This design comes from an exercise in tuning for small area and a short achievable clock period on the open sky130 flow, not from production work.
In this exercise RTL edits were held to simulation tests only and were not proved equivalent to the original.
Some runs may be left out. An edit can pass the tests and still lose a function that they never use.

==> run_1/layer_met1.png <==
Bar = 50 um. Supply wires on this layer in grey. Cells faint in the background.
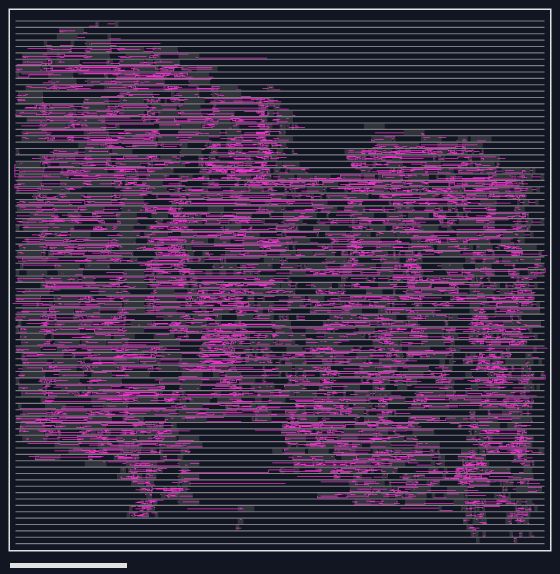
==> run_1/layer_met3.png <==
Bar = 50 um. Cells faint in the background.
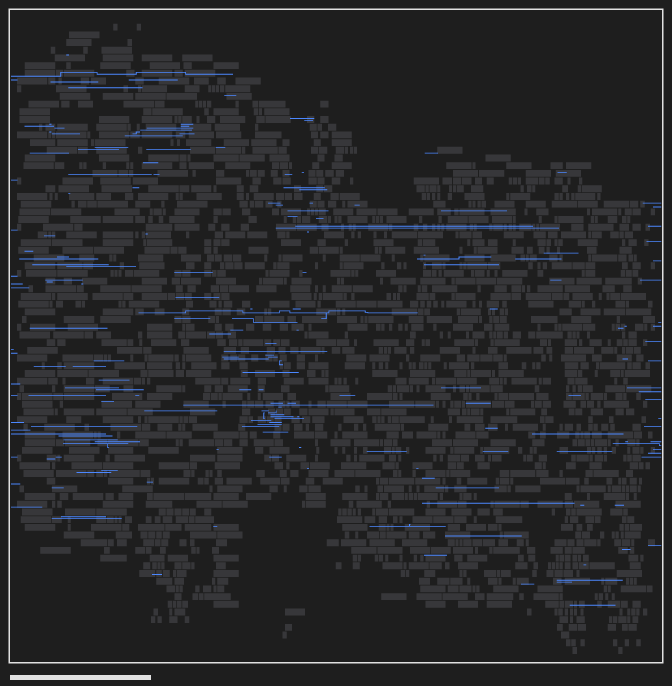
==> run_1/layer_met4.png <==
Supply wires on this layer in grey.
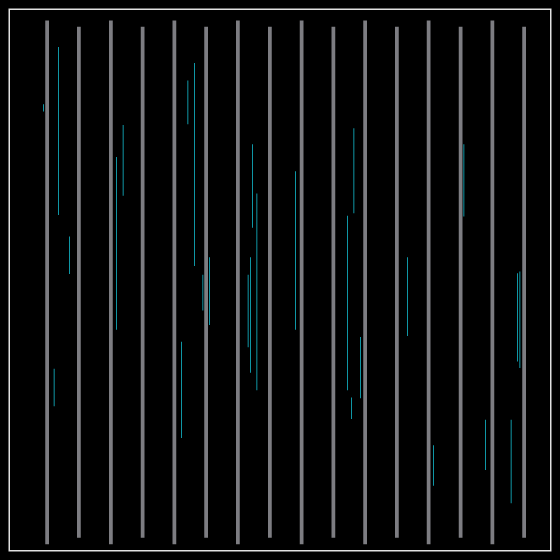
`design.v`:
```
module PrefixAdd32 (
    input  [31:0] p,
    input  [31:0] g,
    output [31:0] sum
);
  wire [31:0] s_int;
  wire m1 = g[1] | (p[1] & g[0]);
  wire m2 = p[1] & p[0];
  wire m3 = g[3] | (p[3] & g[2]);
  wire m4 = p[3] & p[2];
  wire m5 = g[5] | (p[5] & g[4]);
  wire m6 = p[5] & p[4];
  wire m7 = g[7] | (p[7] & g[6]);
  wire m8 = p[7] & p[6];
  wire m9 = g[9] | (p[9] & g[8]);
  wire m10 = p[9] & p[8];
  wire m11 = g[11] | (p[11] & g[10]);
  wire m12 = p[11] & p[10];
  wire m13 = g[13] | (p[13] & g[12]);
  wire m14 = p[13] & p[12];
  wire m15 = g[15] | (p[15] & g[14]);
  wire m16 = p[15] & p[14];
  wire m17 = g[17] | (p[17] & g[16]);
  wire m18 = p[17] & p[16];
  wire m19 = g[19] | (p[19] & g[18]);
  wire m20 = p[19] & p[18];
  wire m21 = g[21] | (p[21] & g[20]);
  wire m22 = p[21] & p[20];
  wire m23 = g[23] | (p[23] & g[22]);
  wire m24 = p[23] & p[22];
  wire m25 = g[25] | (p[25] & g[24]);
  wire m26 = p[25] & p[24];
  wire m27 = g[27] | (p[27] & g[26]);
  wire m28 = p[27] & p[26];
  wire m29 = g[29] | (p[29] & g[28]);
  wire m30 = p[29] & p[28];
  wire m31 = g[31] | (p[31] & g[30]);
  wire m32 = p[31] & p[30];
  wire m33 = g[2] | (p[2] & m1);
  wire m34 = p[2] & m2;
  wire m35 = m3 | (m4 & m1);
  wire m36 = m4 & m2;
  wire m37 = g[6] | (p[6] & m5);
  wire m38 = p[6] & m6;
  wire m39 = m7 | (m8 & m5);
  wire m40 = m8 & m6;
  wire m41 = g[10] | (p[10] & m9);
  wire m42 = p[10] & m10;
  wire m43 = m11 | (m12 & m9);
  wire m44 = m12 & m10;
  wire m45 = g[14] | (p[14] & m13);
  wire m46 = p[14] & m14;
  wire m47 = m15 | (m16 & m13);
  wire m48 = m16 & m14;
  wire m49 = g[18] | (p[18] & m17);
  wire m50 = p[18] & m18;
  wire m51 = m19 | (m20 & m17);
  wire m52 = m20 & m18;
  wire m53 = g[22] | (p[22] & m21);
  wire m54 = p[22] & m22;
  wire m55 = m23 | (m24 & m21);
  wire m56 = m24 & m22;
  wire m57 = g[26] | (p[26] & m25);
  wire m58 = p[26] & m26;
  wire m59 = m27 | (m28 & m25);
  wire m60 = m28 & m26;
  wire m61 = g[30] | (p[30] & m29);
  wire m62 = p[30] & m30;
  wire m63 = m31 | (m32 & m29);
  wire m64 = m32 & m30;
  wire m65 = g[4] | (p[4] & m35);
  wire m66 = p[4] & m36;
  wire m67 = m5 | (m6 & m35);
  wire m68 = m6 & m36;
  wire m69 = m37 | (m38 & m35);
  wire m70 = m38 & m36;
  wire m71 = m39 | (m40 & m35);
  wire m72 = m40 & m36;
  wire m73 = g[12] | (p[12] & m43);
  wire m74 = p[12] & m44;
  wire m75 = m13 | (m14 & m43);
  wire m76 = m14 & m44;
  wire m77 = m45 | (m46 & m43);
  wire m78 = m46 & m44;
  wire m79 = m47 | (m48 & m43);
  wire m80 = m48 & m44;
  wire m81 = g[20] | (p[20] & m51);
  wire m82 = p[20] & m52;
  wire m83 = m21 | (m22 & m51);
  wire m84 = m22 & m52;
  wire m85 = m53 | (m54 & m51);
  wire m86 = m54 & m52;
  wire m87 = m55 | (m56 & m51);
  wire m88 = m56 & m52;
  wire m89 = g[28] | (p[28] & m59);
  wire m90 = p[28] & m60;
  wire m91 = m29 | (m30 & m59);
  wire m92 = m30 & m60;
  wire m93 = m61 | (m62 & m59);
  wire m94 = m62 & m60;
  wire m95 = m63 | (m64 & m59);
  wire m96 = m64 & m60;
  wire m97 = g[8] | (p[8] & m71);
  wire m98 = p[8] & m72;
  wire m99 = m9 | (m10 & m71);
  wire m100 = m10 & m72;
  wire m101 = m41 | (m42 & m71);
  wire m102 = m42 & m72;
  wire m103 = m43 | (m44 & m71);
  wire m104 = m44 & m72;
  wire m105 = m73 | (m74 & m71);
  wire m106 = m74 & m72;
  wire m107 = m75 | (m76 & m71);
  wire m108 = m76 & m72;
  wire m109 = m77 | (m78 & m71);
  wire m110 = m78 & m72;
  wire m111 = m79 | (m80 & m71);
  wire m112 = m80 & m72;
  wire m113 = g[24] | (p[24] & m87);
  wire m114 = p[24] & m88;
  wire m115 = m25 | (m26 & m87);
  wire m116 = m26 & m88;
  wire m117 = m57 | (m58 & m87);
  wire m118 = m58 & m88;
  wire m119 = m59 | (m60 & m87);
  wire m120 = m60 & m88;
  wire m121 = m89 | (m90 & m87);
  wire m122 = m90 & m88;
  wire m123 = m91 | (m92 & m87);
  wire m124 = m92 & m88;
  wire m125 = m93 | (m94 & m87);
  wire m126 = m94 & m88;
  wire m127 = m95 | (m96 & m87);
  wire m128 = m96 & m88;
  wire m129 = g[16] | (p[16] & m111);
  wire m130 = p[16] & m112;
  wire m131 = m17 | (m18 & m111);
  wire m132 = m18 & m112;
  wire m133 = m49 | (m50 & m111);
  wire m134 = m50 & m112;
  wire m135 = m51 | (m52 & m111);
  wire m136 = m52 & m112;
  wire m137 = m81 | (m82 & m111);
  wire m138 = m82 & m112;
  wire m139 = m83 | (m84 & m111);
  wire m140 = m84 & m112;
  wire m141 = m85 | (m86 & m111);
  wire m142 = m86 & m112;
  wire m143 = m87 | (m88 & m111);
  wire m144 = m88 & m112;
  wire m145 = m113 | (m114 & m111);
  wire m146 = m114 & m112;
  wire m147 = m115 | (m116 & m111);
  wire m148 = m116 & m112;
  wire m149 = m117 | (m118 & m111);
  wire m150 = m118 & m112;
  wire m151 = m119 | (m120 & m111);
  wire m152 = m120 & m112;
  wire m153 = m121 | (m122 & m111);
  wire m154 = m122 & m112;
  wire m155 = m123 | (m124 & m111);
  wire m156 = m124 & m112;
  wire m157 = m125 | (m126 & m111);
  wire m158 = m126 & m112;
  wire m159 = m127 | (m128 & m111);
  wire m160 = m128 & m112;
  assign s_int = {(p[31] ^ m157), (p[30] ^ m155), (p[29] ^ m153), (p[28] ^ m151), (p[27] ^ m149), (p[26] ^ m147), (p[25] ^ m145), (p[24] ^ m143), (p[23] ^ m141), (p[22] ^ m139), (p[21] ^ m137), (p[20] ^ m135), (p[19] ^ m133), (p[18] ^ m131), (p[17] ^ m129), (p[16] ^ m111), (p[15] ^ m109), (p[14] ^ m107), (p[13] ^ m105), (p[12] ^ m103), (p[11] ^ m101), (p[10] ^ m99), (p[9] ^ m97), (p[8] ^ m71), (p[7] ^ m69), (p[6] ^ m67), (p[5] ^ m65), (p[4] ^ m35), (p[3] ^ m33), (p[2] ^ m1), (p[1] ^ g[0]), p[0]};
  assign sum = s_int;
endmodule
module ConvEngine (
    input         clk,
    input         rst,
    input  [31:0] DMAport,
    input         acc_enable,
    input         acc_clear,
    output [31:0] result
);
  reg  [23:0] R0, R1, R2, R3, R4, R5;
  reg  [5:0]  z;               
  reg  [2:0]  lr;              
  reg  [31:0] acc_p, acc_g;    
  reg  [17:0] Ws, Wc, V;       
  reg  [2:0]  wrow;            
  wire [18:0] t1a, t1b;        
  wire [31:0] early;           
  wire [31:0] t2p, t2g;        
  wire [17:0] wres;            
  wire       wr  = DMAport[7];
  wire [2:0] sel = DMAport[2:0];
  wire [23:0] data = DMAport[31:8];
  wire       valid = wr & (sel < 3'd6);
  always @(posedge clk) begin
    if (wr) begin
      case (sel)
        3'd0: R0 <= data;
        3'd1: R1 <= data;
        3'd2: R2 <= data;
        3'd3: R3 <= data;
        3'd4: R4 <= data;
        3'd5: R5 <= data;
        default: ;
      endcase
    end
  end
  wire [2:0] lrn = valid ? ((sel == 3'd0 || sel == 3'd3) ? 3'b001 :
                            (sel == 3'd1 || sel == 3'd4) ? 3'b010 : 3'b100) : lr;
  wire [5:0] zn = z & ~({5'd0, valid} << sel);
  always @(posedge clk or posedge rst) begin
    if (rst) begin
      z <= 6'b111111;
      lr <= 3'b001;
    end else begin
      z <= zn;
      lr <= lrn;
    end
  end
  wire       wp = valid & (sel < 3'd3);      
  wire       wk = valid & (sel >= 3'd3);     
  wire [2:0] qp = {3{~wp}} & lrn & ~z[2:0];
  wire [2:0] qk = {3{~wk}} & lrn & ~z[5:3];
  wire [23:0] xp_n = ({24{wp}} & data) | ({24{qp[0]}} & R0) | ({24{qp[1]}} & R1) | ({24{qp[2]}} & R2);
  wire [23:0] xk_n = ({24{wk}} & data) | ({24{qk[0]}} & R3) | ({24{qk[1]}} & R4) | ({24{qk[2]}} & R5);
  wire [11:0] bo_n, bt_n, bn_n;
  genvar gm, gi;
  generate
    for (gm = 0; gm < 3; gm = gm + 1) begin : enc
      wire [7:0] k = xk_n[16 - 8 * gm +: 8];
      wire [8:0] kx = {k, 1'b0};
      for (gi = 0; gi < 4; gi = gi + 1) begin : dig
        assign bo_n[4 * gm + gi] = kx[2 * gi + 1] ^ kx[2 * gi];
        assign bt_n[4 * gm + gi] = (kx[2 * gi + 2] ^ kx[2 * gi + 1]) & ~(kx[2 * gi + 1] ^ kx[2 * gi]);
        assign bn_n[4 * gm + gi] = kx[2 * gi + 2];
      end
    end
  endgenerate
  wire [1:0] bc_n = xk_n[23] + xk_n[15] + xk_n[7];
  reg  [23:0] XP;
  reg  [11:0] bo, bt, bn;
  reg  [1:0]  bc;
  always @(posedge clk or posedge rst) begin
    if (rst) begin
      XP <= 24'd0;
      bo <= 12'd0;
      bt <= 12'd0;
      bn <= 12'd0;
      bc <= 2'd0;
    end else begin
      XP <= xp_n;
      bo <= bo_n;
      bt <= bt_n;
      bn <= bn_n;
      bc <= bc_n;
    end
  end
  wire [23:0] pix = XP;
  wire        lchg = (lrn != lr);
  wire        v_from_w = ~|(wrow & lrn);           
  always @(posedge clk or posedge rst) begin
    if (rst) begin
      Ws <= 18'h20000;
      Wc <= 18'd0;
      V <= 18'h20000;
      wrow <= 3'b010;
    end else if (lchg) begin
      Ws <= t1a[17:0];
      Wc <= t1b[17:0];
      V <= v_from_w ? wres : V;
      wrow <= lr;
    end
  end
  wire [17:0] Xs = Ws;
  wire [17:0] Xc = Wc;
  wire [17:0] Y = V;
  always @(posedge clk or posedge rst) begin
    if (rst) begin
      acc_p <= 32'd0;
      acc_g <= 32'd0;
    end else if (acc_clear) begin
      acc_p <= 32'd0;
      acc_g <= 32'd0;
    end else if (acc_enable) begin
      acc_p <= t2p;
      acc_g <= t2g;
    end
  end
  PrefixAdd32 result_adder (.p(acc_p), .g(acc_g), .sum(result));
  wire n1 = (((bo[0] & pix[16])) ^ bn[0]);
  wire n2 = (((bo[0] & pix[17]) | (bt[0] & pix[16])) ^ bn[0]);
  wire n3 = (((bo[0] & pix[18]) | (bt[0] & pix[17])) ^ bn[0]);
  wire n4 = (((bo[0] & pix[19]) | (bt[0] & pix[18])) ^ bn[0]);
  wire n5 = (((bo[0] & pix[20]) | (bt[0] & pix[19])) ^ bn[0]);
  wire n6 = (((bo[0] & pix[21]) | (bt[0] & pix[20])) ^ bn[0]);
  wire n7 = (((bo[0] & pix[22]) | (bt[0] & pix[21])) ^ bn[0]);
  wire n8 = (((bo[0] & pix[23]) | (bt[0] & pix[22])) ^ bn[0]);
  wire n9 = ~(((bo[0] & pix[23]) | (bt[0] & pix[23])) ^ bn[0]);
  wire n10 = (((bo[1] & pix[16])) ^ bn[1]);
  wire n11 = (((bo[1] & pix[17]) | (bt[1] & pix[16])) ^ bn[1]);
  wire n12 = (((bo[1] & pix[18]) | (bt[1] & pix[17])) ^ bn[1]);
  wire n13 = (((bo[1] & pix[19]) | (bt[1] & pix[18])) ^ bn[1]);
  wire n14 = (((bo[1] & pix[20]) | (bt[1] & pix[19])) ^ bn[1]);
  wire n15 = (((bo[1] & pix[21]) | (bt[1] & pix[20])) ^ bn[1]);
  wire n16 = (((bo[1] & pix[22]) | (bt[1] & pix[21])) ^ bn[1]);
  wire n17 = (((bo[1] & pix[23]) | (bt[1] & pix[22])) ^ bn[1]);
  wire n18 = ~(((bo[1] & pix[23]) | (bt[1] & pix[23])) ^ bn[1]);
  wire n19 = (((bo[2] & pix[16])) ^ bn[2]);
  wire n20 = (((bo[2] & pix[17]) | (bt[2] & pix[16])) ^ bn[2]);
  wire n21 = (((bo[2] & pix[18]) | (bt[2] & pix[17])) ^ bn[2]);
  wire n22 = (((bo[2] & pix[19]) | (bt[2] & pix[18])) ^ bn[2]);
  wire n23 = (((bo[2] & pix[20]) | (bt[2] & pix[19])) ^ bn[2]);
  wire n24 = (((bo[2] & pix[21]) | (bt[2] & pix[20])) ^ bn[2]);
  wire n25 = (((bo[2] & pix[22]) | (bt[2] & pix[21])) ^ bn[2]);
  wire n26 = (((bo[2] & pix[23]) | (bt[2] & pix[22])) ^ bn[2]);
  wire n27 = ~(((bo[2] & pix[23]) | (bt[2] & pix[23])) ^ bn[2]);
  wire n28 = (((bo[3] & pix[16])) ^ bn[3]);
  wire n29 = (((bo[3] & pix[17]) | (bt[3] & pix[16])) ^ bn[3]);
  wire n30 = (((bo[3] & pix[18]) | (bt[3] & pix[17])) ^ bn[3]);
  wire n31 = (((bo[3] & pix[19]) | (bt[3] & pix[18])) ^ bn[3]);
  wire n32 = (((bo[3] & pix[20]) | (bt[3] & pix[19])) ^ bn[3]);
  wire n33 = (((bo[3] & pix[21]) | (bt[3] & pix[20])) ^ bn[3]);
  wire n34 = (((bo[3] & pix[22]) | (bt[3] & pix[21])) ^ bn[3]);
  wire n35 = (((bo[3] & pix[23]) | (bt[3] & pix[22])) ^ bn[3]);
  wire n36 = ~(((bo[3] & pix[23]) | (bt[3] & pix[23])) ^ bn[3]);
  wire n37 = (((bo[4] & pix[8])) ^ bn[4]);
  wire n38 = (((bo[4] & pix[9]) | (bt[4] & pix[8])) ^ bn[4]);
  wire n39 = (((bo[4] & pix[10]) | (bt[4] & pix[9])) ^ bn[4]);
  wire n40 = (((bo[4] & pix[11]) | (bt[4] & pix[10])) ^ bn[4]);
  wire n41 = (((bo[4] & pix[12]) | (bt[4] & pix[11])) ^ bn[4]);
  wire n42 = (((bo[4] & pix[13]) | (bt[4] & pix[12])) ^ bn[4]);
  wire n43 = (((bo[4] & pix[14]) | (bt[4] & pix[13])) ^ bn[4]);
  wire n44 = (((bo[4] & pix[15]) | (bt[4] & pix[14])) ^ bn[4]);
  wire n45 = ~(((bo[4] & pix[15]) | (bt[4] & pix[15])) ^ bn[4]);
  wire n46 = (((bo[5] & pix[8])) ^ bn[5]);
  wire n47 = (((bo[5] & pix[9]) | (bt[5] & pix[8])) ^ bn[5]);
  wire n48 = (((bo[5] & pix[10]) | (bt[5] & pix[9])) ^ bn[5]);
  wire n49 = (((bo[5] & pix[11]) | (bt[5] & pix[10])) ^ bn[5]);
  wire n50 = (((bo[5] & pix[12]) | (bt[5] & pix[11])) ^ bn[5]);
  wire n51 = (((bo[5] & pix[13]) | (bt[5] & pix[12])) ^ bn[5]);
  wire n52 = (((bo[5] & pix[14]) | (bt[5] & pix[13])) ^ bn[5]);
  wire n53 = (((bo[5] & pix[15]) | (bt[5] & pix[14])) ^ bn[5]);
  wire n54 = ~(((bo[5] & pix[15]) | (bt[5] & pix[15])) ^ bn[5]);
  wire n55 = (((bo[6] & pix[8])) ^ bn[6]);
  wire n56 = (((bo[6] & pix[9]) | (bt[6] & pix[8])) ^ bn[6]);
  wire n57 = (((bo[6] & pix[10]) | (bt[6] & pix[9])) ^ bn[6]);
  wire n58 = (((bo[6] & pix[11]) | (bt[6] & pix[10])) ^ bn[6]);
  wire n59 = (((bo[6] & pix[12]) | (bt[6] & pix[11])) ^ bn[6]);
  wire n60 = (((bo[6] & pix[13]) | (bt[6] & pix[12])) ^ bn[6]);
  wire n61 = (((bo[6] & pix[14]) | (bt[6] & pix[13])) ^ bn[6]);
  wire n62 = (((bo[6] & pix[15]) | (bt[6] & pix[14])) ^ bn[6]);
  wire n63 = ~(((bo[6] & pix[15]) | (bt[6] & pix[15])) ^ bn[6]);
  wire n64 = (((bo[7] & pix[8])) ^ bn[7]);
  wire n65 = (((bo[7] & pix[9]) | (bt[7] & pix[8])) ^ bn[7]);
  wire n66 = (((bo[7] & pix[10]) | (bt[7] & pix[9])) ^ bn[7]);
  wire n67 = (((bo[7] & pix[11]) | (bt[7] & pix[10])) ^ bn[7]);
  wire n68 = (((bo[7] & pix[12]) | (bt[7] & pix[11])) ^ bn[7]);
  wire n69 = (((bo[7] & pix[13]) | (bt[7] & pix[12])) ^ bn[7]);
  wire n70 = (((bo[7] & pix[14]) | (bt[7] & pix[13])) ^ bn[7]);
  wire n71 = (((bo[7] & pix[15]) | (bt[7] & pix[14])) ^ bn[7]);
  wire n72 = ~(((bo[7] & pix[15]) | (bt[7] & pix[15])) ^ bn[7]);
  wire n73 = (((bo[8] & pix[0])) ^ bn[8]);
  wire n74 = (((bo[8] & pix[1]) | (bt[8] & pix[0])) ^ bn[8]);
  wire n75 = (((bo[8] & pix[2]) | (bt[8] & pix[1])) ^ bn[8]);
  wire n76 = (((bo[8] & pix[3]) | (bt[8] & pix[2])) ^ bn[8]);
  wire n77 = (((bo[8] & pix[4]) | (bt[8] & pix[3])) ^ bn[8]);
  wire n78 = (((bo[8] & pix[5]) | (bt[8] & pix[4])) ^ bn[8]);
  wire n79 = (((bo[8] & pix[6]) | (bt[8] & pix[5])) ^ bn[8]);
  wire n80 = (((bo[8] & pix[7]) | (bt[8] & pix[6])) ^ bn[8]);
  wire n81 = ~(((bo[8] & pix[7]) | (bt[8] & pix[7])) ^ bn[8]);
  wire n82 = (((bo[9] & pix[0])) ^ bn[9]);
  wire n83 = (((bo[9] & pix[1]) | (bt[9] & pix[0])) ^ bn[9]);
  wire n84 = (((bo[9] & pix[2]) | (bt[9] & pix[1])) ^ bn[9]);
  wire n85 = (((bo[9] & pix[3]) | (bt[9] & pix[2])) ^ bn[9]);
  wire n86 = (((bo[9] & pix[4]) | (bt[9] & pix[3])) ^ bn[9]);
  wire n87 = (((bo[9] & pix[5]) | (bt[9] & pix[4])) ^ bn[9]);
  wire n88 = (((bo[9] & pix[6]) | (bt[9] & pix[5])) ^ bn[9]);
  wire n89 = (((bo[9] & pix[7]) | (bt[9] & pix[6])) ^ bn[9]);
  wire n90 = ~(((bo[9] & pix[7]) | (bt[9] & pix[7])) ^ bn[9]);
  wire n91 = (((bo[10] & pix[0])) ^ bn[10]);
  wire n92 = (((bo[10] & pix[1]) | (bt[10] & pix[0])) ^ bn[10]);
  wire n93 = (((bo[10] & pix[2]) | (bt[10] & pix[1])) ^ bn[10]);
  wire n94 = (((bo[10] & pix[3]) | (bt[10] & pix[2])) ^ bn[10]);
  wire n95 = (((bo[10] & pix[4]) | (bt[10] & pix[3])) ^ bn[10]);
  wire n96 = (((bo[10] & pix[5]) | (bt[10] & pix[4])) ^ bn[10]);
  wire n97 = (((bo[10] & pix[6]) | (bt[10] & pix[5])) ^ bn[10]);
  wire n98 = (((bo[10] & pix[7]) | (bt[10] & pix[6])) ^ bn[10]);
  wire n99 = ~(((bo[10] & pix[7]) | (bt[10] & pix[7])) ^ bn[10]);
  wire n100 = (((bo[11] & pix[0])) ^ bn[11]);
  wire n101 = (((bo[11] & pix[1]) | (bt[11] & pix[0])) ^ bn[11]);
  wire n102 = (((bo[11] & pix[2]) | (bt[11] & pix[1])) ^ bn[11]);
  wire n103 = (((bo[11] & pix[3]) | (bt[11] & pix[2])) ^ bn[11]);
  wire n104 = (((bo[11] & pix[4]) | (bt[11] & pix[3])) ^ bn[11]);
  wire n105 = (((bo[11] & pix[5]) | (bt[11] & pix[4])) ^ bn[11]);
  wire n106 = (((bo[11] & pix[6]) | (bt[11] & pix[5])) ^ bn[11]);
  wire n107 = (((bo[11] & pix[7]) | (bt[11] & pix[6])) ^ bn[11]);
  wire n108 = ~(((bo[11] & pix[7]) | (bt[11] & pix[7])) ^ bn[11]);
  wire n109 = bn[2] ^ bn[6] ^ bn[10];
  wire n110 = (bn[2] & bn[6]) | (bn[2] & bn[10]) | (bn[6] & bn[10]);
  wire n111 = n5 ^ n12;
  wire n112 = n5 & n12;
  wire n113 = n6 ^ n13 ^ n20;
  wire n114 = (n6 & n13) | (n6 & n20) | (n13 & n20);
  wire n115 = bc[0] ^ n7 ^ n14;
  wire n116 = (bc[0] & n7) | (bc[0] & n14) | (n7 & n14);
  wire n117 = n21 ^ n28 ^ n43;
  wire n118 = (n21 & n28) | (n21 & n43) | (n28 & n43);
  wire n119 = n50 ^ n57;
  wire n120 = n50 & n57;
  wire n121 = bc[1] ^ n8 ^ n15;
  wire n122 = (bc[1] & n8) | (bc[1] & n15) | (n8 & n15);
  wire n123 = n22 ^ n29 ^ n44;
  wire n124 = (n22 & n29) | (n22 & n44) | (n29 & n44);
  wire n125 = n51 ^ n58 ^ n65;
  wire n126 = (n51 & n58) | (n51 & n65) | (n58 & n65);
  wire n127 = n80 ^ n87;
  wire n128 = n80 & n87;
  wire n129 = 1'b1 ^ n9 ^ n16;
  wire n130 = (1'b1 & n9) | (1'b1 & n16) | (n9 & n16);
  wire n131 = n23 ^ n30 ^ n45;
  wire n132 = (n23 & n30) | (n23 & n45) | (n30 & n45);
  wire n133 = n52 ^ n59 ^ n66;
  wire n134 = (n52 & n59) | (n52 & n66) | (n59 & n66);
  wire n135 = n81 ^ n88 ^ n95;
  wire n136 = (n81 & n88) | (n81 & n95) | (n88 & n95);
  wire n137 = n17 ^ n24 ^ n31;
  wire n138 = (n17 & n24) | (n17 & n31) | (n24 & n31);
  wire n139 = n53 ^ n60 ^ n67;
  wire n140 = (n53 & n60) | (n53 & n67) | (n60 & n67);
  wire n141 = n18 ^ n25 ^ n32;
  wire n142 = (n18 & n25) | (n18 & n32) | (n25 & n32);
  wire n143 = bn[1] ^ bn[5] ^ bn[9];
  wire n144 = (bn[1] & bn[5]) | (bn[1] & bn[9]) | (bn[5] & bn[9]);
  wire n145 = n3 ^ n10;
  wire n146 = n3 & n10;
  wire n147 = n4 ^ n11 ^ n40;
  wire n148 = (n4 & n11) | (n4 & n40) | (n11 & n40);
  wire n149 = n19 ^ n41 ^ n48;
  wire n150 = (n19 & n41) | (n19 & n48) | (n41 & n48);
  wire n151 = n55 ^ n77 ^ n84;
  wire n152 = (n55 & n77) | (n55 & n84) | (n77 & n84);
  wire n153 = n42 ^ n49 ^ n56;
  wire n154 = (n42 & n49) | (n42 & n56) | (n49 & n56);
  wire n155 = n78 ^ n85 ^ n92;
  wire n156 = (n78 & n85) | (n78 & n92) | (n85 & n92);
  wire n157 = n110 ^ n112;
  wire n158 = n110 & n112;
  wire n159 = n64 ^ n79 ^ n86;
  wire n160 = (n64 & n79) | (n64 & n86) | (n79 & n86);
  wire n161 = n93 ^ n100 ^ n119;
  wire n162 = (n93 & n100) | (n93 & n119) | (n100 & n119);
  wire n163 = n114 ^ n115 ^ n117;
  wire n164 = (n114 & n115) | (n114 & n117) | (n115 & n117);
  wire n165 = n94 ^ n101 ^ n120;
  wire n166 = (n94 & n101) | (n94 & n120) | (n101 & n120);
  wire n167 = n127 ^ n116 ^ n118;
  wire n168 = (n127 & n116) | (n127 & n118) | (n116 & n118);
  wire n169 = n121 ^ n123 ^ n125;
  wire n170 = (n121 & n123) | (n121 & n125) | (n123 & n125);
  wire n171 = n102 ^ n128 ^ n122;
  wire n172 = (n102 & n128) | (n102 & n122) | (n128 & n122);
  wire n173 = n124 ^ n126 ^ n129;
  wire n174 = (n124 & n126) | (n124 & n129) | (n126 & n129);
  wire n175 = n131 ^ n133 ^ n135;
  wire n176 = (n131 & n133) | (n131 & n135) | (n133 & n135);
  wire n177 = n89 ^ n96 ^ n103;
  wire n178 = (n89 & n96) | (n89 & n103) | (n96 & n103);
  wire n179 = n130 ^ n132 ^ n134;
  wire n180 = (n130 & n132) | (n130 & n134) | (n132 & n134);
  wire n181 = n136 ^ n137 ^ n139;
  wire n182 = (n136 & n137) | (n136 & n139) | (n137 & n139);
  wire n183 = n54 ^ n61 ^ n68;
  wire n184 = (n54 & n61) | (n54 & n68) | (n61 & n68);
  wire n185 = n90 ^ n97 ^ n104;
  wire n186 = (n90 & n97) | (n90 & n104) | (n97 & n104);
  wire n187 = n138 ^ n140 ^ n141;
  wire n188 = (n138 & n140) | (n138 & n141) | (n140 & n141);
  wire n189 = n26 ^ n33 ^ n62;
  wire n190 = (n26 & n33) | (n26 & n62) | (n33 & n62);
  wire n191 = n69 ^ n98 ^ n105;
  wire n192 = (n69 & n98) | (n69 & n105) | (n98 & n105);
  wire n193 = n27 ^ n34 ^ n63;
  wire n194 = (n27 & n34) | (n27 & n63) | (n34 & n63);
  wire n195 = bn[0] ^ bn[4] ^ bn[8];
  wire n196 = (bn[0] & bn[4]) | (bn[0] & bn[8]) | (bn[4] & bn[8]);
  wire n197 = n39 ^ n46 ^ n75;
  wire n198 = (n39 & n46) | (n39 & n75) | (n46 & n75);
  wire n199 = n47 ^ n76 ^ n83;
  wire n200 = (n47 & n76) | (n47 & n83) | (n76 & n83);
  wire n201 = n144 ^ n146;
  wire n202 = n144 & n146;
  wire n203 = n91 ^ n109 ^ n111;
  wire n204 = (n91 & n109) | (n91 & n111) | (n109 & n111);
  wire n205 = n148 ^ n149 ^ n151;
  wire n206 = (n148 & n149) | (n148 & n151) | (n149 & n151);
  wire n207 = n150 ^ n152 ^ n153;
  wire n208 = (n150 & n152) | (n150 & n153) | (n152 & n153);
  wire n209 = n155 ^ n113 ^ n157;
  wire n210 = (n155 & n113) | (n155 & n157) | (n113 & n157);
  wire n211 = n154 ^ n156 ^ n159;
  wire n212 = (n154 & n156) | (n154 & n159) | (n156 & n159);
  wire n213 = n158 ^ n161 ^ n163;
  wire n214 = (n158 & n161) | (n158 & n163) | (n161 & n163);
  wire n215 = n160 ^ n165 ^ n162;
  wire n216 = (n160 & n165) | (n160 & n162) | (n165 & n162);
  wire n217 = n167 ^ n164 ^ n169;
  wire n218 = (n167 & n164) | (n167 & n169) | (n164 & n169);
  wire n219 = n166 ^ n168 ^ n171;
  wire n220 = (n166 & n168) | (n166 & n171) | (n168 & n171);
  wire n221 = n170 ^ n173 ^ n175;
  wire n222 = (n170 & n173) | (n170 & n175) | (n173 & n175);
  wire n223 = n177 ^ n172 ^ n179;
  wire n224 = (n177 & n172) | (n177 & n179) | (n172 & n179);
  wire n225 = n174 ^ n176 ^ n181;
  wire n226 = (n174 & n176) | (n174 & n181) | (n176 & n181);
  wire n227 = n178 ^ n183 ^ n185;
  wire n228 = (n178 & n183) | (n178 & n185) | (n183 & n185);
  wire n229 = n180 ^ n182 ^ n187;
  wire n230 = (n180 & n182) | (n180 & n187) | (n182 & n187);
  wire n231 = n142 ^ n184 ^ n186;
  wire n232 = (n142 & n184) | (n142 & n186) | (n184 & n186);
  wire n233 = n189 ^ n191 ^ n188;
  wire n234 = (n189 & n191) | (n189 & n188) | (n191 & n188);
  wire n235 = n70 ^ n99 ^ n106;
  wire n236 = (n70 & n99) | (n70 & n106) | (n99 & n106);
  wire n237 = n190 ^ n192 ^ n193;
  wire n238 = (n190 & n192) | (n190 & n193) | (n192 & n193);
  wire n239 = n35 ^ n71 ^ n107;
  wire n240 = (n35 & n71) | (n35 & n107) | (n71 & n107);
  wire n241 = n1 ^ n37;
  wire n242 = n1 & n37;
  wire n243 = n2 ^ n38 ^ n74;
  wire n244 = (n2 & n38) | (n2 & n74) | (n38 & n74);
  wire n245 = n82 ^ n143 ^ n145;
  wire n246 = (n82 & n143) | (n82 & n145) | (n143 & n145);
  wire n247 = n198 ^ n199 ^ n147;
  wire n248 = (n198 & n199) | (n198 & n147) | (n199 & n147);
  wire n249 = n200 ^ n202 ^ n203;
  wire n250 = (n200 & n202) | (n200 & n203) | (n202 & n203);
  wire n251 = n204 ^ n206 ^ n207;
  wire n252 = (n204 & n206) | (n204 & n207) | (n206 & n207);
  wire n253 = n208 ^ n211 ^ n210;
  wire n254 = (n208 & n211) | (n208 & n210) | (n211 & n210);
  wire n255 = n212 ^ n215 ^ n214;
  wire n256 = (n212 & n215) | (n212 & n214) | (n215 & n214);
  wire n257 = n216 ^ n219 ^ n218;
  wire n258 = (n216 & n219) | (n216 & n218) | (n219 & n218);
  wire n259 = n220 ^ n223 ^ n222;
  wire n260 = (n220 & n223) | (n220 & n222) | (n223 & n222);
  wire n261 = n227 ^ n224 ^ n226;
  wire n262 = (n227 & n224) | (n227 & n226) | (n224 & n226);
  wire n263 = n231 ^ n228 ^ n233;
  wire n264 = (n231 & n228) | (n231 & n233) | (n228 & n233);
  wire n265 = n235 ^ n232 ^ n237;
  wire n266 = (n235 & n232) | (n235 & n237) | (n232 & n237);
  wire n267 = n194 ^ n236 ^ n239;
  wire n268 = (n194 & n236) | (n194 & n239) | (n236 & n239);
  wire n269 = n36 ^ n72 ^ n108;
  wire n270 = (n36 & n72) | (n36 & n108) | (n72 & n108);
  wire n271 = n73 ^ n195;
  wire n272 = n73 & n195;
  wire n273 = n196 ^ n242 ^ n243;
  wire n274 = (n196 & n242) | (n196 & n243) | (n242 & n243);
  wire n275 = n244 ^ n197 ^ n245;
  wire n276 = (n244 & n197) | (n244 & n245) | (n197 & n245);
  wire n277 = n201 ^ n246 ^ n247;
  wire n278 = (n201 & n246) | (n201 & n247) | (n246 & n247);
  wire n279 = n248 ^ n205 ^ n249;
  wire n280 = (n248 & n205) | (n248 & n249) | (n205 & n249);
  wire n281 = n209 ^ n250 ^ n251;
  wire n282 = (n209 & n250) | (n209 & n251) | (n250 & n251);
  wire n283 = n252 ^ n253 ^ n213;
  wire n284 = (n252 & n253) | (n252 & n213) | (n253 & n213);
  wire n285 = n254 ^ n217 ^ n255;
  wire n286 = (n254 & n217) | (n254 & n255) | (n217 & n255);
  wire n287 = n221 ^ n256 ^ n257;
  wire n288 = (n221 & n256) | (n221 & n257) | (n256 & n257);
  wire n289 = n225 ^ n258 ^ n259;
  wire n290 = (n225 & n258) | (n225 & n259) | (n258 & n259);
  wire n291 = n229 ^ n260 ^ n261;
  wire n292 = (n229 & n260) | (n229 & n261) | (n260 & n261);
  wire n293 = n230 ^ n262 ^ n263;
  wire n294 = (n230 & n262) | (n230 & n263) | (n262 & n263);
  wire n295 = n234 ^ n265 ^ n264;
  wire n296 = (n234 & n265) | (n234 & n264) | (n265 & n264);
  wire n297 = n238 ^ n267 ^ n266;
  wire n298 = (n238 & n267) | (n238 & n266) | (n267 & n266);
  wire n299 = n240 ^ n269 ^ n268;
  wire n300 = (n240 & n269) | (n240 & n268) | (n269 & n268);
  assign t1a = {1'b0, 1'b0, 1'b1, n270, n299, n297, n295, n293, n291, n289, n287, n285, n283, n281, n279, n277, n275, n273, n271};
  assign t1b = {1'b0, 1'b0, 1'b0, n300, n298, n296, n294, n292, n290, n288, n286, n284, n282, n280, n278, n276, n274, n272, n241};
  wire n301 = (Ws[1] & Wc[1]) | ((Ws[1] ^ Wc[1]) & (Ws[0] & Wc[0]));
  wire n302 = (Ws[1] ^ Wc[1]) & (Ws[0] ^ Wc[0]);
  wire n303 = (Ws[3] & Wc[3]) | ((Ws[3] ^ Wc[3]) & (Ws[2] & Wc[2]));
  wire n304 = (Ws[3] ^ Wc[3]) & (Ws[2] ^ Wc[2]);
  wire n305 = (Ws[5] & Wc[5]) | ((Ws[5] ^ Wc[5]) & (Ws[4] & Wc[4]));
  wire n306 = (Ws[5] ^ Wc[5]) & (Ws[4] ^ Wc[4]);
  wire n307 = (Ws[7] & Wc[7]) | ((Ws[7] ^ Wc[7]) & (Ws[6] & Wc[6]));
  wire n308 = (Ws[7] ^ Wc[7]) & (Ws[6] ^ Wc[6]);
  wire n309 = (Ws[9] & Wc[9]) | ((Ws[9] ^ Wc[9]) & (Ws[8] & Wc[8]));
  wire n310 = (Ws[9] ^ Wc[9]) & (Ws[8] ^ Wc[8]);
  wire n311 = (Ws[11] & Wc[11]) | ((Ws[11] ^ Wc[11]) & (Ws[10] & Wc[10]));
  wire n312 = (Ws[11] ^ Wc[11]) & (Ws[10] ^ Wc[10]);
  wire n313 = (Ws[13] & Wc[13]) | ((Ws[13] ^ Wc[13]) & (Ws[12] & Wc[12]));
  wire n314 = (Ws[13] ^ Wc[13]) & (Ws[12] ^ Wc[12]);
  wire n315 = (Ws[15] & Wc[15]) | ((Ws[15] ^ Wc[15]) & (Ws[14] & Wc[14]));
  wire n316 = (Ws[15] ^ Wc[15]) & (Ws[14] ^ Wc[14]);
  wire n317 = (Ws[17] & Wc[17]) | ((Ws[17] ^ Wc[17]) & (Ws[16] & Wc[16]));
  wire n318 = (Ws[17] ^ Wc[17]) & (Ws[16] ^ Wc[16]);
  wire n319 = (Ws[2] & Wc[2]) | ((Ws[2] ^ Wc[2]) & n301);
  wire n320 = (Ws[2] ^ Wc[2]) & n302;
  wire n321 = n303 | (n304 & n301);
  wire n322 = n304 & n302;
  wire n323 = (Ws[6] & Wc[6]) | ((Ws[6] ^ Wc[6]) & n305);
  wire n324 = (Ws[6] ^ Wc[6]) & n306;
  wire n325 = n307 | (n308 & n305);
  wire n326 = n308 & n306;
  wire n327 = (Ws[10] & Wc[10]) | ((Ws[10] ^ Wc[10]) & n309);
  wire n328 = (Ws[10] ^ Wc[10]) & n310;
  wire n329 = n311 | (n312 & n309);
  wire n330 = n312 & n310;
  wire n331 = (Ws[14] & Wc[14]) | ((Ws[14] ^ Wc[14]) & n313);
  wire n332 = (Ws[14] ^ Wc[14]) & n314;
  wire n333 = n315 | (n316 & n313);
  wire n334 = n316 & n314;
  wire n335 = (Ws[4] & Wc[4]) | ((Ws[4] ^ Wc[4]) & n321);
  wire n336 = (Ws[4] ^ Wc[4]) & n322;
  wire n337 = n305 | (n306 & n321);
  wire n338 = n306 & n322;
  wire n339 = n323 | (n324 & n321);
  wire n340 = n324 & n322;
  wire n341 = n325 | (n326 & n321);
  wire n342 = n326 & n322;
  wire n343 = (Ws[12] & Wc[12]) | ((Ws[12] ^ Wc[12]) & n329);
  wire n344 = (Ws[12] ^ Wc[12]) & n330;
  wire n345 = n313 | (n314 & n329);
  wire n346 = n314 & n330;
  wire n347 = n331 | (n332 & n329);
  wire n348 = n332 & n330;
  wire n349 = n333 | (n334 & n329);
  wire n350 = n334 & n330;
  wire n351 = (Ws[8] & Wc[8]) | ((Ws[8] ^ Wc[8]) & n341);
  wire n352 = (Ws[8] ^ Wc[8]) & n342;
  wire n353 = n309 | (n310 & n341);
  wire n354 = n310 & n342;
  wire n355 = n327 | (n328 & n341);
  wire n356 = n328 & n342;
  wire n357 = n329 | (n330 & n341);
  wire n358 = n330 & n342;
  wire n359 = n343 | (n344 & n341);
  wire n360 = n344 & n342;
  wire n361 = n345 | (n346 & n341);
  wire n362 = n346 & n342;
  wire n363 = n347 | (n348 & n341);
  wire n364 = n348 & n342;
  wire n365 = n349 | (n350 & n341);
  wire n366 = n350 & n342;
  wire n367 = (Ws[16] & Wc[16]) | ((Ws[16] ^ Wc[16]) & n365);
  wire n368 = (Ws[16] ^ Wc[16]) & n366;
  wire n369 = n317 | (n318 & n365);
  wire n370 = n318 & n366;
  assign wres = {((Ws[17] ^ Wc[17]) ^ n367), ((Ws[16] ^ Wc[16]) ^ n365), ((Ws[15] ^ Wc[15]) ^ n363), ((Ws[14] ^ Wc[14]) ^ n361), ((Ws[13] ^ Wc[13]) ^ n359), ((Ws[12] ^ Wc[12]) ^ n357), ((Ws[11] ^ Wc[11]) ^ n355), ((Ws[10] ^ Wc[10]) ^ n353), ((Ws[9] ^ Wc[9]) ^ n351), ((Ws[8] ^ Wc[8]) ^ n341), ((Ws[7] ^ Wc[7]) ^ n339), ((Ws[6] ^ Wc[6]) ^ n337), ((Ws[5] ^ Wc[5]) ^ n335), ((Ws[4] ^ Wc[4]) ^ n321), ((Ws[3] ^ Wc[3]) ^ n319), ((Ws[2] ^ Wc[2]) ^ n301), ((Ws[1] ^ Wc[1]) ^ (Ws[0] & Wc[0])), (Ws[0] ^ Wc[0])};
  wire n371 = acc_p[1] ^ acc_g[0];
  wire n372 = acc_p[1] & acc_g[0];
  wire n373 = acc_p[2] ^ acc_g[1] ^ Xs[2];
  wire n374 = (acc_p[2] & acc_g[1]) | (acc_p[2] & Xs[2]) | (acc_g[1] & Xs[2]);
  wire n375 = acc_p[3] ^ acc_g[2] ^ Xs[3];
  wire n376 = (acc_p[3] & acc_g[2]) | (acc_p[3] & Xs[3]) | (acc_g[2] & Xs[3]);
  wire n377 = acc_p[4] ^ acc_g[3] ^ Xs[4];
  wire n378 = (acc_p[4] & acc_g[3]) | (acc_p[4] & Xs[4]) | (acc_g[3] & Xs[4]);
  wire n379 = acc_p[5] ^ acc_g[4] ^ Xs[5];
  wire n380 = (acc_p[5] & acc_g[4]) | (acc_p[5] & Xs[5]) | (acc_g[4] & Xs[5]);
  wire n381 = acc_p[6] ^ acc_g[5] ^ Xs[6];
  wire n382 = (acc_p[6] & acc_g[5]) | (acc_p[6] & Xs[6]) | (acc_g[5] & Xs[6]);
  wire n383 = acc_p[7] ^ acc_g[6] ^ Xs[7];
  wire n384 = (acc_p[7] & acc_g[6]) | (acc_p[7] & Xs[7]) | (acc_g[6] & Xs[7]);
  wire n385 = acc_p[8] ^ acc_g[7] ^ Xs[8];
  wire n386 = (acc_p[8] & acc_g[7]) | (acc_p[8] & Xs[8]) | (acc_g[7] & Xs[8]);
  wire n387 = acc_p[9] ^ acc_g[8] ^ Xs[9];
  wire n388 = (acc_p[9] & acc_g[8]) | (acc_p[9] & Xs[9]) | (acc_g[8] & Xs[9]);
  wire n389 = acc_p[10] ^ acc_g[9] ^ Xs[10];
  wire n390 = (acc_p[10] & acc_g[9]) | (acc_p[10] & Xs[10]) | (acc_g[9] & Xs[10]);
  wire n391 = acc_p[11] ^ acc_g[10] ^ Xs[11];
  wire n392 = (acc_p[11] & acc_g[10]) | (acc_p[11] & Xs[11]) | (acc_g[10] & Xs[11]);
  wire n393 = acc_p[12] ^ acc_g[11] ^ Xs[12];
  wire n394 = (acc_p[12] & acc_g[11]) | (acc_p[12] & Xs[12]) | (acc_g[11] & Xs[12]);
  wire n395 = acc_p[13] ^ acc_g[12] ^ Xs[13];
  wire n396 = (acc_p[13] & acc_g[12]) | (acc_p[13] & Xs[13]) | (acc_g[12] & Xs[13]);
  wire n397 = acc_p[14] ^ acc_g[13] ^ Xs[14];
  wire n398 = (acc_p[14] & acc_g[13]) | (acc_p[14] & Xs[14]) | (acc_g[13] & Xs[14]);
  wire n399 = acc_p[15] ^ acc_g[14] ^ Xs[15];
  wire n400 = (acc_p[15] & acc_g[14]) | (acc_p[15] & Xs[15]) | (acc_g[14] & Xs[15]);
  wire n401 = acc_p[16] ^ acc_g[15] ^ Xs[16];
  wire n402 = (acc_p[16] & acc_g[15]) | (acc_p[16] & Xs[16]) | (acc_g[15] & Xs[16]);
  wire n403 = acc_p[17] ^ acc_g[16] ^ 1'b1;
  wire n404 = (acc_p[17] & acc_g[16]) | (acc_p[17] & 1'b1) | (acc_g[16] & 1'b1);
  wire n405 = Xs[17] ^ Xc[17];
  wire n406 = Xs[17] & Xc[17];
  wire n407 = acc_p[0] ^ Xs[0];
  wire n408 = acc_p[0] & Xs[0];
  wire n409 = Xs[1] ^ Xc[1] ^ Y[1];
  wire n410 = (Xs[1] & Xc[1]) | (Xs[1] & Y[1]) | (Xc[1] & Y[1]);
  wire n411 = Xc[2] ^ Y[2] ^ n372;
  wire n412 = (Xc[2] & Y[2]) | (Xc[2] & n372) | (Y[2] & n372);
  wire n413 = Xc[3] ^ Y[3] ^ n374;
  wire n414 = (Xc[3] & Y[3]) | (Xc[3] & n374) | (Y[3] & n374);
  wire n415 = Xc[4] ^ Y[4] ^ n376;
  wire n416 = (Xc[4] & Y[4]) | (Xc[4] & n376) | (Y[4] & n376);
  wire n417 = Xc[5] ^ Y[5] ^ n378;
  wire n418 = (Xc[5] & Y[5]) | (Xc[5] & n378) | (Y[5] & n378);
  wire n419 = Xc[6] ^ Y[6] ^ n380;
  wire n420 = (Xc[6] & Y[6]) | (Xc[6] & n380) | (Y[6] & n380);
  wire n421 = Xc[7] ^ Y[7] ^ n382;
  wire n422 = (Xc[7] & Y[7]) | (Xc[7] & n382) | (Y[7] & n382);
  wire n423 = Xc[8] ^ Y[8] ^ n384;
  wire n424 = (Xc[8] & Y[8]) | (Xc[8] & n384) | (Y[8] & n384);
  wire n425 = Xc[9] ^ Y[9] ^ n386;
  wire n426 = (Xc[9] & Y[9]) | (Xc[9] & n386) | (Y[9] & n386);
  wire n427 = Xc[10] ^ Y[10] ^ n388;
  wire n428 = (Xc[10] & Y[10]) | (Xc[10] & n388) | (Y[10] & n388);
  wire n429 = Xc[11] ^ Y[11] ^ n390;
  wire n430 = (Xc[11] & Y[11]) | (Xc[11] & n390) | (Y[11] & n390);
  wire n431 = Xc[12] ^ Y[12] ^ n392;
  wire n432 = (Xc[12] & Y[12]) | (Xc[12] & n392) | (Y[12] & n392);
  wire n433 = Xc[13] ^ Y[13] ^ n394;
  wire n434 = (Xc[13] & Y[13]) | (Xc[13] & n394) | (Y[13] & n394);
  wire n435 = Xc[14] ^ Y[14] ^ n396;
  wire n436 = (Xc[14] & Y[14]) | (Xc[14] & n396) | (Y[14] & n396);
  wire n437 = Xc[15] ^ Y[15] ^ n398;
  wire n438 = (Xc[15] & Y[15]) | (Xc[15] & n398) | (Y[15] & n398);
  wire n439 = Xc[16] ^ Y[16] ^ n400;
  wire n440 = (Xc[16] & Y[16]) | (Xc[16] & n400) | (Y[16] & n400);
  wire n441 = Y[17] ^ n403 ^ n405;
  wire n442 = (Y[17] & n403) | (Y[17] & n405) | (n403 & n405);
  wire n443 = acc_p[18] ^ acc_g[17] ^ n404;
  wire n444 = (acc_p[18] & acc_g[17]) | (acc_p[18] & n404) | (acc_g[17] & n404);
  wire n445 = acc_p[19] ^ acc_g[18];
  wire n446 = acc_p[19] & acc_g[18];
  wire n447 = acc_p[20] ^ acc_g[19];
  wire n448 = acc_p[20] & acc_g[19];
  wire n449 = acc_p[21] ^ acc_g[20];
  wire n450 = acc_p[21] & acc_g[20];
  wire n451 = acc_p[22] ^ acc_g[21];
  wire n452 = acc_p[22] & acc_g[21];
  wire n453 = acc_p[23] ^ acc_g[22];
  wire n454 = acc_p[23] & acc_g[22];
  wire n455 = acc_p[24] ^ acc_g[23];
  wire n456 = acc_p[24] & acc_g[23];
  wire n457 = acc_p[25] ^ acc_g[24];
  wire n458 = acc_p[25] & acc_g[24];
  wire n459 = acc_p[26] ^ acc_g[25];
  wire n460 = acc_p[26] & acc_g[25];
  wire n461 = acc_p[27] ^ acc_g[26];
  wire n462 = acc_p[27] & acc_g[26];
  wire n463 = acc_p[28] ^ acc_g[27];
  wire n464 = acc_p[28] & acc_g[27];
  wire n465 = acc_p[29] ^ acc_g[28];
  wire n466 = acc_p[29] & acc_g[28];
  wire n467 = acc_p[30] ^ acc_g[29];
  wire n468 = acc_p[30] & acc_g[29];
  wire n469 = acc_p[31] ^ acc_g[30];
  wire n470 = acc_p[31] & acc_g[30];
  wire n471 = Xc[0] ^ Y[0];
  wire n472 = Xc[0] & Y[0];
  wire n473 = n371 ^ n408 ^ n409;
  wire n474 = (n371 & n408) | (n371 & n409) | (n408 & n409);
  wire n475 = n410 ^ n411 ^ n373;
  wire n476 = (n410 & n411) | (n410 & n373) | (n411 & n373);
  wire n477 = n412 ^ n375 ^ n413;
  wire n478 = (n412 & n375) | (n412 & n413) | (n375 & n413);
  wire n479 = n377 ^ n414 ^ n415;
  wire n480 = (n377 & n414) | (n377 & n415) | (n414 & n415);
  wire n481 = n379 ^ n416 ^ n417;
  wire n482 = (n379 & n416) | (n379 & n417) | (n416 & n417);
  wire n483 = n381 ^ n418 ^ n419;
  wire n484 = (n381 & n418) | (n381 & n419) | (n418 & n419);
  wire n485 = n383 ^ n420 ^ n421;
  wire n486 = (n383 & n420) | (n383 & n421) | (n420 & n421);
  wire n487 = n385 ^ n422 ^ n423;
  wire n488 = (n385 & n422) | (n385 & n423) | (n422 & n423);
  wire n489 = n387 ^ n424 ^ n425;
  wire n490 = (n387 & n424) | (n387 & n425) | (n424 & n425);
  wire n491 = n389 ^ n426 ^ n427;
  wire n492 = (n389 & n426) | (n389 & n427) | (n426 & n427);
  wire n493 = n391 ^ n428 ^ n429;
  wire n494 = (n391 & n428) | (n391 & n429) | (n428 & n429);
  wire n495 = n393 ^ n430 ^ n431;
  wire n496 = (n393 & n430) | (n393 & n431) | (n430 & n431);
  wire n497 = n395 ^ n432 ^ n433;
  wire n498 = (n395 & n432) | (n395 & n433) | (n432 & n433);
  wire n499 = n397 ^ n434 ^ n435;
  wire n500 = (n397 & n434) | (n397 & n435) | (n434 & n435);
  wire n501 = n399 ^ n436 ^ n437;
  wire n502 = (n399 & n436) | (n399 & n437) | (n436 & n437);
  wire n503 = n401 ^ n438 ^ n439;
  wire n504 = (n401 & n438) | (n401 & n439) | (n438 & n439);
  wire n505 = n402 ^ n441 ^ n440;
  wire n506 = (n402 & n441) | (n402 & n440) | (n441 & n440);
  wire n507 = n406 ^ n443 ^ n442;
  wire n508 = (n406 & n443) | (n406 & n442) | (n443 & n442);
  wire n509 = 1'b1 ^ n445 ^ n444;
  wire n510 = (1'b1 & n445) | (1'b1 & n444) | (n445 & n444);
  wire n511 = 1'b1 ^ n446 ^ n447;
  wire n512 = (1'b1 & n446) | (1'b1 & n447) | (n446 & n447);
  wire n513 = 1'b1 ^ n448 ^ n449;
  wire n514 = (1'b1 & n448) | (1'b1 & n449) | (n448 & n449);
  wire n515 = 1'b1 ^ n450 ^ n451;
  wire n516 = (1'b1 & n450) | (1'b1 & n451) | (n450 & n451);
  wire n517 = 1'b1 ^ n452 ^ n453;
  wire n518 = (1'b1 & n452) | (1'b1 & n453) | (n452 & n453);
  wire n519 = 1'b1 ^ n454 ^ n455;
  wire n520 = (1'b1 & n454) | (1'b1 & n455) | (n454 & n455);
  wire n521 = 1'b1 ^ n456 ^ n457;
  wire n522 = (1'b1 & n456) | (1'b1 & n457) | (n456 & n457);
  wire n523 = 1'b1 ^ n458 ^ n459;
  wire n524 = (1'b1 & n458) | (1'b1 & n459) | (n458 & n459);
  wire n525 = 1'b1 ^ n460 ^ n461;
  wire n526 = (1'b1 & n460) | (1'b1 & n461) | (n460 & n461);
  wire n527 = 1'b1 ^ n462 ^ n463;
  wire n528 = (1'b1 & n462) | (1'b1 & n463) | (n462 & n463);
  wire n529 = 1'b1 ^ n464 ^ n465;
  wire n530 = (1'b1 & n464) | (1'b1 & n465) | (n464 & n465);
  wire n531 = 1'b1 ^ n466 ^ n467;
  wire n532 = (1'b1 & n466) | (1'b1 & n467) | (n466 & n467);
  wire n533 = 1'b1 ^ n468 ^ n469;
  wire n534 = (1'b1 & n468) | (1'b1 & n469) | (n468 & n469);
  wire n535 = ((n473) & (n472)) | (((n473) ^ (n472)) & ((n471) & (n407)));
  wire n536 = ((n473) ^ (n472)) & ((n471) ^ (n407));
  wire n537 = ((n477) & (n476)) | (((n477) ^ (n476)) & ((n475) & (n474)));
  wire n538 = ((n477) ^ (n476)) & ((n475) ^ (n474));
  wire n539 = ((n481) & (n480)) | (((n481) ^ (n480)) & ((n479) & (n478)));
  wire n540 = ((n481) ^ (n480)) & ((n479) ^ (n478));
  wire n541 = ((n485) & (n484)) | (((n485) ^ (n484)) & ((n483) & (n482)));
  wire n542 = ((n485) ^ (n484)) & ((n483) ^ (n482));
  wire n543 = ((n489) & (n488)) | (((n489) ^ (n488)) & ((n487) & (n486)));
  wire n544 = ((n489) ^ (n488)) & ((n487) ^ (n486));
  wire n545 = ((n493) & (n492)) | (((n493) ^ (n492)) & ((n491) & (n490)));
  wire n546 = ((n493) ^ (n492)) & ((n491) ^ (n490));
  wire n547 = ((n497) & (n496)) | (((n497) ^ (n496)) & ((n495) & (n494)));
  wire n548 = ((n497) ^ (n496)) & ((n495) ^ (n494));
  wire n549 = ((n501) & (n500)) | (((n501) ^ (n500)) & ((n499) & (n498)));
  wire n550 = ((n501) ^ (n500)) & ((n499) ^ (n498));
  wire n551 = ((n505) & (n504)) | (((n505) ^ (n504)) & ((n503) & (n502)));
  wire n552 = ((n505) ^ (n504)) & ((n503) ^ (n502));
  wire n553 = ((n509) & (n508)) | (((n509) ^ (n508)) & ((n507) & (n506)));
  wire n554 = ((n509) ^ (n508)) & ((n507) ^ (n506));
  wire n555 = ((n513) & (n512)) | (((n513) ^ (n512)) & ((n511) & (n510)));
  wire n556 = ((n513) ^ (n512)) & ((n511) ^ (n510));
  wire n557 = ((n517) & (n516)) | (((n517) ^ (n516)) & ((n515) & (n514)));
  wire n558 = ((n517) ^ (n516)) & ((n515) ^ (n514));
  wire n559 = ((n521) & (n520)) | (((n521) ^ (n520)) & ((n519) & (n518)));
  wire n560 = ((n521) ^ (n520)) & ((n519) ^ (n518));
  wire n561 = ((n525) & (n524)) | (((n525) ^ (n524)) & ((n523) & (n522)));
  wire n562 = ((n525) ^ (n524)) & ((n523) ^ (n522));
  wire n563 = ((n529) & (n528)) | (((n529) ^ (n528)) & ((n527) & (n526)));
  wire n564 = ((n529) ^ (n528)) & ((n527) ^ (n526));
  wire n565 = ((n533) & (n532)) | (((n533) ^ (n532)) & ((n531) & (n530)));
  wire n566 = ((n533) ^ (n532)) & ((n531) ^ (n530));
  wire n567 = ((n475) & (n474)) | (((n475) ^ (n474)) & n535);
  wire n568 = ((n475) ^ (n474)) & n536;
  wire n569 = n537 | (n538 & n535);
  wire n570 = n538 & n536;
  wire n571 = ((n483) & (n482)) | (((n483) ^ (n482)) & n539);
  wire n572 = ((n483) ^ (n482)) & n540;
  wire n573 = n541 | (n542 & n539);
  wire n574 = n542 & n540;
  wire n575 = ((n491) & (n490)) | (((n491) ^ (n490)) & n543);
  wire n576 = ((n491) ^ (n490)) & n544;
  wire n577 = n545 | (n546 & n543);
  wire n578 = n546 & n544;
  wire n579 = ((n499) & (n498)) | (((n499) ^ (n498)) & n547);
  wire n580 = ((n499) ^ (n498)) & n548;
  wire n581 = n549 | (n550 & n547);
  wire n582 = n550 & n548;
  wire n583 = ((n507) & (n506)) | (((n507) ^ (n506)) & n551);
  wire n584 = ((n507) ^ (n506)) & n552;
  wire n585 = n553 | (n554 & n551);
  wire n586 = n554 & n552;
  wire n587 = ((n515) & (n514)) | (((n515) ^ (n514)) & n555);
  wire n588 = ((n515) ^ (n514)) & n556;
  wire n589 = n557 | (n558 & n555);
  wire n590 = n558 & n556;
  wire n591 = ((n523) & (n522)) | (((n523) ^ (n522)) & n559);
  wire n592 = ((n523) ^ (n522)) & n560;
  wire n593 = n561 | (n562 & n559);
  wire n594 = n562 & n560;
  wire n595 = ((n531) & (n530)) | (((n531) ^ (n530)) & n563);
  wire n596 = ((n531) ^ (n530)) & n564;
  wire n597 = n565 | (n566 & n563);
  wire n598 = n566 & n564;
  wire n599 = ((n479) & (n478)) | (((n479) ^ (n478)) & n569);
  wire n600 = ((n479) ^ (n478)) & n570;
  wire n601 = n539 | (n540 & n569);
  wire n602 = n540 & n570;
  wire n603 = n571 | (n572 & n569);
  wire n604 = n572 & n570;
  wire n605 = n573 | (n574 & n569);
  wire n606 = n574 & n570;
  wire n607 = ((n495) & (n494)) | (((n495) ^ (n494)) & n577);
  wire n608 = ((n495) ^ (n494)) & n578;
  wire n609 = n547 | (n548 & n577);
  wire n610 = n548 & n578;
  wire n611 = n579 | (n580 & n577);
  wire n612 = n580 & n578;
  wire n613 = n581 | (n582 & n577);
  wire n614 = n582 & n578;
  wire n615 = ((n511) & (n510)) | (((n511) ^ (n510)) & n585);
  wire n616 = ((n511) ^ (n510)) & n586;
  wire n617 = n555 | (n556 & n585);
  wire n618 = n556 & n586;
  wire n619 = n587 | (n588 & n585);
  wire n620 = n588 & n586;
  wire n621 = n589 | (n590 & n585);
  wire n622 = n590 & n586;
  wire n623 = ((n527) & (n526)) | (((n527) ^ (n526)) & n593);
  wire n624 = ((n527) ^ (n526)) & n594;
  wire n625 = n563 | (n564 & n593);
  wire n626 = n564 & n594;
  wire n627 = n595 | (n596 & n593);
  wire n628 = n596 & n594;
  wire n629 = n597 | (n598 & n593);
  wire n630 = n598 & n594;
  wire n631 = ((n487) & (n486)) | (((n487) ^ (n486)) & n605);
  wire n632 = ((n487) ^ (n486)) & n606;
  wire n633 = n543 | (n544 & n605);
  wire n634 = n544 & n606;
  wire n635 = n575 | (n576 & n605);
  wire n636 = n576 & n606;
  wire n637 = n577 | (n578 & n605);
  wire n638 = n578 & n606;
  wire n639 = n607 | (n608 & n605);
  wire n640 = n608 & n606;
  wire n641 = n609 | (n610 & n605);
  wire n642 = n610 & n606;
  wire n643 = n611 | (n612 & n605);
  wire n644 = n612 & n606;
  wire n645 = n613 | (n614 & n605);
  wire n646 = n614 & n606;
  wire n647 = ((n519) & (n518)) | (((n519) ^ (n518)) & n621);
  wire n648 = ((n519) ^ (n518)) & n622;
  wire n649 = n559 | (n560 & n621);
  wire n650 = n560 & n622;
  wire n651 = n591 | (n592 & n621);
  wire n652 = n592 & n622;
  wire n653 = n593 | (n594 & n621);
  wire n654 = n594 & n622;
  wire n655 = n623 | (n624 & n621);
  wire n656 = n624 & n622;
  wire n657 = n625 | (n626 & n621);
  wire n658 = n626 & n622;
  wire n659 = n627 | (n628 & n621);
  wire n660 = n628 & n622;
  wire n661 = n629 | (n630 & n621);
  wire n662 = n630 & n622;
  wire n663 = ((n503) & (n502)) | (((n503) ^ (n502)) & n645);
  wire n664 = ((n503) ^ (n502)) & n646;
  wire n665 = n551 | (n552 & n645);
  wire n666 = n552 & n646;
  wire n667 = n583 | (n584 & n645);
  wire n668 = n584 & n646;
  wire n669 = n585 | (n586 & n645);
  wire n670 = n586 & n646;
  wire n671 = n615 | (n616 & n645);
  wire n672 = n616 & n646;
  wire n673 = n617 | (n618 & n645);
  wire n674 = n618 & n646;
  wire n675 = n619 | (n620 & n645);
  wire n676 = n620 & n646;
  wire n677 = n621 | (n622 & n645);
  wire n678 = n622 & n646;
  wire n679 = n647 | (n648 & n645);
  wire n680 = n648 & n646;
  wire n681 = n649 | (n650 & n645);
  wire n682 = n650 & n646;
  wire n683 = n651 | (n652 & n645);
  wire n684 = n652 & n646;
  wire n685 = n653 | (n654 & n645);
  wire n686 = n654 & n646;
  wire n687 = n655 | (n656 & n645);
  wire n688 = n656 & n646;
  wire n689 = n657 | (n658 & n645);
  wire n690 = n658 & n646;
  wire n691 = n659 | (n660 & n645);
  wire n692 = n660 & n646;
  wire n693 = n661 | (n662 & n645);
  wire n694 = n662 & n646;
  assign early = {(((n533) ^ (n532)) ^ n691), (((n531) ^ (n530)) ^ n689), (((n529) ^ (n528)) ^ n687), (((n527) ^ (n526)) ^ n685), (((n525) ^ (n524)) ^ n683), (((n523) ^ (n522)) ^ n681), (((n521) ^ (n520)) ^ n679), (((n519) ^ (n518)) ^ n677), (((n517) ^ (n516)) ^ n675), (((n515) ^ (n514)) ^ n673), (((n513) ^ (n512)) ^ n671), (((n511) ^ (n510)) ^ n669), (((n509) ^ (n508)) ^ n667), (((n507) ^ (n506)) ^ n665), (((n505) ^ (n504)) ^ n663), (((n503) ^ (n502)) ^ n645), (((n501) ^ (n500)) ^ n643), (((n499) ^ (n498)) ^ n641), (((n497) ^ (n496)) ^ n639), (((n495) ^ (n494)) ^ n637), (((n493) ^ (n492)) ^ n635), (((n491) ^ (n490)) ^ n633), (((n489) ^ (n488)) ^ n631), (((n487) ^ (n486)) ^ n605), (((n485) ^ (n484)) ^ n603), (((n483) ^ (n482)) ^ n601), (((n481) ^ (n480)) ^ n599), (((n479) ^ (n478)) ^ n569), (((n477) ^ (n476)) ^ n567), (((n475) ^ (n474)) ^ n535), (((n473) ^ (n472)) ^ ((n471) & (n407))), ((n471) ^ (n407))};
  wire n695 = n271 ^ n241 ^ early[0];
  wire n696 = (n271 & n241) | (n271 & early[0]) | (n241 & early[0]);
  wire n697 = n273 ^ n272 ^ early[1];
  wire n698 = (n273 & n272) | (n273 & early[1]) | (n272 & early[1]);
  wire n699 = n275 ^ n274 ^ early[2];
  wire n700 = (n275 & n274) | (n275 & early[2]) | (n274 & early[2]);
  wire n701 = n277 ^ n276 ^ early[3];
  wire n702 = (n277 & n276) | (n277 & early[3]) | (n276 & early[3]);
  wire n703 = n279 ^ n278 ^ early[4];
  wire n704 = (n279 & n278) | (n279 & early[4]) | (n278 & early[4]);
  wire n705 = n281 ^ n280 ^ early[5];
  wire n706 = (n281 & n280) | (n281 & early[5]) | (n280 & early[5]);
  wire n707 = n283 ^ n282 ^ early[6];
  wire n708 = (n283 & n282) | (n283 & early[6]) | (n282 & early[6]);
  wire n709 = n285 ^ n284 ^ early[7];
  wire n710 = (n285 & n284) | (n285 & early[7]) | (n284 & early[7]);
  wire n711 = n287 ^ n286 ^ early[8];
  wire n712 = (n287 & n286) | (n287 & early[8]) | (n286 & early[8]);
  wire n713 = n289 ^ n288 ^ early[9];
  wire n714 = (n289 & n288) | (n289 & early[9]) | (n288 & early[9]);
  wire n715 = n291 ^ n290 ^ early[10];
  wire n716 = (n291 & n290) | (n291 & early[10]) | (n290 & early[10]);
  wire n717 = n293 ^ n292 ^ early[11];
  wire n718 = (n293 & n292) | (n293 & early[11]) | (n292 & early[11]);
  wire n719 = n295 ^ n294 ^ early[12];
  wire n720 = (n295 & n294) | (n295 & early[12]) | (n294 & early[12]);
  wire n721 = n297 ^ n296 ^ early[13];
  wire n722 = (n297 & n296) | (n297 & early[13]) | (n296 & early[13]);
  wire n723 = n299 ^ n298 ^ early[14];
  wire n724 = (n299 & n298) | (n299 & early[14]) | (n298 & early[14]);
  wire n725 = n270 ^ n300 ^ early[15];
  wire n726 = (n270 & n300) | (n270 & early[15]) | (n300 & early[15]);
  wire n727 = 1'b1 ^ early[16];
  wire n728 = 1'b1 & early[16];
  assign t2p = {early[31], early[30], early[29], early[28], early[27], early[26], early[25], early[24], early[23], early[22], early[21], early[20], early[19], early[18], (n728 ^ early[17]), (n726 ^ n727), (n724 ^ n725), (n722 ^ n723), (n720 ^ n721), (n718 ^ n719), (n716 ^ n717), (n714 ^ n715), (n712 ^ n713), (n710 ^ n711), (n708 ^ n709), (n706 ^ n707), (n704 ^ n705), (n702 ^ n703), (n700 ^ n701), (n698 ^ n699), (n696 ^ n697), n695};
  assign t2g = {1'b0, 1'b0, 1'b0, 1'b0, 1'b0, 1'b0, 1'b0, 1'b0, 1'b0, 1'b0, 1'b0, 1'b0, 1'b0, 1'b0, (n728 & early[17]), (n726 & n727), (n724 & n725), (n722 & n723), (n720 & n721), (n718 & n719), (n716 & n717), (n714 & n715), (n712 & n713), (n710 & n711), (n708 & n709), (n706 & n707), (n704 & n705), (n702 & n703), (n700 & n701), (n698 & n699), (n696 & n697), 1'b0};
endmodule
```
`flow/run.sh`:
```
#!/bin/bash
# The standard layout, with plain buffers (not delay cells) on the ports.
set -euo pipefail
bash standard.sh "BUFFER_PORTS_ARGS=-buffer_cell sky130_fd_sc_hd__buf_2" finish > flow_make.log 2>&1
```
`standard.sh`:
```
#!/bin/bash
# synth_recipe.tcl (not shown) runs the flow's synth.tcl, then flattens the netlist and writes it again
# the make line also repeats each setting of config.mk as NAME=value (left out here)
make -C /OpenROAD-flow-scripts/flow DESIGN_CONFIG=/design/flow/config.mk WORK_HOME=/design/flow/orfs CLKGATE_MAP_FILE= SYNTH_SCRIPT=/design/flow/synth_recipe.tcl "${@:-finish}"
```
`config.mk`:
```
export PLATFORM = sky130hd
export DESIGN_NAME = ConvEngine
export DESIGN_NICKNAME = ConvEngine
export VERILOG_FILES = /design/flow/design.v
export SDC_FILE = /design/flow/constraint.sdc
export NUM_CORES = 4
export LEC_CHECK = 0
export CAP_MARGIN = 20
export CORE_MARGIN = 2
export CORE_UTILIZATION = 40
export SETUP_SLACK_MARGIN = 5
export SLEW_MARGIN = 20
export SYNTH_HIERARCHICAL = 1
export SYNTH_MINIMUM_KEEP_SIZE = 0
```
`constraint.sdc`:
```
create_clock -name core_clock -period 10.0 [get_ports {clk}]
set_input_delay 2.0000 -clock core_clock [delete_from_list [all_inputs] [get_ports {clk}]]
set_output_delay 2.0000 -clock core_clock [all_outputs]
set_load 0.01 [all_outputs]
```
==> qor.yml, run 1 <==
fp.dieW_um: 230
start_kind: "register"
wirelength_met1_um: 20800
overflow: 0
sh_seq_area: 0.383
syn_avg_cell_area_um2: 11.3
cts_tree: "built"
critical_path.startpoint: "acc_g[1]"
postSynthCellCount: 1814
pin_count: 68
final_cell_count_no_fill: 2558
place_area_um2: 21600
grt_pass1_vias: 13374
die_h_um: 230
yosys_warnings: 7
final_nets: 2139
worst_slack_ns: 5.17
clk_share: 0.0497
antenna_found_initial: 0
yosysMostFrequentCell: "inv_1"
area_delta_synth_final_pct: 11.1
multi_input_gates: 1157
cts_buffers: 36
max_stage_delay_ns: 0.44
inv_count: 259
synth_top_area_frac: 0.211
synth_mux_area_frac: 0.0261
grtUsageMet2: 0.295
slowest_stage: "dfrtp_2"
num-clock-buffers: 54
max_freq_ghz: 0.207
ys_seq_area_frac: 0.425
hold_depth: 2
synth_seq_cells: 319
layout_commonest_cell: "inv_1"
synth-compound-area-share: 0.131
crit_arrival_ns: 2.83
yosys.area_share.simple: 0.0739
reg2reg_setup_slack_ns: 5.24
multi_input_area_um2: 10600
synth_edf_count: 144
route.detailed.drc: 0
dieArea_um2: 53100
final_cell_mix: "258 x inv_1, 161 x fa_1, 158 x dfrtp_1, 144 x edfxtp_1, 110 x nand2_1"
busiest_layer: "met2"
rsz0062_at_grt: "true"
rr_endpoint: "acc_p[9]"
gp_congestion: 0.881
netlist_area_um2: 20500
hp-class: "reg2reg"
whs_endpoint: "XP[5]"
buffers: 85
grt_pass1_wl_um: 74400
core-area_um2: 50400
stdcell_area_um2: 22800
cts_sinks: 319
min_period_ns: 4.83
grt_usage: 0.178
num_antenna_cells: 0
crit_buf_inv: 3
buf_share: 0.0217
post-place-cells: 2487
ys_types: 86
status: "finished clean"
wl_per_cell_um: 18.1
setup_tns_ns: 0
clkSlewWorstSetupHoldPaths_ns: 0.06
wl_met3_um: 2120
met2_length_um: 22300
synthAdderAreaFrac: 0.208
n_tap_cell: 672
cpLargestDelayFamily: "compound AO/OA/AOI/OAI gates"
fin_util: 0.453
cts_hold_buf: 0
crit_chain: "o211ai_1 > buf_4 > a211oi_2 > buf_4 > o2111ai_2 > o211ai_4 > a31oi_4 > nor2b_2 > a31o_1 > xor2_1 > buf_2"
synth_common_cells: "259 x inv_1, 165 x dfrtp_1, 161 x fa_1"
grt_max_degree: 176
vias_per_cell: 5.14
period_share: 0.483
required_ns: 8.00
drt_first_pass_iters: 10
drive_above_1_share: 0.121
largest_reg_flops: 32
nFillCells: 4649
worstPathMaxFanout: 4
reg2reg_depth: 17
crit_path_end_kind: "output port"
multi_input_area_share: 0.466
synth_area_leaders: "edfxtp_1 21%, dfrtp_1 20%, fa_1 16%"
setup_viol: 0
crit_top_cell: "buf_4"
root_buffer: "clkbuf_16"
largest_class: "multi-input gates"
highest_layer: "met4"
cap_violations: 0
drv_slew: 0
hpwl_um: 33000
ff_latch_area_um2: 8720
num_rows: 82
synth_top_family_by_area: "adder cells"
post_cts_resized: 1
start_util: 0.407
drtIter0Drc: 881
top_register: "acc_p"
hold_start: "R0[5]"
ant_nets: 0
synth_xor_area_frac: 0.0687
hold_viol: 0
path_depth: 11
post_cts_buffers: 1
About layer_met1.png:
- share of all routed wire: 45%
- nets with wire on the layer: 2003
- main direction: horizontal
- wire length on this layer: 20.8 mm
- longest straight run: 111 um
DRT Wirelength: 46300 um
via count: 13150
routing usage on met1: 0.242

About layer_met3.png:
- share of all routed wire: 4.6%
- main direction: horizontal
- longest straight run: 99.8 um
- wire length on this layer: 2120 um
- nets with wire on the layer: 122
met3 usage: 0.0272

About layer_met4.png:
- wire length on this layer: 1020 um
- nets with wire on the layer: 18
- share of all routed wire: 2.2%

==> run_1/layer_met2.png <==
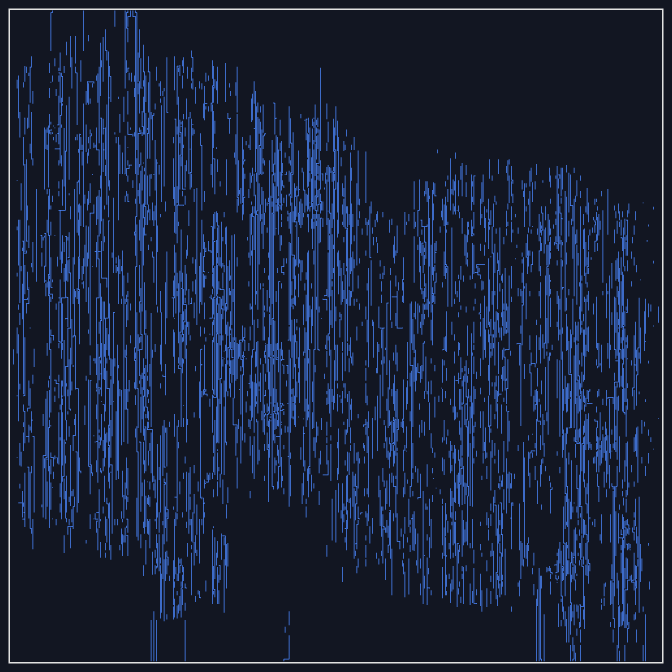

==> run 1 -> run 2 <==
==> flow/run.sh (replaced) <==
#!/bin/bash
# The standard layout, with two changes: plain buffers (not delay cells) on the ports, and, between
# synthesis and floorplan, flow/polarity.py removes the inverters that Yosys's full-adder
# extraction leaves between full adders (it flips full adders, which are self-dual, instead).
set -euo pipefail
PORTBUF="BUFFER_PORTS_ARGS=-buffer_cell sky130_fd_sc_hd__buf_2"
bash standard.sh "$PORTBUF" synth > flow_synth.log 2>&1
NET=orfs/results/sky130hd/ConvEngine/base/1_2_yosys.v
cp "$NET" 1_2_yosys_before_polarity.v
python3 flow/polarity.py "$NET" > flow_polarity.log 2>&1
sleep 1
touch "$NET"
bash standard.sh "$PORTBUF" finish > flow_make.log 2>&1
==> flow/polarity.py (new file) <==
#!/usr/bin/env python3
"""Removes inverters around full adders in a flat sky130 gate-level netlist by flipping the
polarity of full adders (a full adder is self-dual: FA(~a,~b,~c) = (~sum, ~cout)).

usage: polarity.py NETLIST.v   (rewrites the file in place; prints a summary)

Every inverter (not driving a port) is removed and its loads read (base net, polarity); each
full adder may be flipped, which complements its input pins and its outputs; flips are chosen by
local search to minimise the number of nets that still need an inverted copy; one inv_1 per such
net is then added. Registers and all other cells are left as they are."""
import re
import sys

OUT_PINS = {"X", "Y", "Q", "Q_N", "SUM", "COUT", "HI", "LO", "GCLK"}
INV = re.compile(r"sky130_fd_sc_hd__(clk)?inv_\d+$")
FA = re.compile(r"sky130_fd_sc_hd__fa_\d+$")


def main():
    path = sys.argv[1]
    text = open(path).read()
    m = re.search(r"^module ConvEngine\(.*?^endmodule", text, re.S | re.M)
    body = m.group(0)
    cell_re = re.compile(r"^(\s*)(sky130_fd_sc_hd__\w+)\s+(\S+)\s*\((.*?)\);\n", re.S | re.M)
    cells = []
    for cm in cell_re.finditer(body):
        pins = [(p, n.strip()) for p, n in re.findall(r"\.(\w+)\(([^()]*)\)", cm.group(4))]
        cells.append({"type": cm.group(2), "name": cm.group(3), "pins": pins, "span": cm.span()})
    outports = set()
    for decl in re.findall(r"^\s*output\s+(\[\d+:\d+\])?\s*(\S+);", body, re.M):
        rng, nm = decl
        if rng:
            hi, lo = map(int, rng[1:-1].split(":"))
            for i in range(min(hi, lo), max(hi, lo) + 1):
                outports.add(f"{nm}[{i}]")
        else:
            outports.add(nm)
    driver = {}
    for c in cells:
        for p, n in c["pins"]:
            if p in OUT_PINS:
                driver[n] = (c, p)
    # inverters that can go: not driving a port, input not a constant
    removable = set()
    for c in cells:
        if INV.match(c["type"]):
            pins = dict(c["pins"])
            if pins.get("Y") in outports or "'" in pins.get("A", "'"):
                continue
            removable.add(c["name"])

    def base(n):
        pol = 0
        while n in driver and driver[n][0]["name"] in removable:
            n = dict(driver[n][0]["pins"])["A"]
            pol ^= 1
        return n, pol

    fa_of_net = {}
    fas = [c for c in cells if FA.match(c["type"])]
    for i, c in enumerate(fas):
        c["fa"] = i
        for p, n in c["pins"]:
            if p in ("SUM", "COUT"):
                fa_of_net[n] = i
    # loads: (cell, pin index, base, pol)
    loads = []
    for c in cells:
        if c["name"] in removable:
            continue
        for k, (p, n) in enumerate(c["pins"]):
            if p in OUT_PINS or "'" in n:
                continue
            b, pol = base(n)
            loads.append((c, k, b, pol))
    for n in outports:
        pass  # port nets keep their drivers (inverters driving ports are kept)
    by_base = {}
    for ld in loads:
        by_base.setdefault(ld[2], []).append(ld)
    f = [0] * len(fas)

    def need(ld):
        c, k, b, pol = ld
        v = pol ^ (f[fa_of_net[b]] if b in fa_of_net else 0)
        if "fa" in c:
            v ^= f[c["fa"]]
        return v

    def base_cost(b):
        return 1 if any(need(ld) for ld in by_base.get(b, [])) else 0

    # bases touched by each FA: its outputs and the bases of its inputs
    touch = []
    for c in fas:
        s = set()
        for p, n in c["pins"]:
            if p in ("SUM", "COUT"):
                s.add(n)
            else:
                s.add(base(n)[0])
        touch.append(s)
    before = sum(base_cost(b) for b in by_base)
    improved = True
    rounds = 0
    while improved and rounds < 50:
        improved = False
        rounds += 1
        for i in range(len(fas)):
            old = sum(base_cost(b) for b in touch[i])
            f[i] ^= 1
            new = sum(base_cost(b) for b in touch[i])
            if new < old:
                improved = True
            else:
                f[i] ^= 1
    after = sum(base_cost(b) for b in by_base)
    # rewrite; the output nets of flipped full adders are renamed (they now carry the complement)
    ren = {}
    for c in fas:
        if f[c["fa"]]:
            for k, (p, n) in enumerate(c["pins"]):
                if p in ("SUM", "COUT"):
                    ren[n] = f"polflip_{len(ren)}"
                    c["pins"][k] = (p, ren[n])
    newnets = {}
    newcells = []
    for b, lds in by_base.items():
        if any(need(ld) for ld in lds):
            nn = f"polinv_{len(newnets)}"
            newnets[b] = nn
            bb = ren.get(b, b)
            bb = bb + " " if bb.startswith("\\") else bb
            newcells.append(f"  sky130_fd_sc_hd__inv_1 {nn}_cell (\n    .A({bb}),\n    .Y({nn})\n  );\n")
    for ld in loads:
        c, k, b, pol = ld
        p, _ = c["pins"][k]
        c["pins"][k] = (p, newnets[b] if need(ld) else ren.get(b, b))
    for c in fas:
        if f[c["fa"]]:
            pass  # outputs keep their nets; their meaning is complemented, accounted for in need()
    out = []
    pos = 0
    for c in cells:
        s, e = c["span"]
        out.append(body[pos:s])
        pos = e
        if c["name"] in removable:
            continue
        pins = ",\n".join(f"    .{p}({n + ' ' if n.startswith(chr(92)) else n})" for p, n in c["pins"])
        out.append(f"  {c['type']} {c['name']} (\n{pins}\n  );\n")
    rest = body[pos:]
    decl = "".join(f"  wire {nn};\n" for nn in list(newnets.values()) + list(ren.values()))
    newbody = "".join(out)
    # declarations go right after the module header line
    hdr_end = newbody.index(";\n") + 2
    newbody = newbody[:hdr_end] + decl + newbody[hdr_end:] + "".join(newcells) + rest
    # drop declarations of nets nothing connects to any more (outputs of removed inverters)
    used = set()
    for c in cells:
        if c["name"] not in removable:
            used.update(n for p, n in c["pins"])
    dead = set()
    for c in cells:
        if c["name"] in removable:
            y = dict(c["pins"])["Y"]
            if y not in used and y not in outports:
                dead.add(y)
    def keep(line):
        dm = re.match(r"^\s*wire\s+(\S+)\s*;\s*$", line)
        if dm:
            nm = dm.group(1)
            return not (nm in dead or (nm.startswith("\\") and nm in dead))
        return True
    lines = newbody.split("\n")
    newbody = "\n".join(l for l in lines if keep(l))
    text = text[:m.start()] + newbody + text[m.end():]
    open(path, "w").write(text)
    print(f"full adders {len(fas)}, flipped {sum(f)}; inverters removed {len(removable)}, "
          f"added {len(newnets)} (before flipping {before}); rounds {rounds}")


if __name__ == "__main__":
    main()
==> run_2/layer_met2.png <==
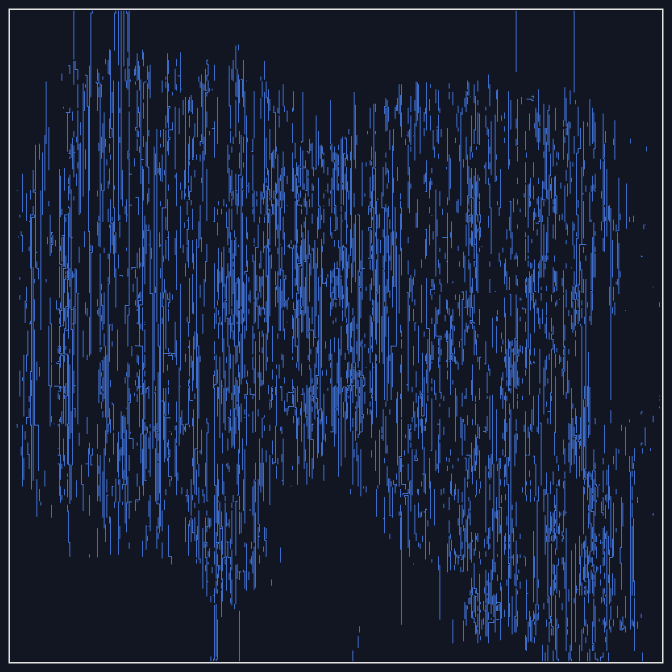
- nets with wire on the layer: 1663
- longest straight run: 81.6 um
- wire length on this layer: 21.5 mm
- main direction: vertical
- share of all routed wire: 48%
met2 usage: 0.288
via count: 12835
DRT Wirelength: 45000 um

==> run 2 against run 1 <==
  * Still clean on timing, DRC and antenna
  * Clock skew about the same
  * Worst setup slack improved by 0.0030 ns
  * Clock-buffer cell count unchanged
  * Critical path depth shrank 1
  * Area after synthesis fell by 2.3%
  * Fmax is essentially flat
  * Sequential share of layout area is 0.74 points higher
  * Synthesized cell count is 6.9% lower
  * Largest cell class unchanged
==> qor.yml, run 2 <==
clkSlewWorstSetupHoldPaths_ns: 0.06  # about the same
final_cell_mix: "160 x fa_1, 158 x dfrtp_1, 144 x edfxtp_1, 132 x inv_1, 110 x nand2_1"  # was 258 x inv_1, 161 x fa_1, 158 x dfrtp_1, 144 x edfxtp_1, 110 x nand2_1
rsz0062_at_grt: "true"  # unchanged
multi_input_area_share: 0.474  # was 0.466
final_nets: 2010  # was 2139
status: "finished clean"  # unchanged
pin_count: 68  # unchanged
num_antenna_cells: 0  # unchanged
place_area_um2: 21100  # was 21600 um^2
nFillCells: 4511  # was 4649
die_h_um: 228  # was 230 um
clock_skew_ns: 0.0160  # was 0.0155 ns
syn_avg_cell_area_um2: 11.9  # was 11.3 um^2
crit_path_end_kind: "output port"  # unchanged
reg2reg_setup_slack_ns: 5.18  # was 5.24 ns
max_stage_delay_ns: 0.43  # was 0.44 ns
cpLargestDelayFamily: "compound AO/OA/AOI/OAI gates"  # unchanged
path_depth: 10  # was 11
top_register: "acc_p"  # unchanged
cts_tree: "built"  # unchanged
core-area_um2: 49800  # was 50400 um^2
start_kind: "register"  # unchanged
ant_nets: 0  # unchanged
post_cts_buffers: 0  # was 1
hp-class: "reg2reg"  # unchanged
setup_viol: 0  # unchanged
busiest_layer: "met2"  # unchanged
reg2reg_depth: 11  # was 17
route.detailed.drc: 0  # unchanged
drt_first_pass_iters: 5  # was 10
hold_start: "R0[17]"  # was R0[5]
drive_above_1_share: 0.130  # was 0.121
start_util: 0.403  # was 0.407
root_buffer: "clkbuf_16"  # unchanged
wl_met3_um: 2020  # was 2120 um
drtIter0Drc: 1015  # was 881
yosys_warnings: 7  # unchanged
hold_viol: 0  # unchanged
final_cell_count_no_fill: 2429  # was 2558
critical_path.endpoint: "result[31]"  # was result[27]
buffers: 81  # was 85
num-clock-buffers: 54  # unchanged
crit_buf_inv: 2  # was 3
grt_pass1_vias: 13367  # was 13374
largest_class: "multi-input gates"  # unchanged
wirelength_met1_um: 20400  # was 20800 um
postSynthCellCount: 1688  # was 1814
area_delta_synth_final_pct: 11.6  # was 11.1%
drv_slew: 0  # unchanged
cap_violations: 0  # unchanged
cts_sinks: 319  # unchanged
worstPathMaxFanout: 4  # unchanged
slowest_stage: "dfrtp_1"  # was dfrtp_2
dieArea_um2: 51900  # was 53100 um^2
crit_arrival_ns: 2.83  # about the same
grt_pass1_wl_um: 73500  # was 74400 um
netlist_area_um2: 20000  # was 20500 um^2
num_rows: 82  # unchanged
sh_seq_area: 0.390  # was 0.383
whs_endpoint: "XP[17]"  # was XP[5]
grt_max_degree: 176  # unchanged
layout_commonest_cell: "fa_1"  # was inv_1
wl_per_cell_um: 18.5  # was 18.1 um
largest_reg_flops: 32  # unchanged
post_cts_resized: 2  # was 1
stdcell_area_um2: 22400  # was 22800 um^2
hold_depth: 2  # unchanged
overflow: 0  # unchanged
dp_slack_ns: 4.88  # was 4.85 ns
period_share: 0.483  # about the same
post-place-cells: 2360  # was 2487
grt_usage: 0.177  # was 0.178
clk_latency_ns: 0.55  # was 0.56 ns
multi_input_gates: 1157  # unchanged
critical_path.startpoint: "acc_p[2]"  # was acc_g[1]
vias_per_cell: 5.28  # was 5.14
met2_length_um: 21500  # was 22300 um
buf_share: 0.0208  # was 0.0217
inv_count: 133  # was 259
antenna_found_initial: 1  # was 0
clk_share: 0.0547  # was 0.0497
cts_buffers: 37  # was 36
hpwl_um: 32200  # was 33000 um
met1_usage: 0.247  # was 0.242
multi_input_area_um2: 10600  # about the same
rr_endpoint: "acc_p[9]"  # unchanged
grt_use_met3: 0.0253  # was 0.0272
highest_layer: "met5"  # was met4
required_ns: 8.00  # about the same
crit_chain: "o211ai_1 > buf_4 > a211oi_4 > o2111ai_1 > o211ai_4 > nand3_2 > o211ai_2 > a31oi_1 > xnor2_1 > buf_2"  # was o211ai_1 > buf_4 > a211oi_2 > buf_4 > o2111ai_2 > o211ai_4 > a31oi_4 > nor2b_2 > a31o_1 > xor2_1 > buf_2
cts_hold_buf: 0  # unchanged
fp.dieW_um: 228  # was 230 um
n_tap_cell: 672  # unchanged
ff_latch_area_um2: 8720  # unchanged
max_freq_ghz: 0.207  # about the same
gp_congestion: 0.844  # was 0.881
==> run_2/worst_path.png <==
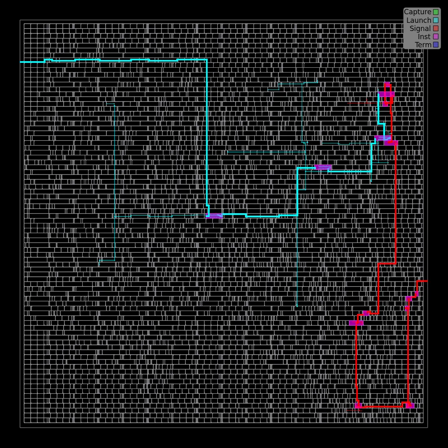
final setup TNS: 0 ns
fin crit period: 4.83 ns
Finished Core Util: 0.449
Final WS setup: 5.17 ns

==> run_2/routing.png <==
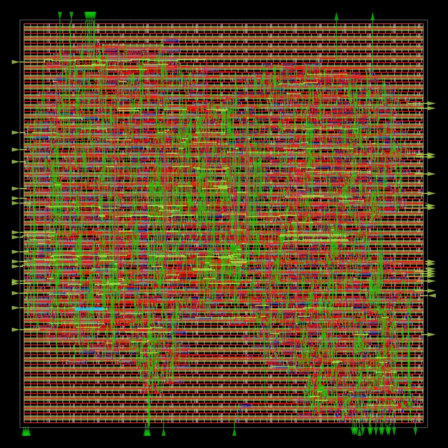

==> run 2 -> run 3 <==
--- a/flow/polarity.py
+++ b/flow/polarity.py
@@ -8,6 +8,7 @@
 full adder may be flipped, which complements its input pins and its outputs; flips are chosen by
 local search to minimise the number of nets that still need an inverted copy; one inv_1 per such
 net is then added. Registers and all other cells are left as they are."""
+import random
 import re
 import sys
 
@@ -101,19 +102,35 @@
                 s.add(base(n)[0])
         touch.append(s)
     before = sum(base_cost(b) for b in by_base)
-    improved = True
+    rng = random.Random(1)
+
+    def descend():
+        rounds = 0
+        improved = True
+        while improved and rounds < 100:
+            improved = False
+            rounds += 1
+            for i in range(len(fas)):
+                old = sum(base_cost(b) for b in touch[i])
+                f[i] ^= 1
+                new = sum(base_cost(b) for b in touch[i])
+                if new < old or (new == old and rng.random() < 0.3):
+                    improved = improved or new < old
+                else:
+                    f[i] ^= 1
+        return sum(base_cost(b) for b in by_base)
+
+    best, bestf = descend(), list(f)
+    for attempt in range(60):
+        f[:] = [rng.randint(0, 1) if attempt % 2 else x for x in bestf]
+        if attempt % 2 == 0:
+            for _ in range(8):
+                f[rng.randrange(len(f))] ^= 1
+        cost = descend()
+        if cost < best:
+            best, bestf = cost, list(f)
+    f[:] = bestf
     rounds = 0
-    while improved and rounds < 50:
-        improved = False
-        rounds += 1
-        for i in range(len(fas)):
-            old = sum(base_cost(b) for b in touch[i])
-            f[i] ^= 1
-            new = sum(base_cost(b) for b in touch[i])
-            if new < old:
-                improved = True
-            else:
-                f[i] ^= 1
     after = sum(base_cost(b) for b in by_base)
     # rewrite; the output nets of flipped full adders are renamed (they now carry the complement)
     ren = {}
--- a/config.mk
+++ b/config.mk
@@ -7,7 +7,7 @@
 export LEC_CHECK = 0
 export CAP_MARGIN = 20
 export CORE_MARGIN = 2
-export CORE_UTILIZATION = 40
+export CORE_UTILIZATION = 55
 export SETUP_SLACK_MARGIN = 5
 export SLEW_MARGIN = 20
 export SYNTH_HIERARCHICAL = 1
==> run_3/routing.png <==
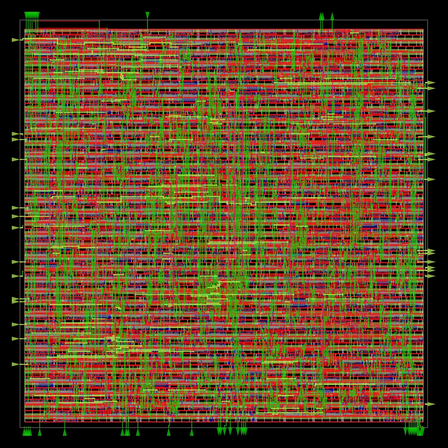
Top Metal Used: met4
DR WL/cell: 20.2 um
Total Routing Usage GR: 0.246
met2 routed WL: 21200 um

==> run 3 against run 2 <==
  * Area after synthesis is essentially flat
  * Hold slack got worse by 0.00079 ns
  * Clock-buffer cell count is 8 lower
  * Largest cell class unchanged
  * Sequential cell count did not move
  * Die area shrank 27%
==> qor.yml, run 3 <==
status: "finished clean"  # unchanged
reg2reg_depth: 12  # was 11
vias: 12843  # was 12835
reg2reg_setup_slack_ns: 5.20  # was 5.18 ns
postSynthCellCount: 1686  # was 1688
route.detailed.drc: 0  # unchanged
multi_input_area_share: 0.480  # was 0.474
worstPathMaxFanout: 5  # was 4
rsz0062_at_grt: "true"  # unchanged
grt_pass1_vias: 13088  # was 13367
core-area_um2: 35700  # was 49800 um^2
crit_arrival_ns: 2.91  # was 2.83 ns
slowest_stage: "dfrtp_2"  # was dfrtp_1
num_antenna_cells: 0  # unchanged
place_area_um2: 20800  # was 21100 um^2
cts_sinks: 319  # unchanged
stdcell_area_um2: 22300  # was 22400 um^2
path_depth: 11  # was 10
buffers: 97  # was 81
sh_seq_area: 0.392  # was 0.390
clk_share: 0.0544  # was 0.0547
post-place-cells: 2151  # was 2360
ff_latch_area_um2: 8740  # was 8720 um^2
gp_congestion: 0.854  # was 0.844
wirelength_met1_um: 20800  # was 20400 um
critical_path.endpoint: "result[27]"  # was result[31]
final_nets: 2023  # was 2010
largest_class: "multi-input gates"  # unchanged
multi_input_area_um2: 10700  # was 10600 um^2
inv_count: 131  # was 133
post_cts_resized: 8  # was 2
clock_skew_ns: 0.0176  # was 0.0160 ns
yosys_warnings: 7  # unchanged
rr_endpoint: "acc_p[11]"  # was acc_p[9]
antenna_found_initial: 0  # was 1
hpwl_um: 32200  # about the same
buf_share: 0.0263  # was 0.0208
drv_slew: 0  # unchanged
hp-class: "reg2reg"  # unchanged
num_rows: 69  # was 82
setup_tns_ns: 0  # unchanged
top_register: "acc_p"  # unchanged
whs_endpoint: "XP[20]"  # was XP[17]
hold_start: "R0[20]"  # was R0[17]
crit_chain: "o211ai_1 > buf_4 > a211oi_4 > o2111ai_2 > o211ai_4 > buf_6 > a31oi_4 > nor2b_2 > a31o_1 > xor2_1 > buf_2"  # was o211ai_1 > buf_4 > a211oi_4 > o2111ai_1 > o211ai_4 > nand3_2 > o211ai_2 > a31oi_1 > xnor2_1 > buf_2
wl_met3_um: 2090  # was 2020 um
max_freq_ghz: 0.204  # was 0.207 GHz
drt_wl_total_um: 45100  # was 45000 um
period_share: 0.491  # was 0.483
start_util: 0.560  # was 0.403
hold_viol: 0  # unchanged
overflow: 0  # unchanged
met1_usage: 0.362  # was 0.247
root_buffer: "clkbuf_16"  # unchanged
pin_count: 68  # unchanged
==> run_3/worst_path.png <==
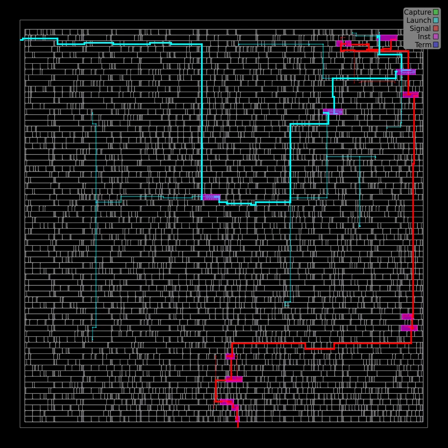
fin crit period: 4.91 ns
Final WS setup: 5.09 ns
non-filler cells, final: 2229
Finished Core Util: 0.625

==> run_3/layer_met4.png <==
Supply wires on this layer in grey.
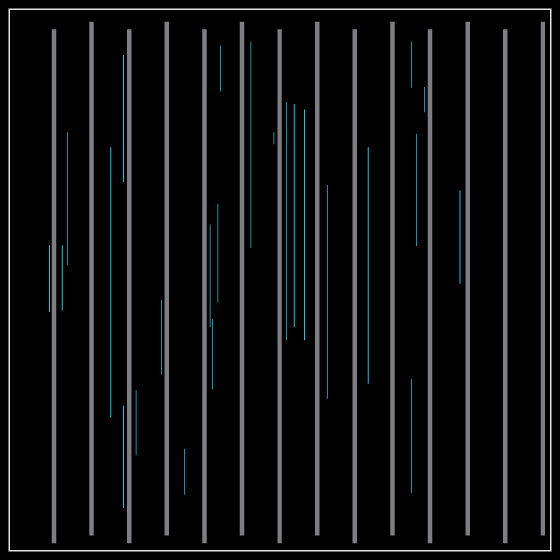

==> run 3 -> run 4 <==
--- a/config.mk
+++ b/config.mk
@@ -7,7 +7,7 @@
 export LEC_CHECK = 0
 export CAP_MARGIN = 20
 export CORE_MARGIN = 2
-export CORE_UTILIZATION = 55
+export CORE_UTILIZATION = 40
 export SETUP_SLACK_MARGIN = 5
 export SLEW_MARGIN = 20
 export SYNTH_HIERARCHICAL = 1
==> run_4/layer_met4.png <==
Supply wires on this layer in grey.
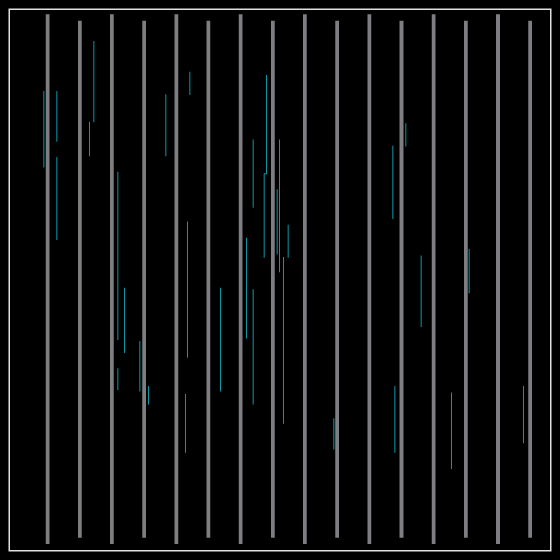
- wire length on this layer: 980 um
- nets with wire on the layer: 19
via count: 12696
DRT Wirelength: 45400 um

==> run 4 against run 3 <==
  * Critical endpoint unchanged
  * Critical path depth down 1
  * Still clean on timing, DRC and antenna
  * Highest routed layer unchanged
  * Die area up 37%
  * Global-route usage down 6.7 points
==> qor.yml, run 4 <==
crit_chain: "o211ai_1 > buf_4 > a211oi_4 > o2111ai_2 > o211ai_4 > a31oi_4 > nor2b_2 > a31o_1 > xor2_1 > buf_2"  # was o211ai_1 > buf_4 > a211oi_4 > o2111ai_2 > o211ai_4 > buf_6 > a31oi_4 > nor2b_2 > a31o_1 > xor2_1 > buf_2
critical_path.startpoint: "acc_p[3]"  # unchanged
rr_endpoint: "acc_p[10]"  # was acc_p[11]
antenna_found_initial: 0  # unchanged
route.detailed.drc: 0  # unchanged
netlist_area_um2: 20000  # unchanged
final_cell_mix: "161 x fa_1, 158 x dfrtp_1, 144 x edfxtp_1, 130 x inv_1, 110 x nand2_1"  # was 161 x fa_1, 144 x edfxtp_1, 144 x dfrtp_1, 130 x inv_1, 110 x nand2_1
clock_skew_ns: 0.0145  # was 0.0176 ns
multi_input_gates: 1157  # unchanged
clk_share: 0.0547  # was 0.0544
pin_count: 68  # unchanged
clkSlewWorstSetupHoldPaths_ns: 0.06  # about the same
root_buffer: "clkbuf_16"  # unchanged
sh_seq_area: 0.389  # was 0.392
buffers: 83  # was 97
cts_buffers: 37  # was 36
min_period_ns: 4.88  # was 4.91 ns
stdcell_area_um2: 22400  # was 22300 um^2
drive_above_1_share: 0.131  # was 0.149
post_cts_resized: 2  # was 8
syn_avg_cell_area_um2: 11.9  # unchanged
hp-class: "reg2reg"  # unchanged
postSynthCellCount: 1686  # unchanged
hold_depth: 2  # unchanged
whs_endpoint: "XP[5]"  # was XP[20]
rsz0062_at_grt: "true"  # unchanged
worstPathMaxFanout: 5  # unchanged
status: "finished clean"  # unchanged
setup_tns_ns: 0  # unchanged
critical_path.endpoint: "result[27]"  # unchanged
busiest_layer: "met2"  # unchanged
period_share: 0.488  # was 0.491
wl_per_cell_um: 18.7  # was 20.2 um
slowest_stage: "dfrtp_1"  # was dfrtp_2
wl_met3_um: 1720  # was 2090 um
cts_sinks: 319  # unchanged
start_kind: "register"  # unchanged
hpwl_um: 33000  # was 32200 um
hold_viol: 0  # unchanged
area_delta_synth_final_pct: 11.8  # was 11.4%
grt_usage: 0.179  # was 0.246
crit_buf_inv: 2  # was 3
met2_length_um: 22500  # was 21200 um
max_stage_delay_ns: 0.47  # was 0.45 ns
place_area_um2: 21100  # was 20800 um^2
fin_util: 0.450  # was 0.625
clk_latency_ns: 0.56  # was 0.57 ns
wirelength_met1_um: 20200  # was 20800 um
worst_slack_ns: 5.12  # was 5.09 ns
crit_arrival_ns: 2.88  # was 2.91 ns
dp_slack_ns: 4.83  # was 5.05 ns
nFillCells: 4584  # was 2871
reg2reg_depth: 12  # unchanged
largest_class: "multi-input gates"  # unchanged
crit_path_end_kind: "output port"  # unchanged
buf_share: 0.0214  # was 0.0263
drtIter0Drc: 1003  # was 966
grt_pass1_vias: 13327  # was 13088
setup_viol: 0  # unchanged
path_depth: 10  # was 11
die_h_um: 228  # was 195 um
grtUsageMet2: 0.299  # was 0.386
drv_slew: 0  # unchanged
required_ns: 8.00  # about the same
ff_latch_area_um2: 8720  # was 8740 um^2
grt_pass1_wl_um: 73800  # was 72400 um
cts_tree: "built"  # unchanged
overflow: 0  # unchanged
drt_first_pass_iters: 6  # was 8
max_freq_ghz: 0.205  # was 0.204 GHz
multi_input_area_um2: 10600  # was 10700 um^2
layout_commonest_cell: "fa_1"  # unchanged
cap_violations: 0  # unchanged
final_nets: 2010  # was 2023
yosys_warnings: 7  # unchanged
largest_reg_flops: 32  # unchanged
fp.dieW_um: 228  # was 195 um
cts_hold_buf: 0  # unchanged
final_cell_count_no_fill: 2430  # was 2229
grt_use_met3: 0.0274  # was 0.0304
==> run_4/layer_met1.png <==
Bar = 50 um. Supply wires on this layer in grey. Cells faint in the background.
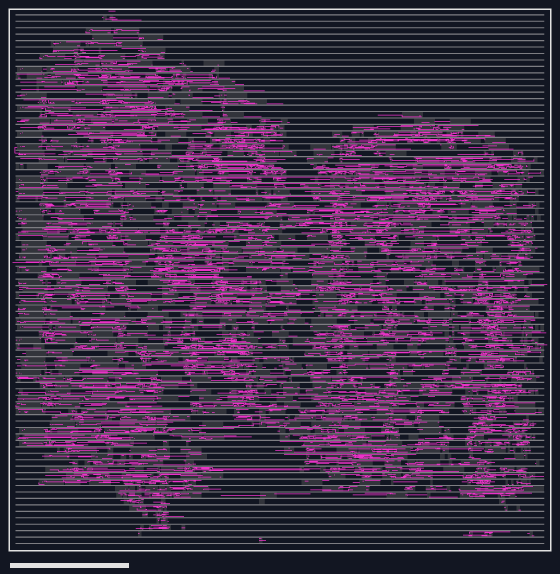
- nets with wire on the layer: 1870
- main direction: horizontal
- wire length on this layer: 20.2 mm
- longest straight run: 77.3 um
routing usage on met1: 0.242

==> run_4/worst_path.png <==
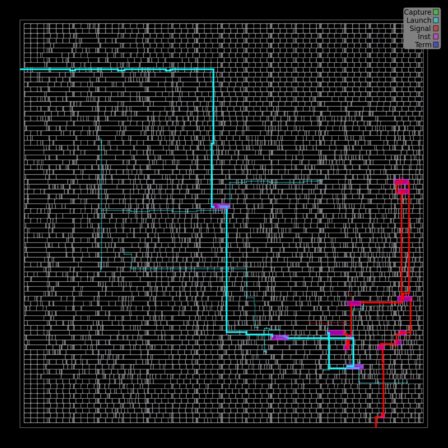

==> run 4 -> run 5 <==
--- a/config.mk
+++ b/config.mk
@@ -8,6 +8,8 @@
 export CAP_MARGIN = 20
 export CORE_MARGIN = 2
 export CORE_UTILIZATION = 40
+export CTS_CLUSTER_DIAMETER = 80
+export CTS_CLUSTER_SIZE = 25
 export SETUP_SLACK_MARGIN = 5
 export SLEW_MARGIN = 20
 export SYNTH_HIERARCHICAL = 1
==> run_5/worst_path.png <==
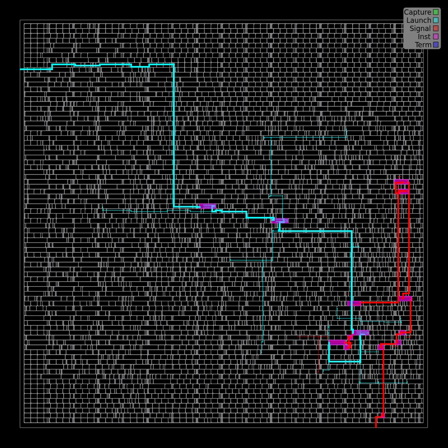
Final WS setup: 5.16 ns
Finished Core Util: 0.438
fin crit period: 4.84 ns

==> run_5/layer_met1.png <==
Bar = 50 um. Supply wires on this layer in grey. Cells faint in the background.
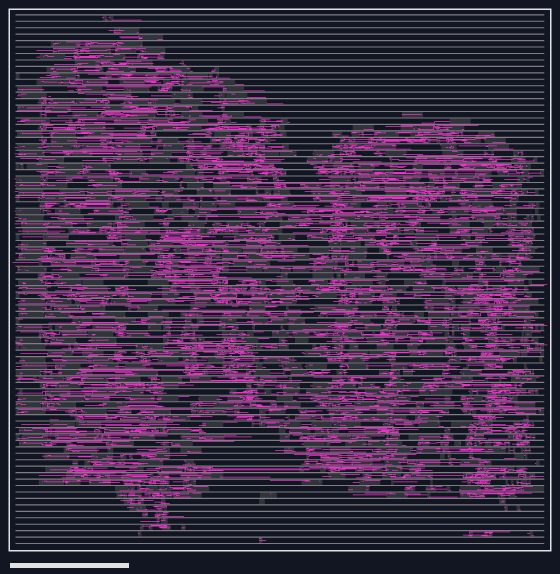
- wire length on this layer: 20.2 mm
- nets with wire on the layer: 1851
- share of all routed wire: 45%
- longest straight run: 77.3 um
- main direction: horizontal
DRT Wirelength: 45000 um
routing usage on met1: 0.241
via count: 12590

==> run 5 against run 4 <==
  * Non-clock buffer count grew 1
  * Global-route usage shrank 0.41 points
  * Fmax grew 0.76%
  * Area after synthesis is the same
  * Via count shrank 0.83%
  * Sequential share of layout area grew 1.1 points
==> qor.yml, run 5 <==
status: "finished clean"  # unchanged
highest_layer: "met4"  # unchanged
drive_above_1_share: 0.122  # was 0.131
wl_met3_um: 1570  # was 1720 um
die_h_um: 228  # unchanged
gp_congestion: 0.848  # unchanged
final_cell_mix: "161 x fa_1, 156 x dfrtp_1, 144 x edfxtp_1, 130 x inv_1, 110 x nand2_1"  # was 161 x fa_1, 158 x dfrtp_1, 144 x edfxtp_1, 130 x inv_1, 110 x nand2_1
inv_count: 131  # unchanged
required_ns: 8.00  # about the same
hold_depth: 2  # unchanged
clk_share: 0.0292  # was 0.0547
syn_avg_cell_area_um2: 11.9  # unchanged
wirelength_met1_um: 20200  # about the same
drt_first_pass_iters: 6  # unchanged
vias_per_cell: 5.25  # was 5.22
dp_slack_ns: 4.83  # unchanged
start_kind: "register"  # unchanged
post_cts_buffers: 0  # unchanged
rr_endpoint: "acc_p[9]"  # was acc_p[10]
grt_usage: 0.175  # was 0.179
final_nets: 1994  # was 2010
top_register: "acc_p"  # unchanged
cts_buffers: 20  # was 37
area_delta_synth_final_pct: 8.84  # was 11.8%
final_cell_count_no_fill: 2399  # was 2430
slowest_stage: "dfrtp_1"  # unchanged
layout_commonest_cell: "fa_1"  # unchanged
cts_hold_buf: 0  # unchanged
met2_length_um: 22300  # was 22500 um
antenna_found_initial: 0  # unchanged
grt_max_degree: 176  # unchanged
crit_buf_inv: 2  # unchanged
cpLargestDelayFamily: "compound AO/OA/AOI/OAI gates"  # unchanged
multi_input_gates: 1157  # unchanged
sh_seq_area: 0.400  # was 0.389
period_share: 0.484  # was 0.488
max_freq_ghz: 0.206  # was 0.205 GHz
cap_violations: 0  # unchanged
whs_endpoint: "XP[16]"  # was XP[5]
largest_class: "multi-input gates"  # unchanged
largest_reg_flops: 32  # unchanged
start_util: 0.403  # unchanged
yosys_warnings: 7  # unchanged
hold_viol: 0  # unchanged
num_antenna_cells: 0  # unchanged
grt_pass1_wl_um: 72900  # was 73800 um
n_tap_cell: 672  # unchanged
rsz0062_at_grt: "true"  # unchanged
grt_use_met3: 0.0226  # was 0.0274
drv_slew: 0  # unchanged
overflow: 0  # unchanged
crit_chain: "o211ai_1 > buf_4 > a211oi_4 > o2111ai_2 > o211ai_4 > a31oi_4 > nor2b_2 > a31o_1 > xor2_1 > buf_2"  # unchanged
grt_pass1_vias: 13097  # was 13327
root_buffer: "clkbuf_16"  # unchanged
setup_viol: 0  # unchanged
buffers: 84  # was 83
setup_tns_ns: 0  # unchanged
crit_arrival_ns: 2.84  # was 2.88 ns
==> run_5/layer_met3.png <==
Bar = 50 um. Cells faint in the background.
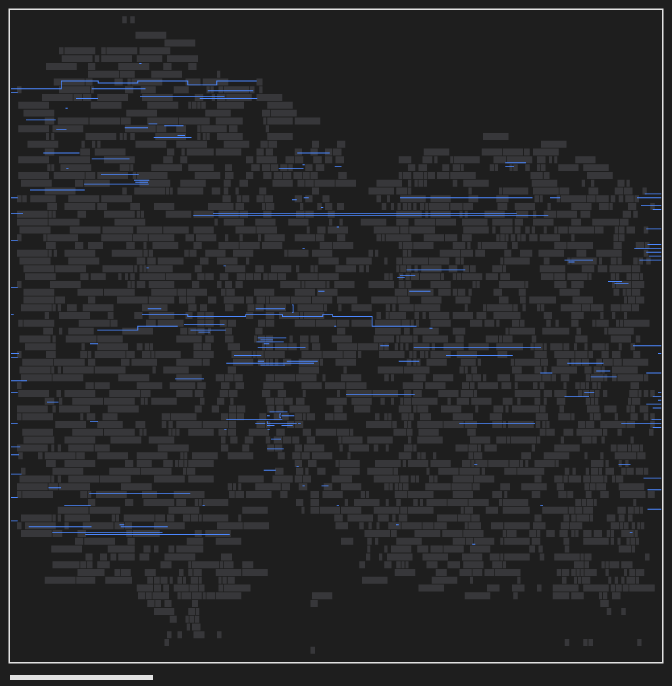

==> run 5 -> run 6 <==
--- a/config.mk
+++ b/config.mk
@@ -8,8 +8,8 @@
 export CAP_MARGIN = 20
 export CORE_MARGIN = 2
 export CORE_UTILIZATION = 40
-export CTS_CLUSTER_DIAMETER = 80
-export CTS_CLUSTER_SIZE = 25
+export CTS_CLUSTER_DIAMETER = 90
+export CTS_CLUSTER_SIZE = 30
 export SETUP_SLACK_MARGIN = 5
 export SLEW_MARGIN = 20
 export SYNTH_HIERARCHICAL = 1
==> run_6/layer_met3.png <==
Bar = 50 um. Cells faint in the background.
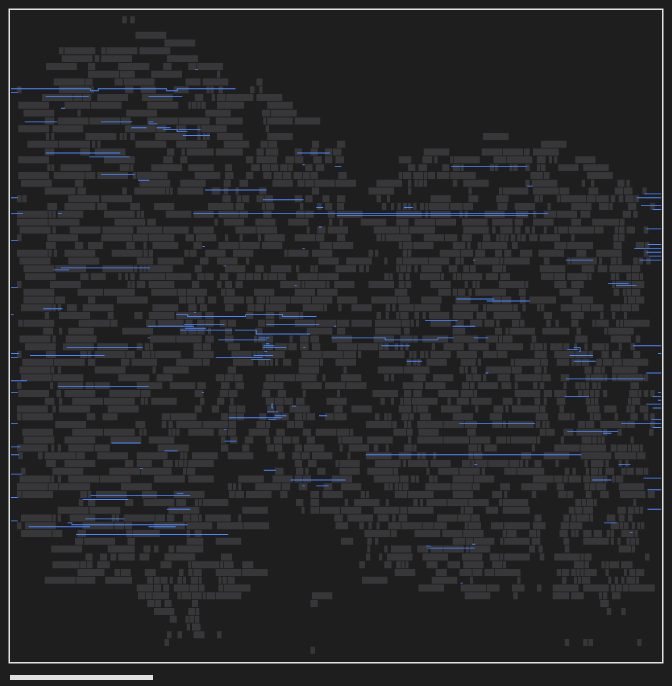
- share of all routed wire: 3.6%
- wire length on this layer: 1620 um
- nets with wire on the layer: 121
- main direction: horizontal
via count: 12604
met3 usage: 0.0214

==> run_6/layer_met1.png <==
Bar = 50 um. Supply wires on this layer in grey. Cells faint in the background.
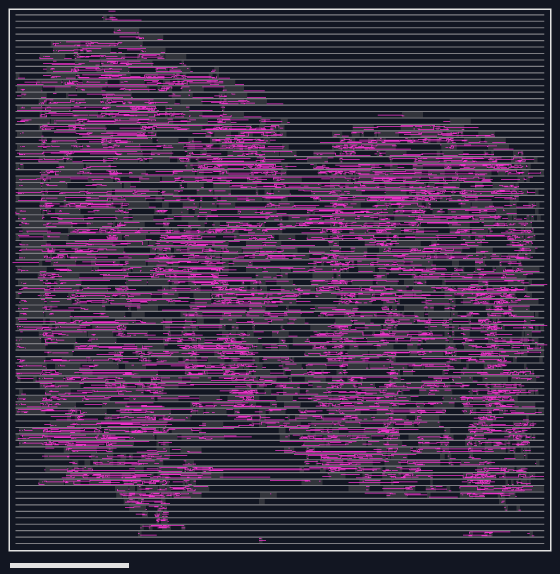
- nets with wire on the layer: 1847
- main direction: horizontal
routing usage on met1: 0.242
DRT Wirelength: 45000 um

==> run 6 against run 5 <==
  * Critical path type unchanged
  * Routed wire length about the same
  * Critical endpoint unchanged
  * Highest routed layer unchanged
  * Core utilization about the same
==> qor.yml, run 6 <==
max_freq_ghz: 0.207  # was 0.206 GHz
rr_endpoint: "acc_p[9]"  # unchanged
n_tap_cell: 672  # unchanged
buffers: 87  # was 84
ant_nets: 0  # unchanged
post-place-cells: 2358  # unchanged
stdcell_area_um2: 21800  # about the same
dieArea_um2: 51900  # unchanged
pin_count: 68  # unchanged
vias_per_cell: 5.26  # was 5.25
ff_latch_area_um2: 8730  # about the same
setup_viol: 0  # unchanged
hold_viol: 0  # unchanged
cts_sinks: 319  # unchanged
core-area_um2: 49800  # unchanged
largest_reg_flops: 32  # unchanged
drv_slew: 0  # unchanged
highest_layer: "met4"  # unchanged
clock_skew_ns: 0.0401  # was 0.0356 ns
reg2reg_depth: 12  # was 15
buf_share: 0.0234  # was 0.0224
start_util: 0.403  # unchanged
gp_congestion: 0.848  # unchanged
post_cts_buffers: 0  # unchanged
clk_share: 0.0284  # was 0.0292
drive_above_1_share: 0.122  # about the same
status: "finished clean"  # unchanged
worst_pin_slew_ns: 0.953  # was 0.952 ns
antenna_found_initial: 0  # unchanged
layout_commonest_cell: "fa_1"  # unchanged
crit_chain: "o211ai_1 > buf_4 > a211oi_4 > o2111ai_2 > o211ai_4 > a31oi_4 > nor2b_2 > a31o_1 > xor2_1 > buf_2"  # unchanged
yosys_warnings: 7  # unchanged
multi_input_area_um2: 10600  # about the same
busiest_layer: "met2"  # unchanged
min_period_ns: 4.82  # was 4.84 ns
drt_first_pass_iters: 6  # unchanged
clk_path_buf_depth: 3  # unchanged
num_rows: 82  # unchanged
post_cts_resized: 0  # was 2
period_share: 0.482  # was 0.484
hold_depth: 2  # unchanged
fp.dieW_um: 228  # unchanged
h-tree-depth: 1  # unchanged
place_area_um2: 21100  # unchanged
setup_tns_ns: 0  # unchanged
syn_avg_cell_area_um2: 11.9  # unchanged
crit_buf_inv: 2  # unchanged
wl_met3_um: 1620  # was 1570 um
worstPathMaxFanout: 4  # unchanged
nFillCells: 4634  # was 4623
final_nets: 1995  # was 1994
overflow: 0  # unchanged
crit_path_end_kind: "output port"  # unchanged
start_kind: "register"  # unchanged
drtIter0Drc: 954  # was 945
cpLargestDelayFamily: "compound AO/OA/AOI/OAI gates"  # unchanged
area_delta_synth_final_pct: 8.93  # was 8.84%
sh_seq_area: 0.400  # about the same
clkSlewWorstSetupHoldPaths_ns: 0.10  # was 0.09 ns
required_ns: 8.00  # about the same
hold_start: "R0[16]"  # unchanged
cap_violations: 0  # unchanged
met2_length_um: 22200  # was 22300 um
die_h_um: 228  # unchanged
multi_input_area_share: 0.487  # about the same
cts_buffers: 18  # was 20
rsz0062_at_grt: "true"  # unchanged
postSynthCellCount: 1686  # unchanged
route.detailed.drc: 0  # unchanged
dp_slack_ns: 4.83  # unchanged
max_slew_margin: 0.365  # was 0.366
cts_tree: "built"  # unchanged
hpwl_um: 33000  # unchanged
max_stage_delay_ns: 0.45  # was 0.46 ns
critical_path_class: "reg2out"  # unchanged
fin_util: 0.439  # was 0.438
hp-class: "reg2reg"  # unchanged
port_buffers: 63  # unchanged
largest_class: "multi-input gates"  # unchanged
grtUsageMet2: 0.296  # about the same
netlist_area_um2: 20000  # unchanged
grt_max_degree: 176  # unchanged
inv_count: 131  # unchanged
grt_usage: 0.175  # about the same
final_cell_count_no_fill: 2398  # was 2399
path_depth: 10  # unchanged
whs_endpoint: "XP[16]"  # unchanged
critical_path.endpoint: "result[27]"  # unchanged
wirelength_met1_um: 20100  # was 20200 um
multi_input_gates: 1157  # unchanged
top_register: "acc_p"  # unchanged
wl_per_cell_um: 18.8  # about the same
critical_path.startpoint: "acc_p[2]"  # unchanged
clk_latency_ns: 0.55  # about the same
crit_arrival_ns: 2.82  # was 2.84 ns
worst_slack_ns: 5.18  # was 5.16 ns
num_antenna_cells: 0  # unchanged
slowest_stage: "dfrtp_1"  # unchanged
final_cell_mix: "161 x fa_1, 154 x dfrtp_1, 144 x edfxtp_1, 130 x inv_1, 110 x nand2_1"  # was 161 x fa_1, 156 x dfrtp_1, 144 x edfxtp_1, 130 x inv_1, 110 x nand2_1
num-clock-buffers: 26  # was 25
root_buffer: "clkbuf_16"  # unchanged
grt_pass1_wl_um: 72900  # about the same
grt_pass1_vias: 13102  # was 13097
cts_hold_buf: 0  # unchanged
reg2reg_from: "bn[4]"  # was acc_p[4]
nFlopsAndLatches: 319  # unchanged
reg2reg_setup_slack_ns: 5.23  # was 5.20 ns
==> run_6/worst_path.png <==
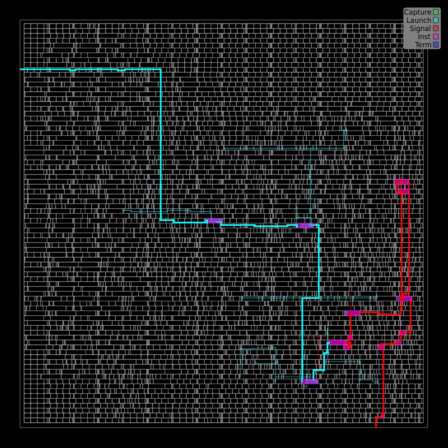

==> run 6 -> run 7 <==
--- a/flow/run.sh
+++ b/flow/run.sh
@@ -10,4 +10,4 @@
 python3 flow/polarity.py "$NET" > flow_polarity.log 2>&1
 sleep 1
 touch "$NET"
-bash standard.sh "$PORTBUF" finish > flow_make.log 2>&1
+bash standard.sh "$PORTBUF" SETUP_SLACK_MARGIN=5.2 finish > flow_make.log 2>&1
--- a/config.mk
+++ b/config.mk
@@ -8,9 +8,8 @@
 export CAP_MARGIN = 20
 export CORE_MARGIN = 2
 export CORE_UTILIZATION = 40
-export CTS_CLUSTER_DIAMETER = 90
-export CTS_CLUSTER_SIZE = 30
 export SETUP_SLACK_MARGIN = 5
 export SLEW_MARGIN = 20
 export SYNTH_HIERARCHICAL = 1
 export SYNTH_MINIMUM_KEEP_SIZE = 0
+export TNS_END_PERCENT = 5
==> run_7/worst_path.png <==
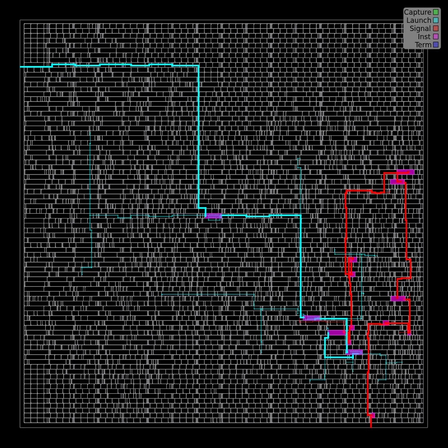
Final WS setup: 5.23 ns
Finished Core Util: 0.455
fin crit period: 4.77 ns

==> run 7 against run 6 <==
  * Register-to-register slack gained 0.07 ns
  * Die area did not move
  * Still clean
  * Highest routed layer unchanged
  * First-iteration DRC count rose by 13%
  * Critical path depth is the same
  * Non-clock buffer count is 9 higher
  * Core utilization is 1.6 points higher
  * Sequential share of layout area fell by 1.2 points
  * Cell area up 3.7%
==> qor.yml, run 7 <==
buffers: 96  # was 87
wl_met3_um: 1960  # was 1620 um
place_area_um2: 21100  # about the same
clk_share: 0.0540  # was 0.0284
post-place-cells: 2358  # unchanged
core-area_um2: 49800  # unchanged
clock_skew_ns: 0.0149  # was 0.0401 ns
critical_path.startpoint: "acc_p[3]"  # was acc_p[2]
num_rows: 82  # unchanged
cpLargestDelayFamily: "compound AO/OA/AOI/OAI gates"  # unchanged
syn_avg_cell_area_um2: 11.9  # unchanged
layout_commonest_cell: "fa_1"  # unchanged
period_share: 0.477  # was 0.482
setup_viol: 0  # unchanged
hold_viol: 0  # unchanged
hp-class: "reg2reg"  # unchanged
grt_usage: 0.181  # was 0.175
busiest_layer: "met2"  # unchanged
sh_seq_area: 0.388  # was 0.400
grt_pass1_wl_um: 74800  # was 72900 um
root_buffer: "clkbuf_16"  # unchanged
crit_chain: "o211ai_1 > buf_4 > a211oi_2 > buf_4 > o2111ai_4 > o211ai_4 > a31oi_4 > o21ai_1 > xor2_1 > buf_2"  # was o211ai_1 > buf_4 > a211oi_4 > o2111ai_2 > o211ai_4 > a31oi_4 > nor2b_2 > a31o_1 > xor2_1 > buf_2
top_register: "acc_p"  # unchanged
grtUsageMet2: 0.296  # about the same
port_buffers: 63  # unchanged
slowest_stage: "dfrtp_2"  # was dfrtp_1
h-tree-depth: 2  # was 1
largest_reg_flops: 32  # unchanged
vias_per_cell: 5.26  # about the same
start_util: 0.403  # unchanged
largest_class: "multi-input gates"  # unchanged
dp_slack_ns: 4.85  # was 4.83 ns
hold_start: "R0[0]"  # was R0[16]
cts_sinks: 319  # unchanged
crit_path_end_kind: "output port"  # unchanged
max_slew_margin: 0.376  # was 0.365
ff_latch_area_um2: 8770  # was 8730 um^2
cts_tree: "built"  # unchanged
cap_violations: 0  # unchanged
die_h_um: 228  # unchanged
multi_input_area_share: 0.474  # was 0.487
ant_nets: 0  # unchanged
post_cts_buffers: 6  # was 0
rr_endpoint: "acc_p[9]"  # unchanged
num-clock-buffers: 45  # was 26
multi_input_area_um2: 10700  # was 10600 um^2
holdWs_ns: 0.433  # was 0.457 ns
crit_buf_inv: 3  # was 2
drtIter0Drc: 1077  # was 954
required_ns: 8.00  # about the same
highest_layer: "met4"  # unchanged
nFillCells: 4548  # was 4634
inv_count: 131  # unchanged
drive_above_1_share: 0.169  # was 0.122
worstPathMaxFanout: 5  # was 4
met1_usage: 0.253  # was 0.242
antenna_found_initial: 0  # unchanged
setup_tns_ns: 0  # unchanged
drt_first_pass_iters: 7  # was 6
area_delta_synth_final_pct: 12.9  # was 8.93%
path_depth: 10  # unchanged
whs_endpoint: "XP[0]"  # was XP[16]
clk_latency_ns: 0.55  # about the same
crit_top_cell: "buf_4"
rsz0062_at_grt: "true"  # unchanged
grt_pass1_vias: 13307  # was 13102
postSynthCellCount: 1686  # unchanged
buf_share: 0.0256  # was 0.0234
reg2reg_depth: 13  # was 12
cts_hold_buf: 0  # unchanged
netlist_area_um2: 20000  # unchanged
nFlopsAndLatches: 319  # unchanged
route.detailed.drc: 0  # unchanged
fp.dieW_um: 228  # unchanged
dieArea_um2: 51900  # unchanged
hpwl_um: 32700  # was 33000 um
pin_count: 68  # unchanged
crit_arrival_ns: 2.77  # was 2.82 ns
status: "finished clean"  # unchanged
grt_max_degree: 176  # unchanged
final_nets: 2024  # was 1995
met2_length_um: 22300  # was 22200 um
final_cell_mix: "156 x fa_1, 144 x edfxtp_1, 130 x inv_1, 124 x dfrtp_1, 110 x nand2_1"  # was 161 x fa_1, 154 x dfrtp_1, 144 x edfxtp_1, 130 x inv_1, 110 x nand2_1
n_tap_cell: 672  # unchanged
worst_pin_slew_ns: 0.936  # was 0.953 ns
wl_per_cell_um: 18.9  # was 18.8 um
clk_path_buf_depth: 3  # unchanged
clkSlewWorstSetupHoldPaths_ns: 0.06  # was 0.10 ns
overflow: 0  # unchanged
yosys_warnings: 7  # unchanged
post_cts_resized: 14  # was 0
hold_depth: 2  # unchanged
stdcell_area_um2: 22600  # was 21800 um^2
gp_congestion: 0.870  # was 0.848
cts_buffers: 38  # was 18
max_stage_delay_ns: 0.44  # was 0.45 ns
max_freq_ghz: 0.210  # was 0.207 GHz
reg2reg_setup_slack_ns: 5.30  # was 5.23 ns
critical_path_class: "reg2out"  # unchanged
drv_slew: 0  # unchanged
num_antenna_cells: 0  # unchanged
final_cell_count_no_fill: 2443  # was 2398
reg2reg_from: "bo[4]"  # was bn[4]
multi_input_gates: 1157  # unchanged
wirelength_met1_um: 20800  # was 20100 um
start_kind: "register"  # unchanged
critical_path.endpoint: "result[26]"  # was result[27]
==> run_7/layer_met3.png <==
Bar = 50 um. Cells faint in the background.
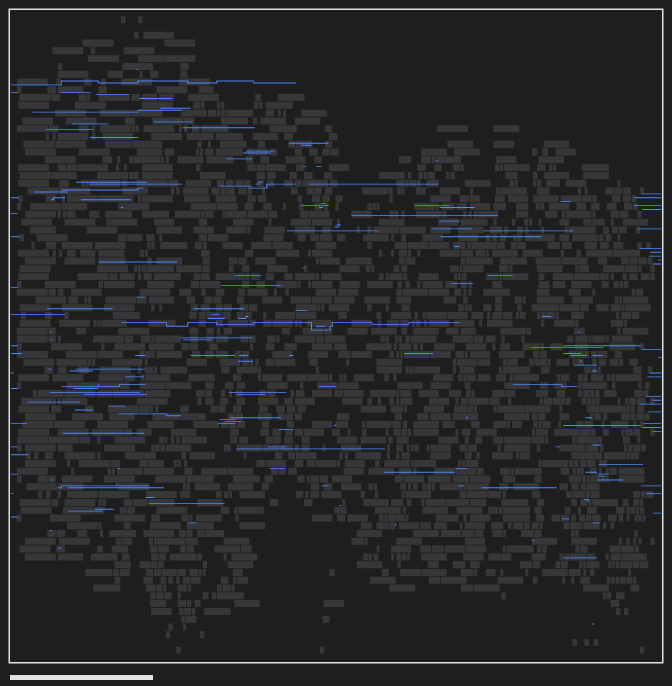
- main direction: horizontal
- nets with wire on the layer: 127
DRT Wirelength: 46100 um
met3 usage: 0.0240
via count: 12854

==> run_7/routing.png <==
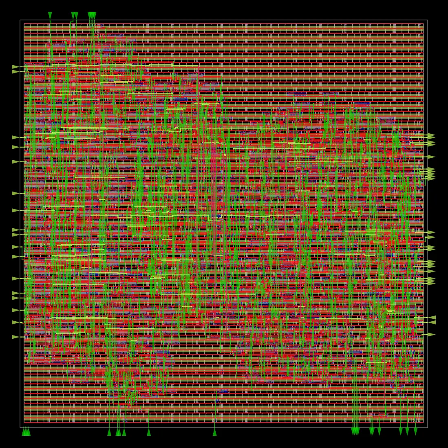

==> run 7 -> run 8 <==
--- a/config.mk
+++ b/config.mk
@@ -5,9 +5,12 @@
 export SDC_FILE = /design/flow/constraint.sdc
 export NUM_CORES = 4
 export LEC_CHECK = 0
+export ABC_AREA = 1
 export CAP_MARGIN = 20
 export CORE_MARGIN = 2
 export CORE_UTILIZATION = 40
+export CTS_CLUSTER_DIAMETER = 80
+export CTS_CLUSTER_SIZE = 25
 export SETUP_SLACK_MARGIN = 5
 export SLEW_MARGIN = 20
 export SYNTH_HIERARCHICAL = 1
==> run_8/routing.png <==
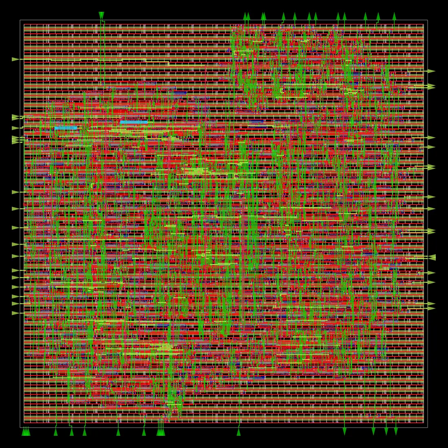
DRT Wirelength: 48400 um
Total Routing Usage GR: 0.183
Top Metal Used: met5

==> run 8 against run 7 <==
  * Still clean
  * Sequential share of layout area is 0.88 points lower
  * Hold slack better by 0.016 ns
  * Synthesized cell count is 31% higher
  * Register-to-register slack worse by 0.02 ns
  * Routed wire length is 4.9% higher
  * Sequential cell count is the same
  * Cell count is 22% higher
  * Critical path type is now reg2reg
  * Critical endpoint is now acc_p[10]
==> qor.yml, run 8 <==
crit_chain: "inv_1 > xor2_1 > fa_1 > fa_1 > inv_1 > fa_1 > fa_1 > fa_2 > fa_1 > ha_1 > a22o_1"  # was o211ai_1 > buf_4 > a211oi_2 > buf_4 > o2111ai_4 > o211ai_4 > a31oi_4 > o21ai_1 > xor2_1 > buf_2
multi_input_area_share: 0.479  # was 0.474
busiest_layer: "met2"  # unchanged
drt_first_pass_iters: 5  # was 7
port_buffers: 63  # unchanged
grt_pass1_vias: 14955  # was 13307
layout_commonest_cell: "nand2_1"  # was fa_1
reg2reg_setup_slack_ns: 5.28  # was 5.30 ns
ant_nets: 0  # unchanged
h-tree-depth: 1  # was 2
root_buffer: "clkbuf_16"  # unchanged
inv_count: 313  # was 131
reg2reg_from: "bn[5]"  # was bo[4]
grtUsageMet2: 0.295  # was 0.296
wl_met3_um: 2190  # was 1960 um
max_freq_ghz: 0.212  # was 0.210 GHz
gp_congestion: 0.885  # was 0.870
clk_path_buf_depth: 3  # unchanged
num_antenna_cells: 0  # unchanged
num_rows: 84  # was 82
holdWs_ns: 0.449  # was 0.433 ns
met1_usage: 0.264  # was 0.253
cap_violations: 0  # unchanged
largest_class: "multi-input gates"  # unchanged
largest_reg_flops: 32  # unchanged
hold_depth: 2  # unchanged
critical_path_class: "reg2reg"  # was reg2out
status: "finished clean"  # unchanged
post-place-cells: 2943  # was 2358
post_cts_resized: 1  # was 14
grt_max_degree: 70  # was 176
cts_tree: "built"  # unchanged
postSynthCellCount: 2212  # was 1686
setup_viol: 0  # unchanged
ff_latch_area_um2: 8720  # was 8770 um^2
antenna_found_initial: 2  # was 0
fin_util: 0.440  # was 0.455
multi_input_area_um2: 11000  # was 10700 um^2
start_kind: "register"  # unchanged
reg2reg_depth: 11  # was 13
buf_share: 0.0204  # was 0.0256
nFlopsAndLatches: 319  # unchanged
dieArea_um2: 54600  # was 51900 um^2
cts_buffers: 23  # was 38
hold_viol: 0  # unchanged
wirelength_met1_um: 23000  # was 20800 um
whs_endpoint: "z[1]"  # was XP[0]
met2_length_um: 22200  # was 22300 um
crit_top_cell: "fa_1"  # was buf_4
multi_input_gates: 1546  # was 1157
drtIter0Drc: 996  # was 1077
num-clock-buffers: 31  # was 45
final_nets: 2564  # was 2024
max_stage_delay_ns: 0.66  # was 0.44 ns
period_share: 0.472  # was 0.477
route.detailed.drc: 0  # unchanged
required_ns: 10.44  # was 8.00 ns
fp.dieW_um: 234  # was 228 um
place_area_um2: 22200  # was 21100 um^2
rr_endpoint: "acc_p[10]"  # was acc_p[9]
drv_slew: 0  # unchanged
n_tap_cell: 688  # was 672
pin_count: 68  # unchanged
min_period_ns: 4.72  # was 4.77 ns
hold_start: "z[1]"  # was R0[0]
cts_hold_buf: 0  # unchanged
start_util: 0.403  # about the same
netlist_area_um2: 21100  # was 20000 um^2
hpwl_um: 37500  # was 32700 um
max_slew_margin: 0.342  # was 0.376
slowest_stage: "fa_2"  # was dfrtp_2
wl_per_cell_um: 16.2  # was 18.9 um
clk_share: 0.0334  # was 0.0540
top_register: "acc_p"  # unchanged
cpLargestDelayFamily: "adder cells"  # was compound AO/OA/AOI/OAI gates
grt_pass1_wl_um: 79300  # was 74800 um
setup_tns_ns: 0  # unchanged
core-area_um2: 52300  # was 49800 um^2
yosys_warnings: 7  # unchanged
crit_path_end_kind: "register"  # was output port
drive_above_1_share: 0.0830  # was 0.169
clkSlewWorstSetupHoldPaths_ns: 0.09  # was 0.06 ns
stdcell_area_um2: 23000  # was 22600 um^2
final_cell_count_no_fill: 2988  # was 2443
worstPathMaxFanout: 6  # was 5
sh_seq_area: 0.379  # was 0.388
syn_avg_cell_area_um2: 9.54  # was 11.9 um^2
cts_sinks: 319  # unchanged
nFillCells: 5023  # was 4548
dp_slack_ns: 5.19  # was 4.85 ns
grt_use_met3: 0.0236  # was 0.0240
vias_per_cell: 5.01  # was 5.26
critical_path.startpoint: "bn[5]"  # was acc_p[3]
rsz0062_at_grt: "true"  # unchanged
final_cell_mix: "555 x nand2_1, 309 x inv_1, 160 x dfrtp_1, 160 x nand3_1, 160 x fa_1"  # was 156 x fa_1, 144 x edfxtp_1, 130 x inv_1, 124 x dfrtp_1, 110 x nand2_1
buffers: 80  # was 96
clock_skew_ns: 0.0232  # was 0.0149 ns
crit_buf_inv: 2  # was 3
clk_latency_ns: 0.56  # was 0.55 ns
critical_path.endpoint: "acc_p[10]"  # was result[26]
post_cts_buffers: 0  # was 6
path_depth: 11  # was 10
area_delta_synth_final_pct: 9.14  # was 12.9%
overflow: 0  # unchanged
crit_arrival_ns: 5.16  # was 2.77 ns
die_h_um: 234  # was 228 um
==> run_8/layer_met4.png <==
Supply wires on this layer in grey.
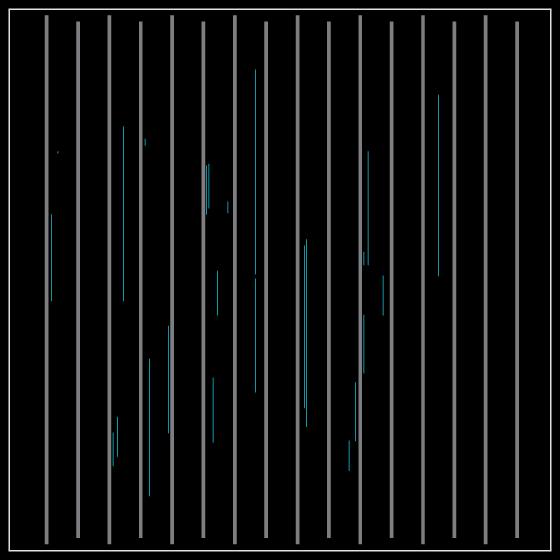
- wire length on this layer: 846 um
- main direction: vertical
- share of all routed wire: 1.8%
via count: 14958

==> run_8/layer_met1.png <==
Bar = 50 um. Supply wires on this layer in grey. Cells faint in the background.
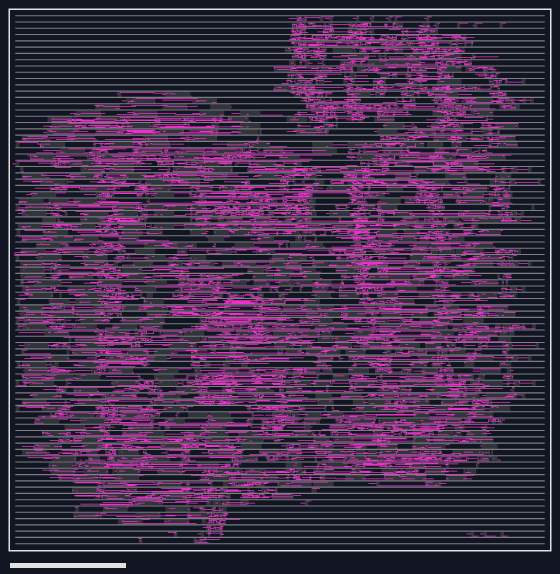

==> run 8 -> run 9 <==
--- a/config.mk
+++ b/config.mk
@@ -5,7 +5,6 @@
 export SDC_FILE = /design/flow/constraint.sdc
 export NUM_CORES = 4
 export LEC_CHECK = 0
-export ABC_AREA = 1
 export CAP_MARGIN = 20
 export CORE_MARGIN = 2
 export CORE_UTILIZATION = 40
==> run_9/layer_met1.png <==
Bar = 50 um. Supply wires on this layer in grey. Cells faint in the background.
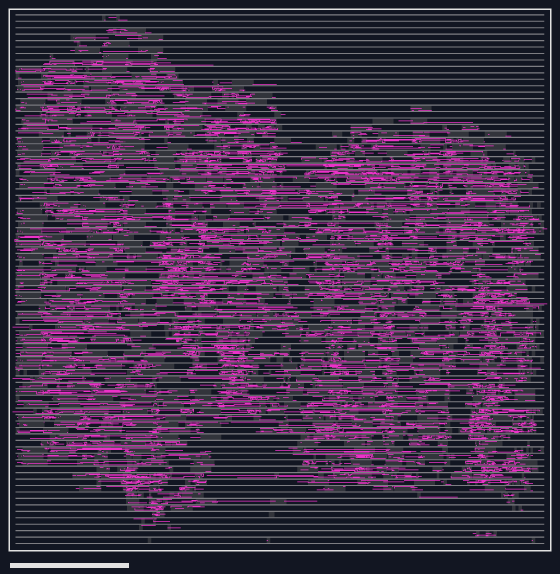
- nets with wire on the layer: 1856
- main direction: horizontal
routing usage on met1: 0.251
DRT Wirelength: 45500 um
via count: 12667

==> run_9/layer_met2.png <==
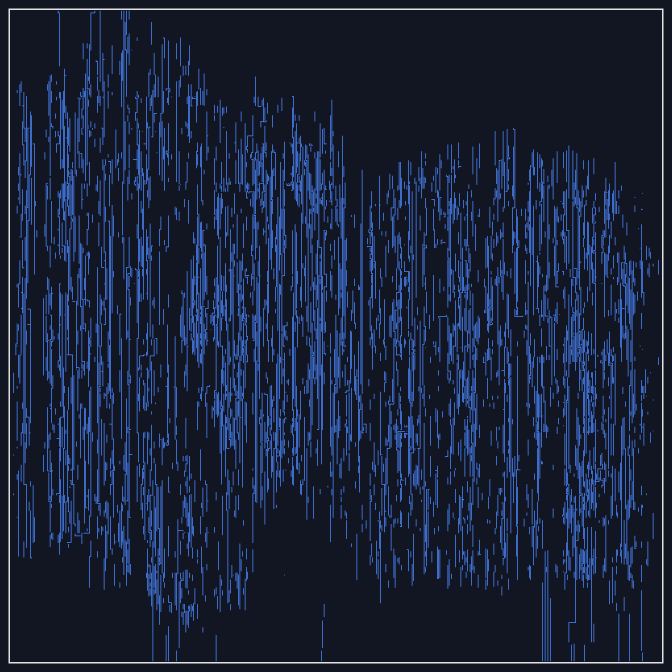
- main direction: vertical
- wire length on this layer: 22.1 mm
- nets with wire on the layer: 1650
met2 usage: 0.294

==> run 9 against run 8 <==
  * Core utilization increased by 0.40 points
  * First-iteration DRC count increased by 11%
  * Global-route usage decreased by 0.49 points
  * Cell count decreased by 19%
  * Die area decreased by 5.0%
  * Cell area decreased by 4.1%
  * Via count decreased by 15%
  * Routed wire length decreased by 6.0%
==> qor.yml, run 9 <==
final_cell_count_no_fill: 2412  # was 2988
postSynthCellCount: 1686  # was 2212
clk_latency_ns: 0.55  # was 0.56 ns
multi_input_area_um2: 10700  # was 11000 um^2
final_cell_mix: "157 x fa_1, 144 x edfxtp_1, 130 x inv_1, 119 x dfrtp_1, 110 x nand2_1"  # was 555 x nand2_1, 309 x inv_1, 160 x dfrtp_1, 160 x nand3_1, 160 x fa_1
worst_slack_ns: 5.27  # was 5.28 ns
pin_count: 68  # unchanged
layout_commonest_cell: "fa_1"  # was nand2_1
critical_path.startpoint: "acc_g[1]"  # was bn[5]
core-area_um2: 49800  # was 52300 um^2
clkSlewWorstSetupHoldPaths_ns: 0.10  # was 0.09 ns
num-clock-buffers: 27  # was 31
required_ns: 8.00  # was 10.44 ns
netlist_area_um2: 20000  # was 21100 um^2
grt_usage: 0.178  # was 0.183
status: "finished clean"  # unchanged
wl_per_cell_um: 18.8  # was 16.2 um
period_share: 0.473  # was 0.472
highest_layer: "met4"  # was met5
crit_path_end_kind: "output port"  # was register
gp_congestion: 0.870  # was 0.885
h-tree-depth: 1  # unchanged
syn_avg_cell_area_um2: 11.9  # was 9.54 um^2
holdWs_ns: 0.454  # was 0.449 ns
cts_buffers: 21  # was 23
rr_endpoint: "acc_p[9]"  # was acc_p[10]
crit_arrival_ns: 2.73  # was 5.16 ns
buf_share: 0.0258  # was 0.0204
hold_viol: 0  # unchanged
crit_top_cell: "buf_4"  # was fa_1
num_rows: 82  # was 84
n_tap_cell: 672  # was 688
worstPathMaxFanout: 4  # was 6
top_register: "acc_p"  # unchanged
wirelength_met1_um: 20600  # was 23000 um
grt_max_degree: 176  # was 70
route.detailed.drc: 0  # unchanged
fp.dieW_um: 228  # was 234 um
dieArea_um2: 51900  # was 54600 um^2
root_buffer: "clkbuf_16"  # unchanged
buffers: 95  # was 80
cap_violations: 0  # unchanged
nFillCells: 4580  # was 5023
path_depth: 11  # unchanged
setup_viol: 0  # unchanged
max_stage_delay_ns: 0.44  # was 0.66 ns
drive_above_1_share: 0.159  # was 0.0830
max_freq_ghz: 0.211  # was 0.212 GHz
overflow: 0  # unchanged
grt_pass1_vias: 13135  # was 14955
min_period_ns: 4.73  # was 4.72 ns
cpLargestDelayFamily: "compound AO/OA/AOI/OAI gates"  # was adder cells
crit_buf_inv: 3  # was 2
multi_input_gates: 1157  # was 1546
hpwl_um: 32700  # was 37500 um
dp_slack_ns: 4.85  # was 5.19 ns
reg2reg_setup_slack_ns: 5.27  # was 5.28 ns
post_cts_buffers: 6  # was 0
max_slew_margin: 0.375  # was 0.342
crit_chain: "o211ai_1 > buf_4 > a211oi_2 > buf_4 > o2111ai_4 > o211ai_4 > a31oi_4 > nor2b_2 > a31o_1 > xor2_2 > buf_2"  # was inv_1 > xor2_1 > fa_1 > fa_1 > inv_1 > fa_1 > fa_1 > fa_2 > fa_1 > ha_1 > a22o_1
num_antenna_cells: 0  # unchanged
clk_share: 0.0319  # was 0.0334
clock_skew_ns: 0.0338  # was 0.0232 ns
reg2reg_from: "bo[1]"  # was bn[5]
rsz0062_at_grt: "true"  # unchanged
hold_start: "R0[0]"  # was z[1]
drtIter0Drc: 1102  # was 996
largest_class: "multi-input gates"  # unchanged
met2_length_um: 22100  # was 22200 um
critical_path_class: "reg2out"  # was reg2reg
clk_path_buf_depth: 3  # unchanged
port_buffers: 63  # unchanged
yosys_warnings: 7  # unchanged
drv_slew: 0  # unchanged
ant_nets: 0  # unchanged
ff_latch_area_um2: 8770  # was 8720 um^2
fin_util: 0.444  # was 0.440
slowest_stage: "dfrtp_2"  # was fa_2
stdcell_area_um2: 22100  # was 23000 um^2
die_h_um: 228  # was 234 um
nFlopsAndLatches: 319  # unchanged
cts_tree: "built"  # unchanged
start_util: 0.403  # about the same
worst_pin_slew_ns: 0.935  # was 0.981 ns
wl_met3_um: 1790  # was 2190 um
setup_tns_ns: 0  # unchanged
cts_sinks: 319  # unchanged
critical_path.endpoint: "result[27]"  # was acc_p[10]
hold_depth: 2  # unchanged
hp-class: "reg2reg"  # unchanged
antenna_found_initial: 0  # was 2
largest_reg_flops: 32  # unchanged
post_cts_resized: 22  # was 1
drt_first_pass_iters: 5  # unchanged
area_delta_synth_final_pct: 10.3  # was 9.14%
vias_per_cell: 5.25  # was 5.01
multi_input_area_share: 0.485  # was 0.479
final_nets: 2006  # was 2564
post-place-cells: 2358  # was 2943
cts_hold_buf: 0  # unchanged
whs_endpoint: "XP[0]"  # was z[1]
reg2reg_depth: 13  # was 11
inv_count: 131  # was 313
start_kind: "register"  # unchanged
place_area_um2: 21100  # was 22200 um^2
grt_use_met3: 0.0185  # was 0.0236
sh_seq_area: 0.397  # was 0.379
grt_pass1_wl_um: 73900  # was 79300 um
busiest_layer: "met2"  # unchanged
==> run_9/layer_met3.png <==
Bar = 50 um. Cells faint in the background.
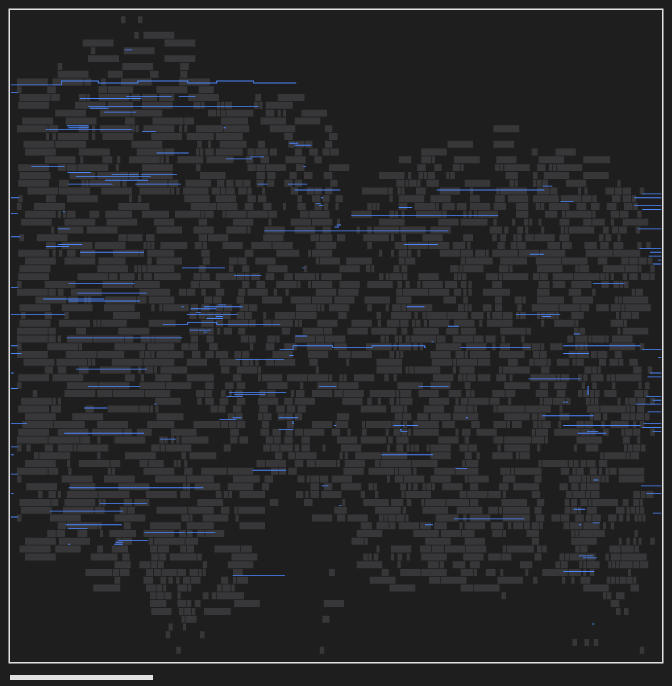

==> run 9 -> run 10 <==
--- a/config.mk
+++ b/config.mk
@@ -7,7 +7,7 @@
 export LEC_CHECK = 0
 export CAP_MARGIN = 20
 export CORE_MARGIN = 2
-export CORE_UTILIZATION = 40
+export CORE_UTILIZATION = 45
 export CTS_CLUSTER_DIAMETER = 80
 export CTS_CLUSTER_SIZE = 25
 export SETUP_SLACK_MARGIN = 5
==> run_10/layer_met3.png <==
Bar = 50 um. Cells faint in the background.
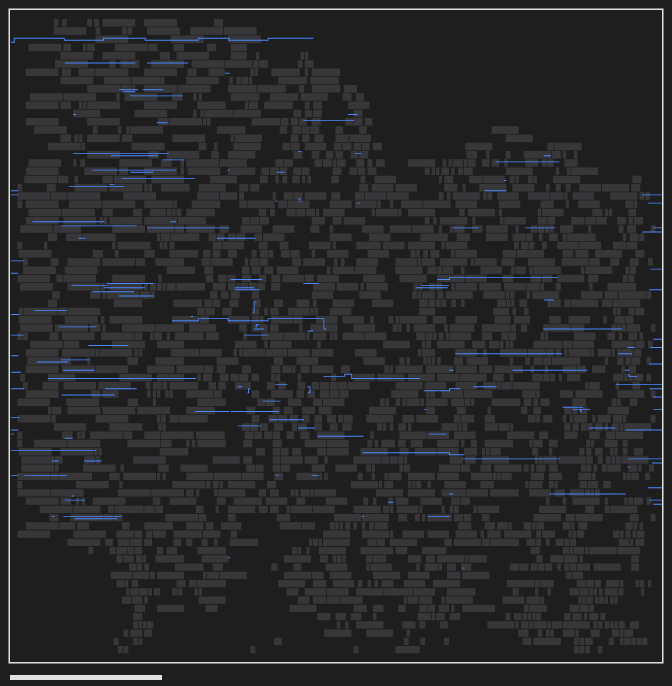
- wire length on this layer: 1430 um
- nets with wire on the layer: 103
- main direction: horizontal
DRT Wirelength: 44900 um
via count: 12643
met3 usage: 0.0192

==> run 10 against run 9 <==
  * Still clean on timing, DRC and antenna
  * Sequential cell count unchanged
  * Cell area increased by 0.49%
  * Global-route usage increased by 1.8 points
  * Critical path type unchanged
  * Largest cell class unchanged
  * Highest routed layer unchanged
==> qor.yml, run 10 <==
place_area_um2: 21000  # was 21100 um^2
antenna_found_initial: 0  # unchanged
h-tree-depth: 1  # unchanged
cts_tree: "built"  # unchanged
clk_share: 0.0312  # was 0.0319
setup_viol: 0  # unchanged
fin_util: 0.503  # was 0.444
drtIter0Drc: 915  # was 1102
sh_seq_area: 0.395  # was 0.397
dp_slack_ns: 5.03  # was 4.85 ns
hpwl_um: 32600  # was 32700 um
required_ns: 8.00  # about the same
final_cell_mix: "155 x fa_1, 144 x edfxtp_1, 130 x inv_1, 116 x dfrtp_1, 110 x nand2_1"  # was 157 x fa_1, 144 x edfxtp_1, 130 x inv_1, 119 x dfrtp_1, 110 x nand2_1
grt_pass1_vias: 12903  # was 13135
multi_input_area_share: 0.483  # was 0.485
stdcell_area_um2: 22200  # was 22100 um^2
vias_per_cell: 5.36  # was 5.25
crit_path_end_kind: "output port"  # unchanged
reg2reg_setup_slack_ns: 5.29  # was 5.27 ns
root_buffer: "clkbuf_16"  # unchanged
max_stage_delay_ns: 0.42  # was 0.44 ns
status: "finished clean"  # unchanged
drv_slew: 0  # unchanged
max_slew_margin: 0.349  # was 0.375
grt_pass1_wl_um: 72000  # was 73900 um
reg2reg_from: "acc_g[3]"  # was bo[1]
route.detailed.drc: 0  # unchanged
final_cell_count_no_fill: 2358  # was 2412
crit_top_cell: "buf_4"  # unchanged
pin_count: 68  # unchanged
worst_pin_slew_ns: 0.974  # was 0.935 ns
n_tap_cell: 592  # was 672
dieArea_um2: 46200  # was 51900 um^2
rsz0062_at_grt: "true"  # unchanged
grt_usage: 0.196  # was 0.178
highest_layer: "met4"  # unchanged
hold_start: "R0[4]"  # was R0[0]
hp-class: "reg2reg"  # unchanged
worstPathMaxFanout: 4  # unchanged
cap_violations: 0  # unchanged
cts_buffers: 21  # unchanged
gp_congestion: 0.907  # was 0.870
hold_viol: 0  # unchanged
drive_above_1_share: 0.175  # was 0.159
setup_tns_ns: 0  # unchanged
worst_slack_ns: 5.28  # was 5.27 ns
nFlopsAndLatches: 319  # unchanged
critical_path.startpoint: "acc_g[1]"  # unchanged
ant_nets: 0  # unchanged
netlist_area_um2: 20000  # unchanged
die_h_um: 215  # was 228 um
whs_endpoint: "XP[4]"  # was XP[0]
fp.dieW_um: 215  # was 228 um
num_rows: 77  # was 82
multi_input_area_um2: 10700  # about the same
rr_endpoint: "acc_p[9]"  # unchanged
buf_share: 0.0344  # was 0.0258
hold_depth: 2  # unchanged
final_nets: 2032  # was 2006
num-clock-buffers: 27  # unchanged
largest_reg_flops: 32  # unchanged
start_kind: "register"  # unchanged
top_register: "acc_p"  # unchanged
ff_latch_area_um2: 8780  # was 8770 um^2
crit_arrival_ns: 2.72  # was 2.73 ns
crit_buf_inv: 3  # unchanged
nFillCells: 3913  # was 4580
clkSlewWorstSetupHoldPaths_ns: 0.10  # about the same
max_freq_ghz: 0.212  # was 0.211 GHz
area_delta_synth_final_pct: 10.8  # was 10.3%
port_buffers: 63  # unchanged
period_share: 0.472  # was 0.473
cts_sinks: 319  # unchanged
crit_chain: "o211ai_1 > buf_4 > a211oi_4 > o2111ai_2 > o211ai_4 > a31oi_4 > buf_4 > o21ai_1 > xor2_1 > buf_2"  # was o211ai_1 > buf_4 > a211oi_2 > buf_4 > o2111ai_4 > o211ai_4 > a31oi_4 > nor2b_2 > a31o_1 > xor2_2 > buf_2
cts_hold_buf: 0  # unchanged
grt_max_degree: 75  # was 176
reg2reg_depth: 15  # was 13
clock_skew_ns: 0.0423  # was 0.0338 ns
met1_usage: 0.271  # was 0.251
core-area_um2: 44100  # was 49800 um^2
post_cts_buffers: 5  # was 6
clk_path_buf_depth: 3  # unchanged
busiest_layer: "met2"  # unchanged
start_util: 0.454  # was 0.403
overflow: 0  # unchanged
yosys_warnings: 7  # unchanged
slowest_stage: "dfrtp_1"  # was dfrtp_2
holdWs_ns: 0.454  # about the same
largest_class: "multi-input gates"  # unchanged
postSynthCellCount: 1686  # unchanged
buffers: 121  # was 95
syn_avg_cell_area_um2: 11.9  # unchanged
post_cts_resized: 19  # was 22
num_antenna_cells: 0  # unchanged
critical_path.endpoint: "result[26]"  # was result[27]
cpLargestDelayFamily: "compound AO/OA/AOI/OAI gates"  # unchanged
inv_count: 131  # unchanged
post-place-cells: 2280  # was 2358
wl_met3_um: 1430  # was 1790 um
multi_input_gates: 1157  # unchanged
drt_first_pass_iters: 7  # was 5
clk_latency_ns: 0.55  # about the same
min_period_ns: 4.72  # was 4.73 ns
critical_path_class: "reg2out"  # unchanged
grtUsageMet2: 0.337  # was 0.294
layout_commonest_cell: "fa_1"  # unchanged
path_depth: 10  # was 11
==> run_10/routing.png <==
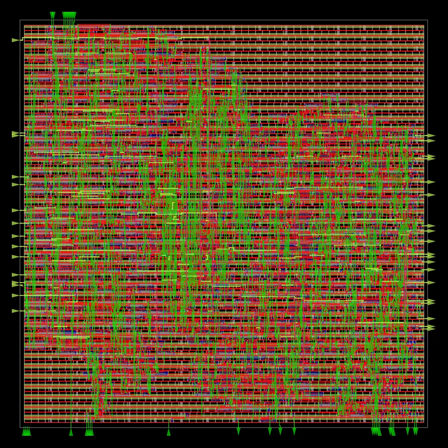
Post-Route M1 WL: 20400 um
met2 routed WL: 22200 um
DR WL/cell: 19.1 um

==> run_10/worst_path.png <==
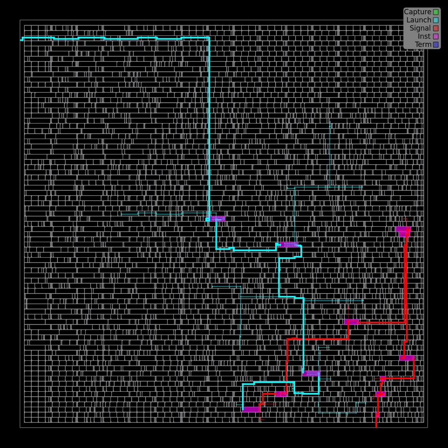

==> run 10 -> run 11 <==
--- a/flow/run.sh
+++ b/flow/run.sh
@@ -10,4 +10,4 @@
 python3 flow/polarity.py "$NET" > flow_polarity.log 2>&1
 sleep 1
 touch "$NET"
-bash standard.sh "$PORTBUF" SETUP_SLACK_MARGIN=5.2 finish > flow_make.log 2>&1
+bash standard.sh "$PORTBUF" SETUP_SLACK_MARGIN=5.35 finish > flow_make.log 2>&1
--- a/config.mk
+++ b/config.mk
@@ -7,7 +7,7 @@
 export LEC_CHECK = 0
 export CAP_MARGIN = 20
 export CORE_MARGIN = 2
-export CORE_UTILIZATION = 45
+export CORE_UTILIZATION = 40
 export CTS_CLUSTER_DIAMETER = 80
 export CTS_CLUSTER_SIZE = 25
 export SETUP_SLACK_MARGIN = 5
==> run_11/worst_path.png <==
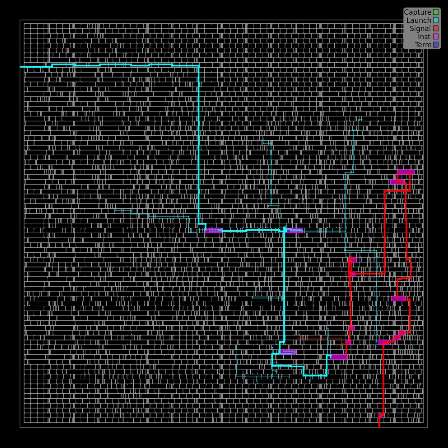
fin crit period: 4.74 ns
Finished Core Util: 0.444
Final WS setup: 5.26 ns

==> run 11 against run 10 <==
  * Highest routed layer unchanged
  * Still clean
  * Clock skew is 0.0092 ns lower
  * Critical path depth is 1 higher
  * Critical path type unchanged
  * First-iteration DRC count is 15% higher
  * Largest cell class unchanged
==> qor.yml, run 11 <==
overflow: 0  # unchanged
reg2reg_depth: 13  # was 15
cpLargestDelayFamily: "compound AO/OA/AOI/OAI gates"  # unchanged
ff_latch_area_um2: 8770  # was 8780 um^2
reg2reg_setup_slack_ns: 5.26  # was 5.29 ns
die_h_um: 228  # was 215 um
pin_count: 68  # unchanged
cts_sinks: 319  # unchanged
crit_chain: "o211ai_1 > buf_4 > a211oi_2 > buf_4 > o2111ai_4 > o211ai_4 > a31oi_4 > nor2b_2 > a31o_1 > xor2_2 > buf_2"  # was o211ai_1 > buf_4 > a211oi_4 > o2111ai_2 > o211ai_4 > a31oi_4 > buf_4 > o21ai_1 > xor2_1 > buf_2
ant_nets: 0  # unchanged
critical_path.startpoint: "acc_g[1]"  # unchanged
grt_usage: 0.178  # was 0.196
num-clock-buffers: 27  # unchanged
grt_max_degree: 176  # was 75
setup_viol: 0  # unchanged
root_buffer: "clkbuf_16"  # unchanged
antenna_found_initial: 0  # unchanged
critical_path_class: "reg2out"  # unchanged
max_slew_margin: 0.373  # was 0.349
hold_start: "R0[0]"  # was R0[4]
port_buffers: 63  # unchanged
route.detailed.drc: 0  # unchanged
gp_congestion: 0.870  # was 0.907
status: "finished clean"  # unchanged
reg2reg_from: "bo[1]"  # was acc_g[3]
grt_pass1_wl_um: 73900  # was 72000 um
buffers: 95  # was 121
clk_latency_ns: 0.55  # about the same
worst_pin_slew_ns: 0.940  # was 0.974 ns
fp.dieW_um: 228  # was 215 um
cts_hold_buf: 0  # unchanged
area_delta_synth_final_pct: 10.4  # was 10.8%
inv_count: 131  # unchanged
drtIter0Drc: 1049  # was 915
multi_input_gates: 1157  # unchanged
highest_layer: "met4"  # unchanged
critical_path.endpoint: "result[27]"  # was result[26]
cap_violations: 0  # unchanged
whs_endpoint: "XP[0]"  # was XP[4]
buf_share: 0.0258  # was 0.0344
grtUsageMet2: 0.294  # was 0.337
cts_tree: "built"  # unchanged
multi_input_area_um2: 10700  # about the same
rsz0062_at_grt: "true"  # unchanged
place_area_um2: 21100  # was 21000 um^2
crit_top_cell: "buf_4"  # unchanged
crit_path_end_kind: "output port"  # unchanged
drt_first_pass_iters: 5  # was 7
post_cts_resized: 22  # was 19
num_antenna_cells: 0  # unchanged
period_share: 0.474  # was 0.472
clock_skew_ns: 0.0331  # was 0.0423 ns
final_nets: 2006  # was 2032
drive_above_1_share: 0.161  # was 0.175
netlist_area_um2: 20000  # unchanged
nFillCells: 4580  # was 3913
max_stage_delay_ns: 0.44  # was 0.42 ns
postSynthCellCount: 1686  # unchanged
met2_length_um: 22100  # was 22200 um
stdcell_area_um2: 22100  # was 22200 um^2
n_tap_cell: 672  # was 592
clk_path_buf_depth: 3  # unchanged
wl_met3_um: 1650  # was 1430 um
h-tree-depth: 1  # unchanged
largest_reg_flops: 32  # unchanged
worstPathMaxFanout: 4  # unchanged
grt_pass1_vias: 13135  # was 12903
holdWs_ns: 0.453  # was 0.454 ns
dieArea_um2: 51900  # was 46200 um^2
required_ns: 8.00  # about the same
multi_input_area_share: 0.485  # was 0.483
wl_per_cell_um: 18.9  # was 19.1 um
largest_class: "multi-input gates"  # unchanged
crit_buf_inv: 3  # unchanged
final_cell_mix: "157 x fa_1, 144 x edfxtp_1, 130 x inv_1, 119 x dfrtp_1, 110 x nand2_1"  # was 155 x fa_1, 144 x edfxtp_1, 130 x inv_1, 116 x dfrtp_1, 110 x nand2_1
core-area_um2: 49800  # was 44100 um^2
drv_slew: 0  # unchanged
yosys_warnings: 7  # unchanged
layout_commonest_cell: "fa_1"  # unchanged
slowest_stage: "dfrtp_2"  # was dfrtp_1
grt_use_met3: 0.0185  # was 0.0192
clkSlewWorstSetupHoldPaths_ns: 0.10  # about the same
start_util: 0.403  # was 0.454
post_cts_buffers: 6  # was 5
vias_per_cell: 5.26  # was 5.36
final_cell_count_no_fill: 2412  # was 2358
hold_depth: 2  # unchanged
start_kind: "register"  # unchanged
cts_buffers: 21  # unchanged
num_rows: 82  # was 77
crit_arrival_ns: 2.74  # was 2.72 ns
setup_tns_ns: 0  # unchanged
wirelength_met1_um: 20800  # was 20400 um
dp_slack_ns: 4.85  # was 5.03 ns
post-place-cells: 2358  # was 2280
hold_viol: 0  # unchanged
busiest_layer: "met2"  # unchanged
hpwl_um: 32700  # was 32600 um
rr_endpoint: "acc_p[9]"  # unchanged
top_register: "acc_p"  # unchanged
path_depth: 11  # was 10
nFlopsAndLatches: 319  # unchanged
hp-class: "reg2reg"  # unchanged
clk_share: 0.0319  # was 0.0312
max_freq_ghz: 0.211  # was 0.212 GHz
syn_avg_cell_area_um2: 11.9  # unchanged
met1_usage: 0.251  # was 0.271
sh_seq_area: 0.397  # was 0.395
==> run_11/layer_met1.png <==
Bar = 50 um. Supply wires on this layer in grey. Cells faint in the background.
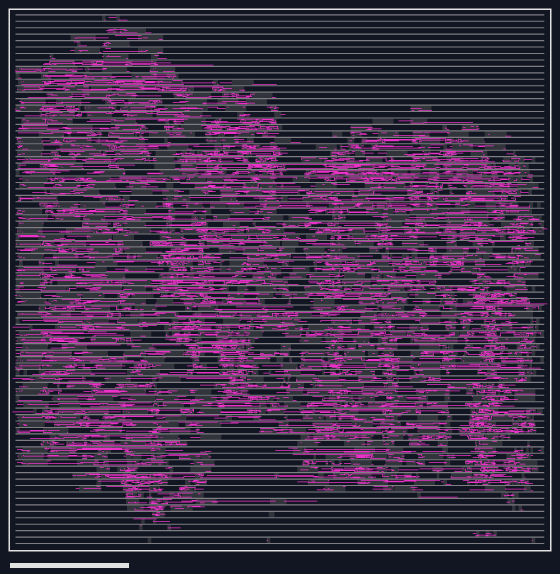
- main direction: horizontal
- share of all routed wire: 46%
- longest straight run: 96.6 um
via count: 12696
DRT Wirelength: 45600 um

==> run_11/layer_met2.png <==
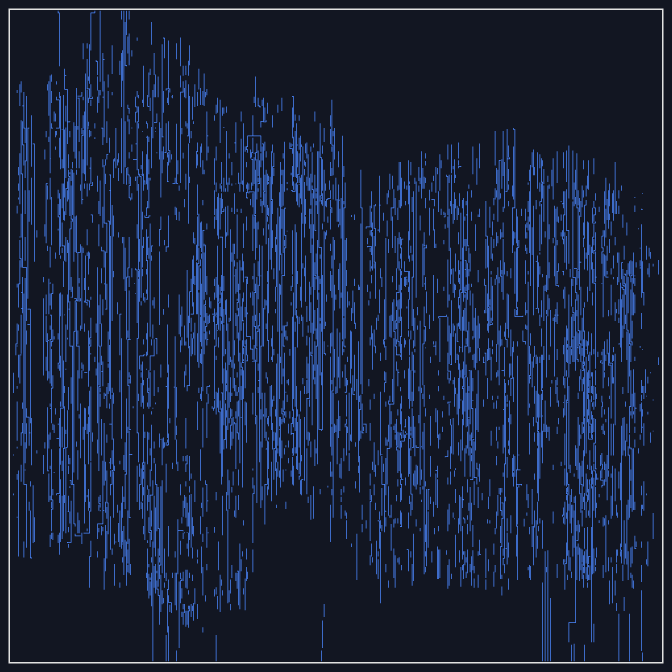

==> run 11 -> run 12 <==
--- a/flow/run.sh
+++ b/flow/run.sh
@@ -10,4 +10,4 @@
 python3 flow/polarity.py "$NET" > flow_polarity.log 2>&1
 sleep 1
 touch "$NET"
-bash standard.sh "$PORTBUF" SETUP_SLACK_MARGIN=5.35 finish > flow_make.log 2>&1
+bash standard.sh "$PORTBUF" SETUP_SLACK_MARGIN=5.2 finish > flow_make.log 2>&1
--- a/config.mk
+++ b/config.mk
@@ -8,8 +8,8 @@
 export CAP_MARGIN = 20
 export CORE_MARGIN = 2
 export CORE_UTILIZATION = 40
-export CTS_CLUSTER_DIAMETER = 80
-export CTS_CLUSTER_SIZE = 25
+export CTS_CLUSTER_DIAMETER = 100
+export CTS_CLUSTER_SIZE = 30
 export SETUP_SLACK_MARGIN = 5
 export SLEW_MARGIN = 20
 export SYNTH_HIERARCHICAL = 1
==> run_12/layer_met2.png <==
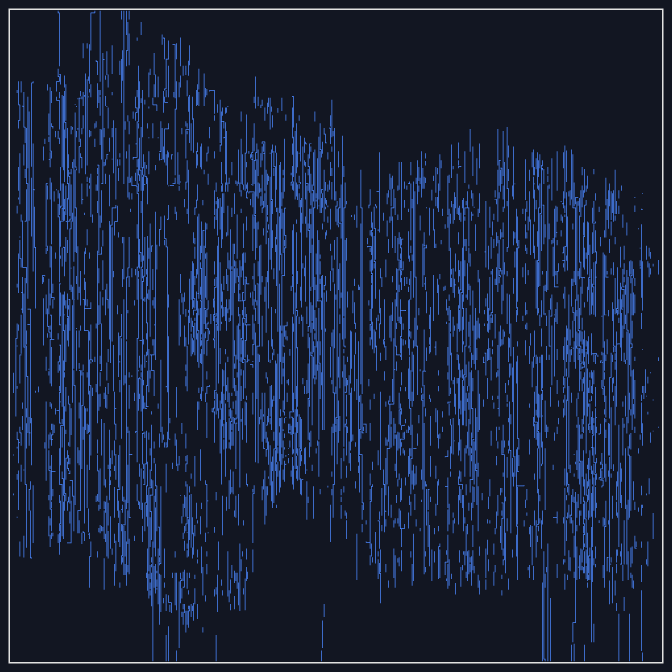
- nets with wire on the layer: 1652
- share of all routed wire: 49%
met2 usage: 0.294
DRT Wirelength: 45300 um
via count: 12645

==> run 12 against run 11 <==
  * Largest cell class unchanged
  * Clock-buffer cell count shrank 5
  * Critical endpoint unchanged
  * First-iteration DRC count decreased by 5.4%
  * Synthesized cell count is the same
  * Fmax is 0.52% lower
  * Still clean
  * Die area unchanged
  * Area after synthesis unchanged
  * Critical path depth did not move
  * Clock skew is 0.0062 ns lower
==> qor.yml, run 12 <==
clk_latency_ns: 0.54  # was 0.55 ns
worstPathMaxFanout: 5  # was 4
core-area_um2: 49800  # unchanged
post-place-cells: 2358  # unchanged
holdWs_ns: 0.453  # about the same
h-tree-depth: 1  # unchanged
clkSlewWorstSetupHoldPaths_ns: 0.10  # about the same
top_register: "acc_p"  # unchanged
place_area_um2: 21100  # unchanged
fin_util: 0.442  # was 0.444
port_buffers: 63  # unchanged
crit_top_cell: "buf_4"  # unchanged
reg2reg_from: "bo[4]"  # was bo[1]
hp-class: "reg2reg"  # unchanged
multi_input_area_share: 0.488  # was 0.485
max_stage_delay_ns: 0.46  # was 0.44 ns
ff_latch_area_um2: 8770  # about the same
busiest_layer: "met2"  # unchanged
nFlopsAndLatches: 319  # unchanged
critical_path.startpoint: "acc_p[3]"  # was acc_g[1]
slowest_stage: "dfrtp_2"  # unchanged
num_antenna_cells: 0  # unchanged
grt_usage: 0.177  # was 0.178
die_h_um: 228  # unchanged
worst_pin_slew_ns: 0.942  # was 0.940 ns
final_cell_count_no_fill: 2406  # was 2412
netlist_area_um2: 20000  # unchanged
nFillCells: 4601  # was 4580
crit_buf_inv: 3  # unchanged
clock_skew_ns: 0.0270  # was 0.0331 ns
final_nets: 2004  # was 2006
crit_chain: "buf_4 > a21oi_4 > a211oi_2 > buf_4 > o2111ai_4 > o211ai_4 > a31oi_4 > nor2b_2 > a31o_1 > xor2_2 > buf_2"  # was o211ai_1 > buf_4 > a211oi_2 > buf_4 > o2111ai_4 > o211ai_4 > a31oi_4 > nor2b_2 > a31o_1 > xor2_2 > buf_2
largest_class: "multi-input gates"  # unchanged
clk_path_buf_depth: 3  # unchanged
cts_tree: "built"  # unchanged
dp_slack_ns: 4.85  # unchanged
max_freq_ghz: 0.210  # was 0.211 GHz
cts_buffers: 17  # was 21
syn_avg_cell_area_um2: 11.9  # unchanged
critical_path.endpoint: "result[27]"  # unchanged
final_cell_mix: "157 x fa_1, 144 x edfxtp_1, 130 x inv_1, 122 x dfrtp_1, 110 x nand2_1"  # was 157 x fa_1, 144 x edfxtp_1, 130 x inv_1, 119 x dfrtp_1, 110 x nand2_1
buffers: 97  # was 95
grt_use_met3: 0.0185  # unchanged
min_period_ns: 4.76  # was 4.74 ns
start_util: 0.403  # unchanged
cts_sinks: 319  # unchanged
vias_per_cell: 5.26  # about the same
hold_depth: 2  # unchanged
area_delta_synth_final_pct: 9.74  # was 10.4%
reg2reg_depth: 13  # unchanged
worst_slack_ns: 5.24  # was 5.26 ns
grt_max_degree: 176  # unchanged
path_depth: 11  # unchanged
clk_share: 0.0250  # was 0.0319
status: "finished clean"  # unchanged
grt_pass1_wl_um: 73600  # was 73900 um
max_slew_margin: 0.372  # was 0.373
setup_tns_ns: 0  # unchanged
dieArea_um2: 51900  # unchanged
largest_reg_flops: 32  # unchanged
hpwl_um: 32700  # unchanged
critical_path_class: "reg2out"  # unchanged
==> run_12/routing.png <==
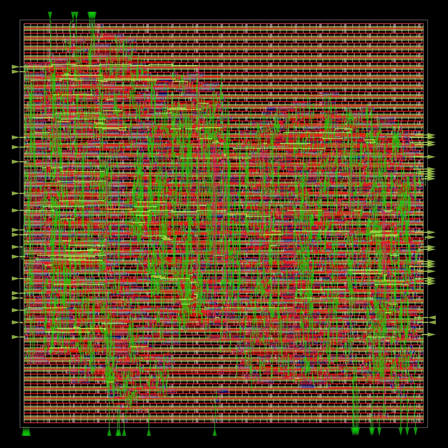
DR WL met3: 1810 um
Post-Route M1 WL: 20500 um
Top Metal Used: met4

==> run_12/worst_path.png <==
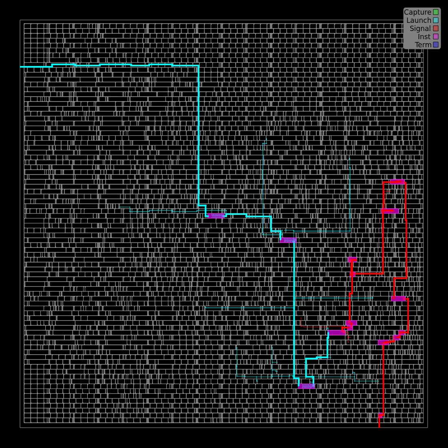

==> run 12 -> run 13 <==
==> flow/run.sh (replaced) <==
#!/bin/bash
# The standard layout (standard.sh, same synthesis and steps), with three changes:
#  - plain buffers (buf_2), not delay cells, on the ports;
#  - between synthesis and floorplan, flow/polarity.py removes the inverters that Yosys's
#    full-adder extraction leaves between full adders, by flipping full adders instead (a full
#    adder is self-dual); registers are untouched;
#  - repair aims at 5.2 ns of setup slack (config.mk's TNS_END_PERCENT keeps it to the worst
#    endpoints).
# Each tool's output goes to a log file of its own in this folder.
set -euo pipefail
PORTBUF="BUFFER_PORTS_ARGS=-buffer_cell sky130_fd_sc_hd__buf_2"
bash standard.sh "$PORTBUF" synth > flow_synth.log 2>&1
NET=orfs/results/sky130hd/ConvEngine/base/1_2_yosys.v
cp "$NET" 1_2_yosys_before_polarity.v
python3 flow/polarity.py "$NET" > flow_polarity.log 2>&1
sleep 1
touch "$NET"
bash standard.sh "$PORTBUF" SETUP_SLACK_MARGIN=5.2 finish > flow_make.log 2>&1
--- a/config.mk
+++ b/config.mk
@@ -10,6 +10,7 @@
 export CORE_UTILIZATION = 40
 export CTS_CLUSTER_DIAMETER = 100
 export CTS_CLUSTER_SIZE = 30
+export GPL_TIMING_DRIVEN = 0
 export SETUP_SLACK_MARGIN = 5
 export SLEW_MARGIN = 20
 export SYNTH_HIERARCHICAL = 1
==> run_13/worst_path.png <==
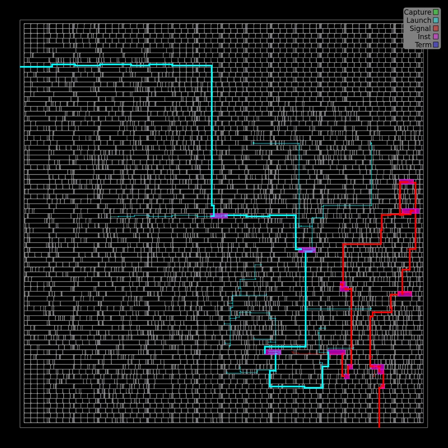
fin crit period: 4.80 ns
Final WS setup: 5.20 ns
non-filler cells, final: 2501

==> run 13 against run 12 <==
  * Fmax fell by 0.82%
  * Area after synthesis stayed put
  * Via count rose by 4.1%
  * Clock-buffer cell count stayed put
  * Hold slack better by 0.0034 ns
  * Highest routed layer unchanged
==> qor.yml, run 13 <==
status: "finished clean"  # unchanged
met1_usage: 0.259  # was 0.251
dp_slack_ns: 4.93  # was 4.85 ns
num_rows: 82  # unchanged
clk_latency_ns: 0.56  # was 0.54 ns
clk_path_buf_depth: 3  # unchanged
layout_commonest_cell: "fa_1"  # unchanged
critical_path.startpoint: "acc_g[1]"  # was acc_p[3]
max_freq_ghz: 0.208  # was 0.210 GHz
clk_share: 0.0234  # was 0.0250
die_h_um: 228  # unchanged
post-place-cells: 2456  # was 2358
multi_input_gates: 1157  # unchanged
ant_nets: 0  # unchanged
worst_pin_slew_ns: 0.965  # was 0.942 ns
vias_per_cell: 5.26  # about the same
dieArea_um2: 51900  # unchanged
cts_tree: "built"  # unchanged
sh_seq_area: 0.389  # was 0.399
clock_skew_ns: 0.0348  # was 0.0270 ns
start_util: 0.403  # unchanged
buf_share: 0.0518  # was 0.0272
hp-class: "reg2reg"  # unchanged
top_register: "acc_p"  # unchanged
cts_hold_buf: 0  # unchanged
start_kind: "register"  # unchanged
cap_violations: 0  # unchanged
syn_avg_cell_area_um2: 11.9  # unchanged
drt_first_pass_iters: 7  # was 6
nFillCells: 4544  # was 4601
grt_usage: 0.193  # was 0.177
max_slew_margin: 0.356  # was 0.372
fin_util: 0.452  # was 0.442
gp_congestion: 0.866  # was 0.870
inv_count: 131  # unchanged
rsz0062_at_grt: "true"  # unchanged
critical_path_class: "reg2out"  # unchanged
whs_endpoint: "XP[12]"  # was XP[0]
num_antenna_cells: 0  # unchanged
drtIter0Drc: 1063  # was 992
route.detailed.drc: 0  # unchanged
crit_chain: "o211ai_1 > buf_4 > a211oi_2 > buf_4 > o2111ai_4 > o211ai_4 > a31oi_4 > nor2b_2 > a31o_1 > xor2_1 > buf_2"  # was buf_4 > a21oi_4 > a211oi_2 > buf_4 > o2111ai_4 > o211ai_4 > a31oi_4 > nor2b_2 > a31o_1 > xor2_2 > buf_2
final_cell_mix: "159 x fa_1, 148 x dfrtp_1, 144 x edfxtp_1, 130 x inv_1, 110 x nand2_1"  # was 157 x fa_1, 144 x edfxtp_1, 130 x inv_1, 122 x dfrtp_1, 110 x nand2_1
fp.dieW_um: 228  # unchanged
drv_slew: 0  # unchanged
busiest_layer: "met2"  # unchanged
ff_latch_area_um2: 8740  # was 8770 um^2
worstPathMaxFanout: 4  # was 5
grt_max_degree: 35  # was 176
netlist_area_um2: 20000  # unchanged
overflow: 0  # unchanged
met2_length_um: 25400  # was 22000 um
area_delta_synth_final_pct: 12.2  # was 9.74%
required_ns: 8.00  # about the same
hold_start: "R0[12]"  # was R0[0]
nFlopsAndLatches: 319  # unchanged
highest_layer: "met4"  # unchanged
setup_tns_ns: 0  # unchanged
largest_reg_flops: 32  # unchanged
crit_top_cell: "buf_4"  # unchanged
root_buffer: "clkbuf_16"  # unchanged
yosys_warnings: 7  # unchanged
largest_class: "multi-input gates"  # unchanged
post_cts_resized: 42  # was 12
path_depth: 11  # unchanged
setup_viol: 0  # unchanged
postSynthCellCount: 1686  # unchanged
holdWs_ns: 0.456  # was 0.453 ns
max_stage_delay_ns: 0.46  # about the same
hpwl_um: 38900  # was 32700 um
hold_viol: 0  # unchanged
crit_path_end_kind: "output port"  # unchanged
wl_per_cell_um: 20.0  # was 18.8 um
port_buffers: 61  # was 63
antenna_found_initial: 0  # unchanged
reg2reg_depth: 13  # unchanged
post_cts_buffers: 6  # was 3
buffers: 194  # was 97
hold_depth: 2  # unchanged
multi_input_area_um2: 10700  # about the same
core-area_um2: 49800  # unchanged
multi_input_area_share: 0.477  # was 0.488
reg2reg_from: "bt[9]"  # was bo[4]
reg2reg_setup_slack_ns: 5.26  # was 5.29 ns
critical_path.endpoint: "result[27]"  # unchanged
clkSlewWorstSetupHoldPaths_ns: 0.12  # was 0.10 ns
rr_endpoint: "acc_p[10]"  # was acc_p[9]
period_share: 0.480  # was 0.476
grt_use_met3: 0.0173  # was 0.0185
cts_buffers: 16  # was 17
h-tree-depth: 1  # unchanged
place_area_um2: 21600  # was 21100 um^2
wl_met3_um: 1680  # was 1810 um
crit_buf_inv: 3  # unchanged
grt_pass1_vias: 13622  # was 13061
num-clock-buffers: 22  # unchanged
cts_sinks: 319  # unchanged
final_nets: 2100  # was 2004
wirelength_met1_um: 21800  # was 20500 um
n_tap_cell: 672  # unchanged
stdcell_area_um2: 22500  # was 22000 um^2
drive_above_1_share: 0.161  # was 0.155
grt_pass1_wl_um: 78800  # was 73600 um
slowest_stage: "dfrtp_2"  # unchanged
crit_arrival_ns: 2.80  # was 2.76 ns
grtUsageMet2: 0.341  # was 0.294
pin_count: 68  # unchanged
cpLargestDelayFamily: "compound AO/OA/AOI/OAI gates"  # unchanged
==> run_13/layer_met4.png <==
Supply wires on this layer in grey.
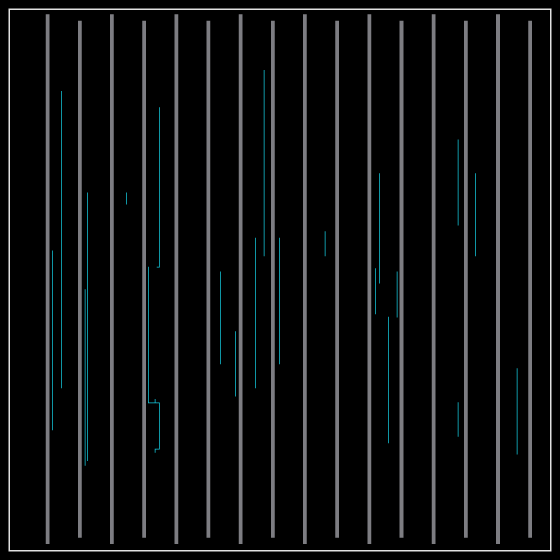
- main direction: vertical
- share of all routed wire: 2.2%
- longest straight run: 125 um
- wire length on this layer: 1080 um
DRT Wirelength: 49900 um
via count: 13162

==> run_13/routing.png <==
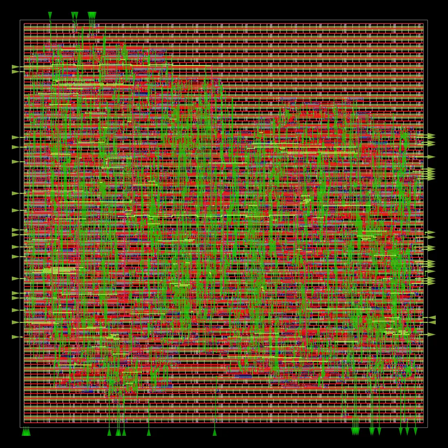

==> run 13 -> run 14 <==
--- a/config.mk
+++ b/config.mk
@@ -10,7 +10,7 @@
 export CORE_UTILIZATION = 40
 export CTS_CLUSTER_DIAMETER = 100
 export CTS_CLUSTER_SIZE = 30
-export GPL_TIMING_DRIVEN = 0
+export PLACE_DENSITY = 0.75
 export SETUP_SLACK_MARGIN = 5
 export SLEW_MARGIN = 20
 export SYNTH_HIERARCHICAL = 1
==> run_14/routing.png <==
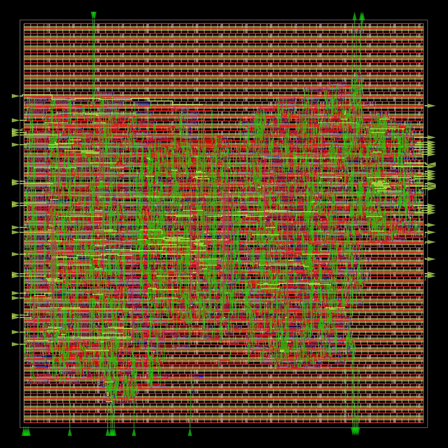
via count: 12852
DRT Wirelength: 43300 um
Post-Route M1 WL: 19300 um

==> run 14 against run 13 <==
  * Still clean
  * Routed wire length fell by 13%
  * Clock-buffer cell count fell by 2
  * Global-route usage down 2.4 points
  * Critical path depth unchanged
  * Core utilization shrank 1.4 points
  * Register-to-register slack got worse by 0.02 ns
  * Area after synthesis stayed put
  * Cell area down 3.0%
  * Die area stayed put
  * Hold slack improved by 0.0013 ns
==> qor.yml, run 14 <==
reg2reg_from: "bn[10]"  # was bt[9]
dieArea_um2: 51900  # unchanged
drt_first_pass_iters: 6  # was 7
n_tap_cell: 672  # unchanged
gp_congestion: 0.911  # was 0.866
start_util: 0.403  # unchanged
critical_path.endpoint: "acc_p[9]"  # was result[27]
multi_input_gates: 1157  # unchanged
final_cell_mix: "157 x fa_1, 144 x edfxtp_1, 130 x inv_1, 128 x dfrtp_1, 110 x nand2_1"  # was 159 x fa_1, 148 x dfrtp_1, 144 x edfxtp_1, 130 x inv_1, 110 x nand2_1
cts_tree: "built"  # unchanged
holdWs_ns: 0.457  # was 0.456 ns
path_depth: 11  # unchanged
multi_input_area_share: 0.490  # was 0.477
grt_pass1_wl_um: 71400  # was 78800 um
num_rows: 82  # unchanged
hold_depth: 2  # unchanged
postSynthCellCount: 1686  # unchanged
fin_util: 0.438  # was 0.452
ant_nets: 0  # unchanged
critical_path_class: "reg2reg"  # was reg2out
nFillCells: 4498  # was 4544
grtUsageMet2: 0.285  # was 0.341
setup_viol: 0  # unchanged
port_buffers: 63  # was 61
buffers: 94  # was 194
stdcell_area_um2: 21800  # was 22500 um^2
clk_share: 0.0206  # was 0.0234
crit_path_end_kind: "register"  # was output port
clkSlewWorstSetupHoldPaths_ns: 0.12  # about the same
clk_latency_ns: 0.53  # was 0.56 ns
drive_above_1_share: 0.145  # was 0.161
clock_skew_ns: 0.0193  # was 0.0348 ns
crit_arrival_ns: 5.15  # was 2.80 ns
cap_violations: 0  # unchanged
slowest_stage: "dfrtp_1"  # was dfrtp_2
h-tree-depth: 1  # unchanged
place_area_um2: 21100  # was 21600 um^2
hpwl_um: 31500  # was 38900 um
num-clock-buffers: 20  # was 22
multi_input_area_um2: 10700  # about the same
area_delta_synth_final_pct: 8.89  # was 12.2%
final_nets: 1999  # was 2100
vias_per_cell: 5.36  # was 5.26
largest_class: "multi-input gates"  # unchanged
ff_latch_area_um2: 8760  # was 8740 um^2
crit_buf_inv: 1  # was 3
busiest_layer: "met2"  # unchanged
buf_share: 0.0264  # was 0.0518
cts_hold_buf: 0  # unchanged
rsz0062_at_grt: "true"  # unchanged
status: "finished clean"  # unchanged
layout_commonest_cell: "fa_1"  # unchanged
cts_buffers: 15  # was 16
hold_start: "R0[23]"  # was R0[12]
highest_layer: "met4"  # unchanged
worst_pin_slew_ns: 1.11  # was 0.965 ns
critical_path.startpoint: "bn[10]"  # was acc_g[1]
wl_met3_um: 1880  # was 1680 um
start_kind: "register"  # unchanged
post_cts_buffers: 1  # was 6
period_share: 0.476  # was 0.480
inv_count: 131  # unchanged
route.detailed.drc: 0  # unchanged
drtIter0Drc: 996  # was 1063
syn_avg_cell_area_um2: 11.9  # unchanged
clk_path_buf_depth: 3  # unchanged
netlist_area_um2: 20000  # unchanged
nFlopsAndLatches: 319  # unchanged
max_stage_delay_ns: 0.73  # was 0.46 ns
final_cell_count_no_fill: 2400  # was 2501
grt_pass1_vias: 13359  # was 13622
crit_top_cell: "fa_1"  # was buf_4
overflow: 0  # unchanged
grt_usage: 0.169  # was 0.193
reg2reg_depth: 11  # was 13
rr_endpoint: "acc_p[9]"  # was acc_p[10]
hp-class: "reg2reg"  # unchanged
whs_endpoint: "XP[23]"  # was XP[12]
fp.dieW_um: 228  # unchanged
met1_usage: 0.231  # was 0.259
grt_max_degree: 176  # was 35
==> run_14/layer_met3.png <==
Bar = 50 um. Cells faint in the background.
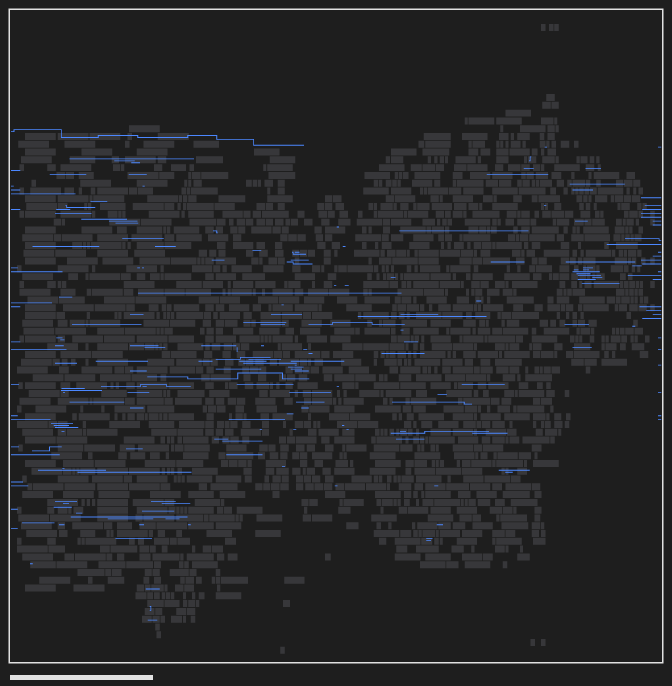
- main direction: horizontal
- nets with wire on the layer: 160
- longest straight run: 91.8 um
- share of all routed wire: 4.3%
- wire length on this layer: 1880 um
met3 usage: 0.0206


==> gallery <==
The metal 2 layer.
shot_01.png
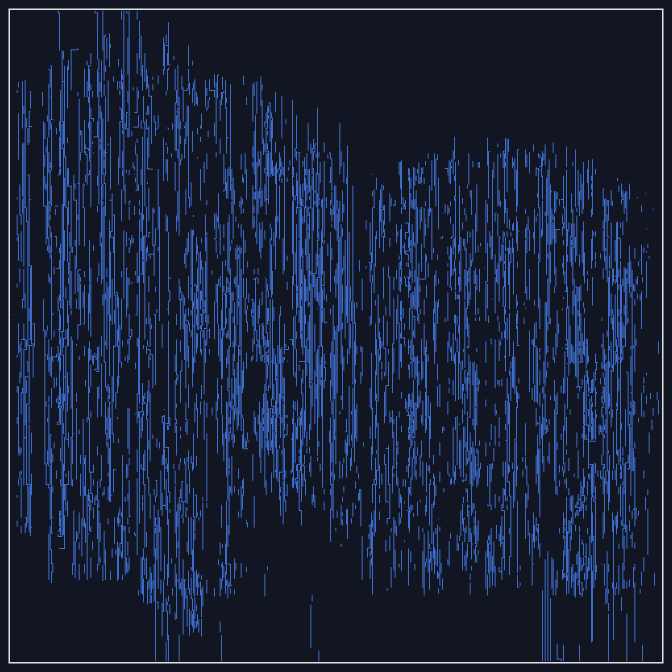
shot_02.png
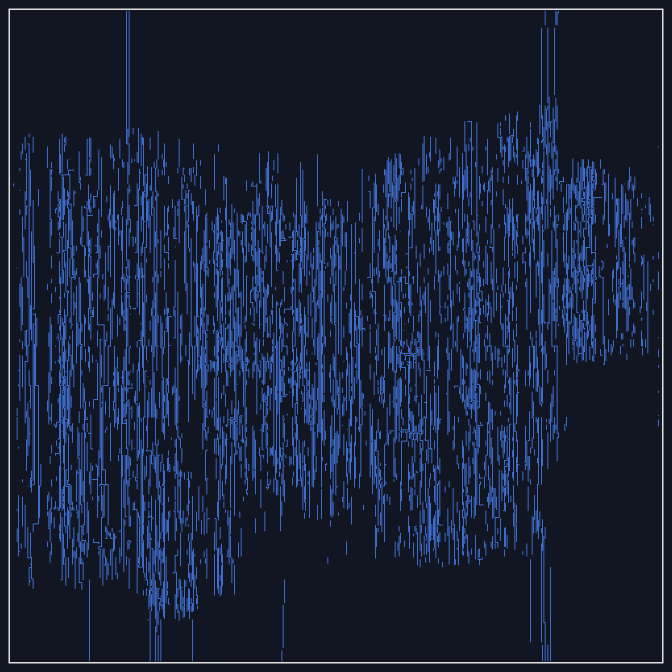
shot_03.png
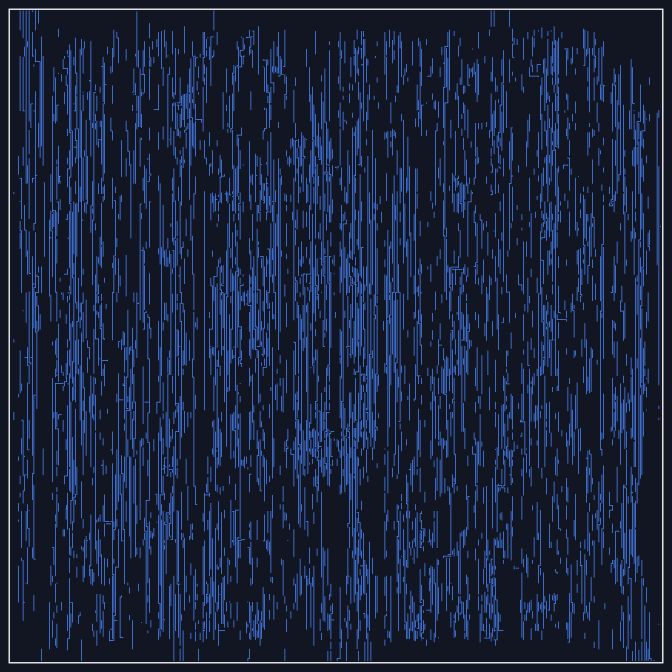
shot_04.png
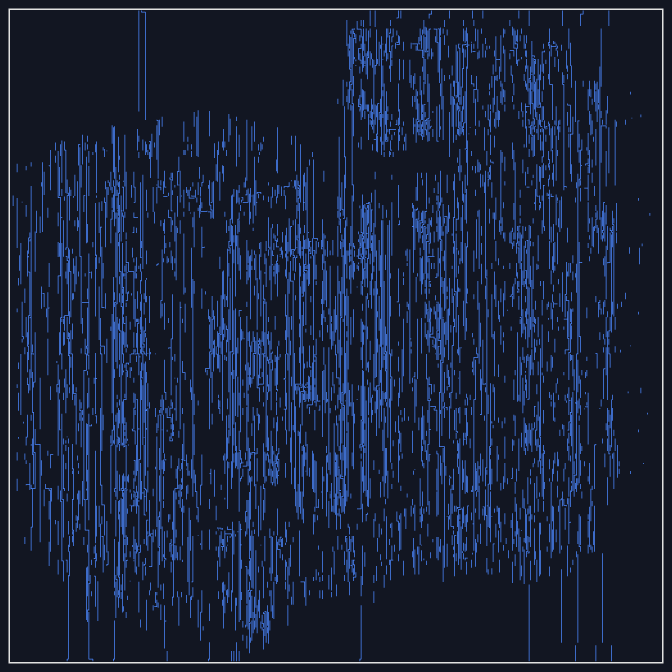
Run 14 is shot_02.png.
Run 4 is shot_01.png.
Run 3 is shot_03.png.
Run 8 is shot_04.png.

Key to shot_03.png:
- main direction: vertical
- longest straight run: 73.3 um
- share of all routed wire: 47%
- wire length on this layer: 21.2 mm
- nets with wire on the layer: 1670


==> gallery <==
Signal wires on met4.
Supply wires on this layer in grey.
panel A
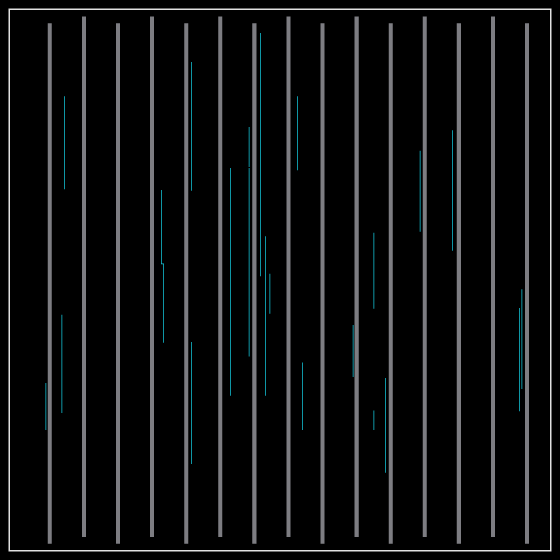
panel B
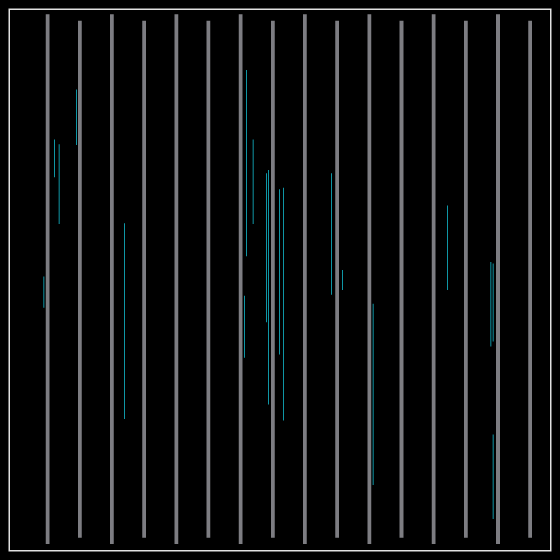
panel C
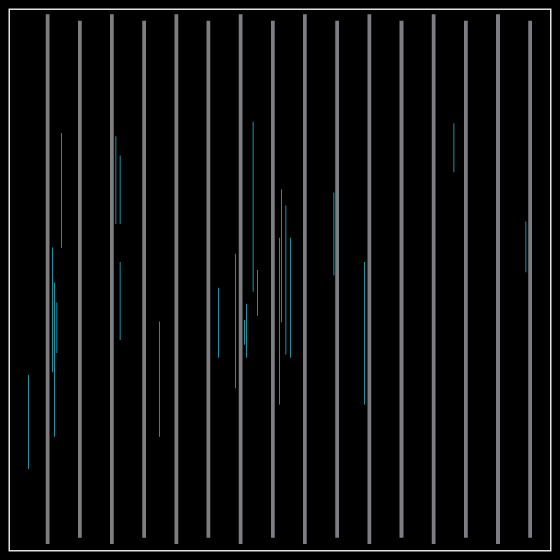
panel D
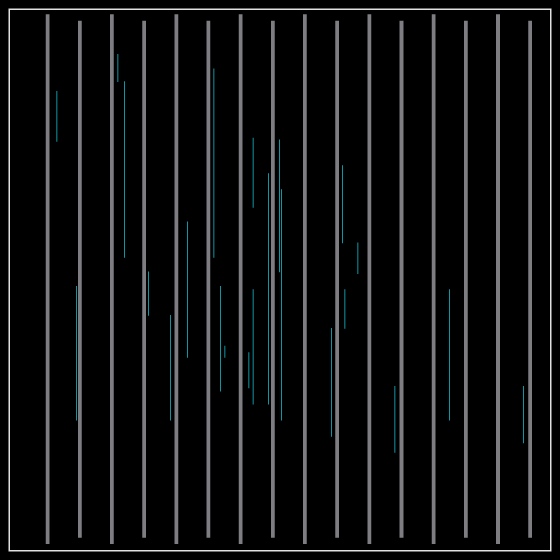
panel E
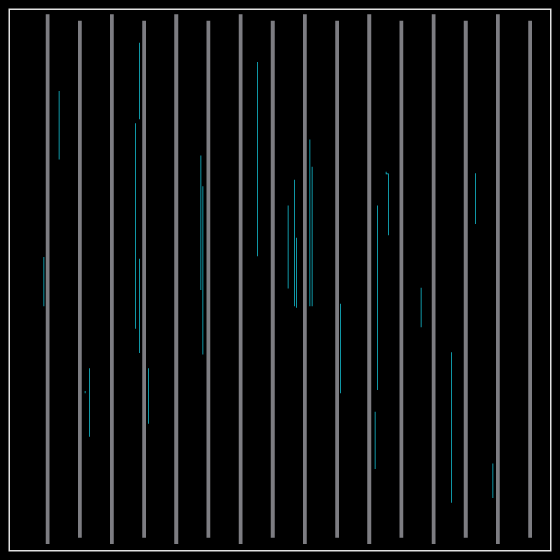
run 10: panel A
run 2: panel E
run 14: panel C
run 12: panel B
run 5: panel D

Key to panel C:
- nets with wire on the layer: 18
- wire length on this layer: 955 um
- longest straight run: 71.4 um
- main direction: vertical
- share of all routed wire: 2.2%

[static timing again, ports no longer ideal]
The results above use ideal ports. As a check the final layouts listed here were re-extracted and re-timed, cells and wires unchanged.
Step 1 assumes that a clkbuf_16 drives the clock port and a buf_2 every other input.
Step 2, shift: input delay + t, output delay - t, t = (earliest + latest rising clock arrival at the registers) / 2. This alone moves slack from input paths to output paths.
Slacks: no drivers / after step 1 / after step 2; pairs: no drivers / after step 1.
run	shift t [ns]	slack for setup (ns)	worst setup path at the end	latest minus earliest clock arrival (ns)	cell pins on the clock port's net
run 1	0.604	5.172 / 5.116 / 4.924	input to register	0.015 / 0.016	1
run 2	0.599	5.175 / 5.119 / 4.887	input to register	0.017 / 0.017	1
run 3	0.613	5.093 / 5.040 / 5.201	register to register	0.019 / 0.019	1
run 4	0.611	5.121 / 5.065 / 4.852	input to register	0.016 / 0.017	1
run 5	0.589	5.157 / 5.102 / 4.862	input to register	0.038 / 0.037	1
run 6	0.584	5.177 / 5.121 / 4.851	input to register	0.044 / 0.044	1
run 7	0.604	5.234 / 5.178 / 4.879	input to register	0.018 / 0.018	1
run 8	0.601	5.276 / 5.276 / 5.107	input to register	0.029 / 0.029	1
run 9	0.597	5.268 / 5.211 / 4.875	input to register	0.039 / 0.039	1
run 10	0.591	5.276 / 5.218 / 5.291	register to register	0.044 / 0.043	1
run 11	0.596	5.261 / 5.204 / 4.878	input to register	0.039 / 0.038	1
run 12	0.587	5.236 / 5.180 / 4.899	input to register	0.030 / 0.030	1
run 13	0.597	5.196 / 5.141 / 4.963	input to register	0.035 / 0.035	1
run 14	0.577	5.241 / 5.192 / 4.990	input to register	0.019 / 0.019	1
After both steps setup and hold are still met in every run listed. For run 9, which loses most, drivers alone change the setup slack by -0.057 ns; drivers and shift together by -0.393 ns.
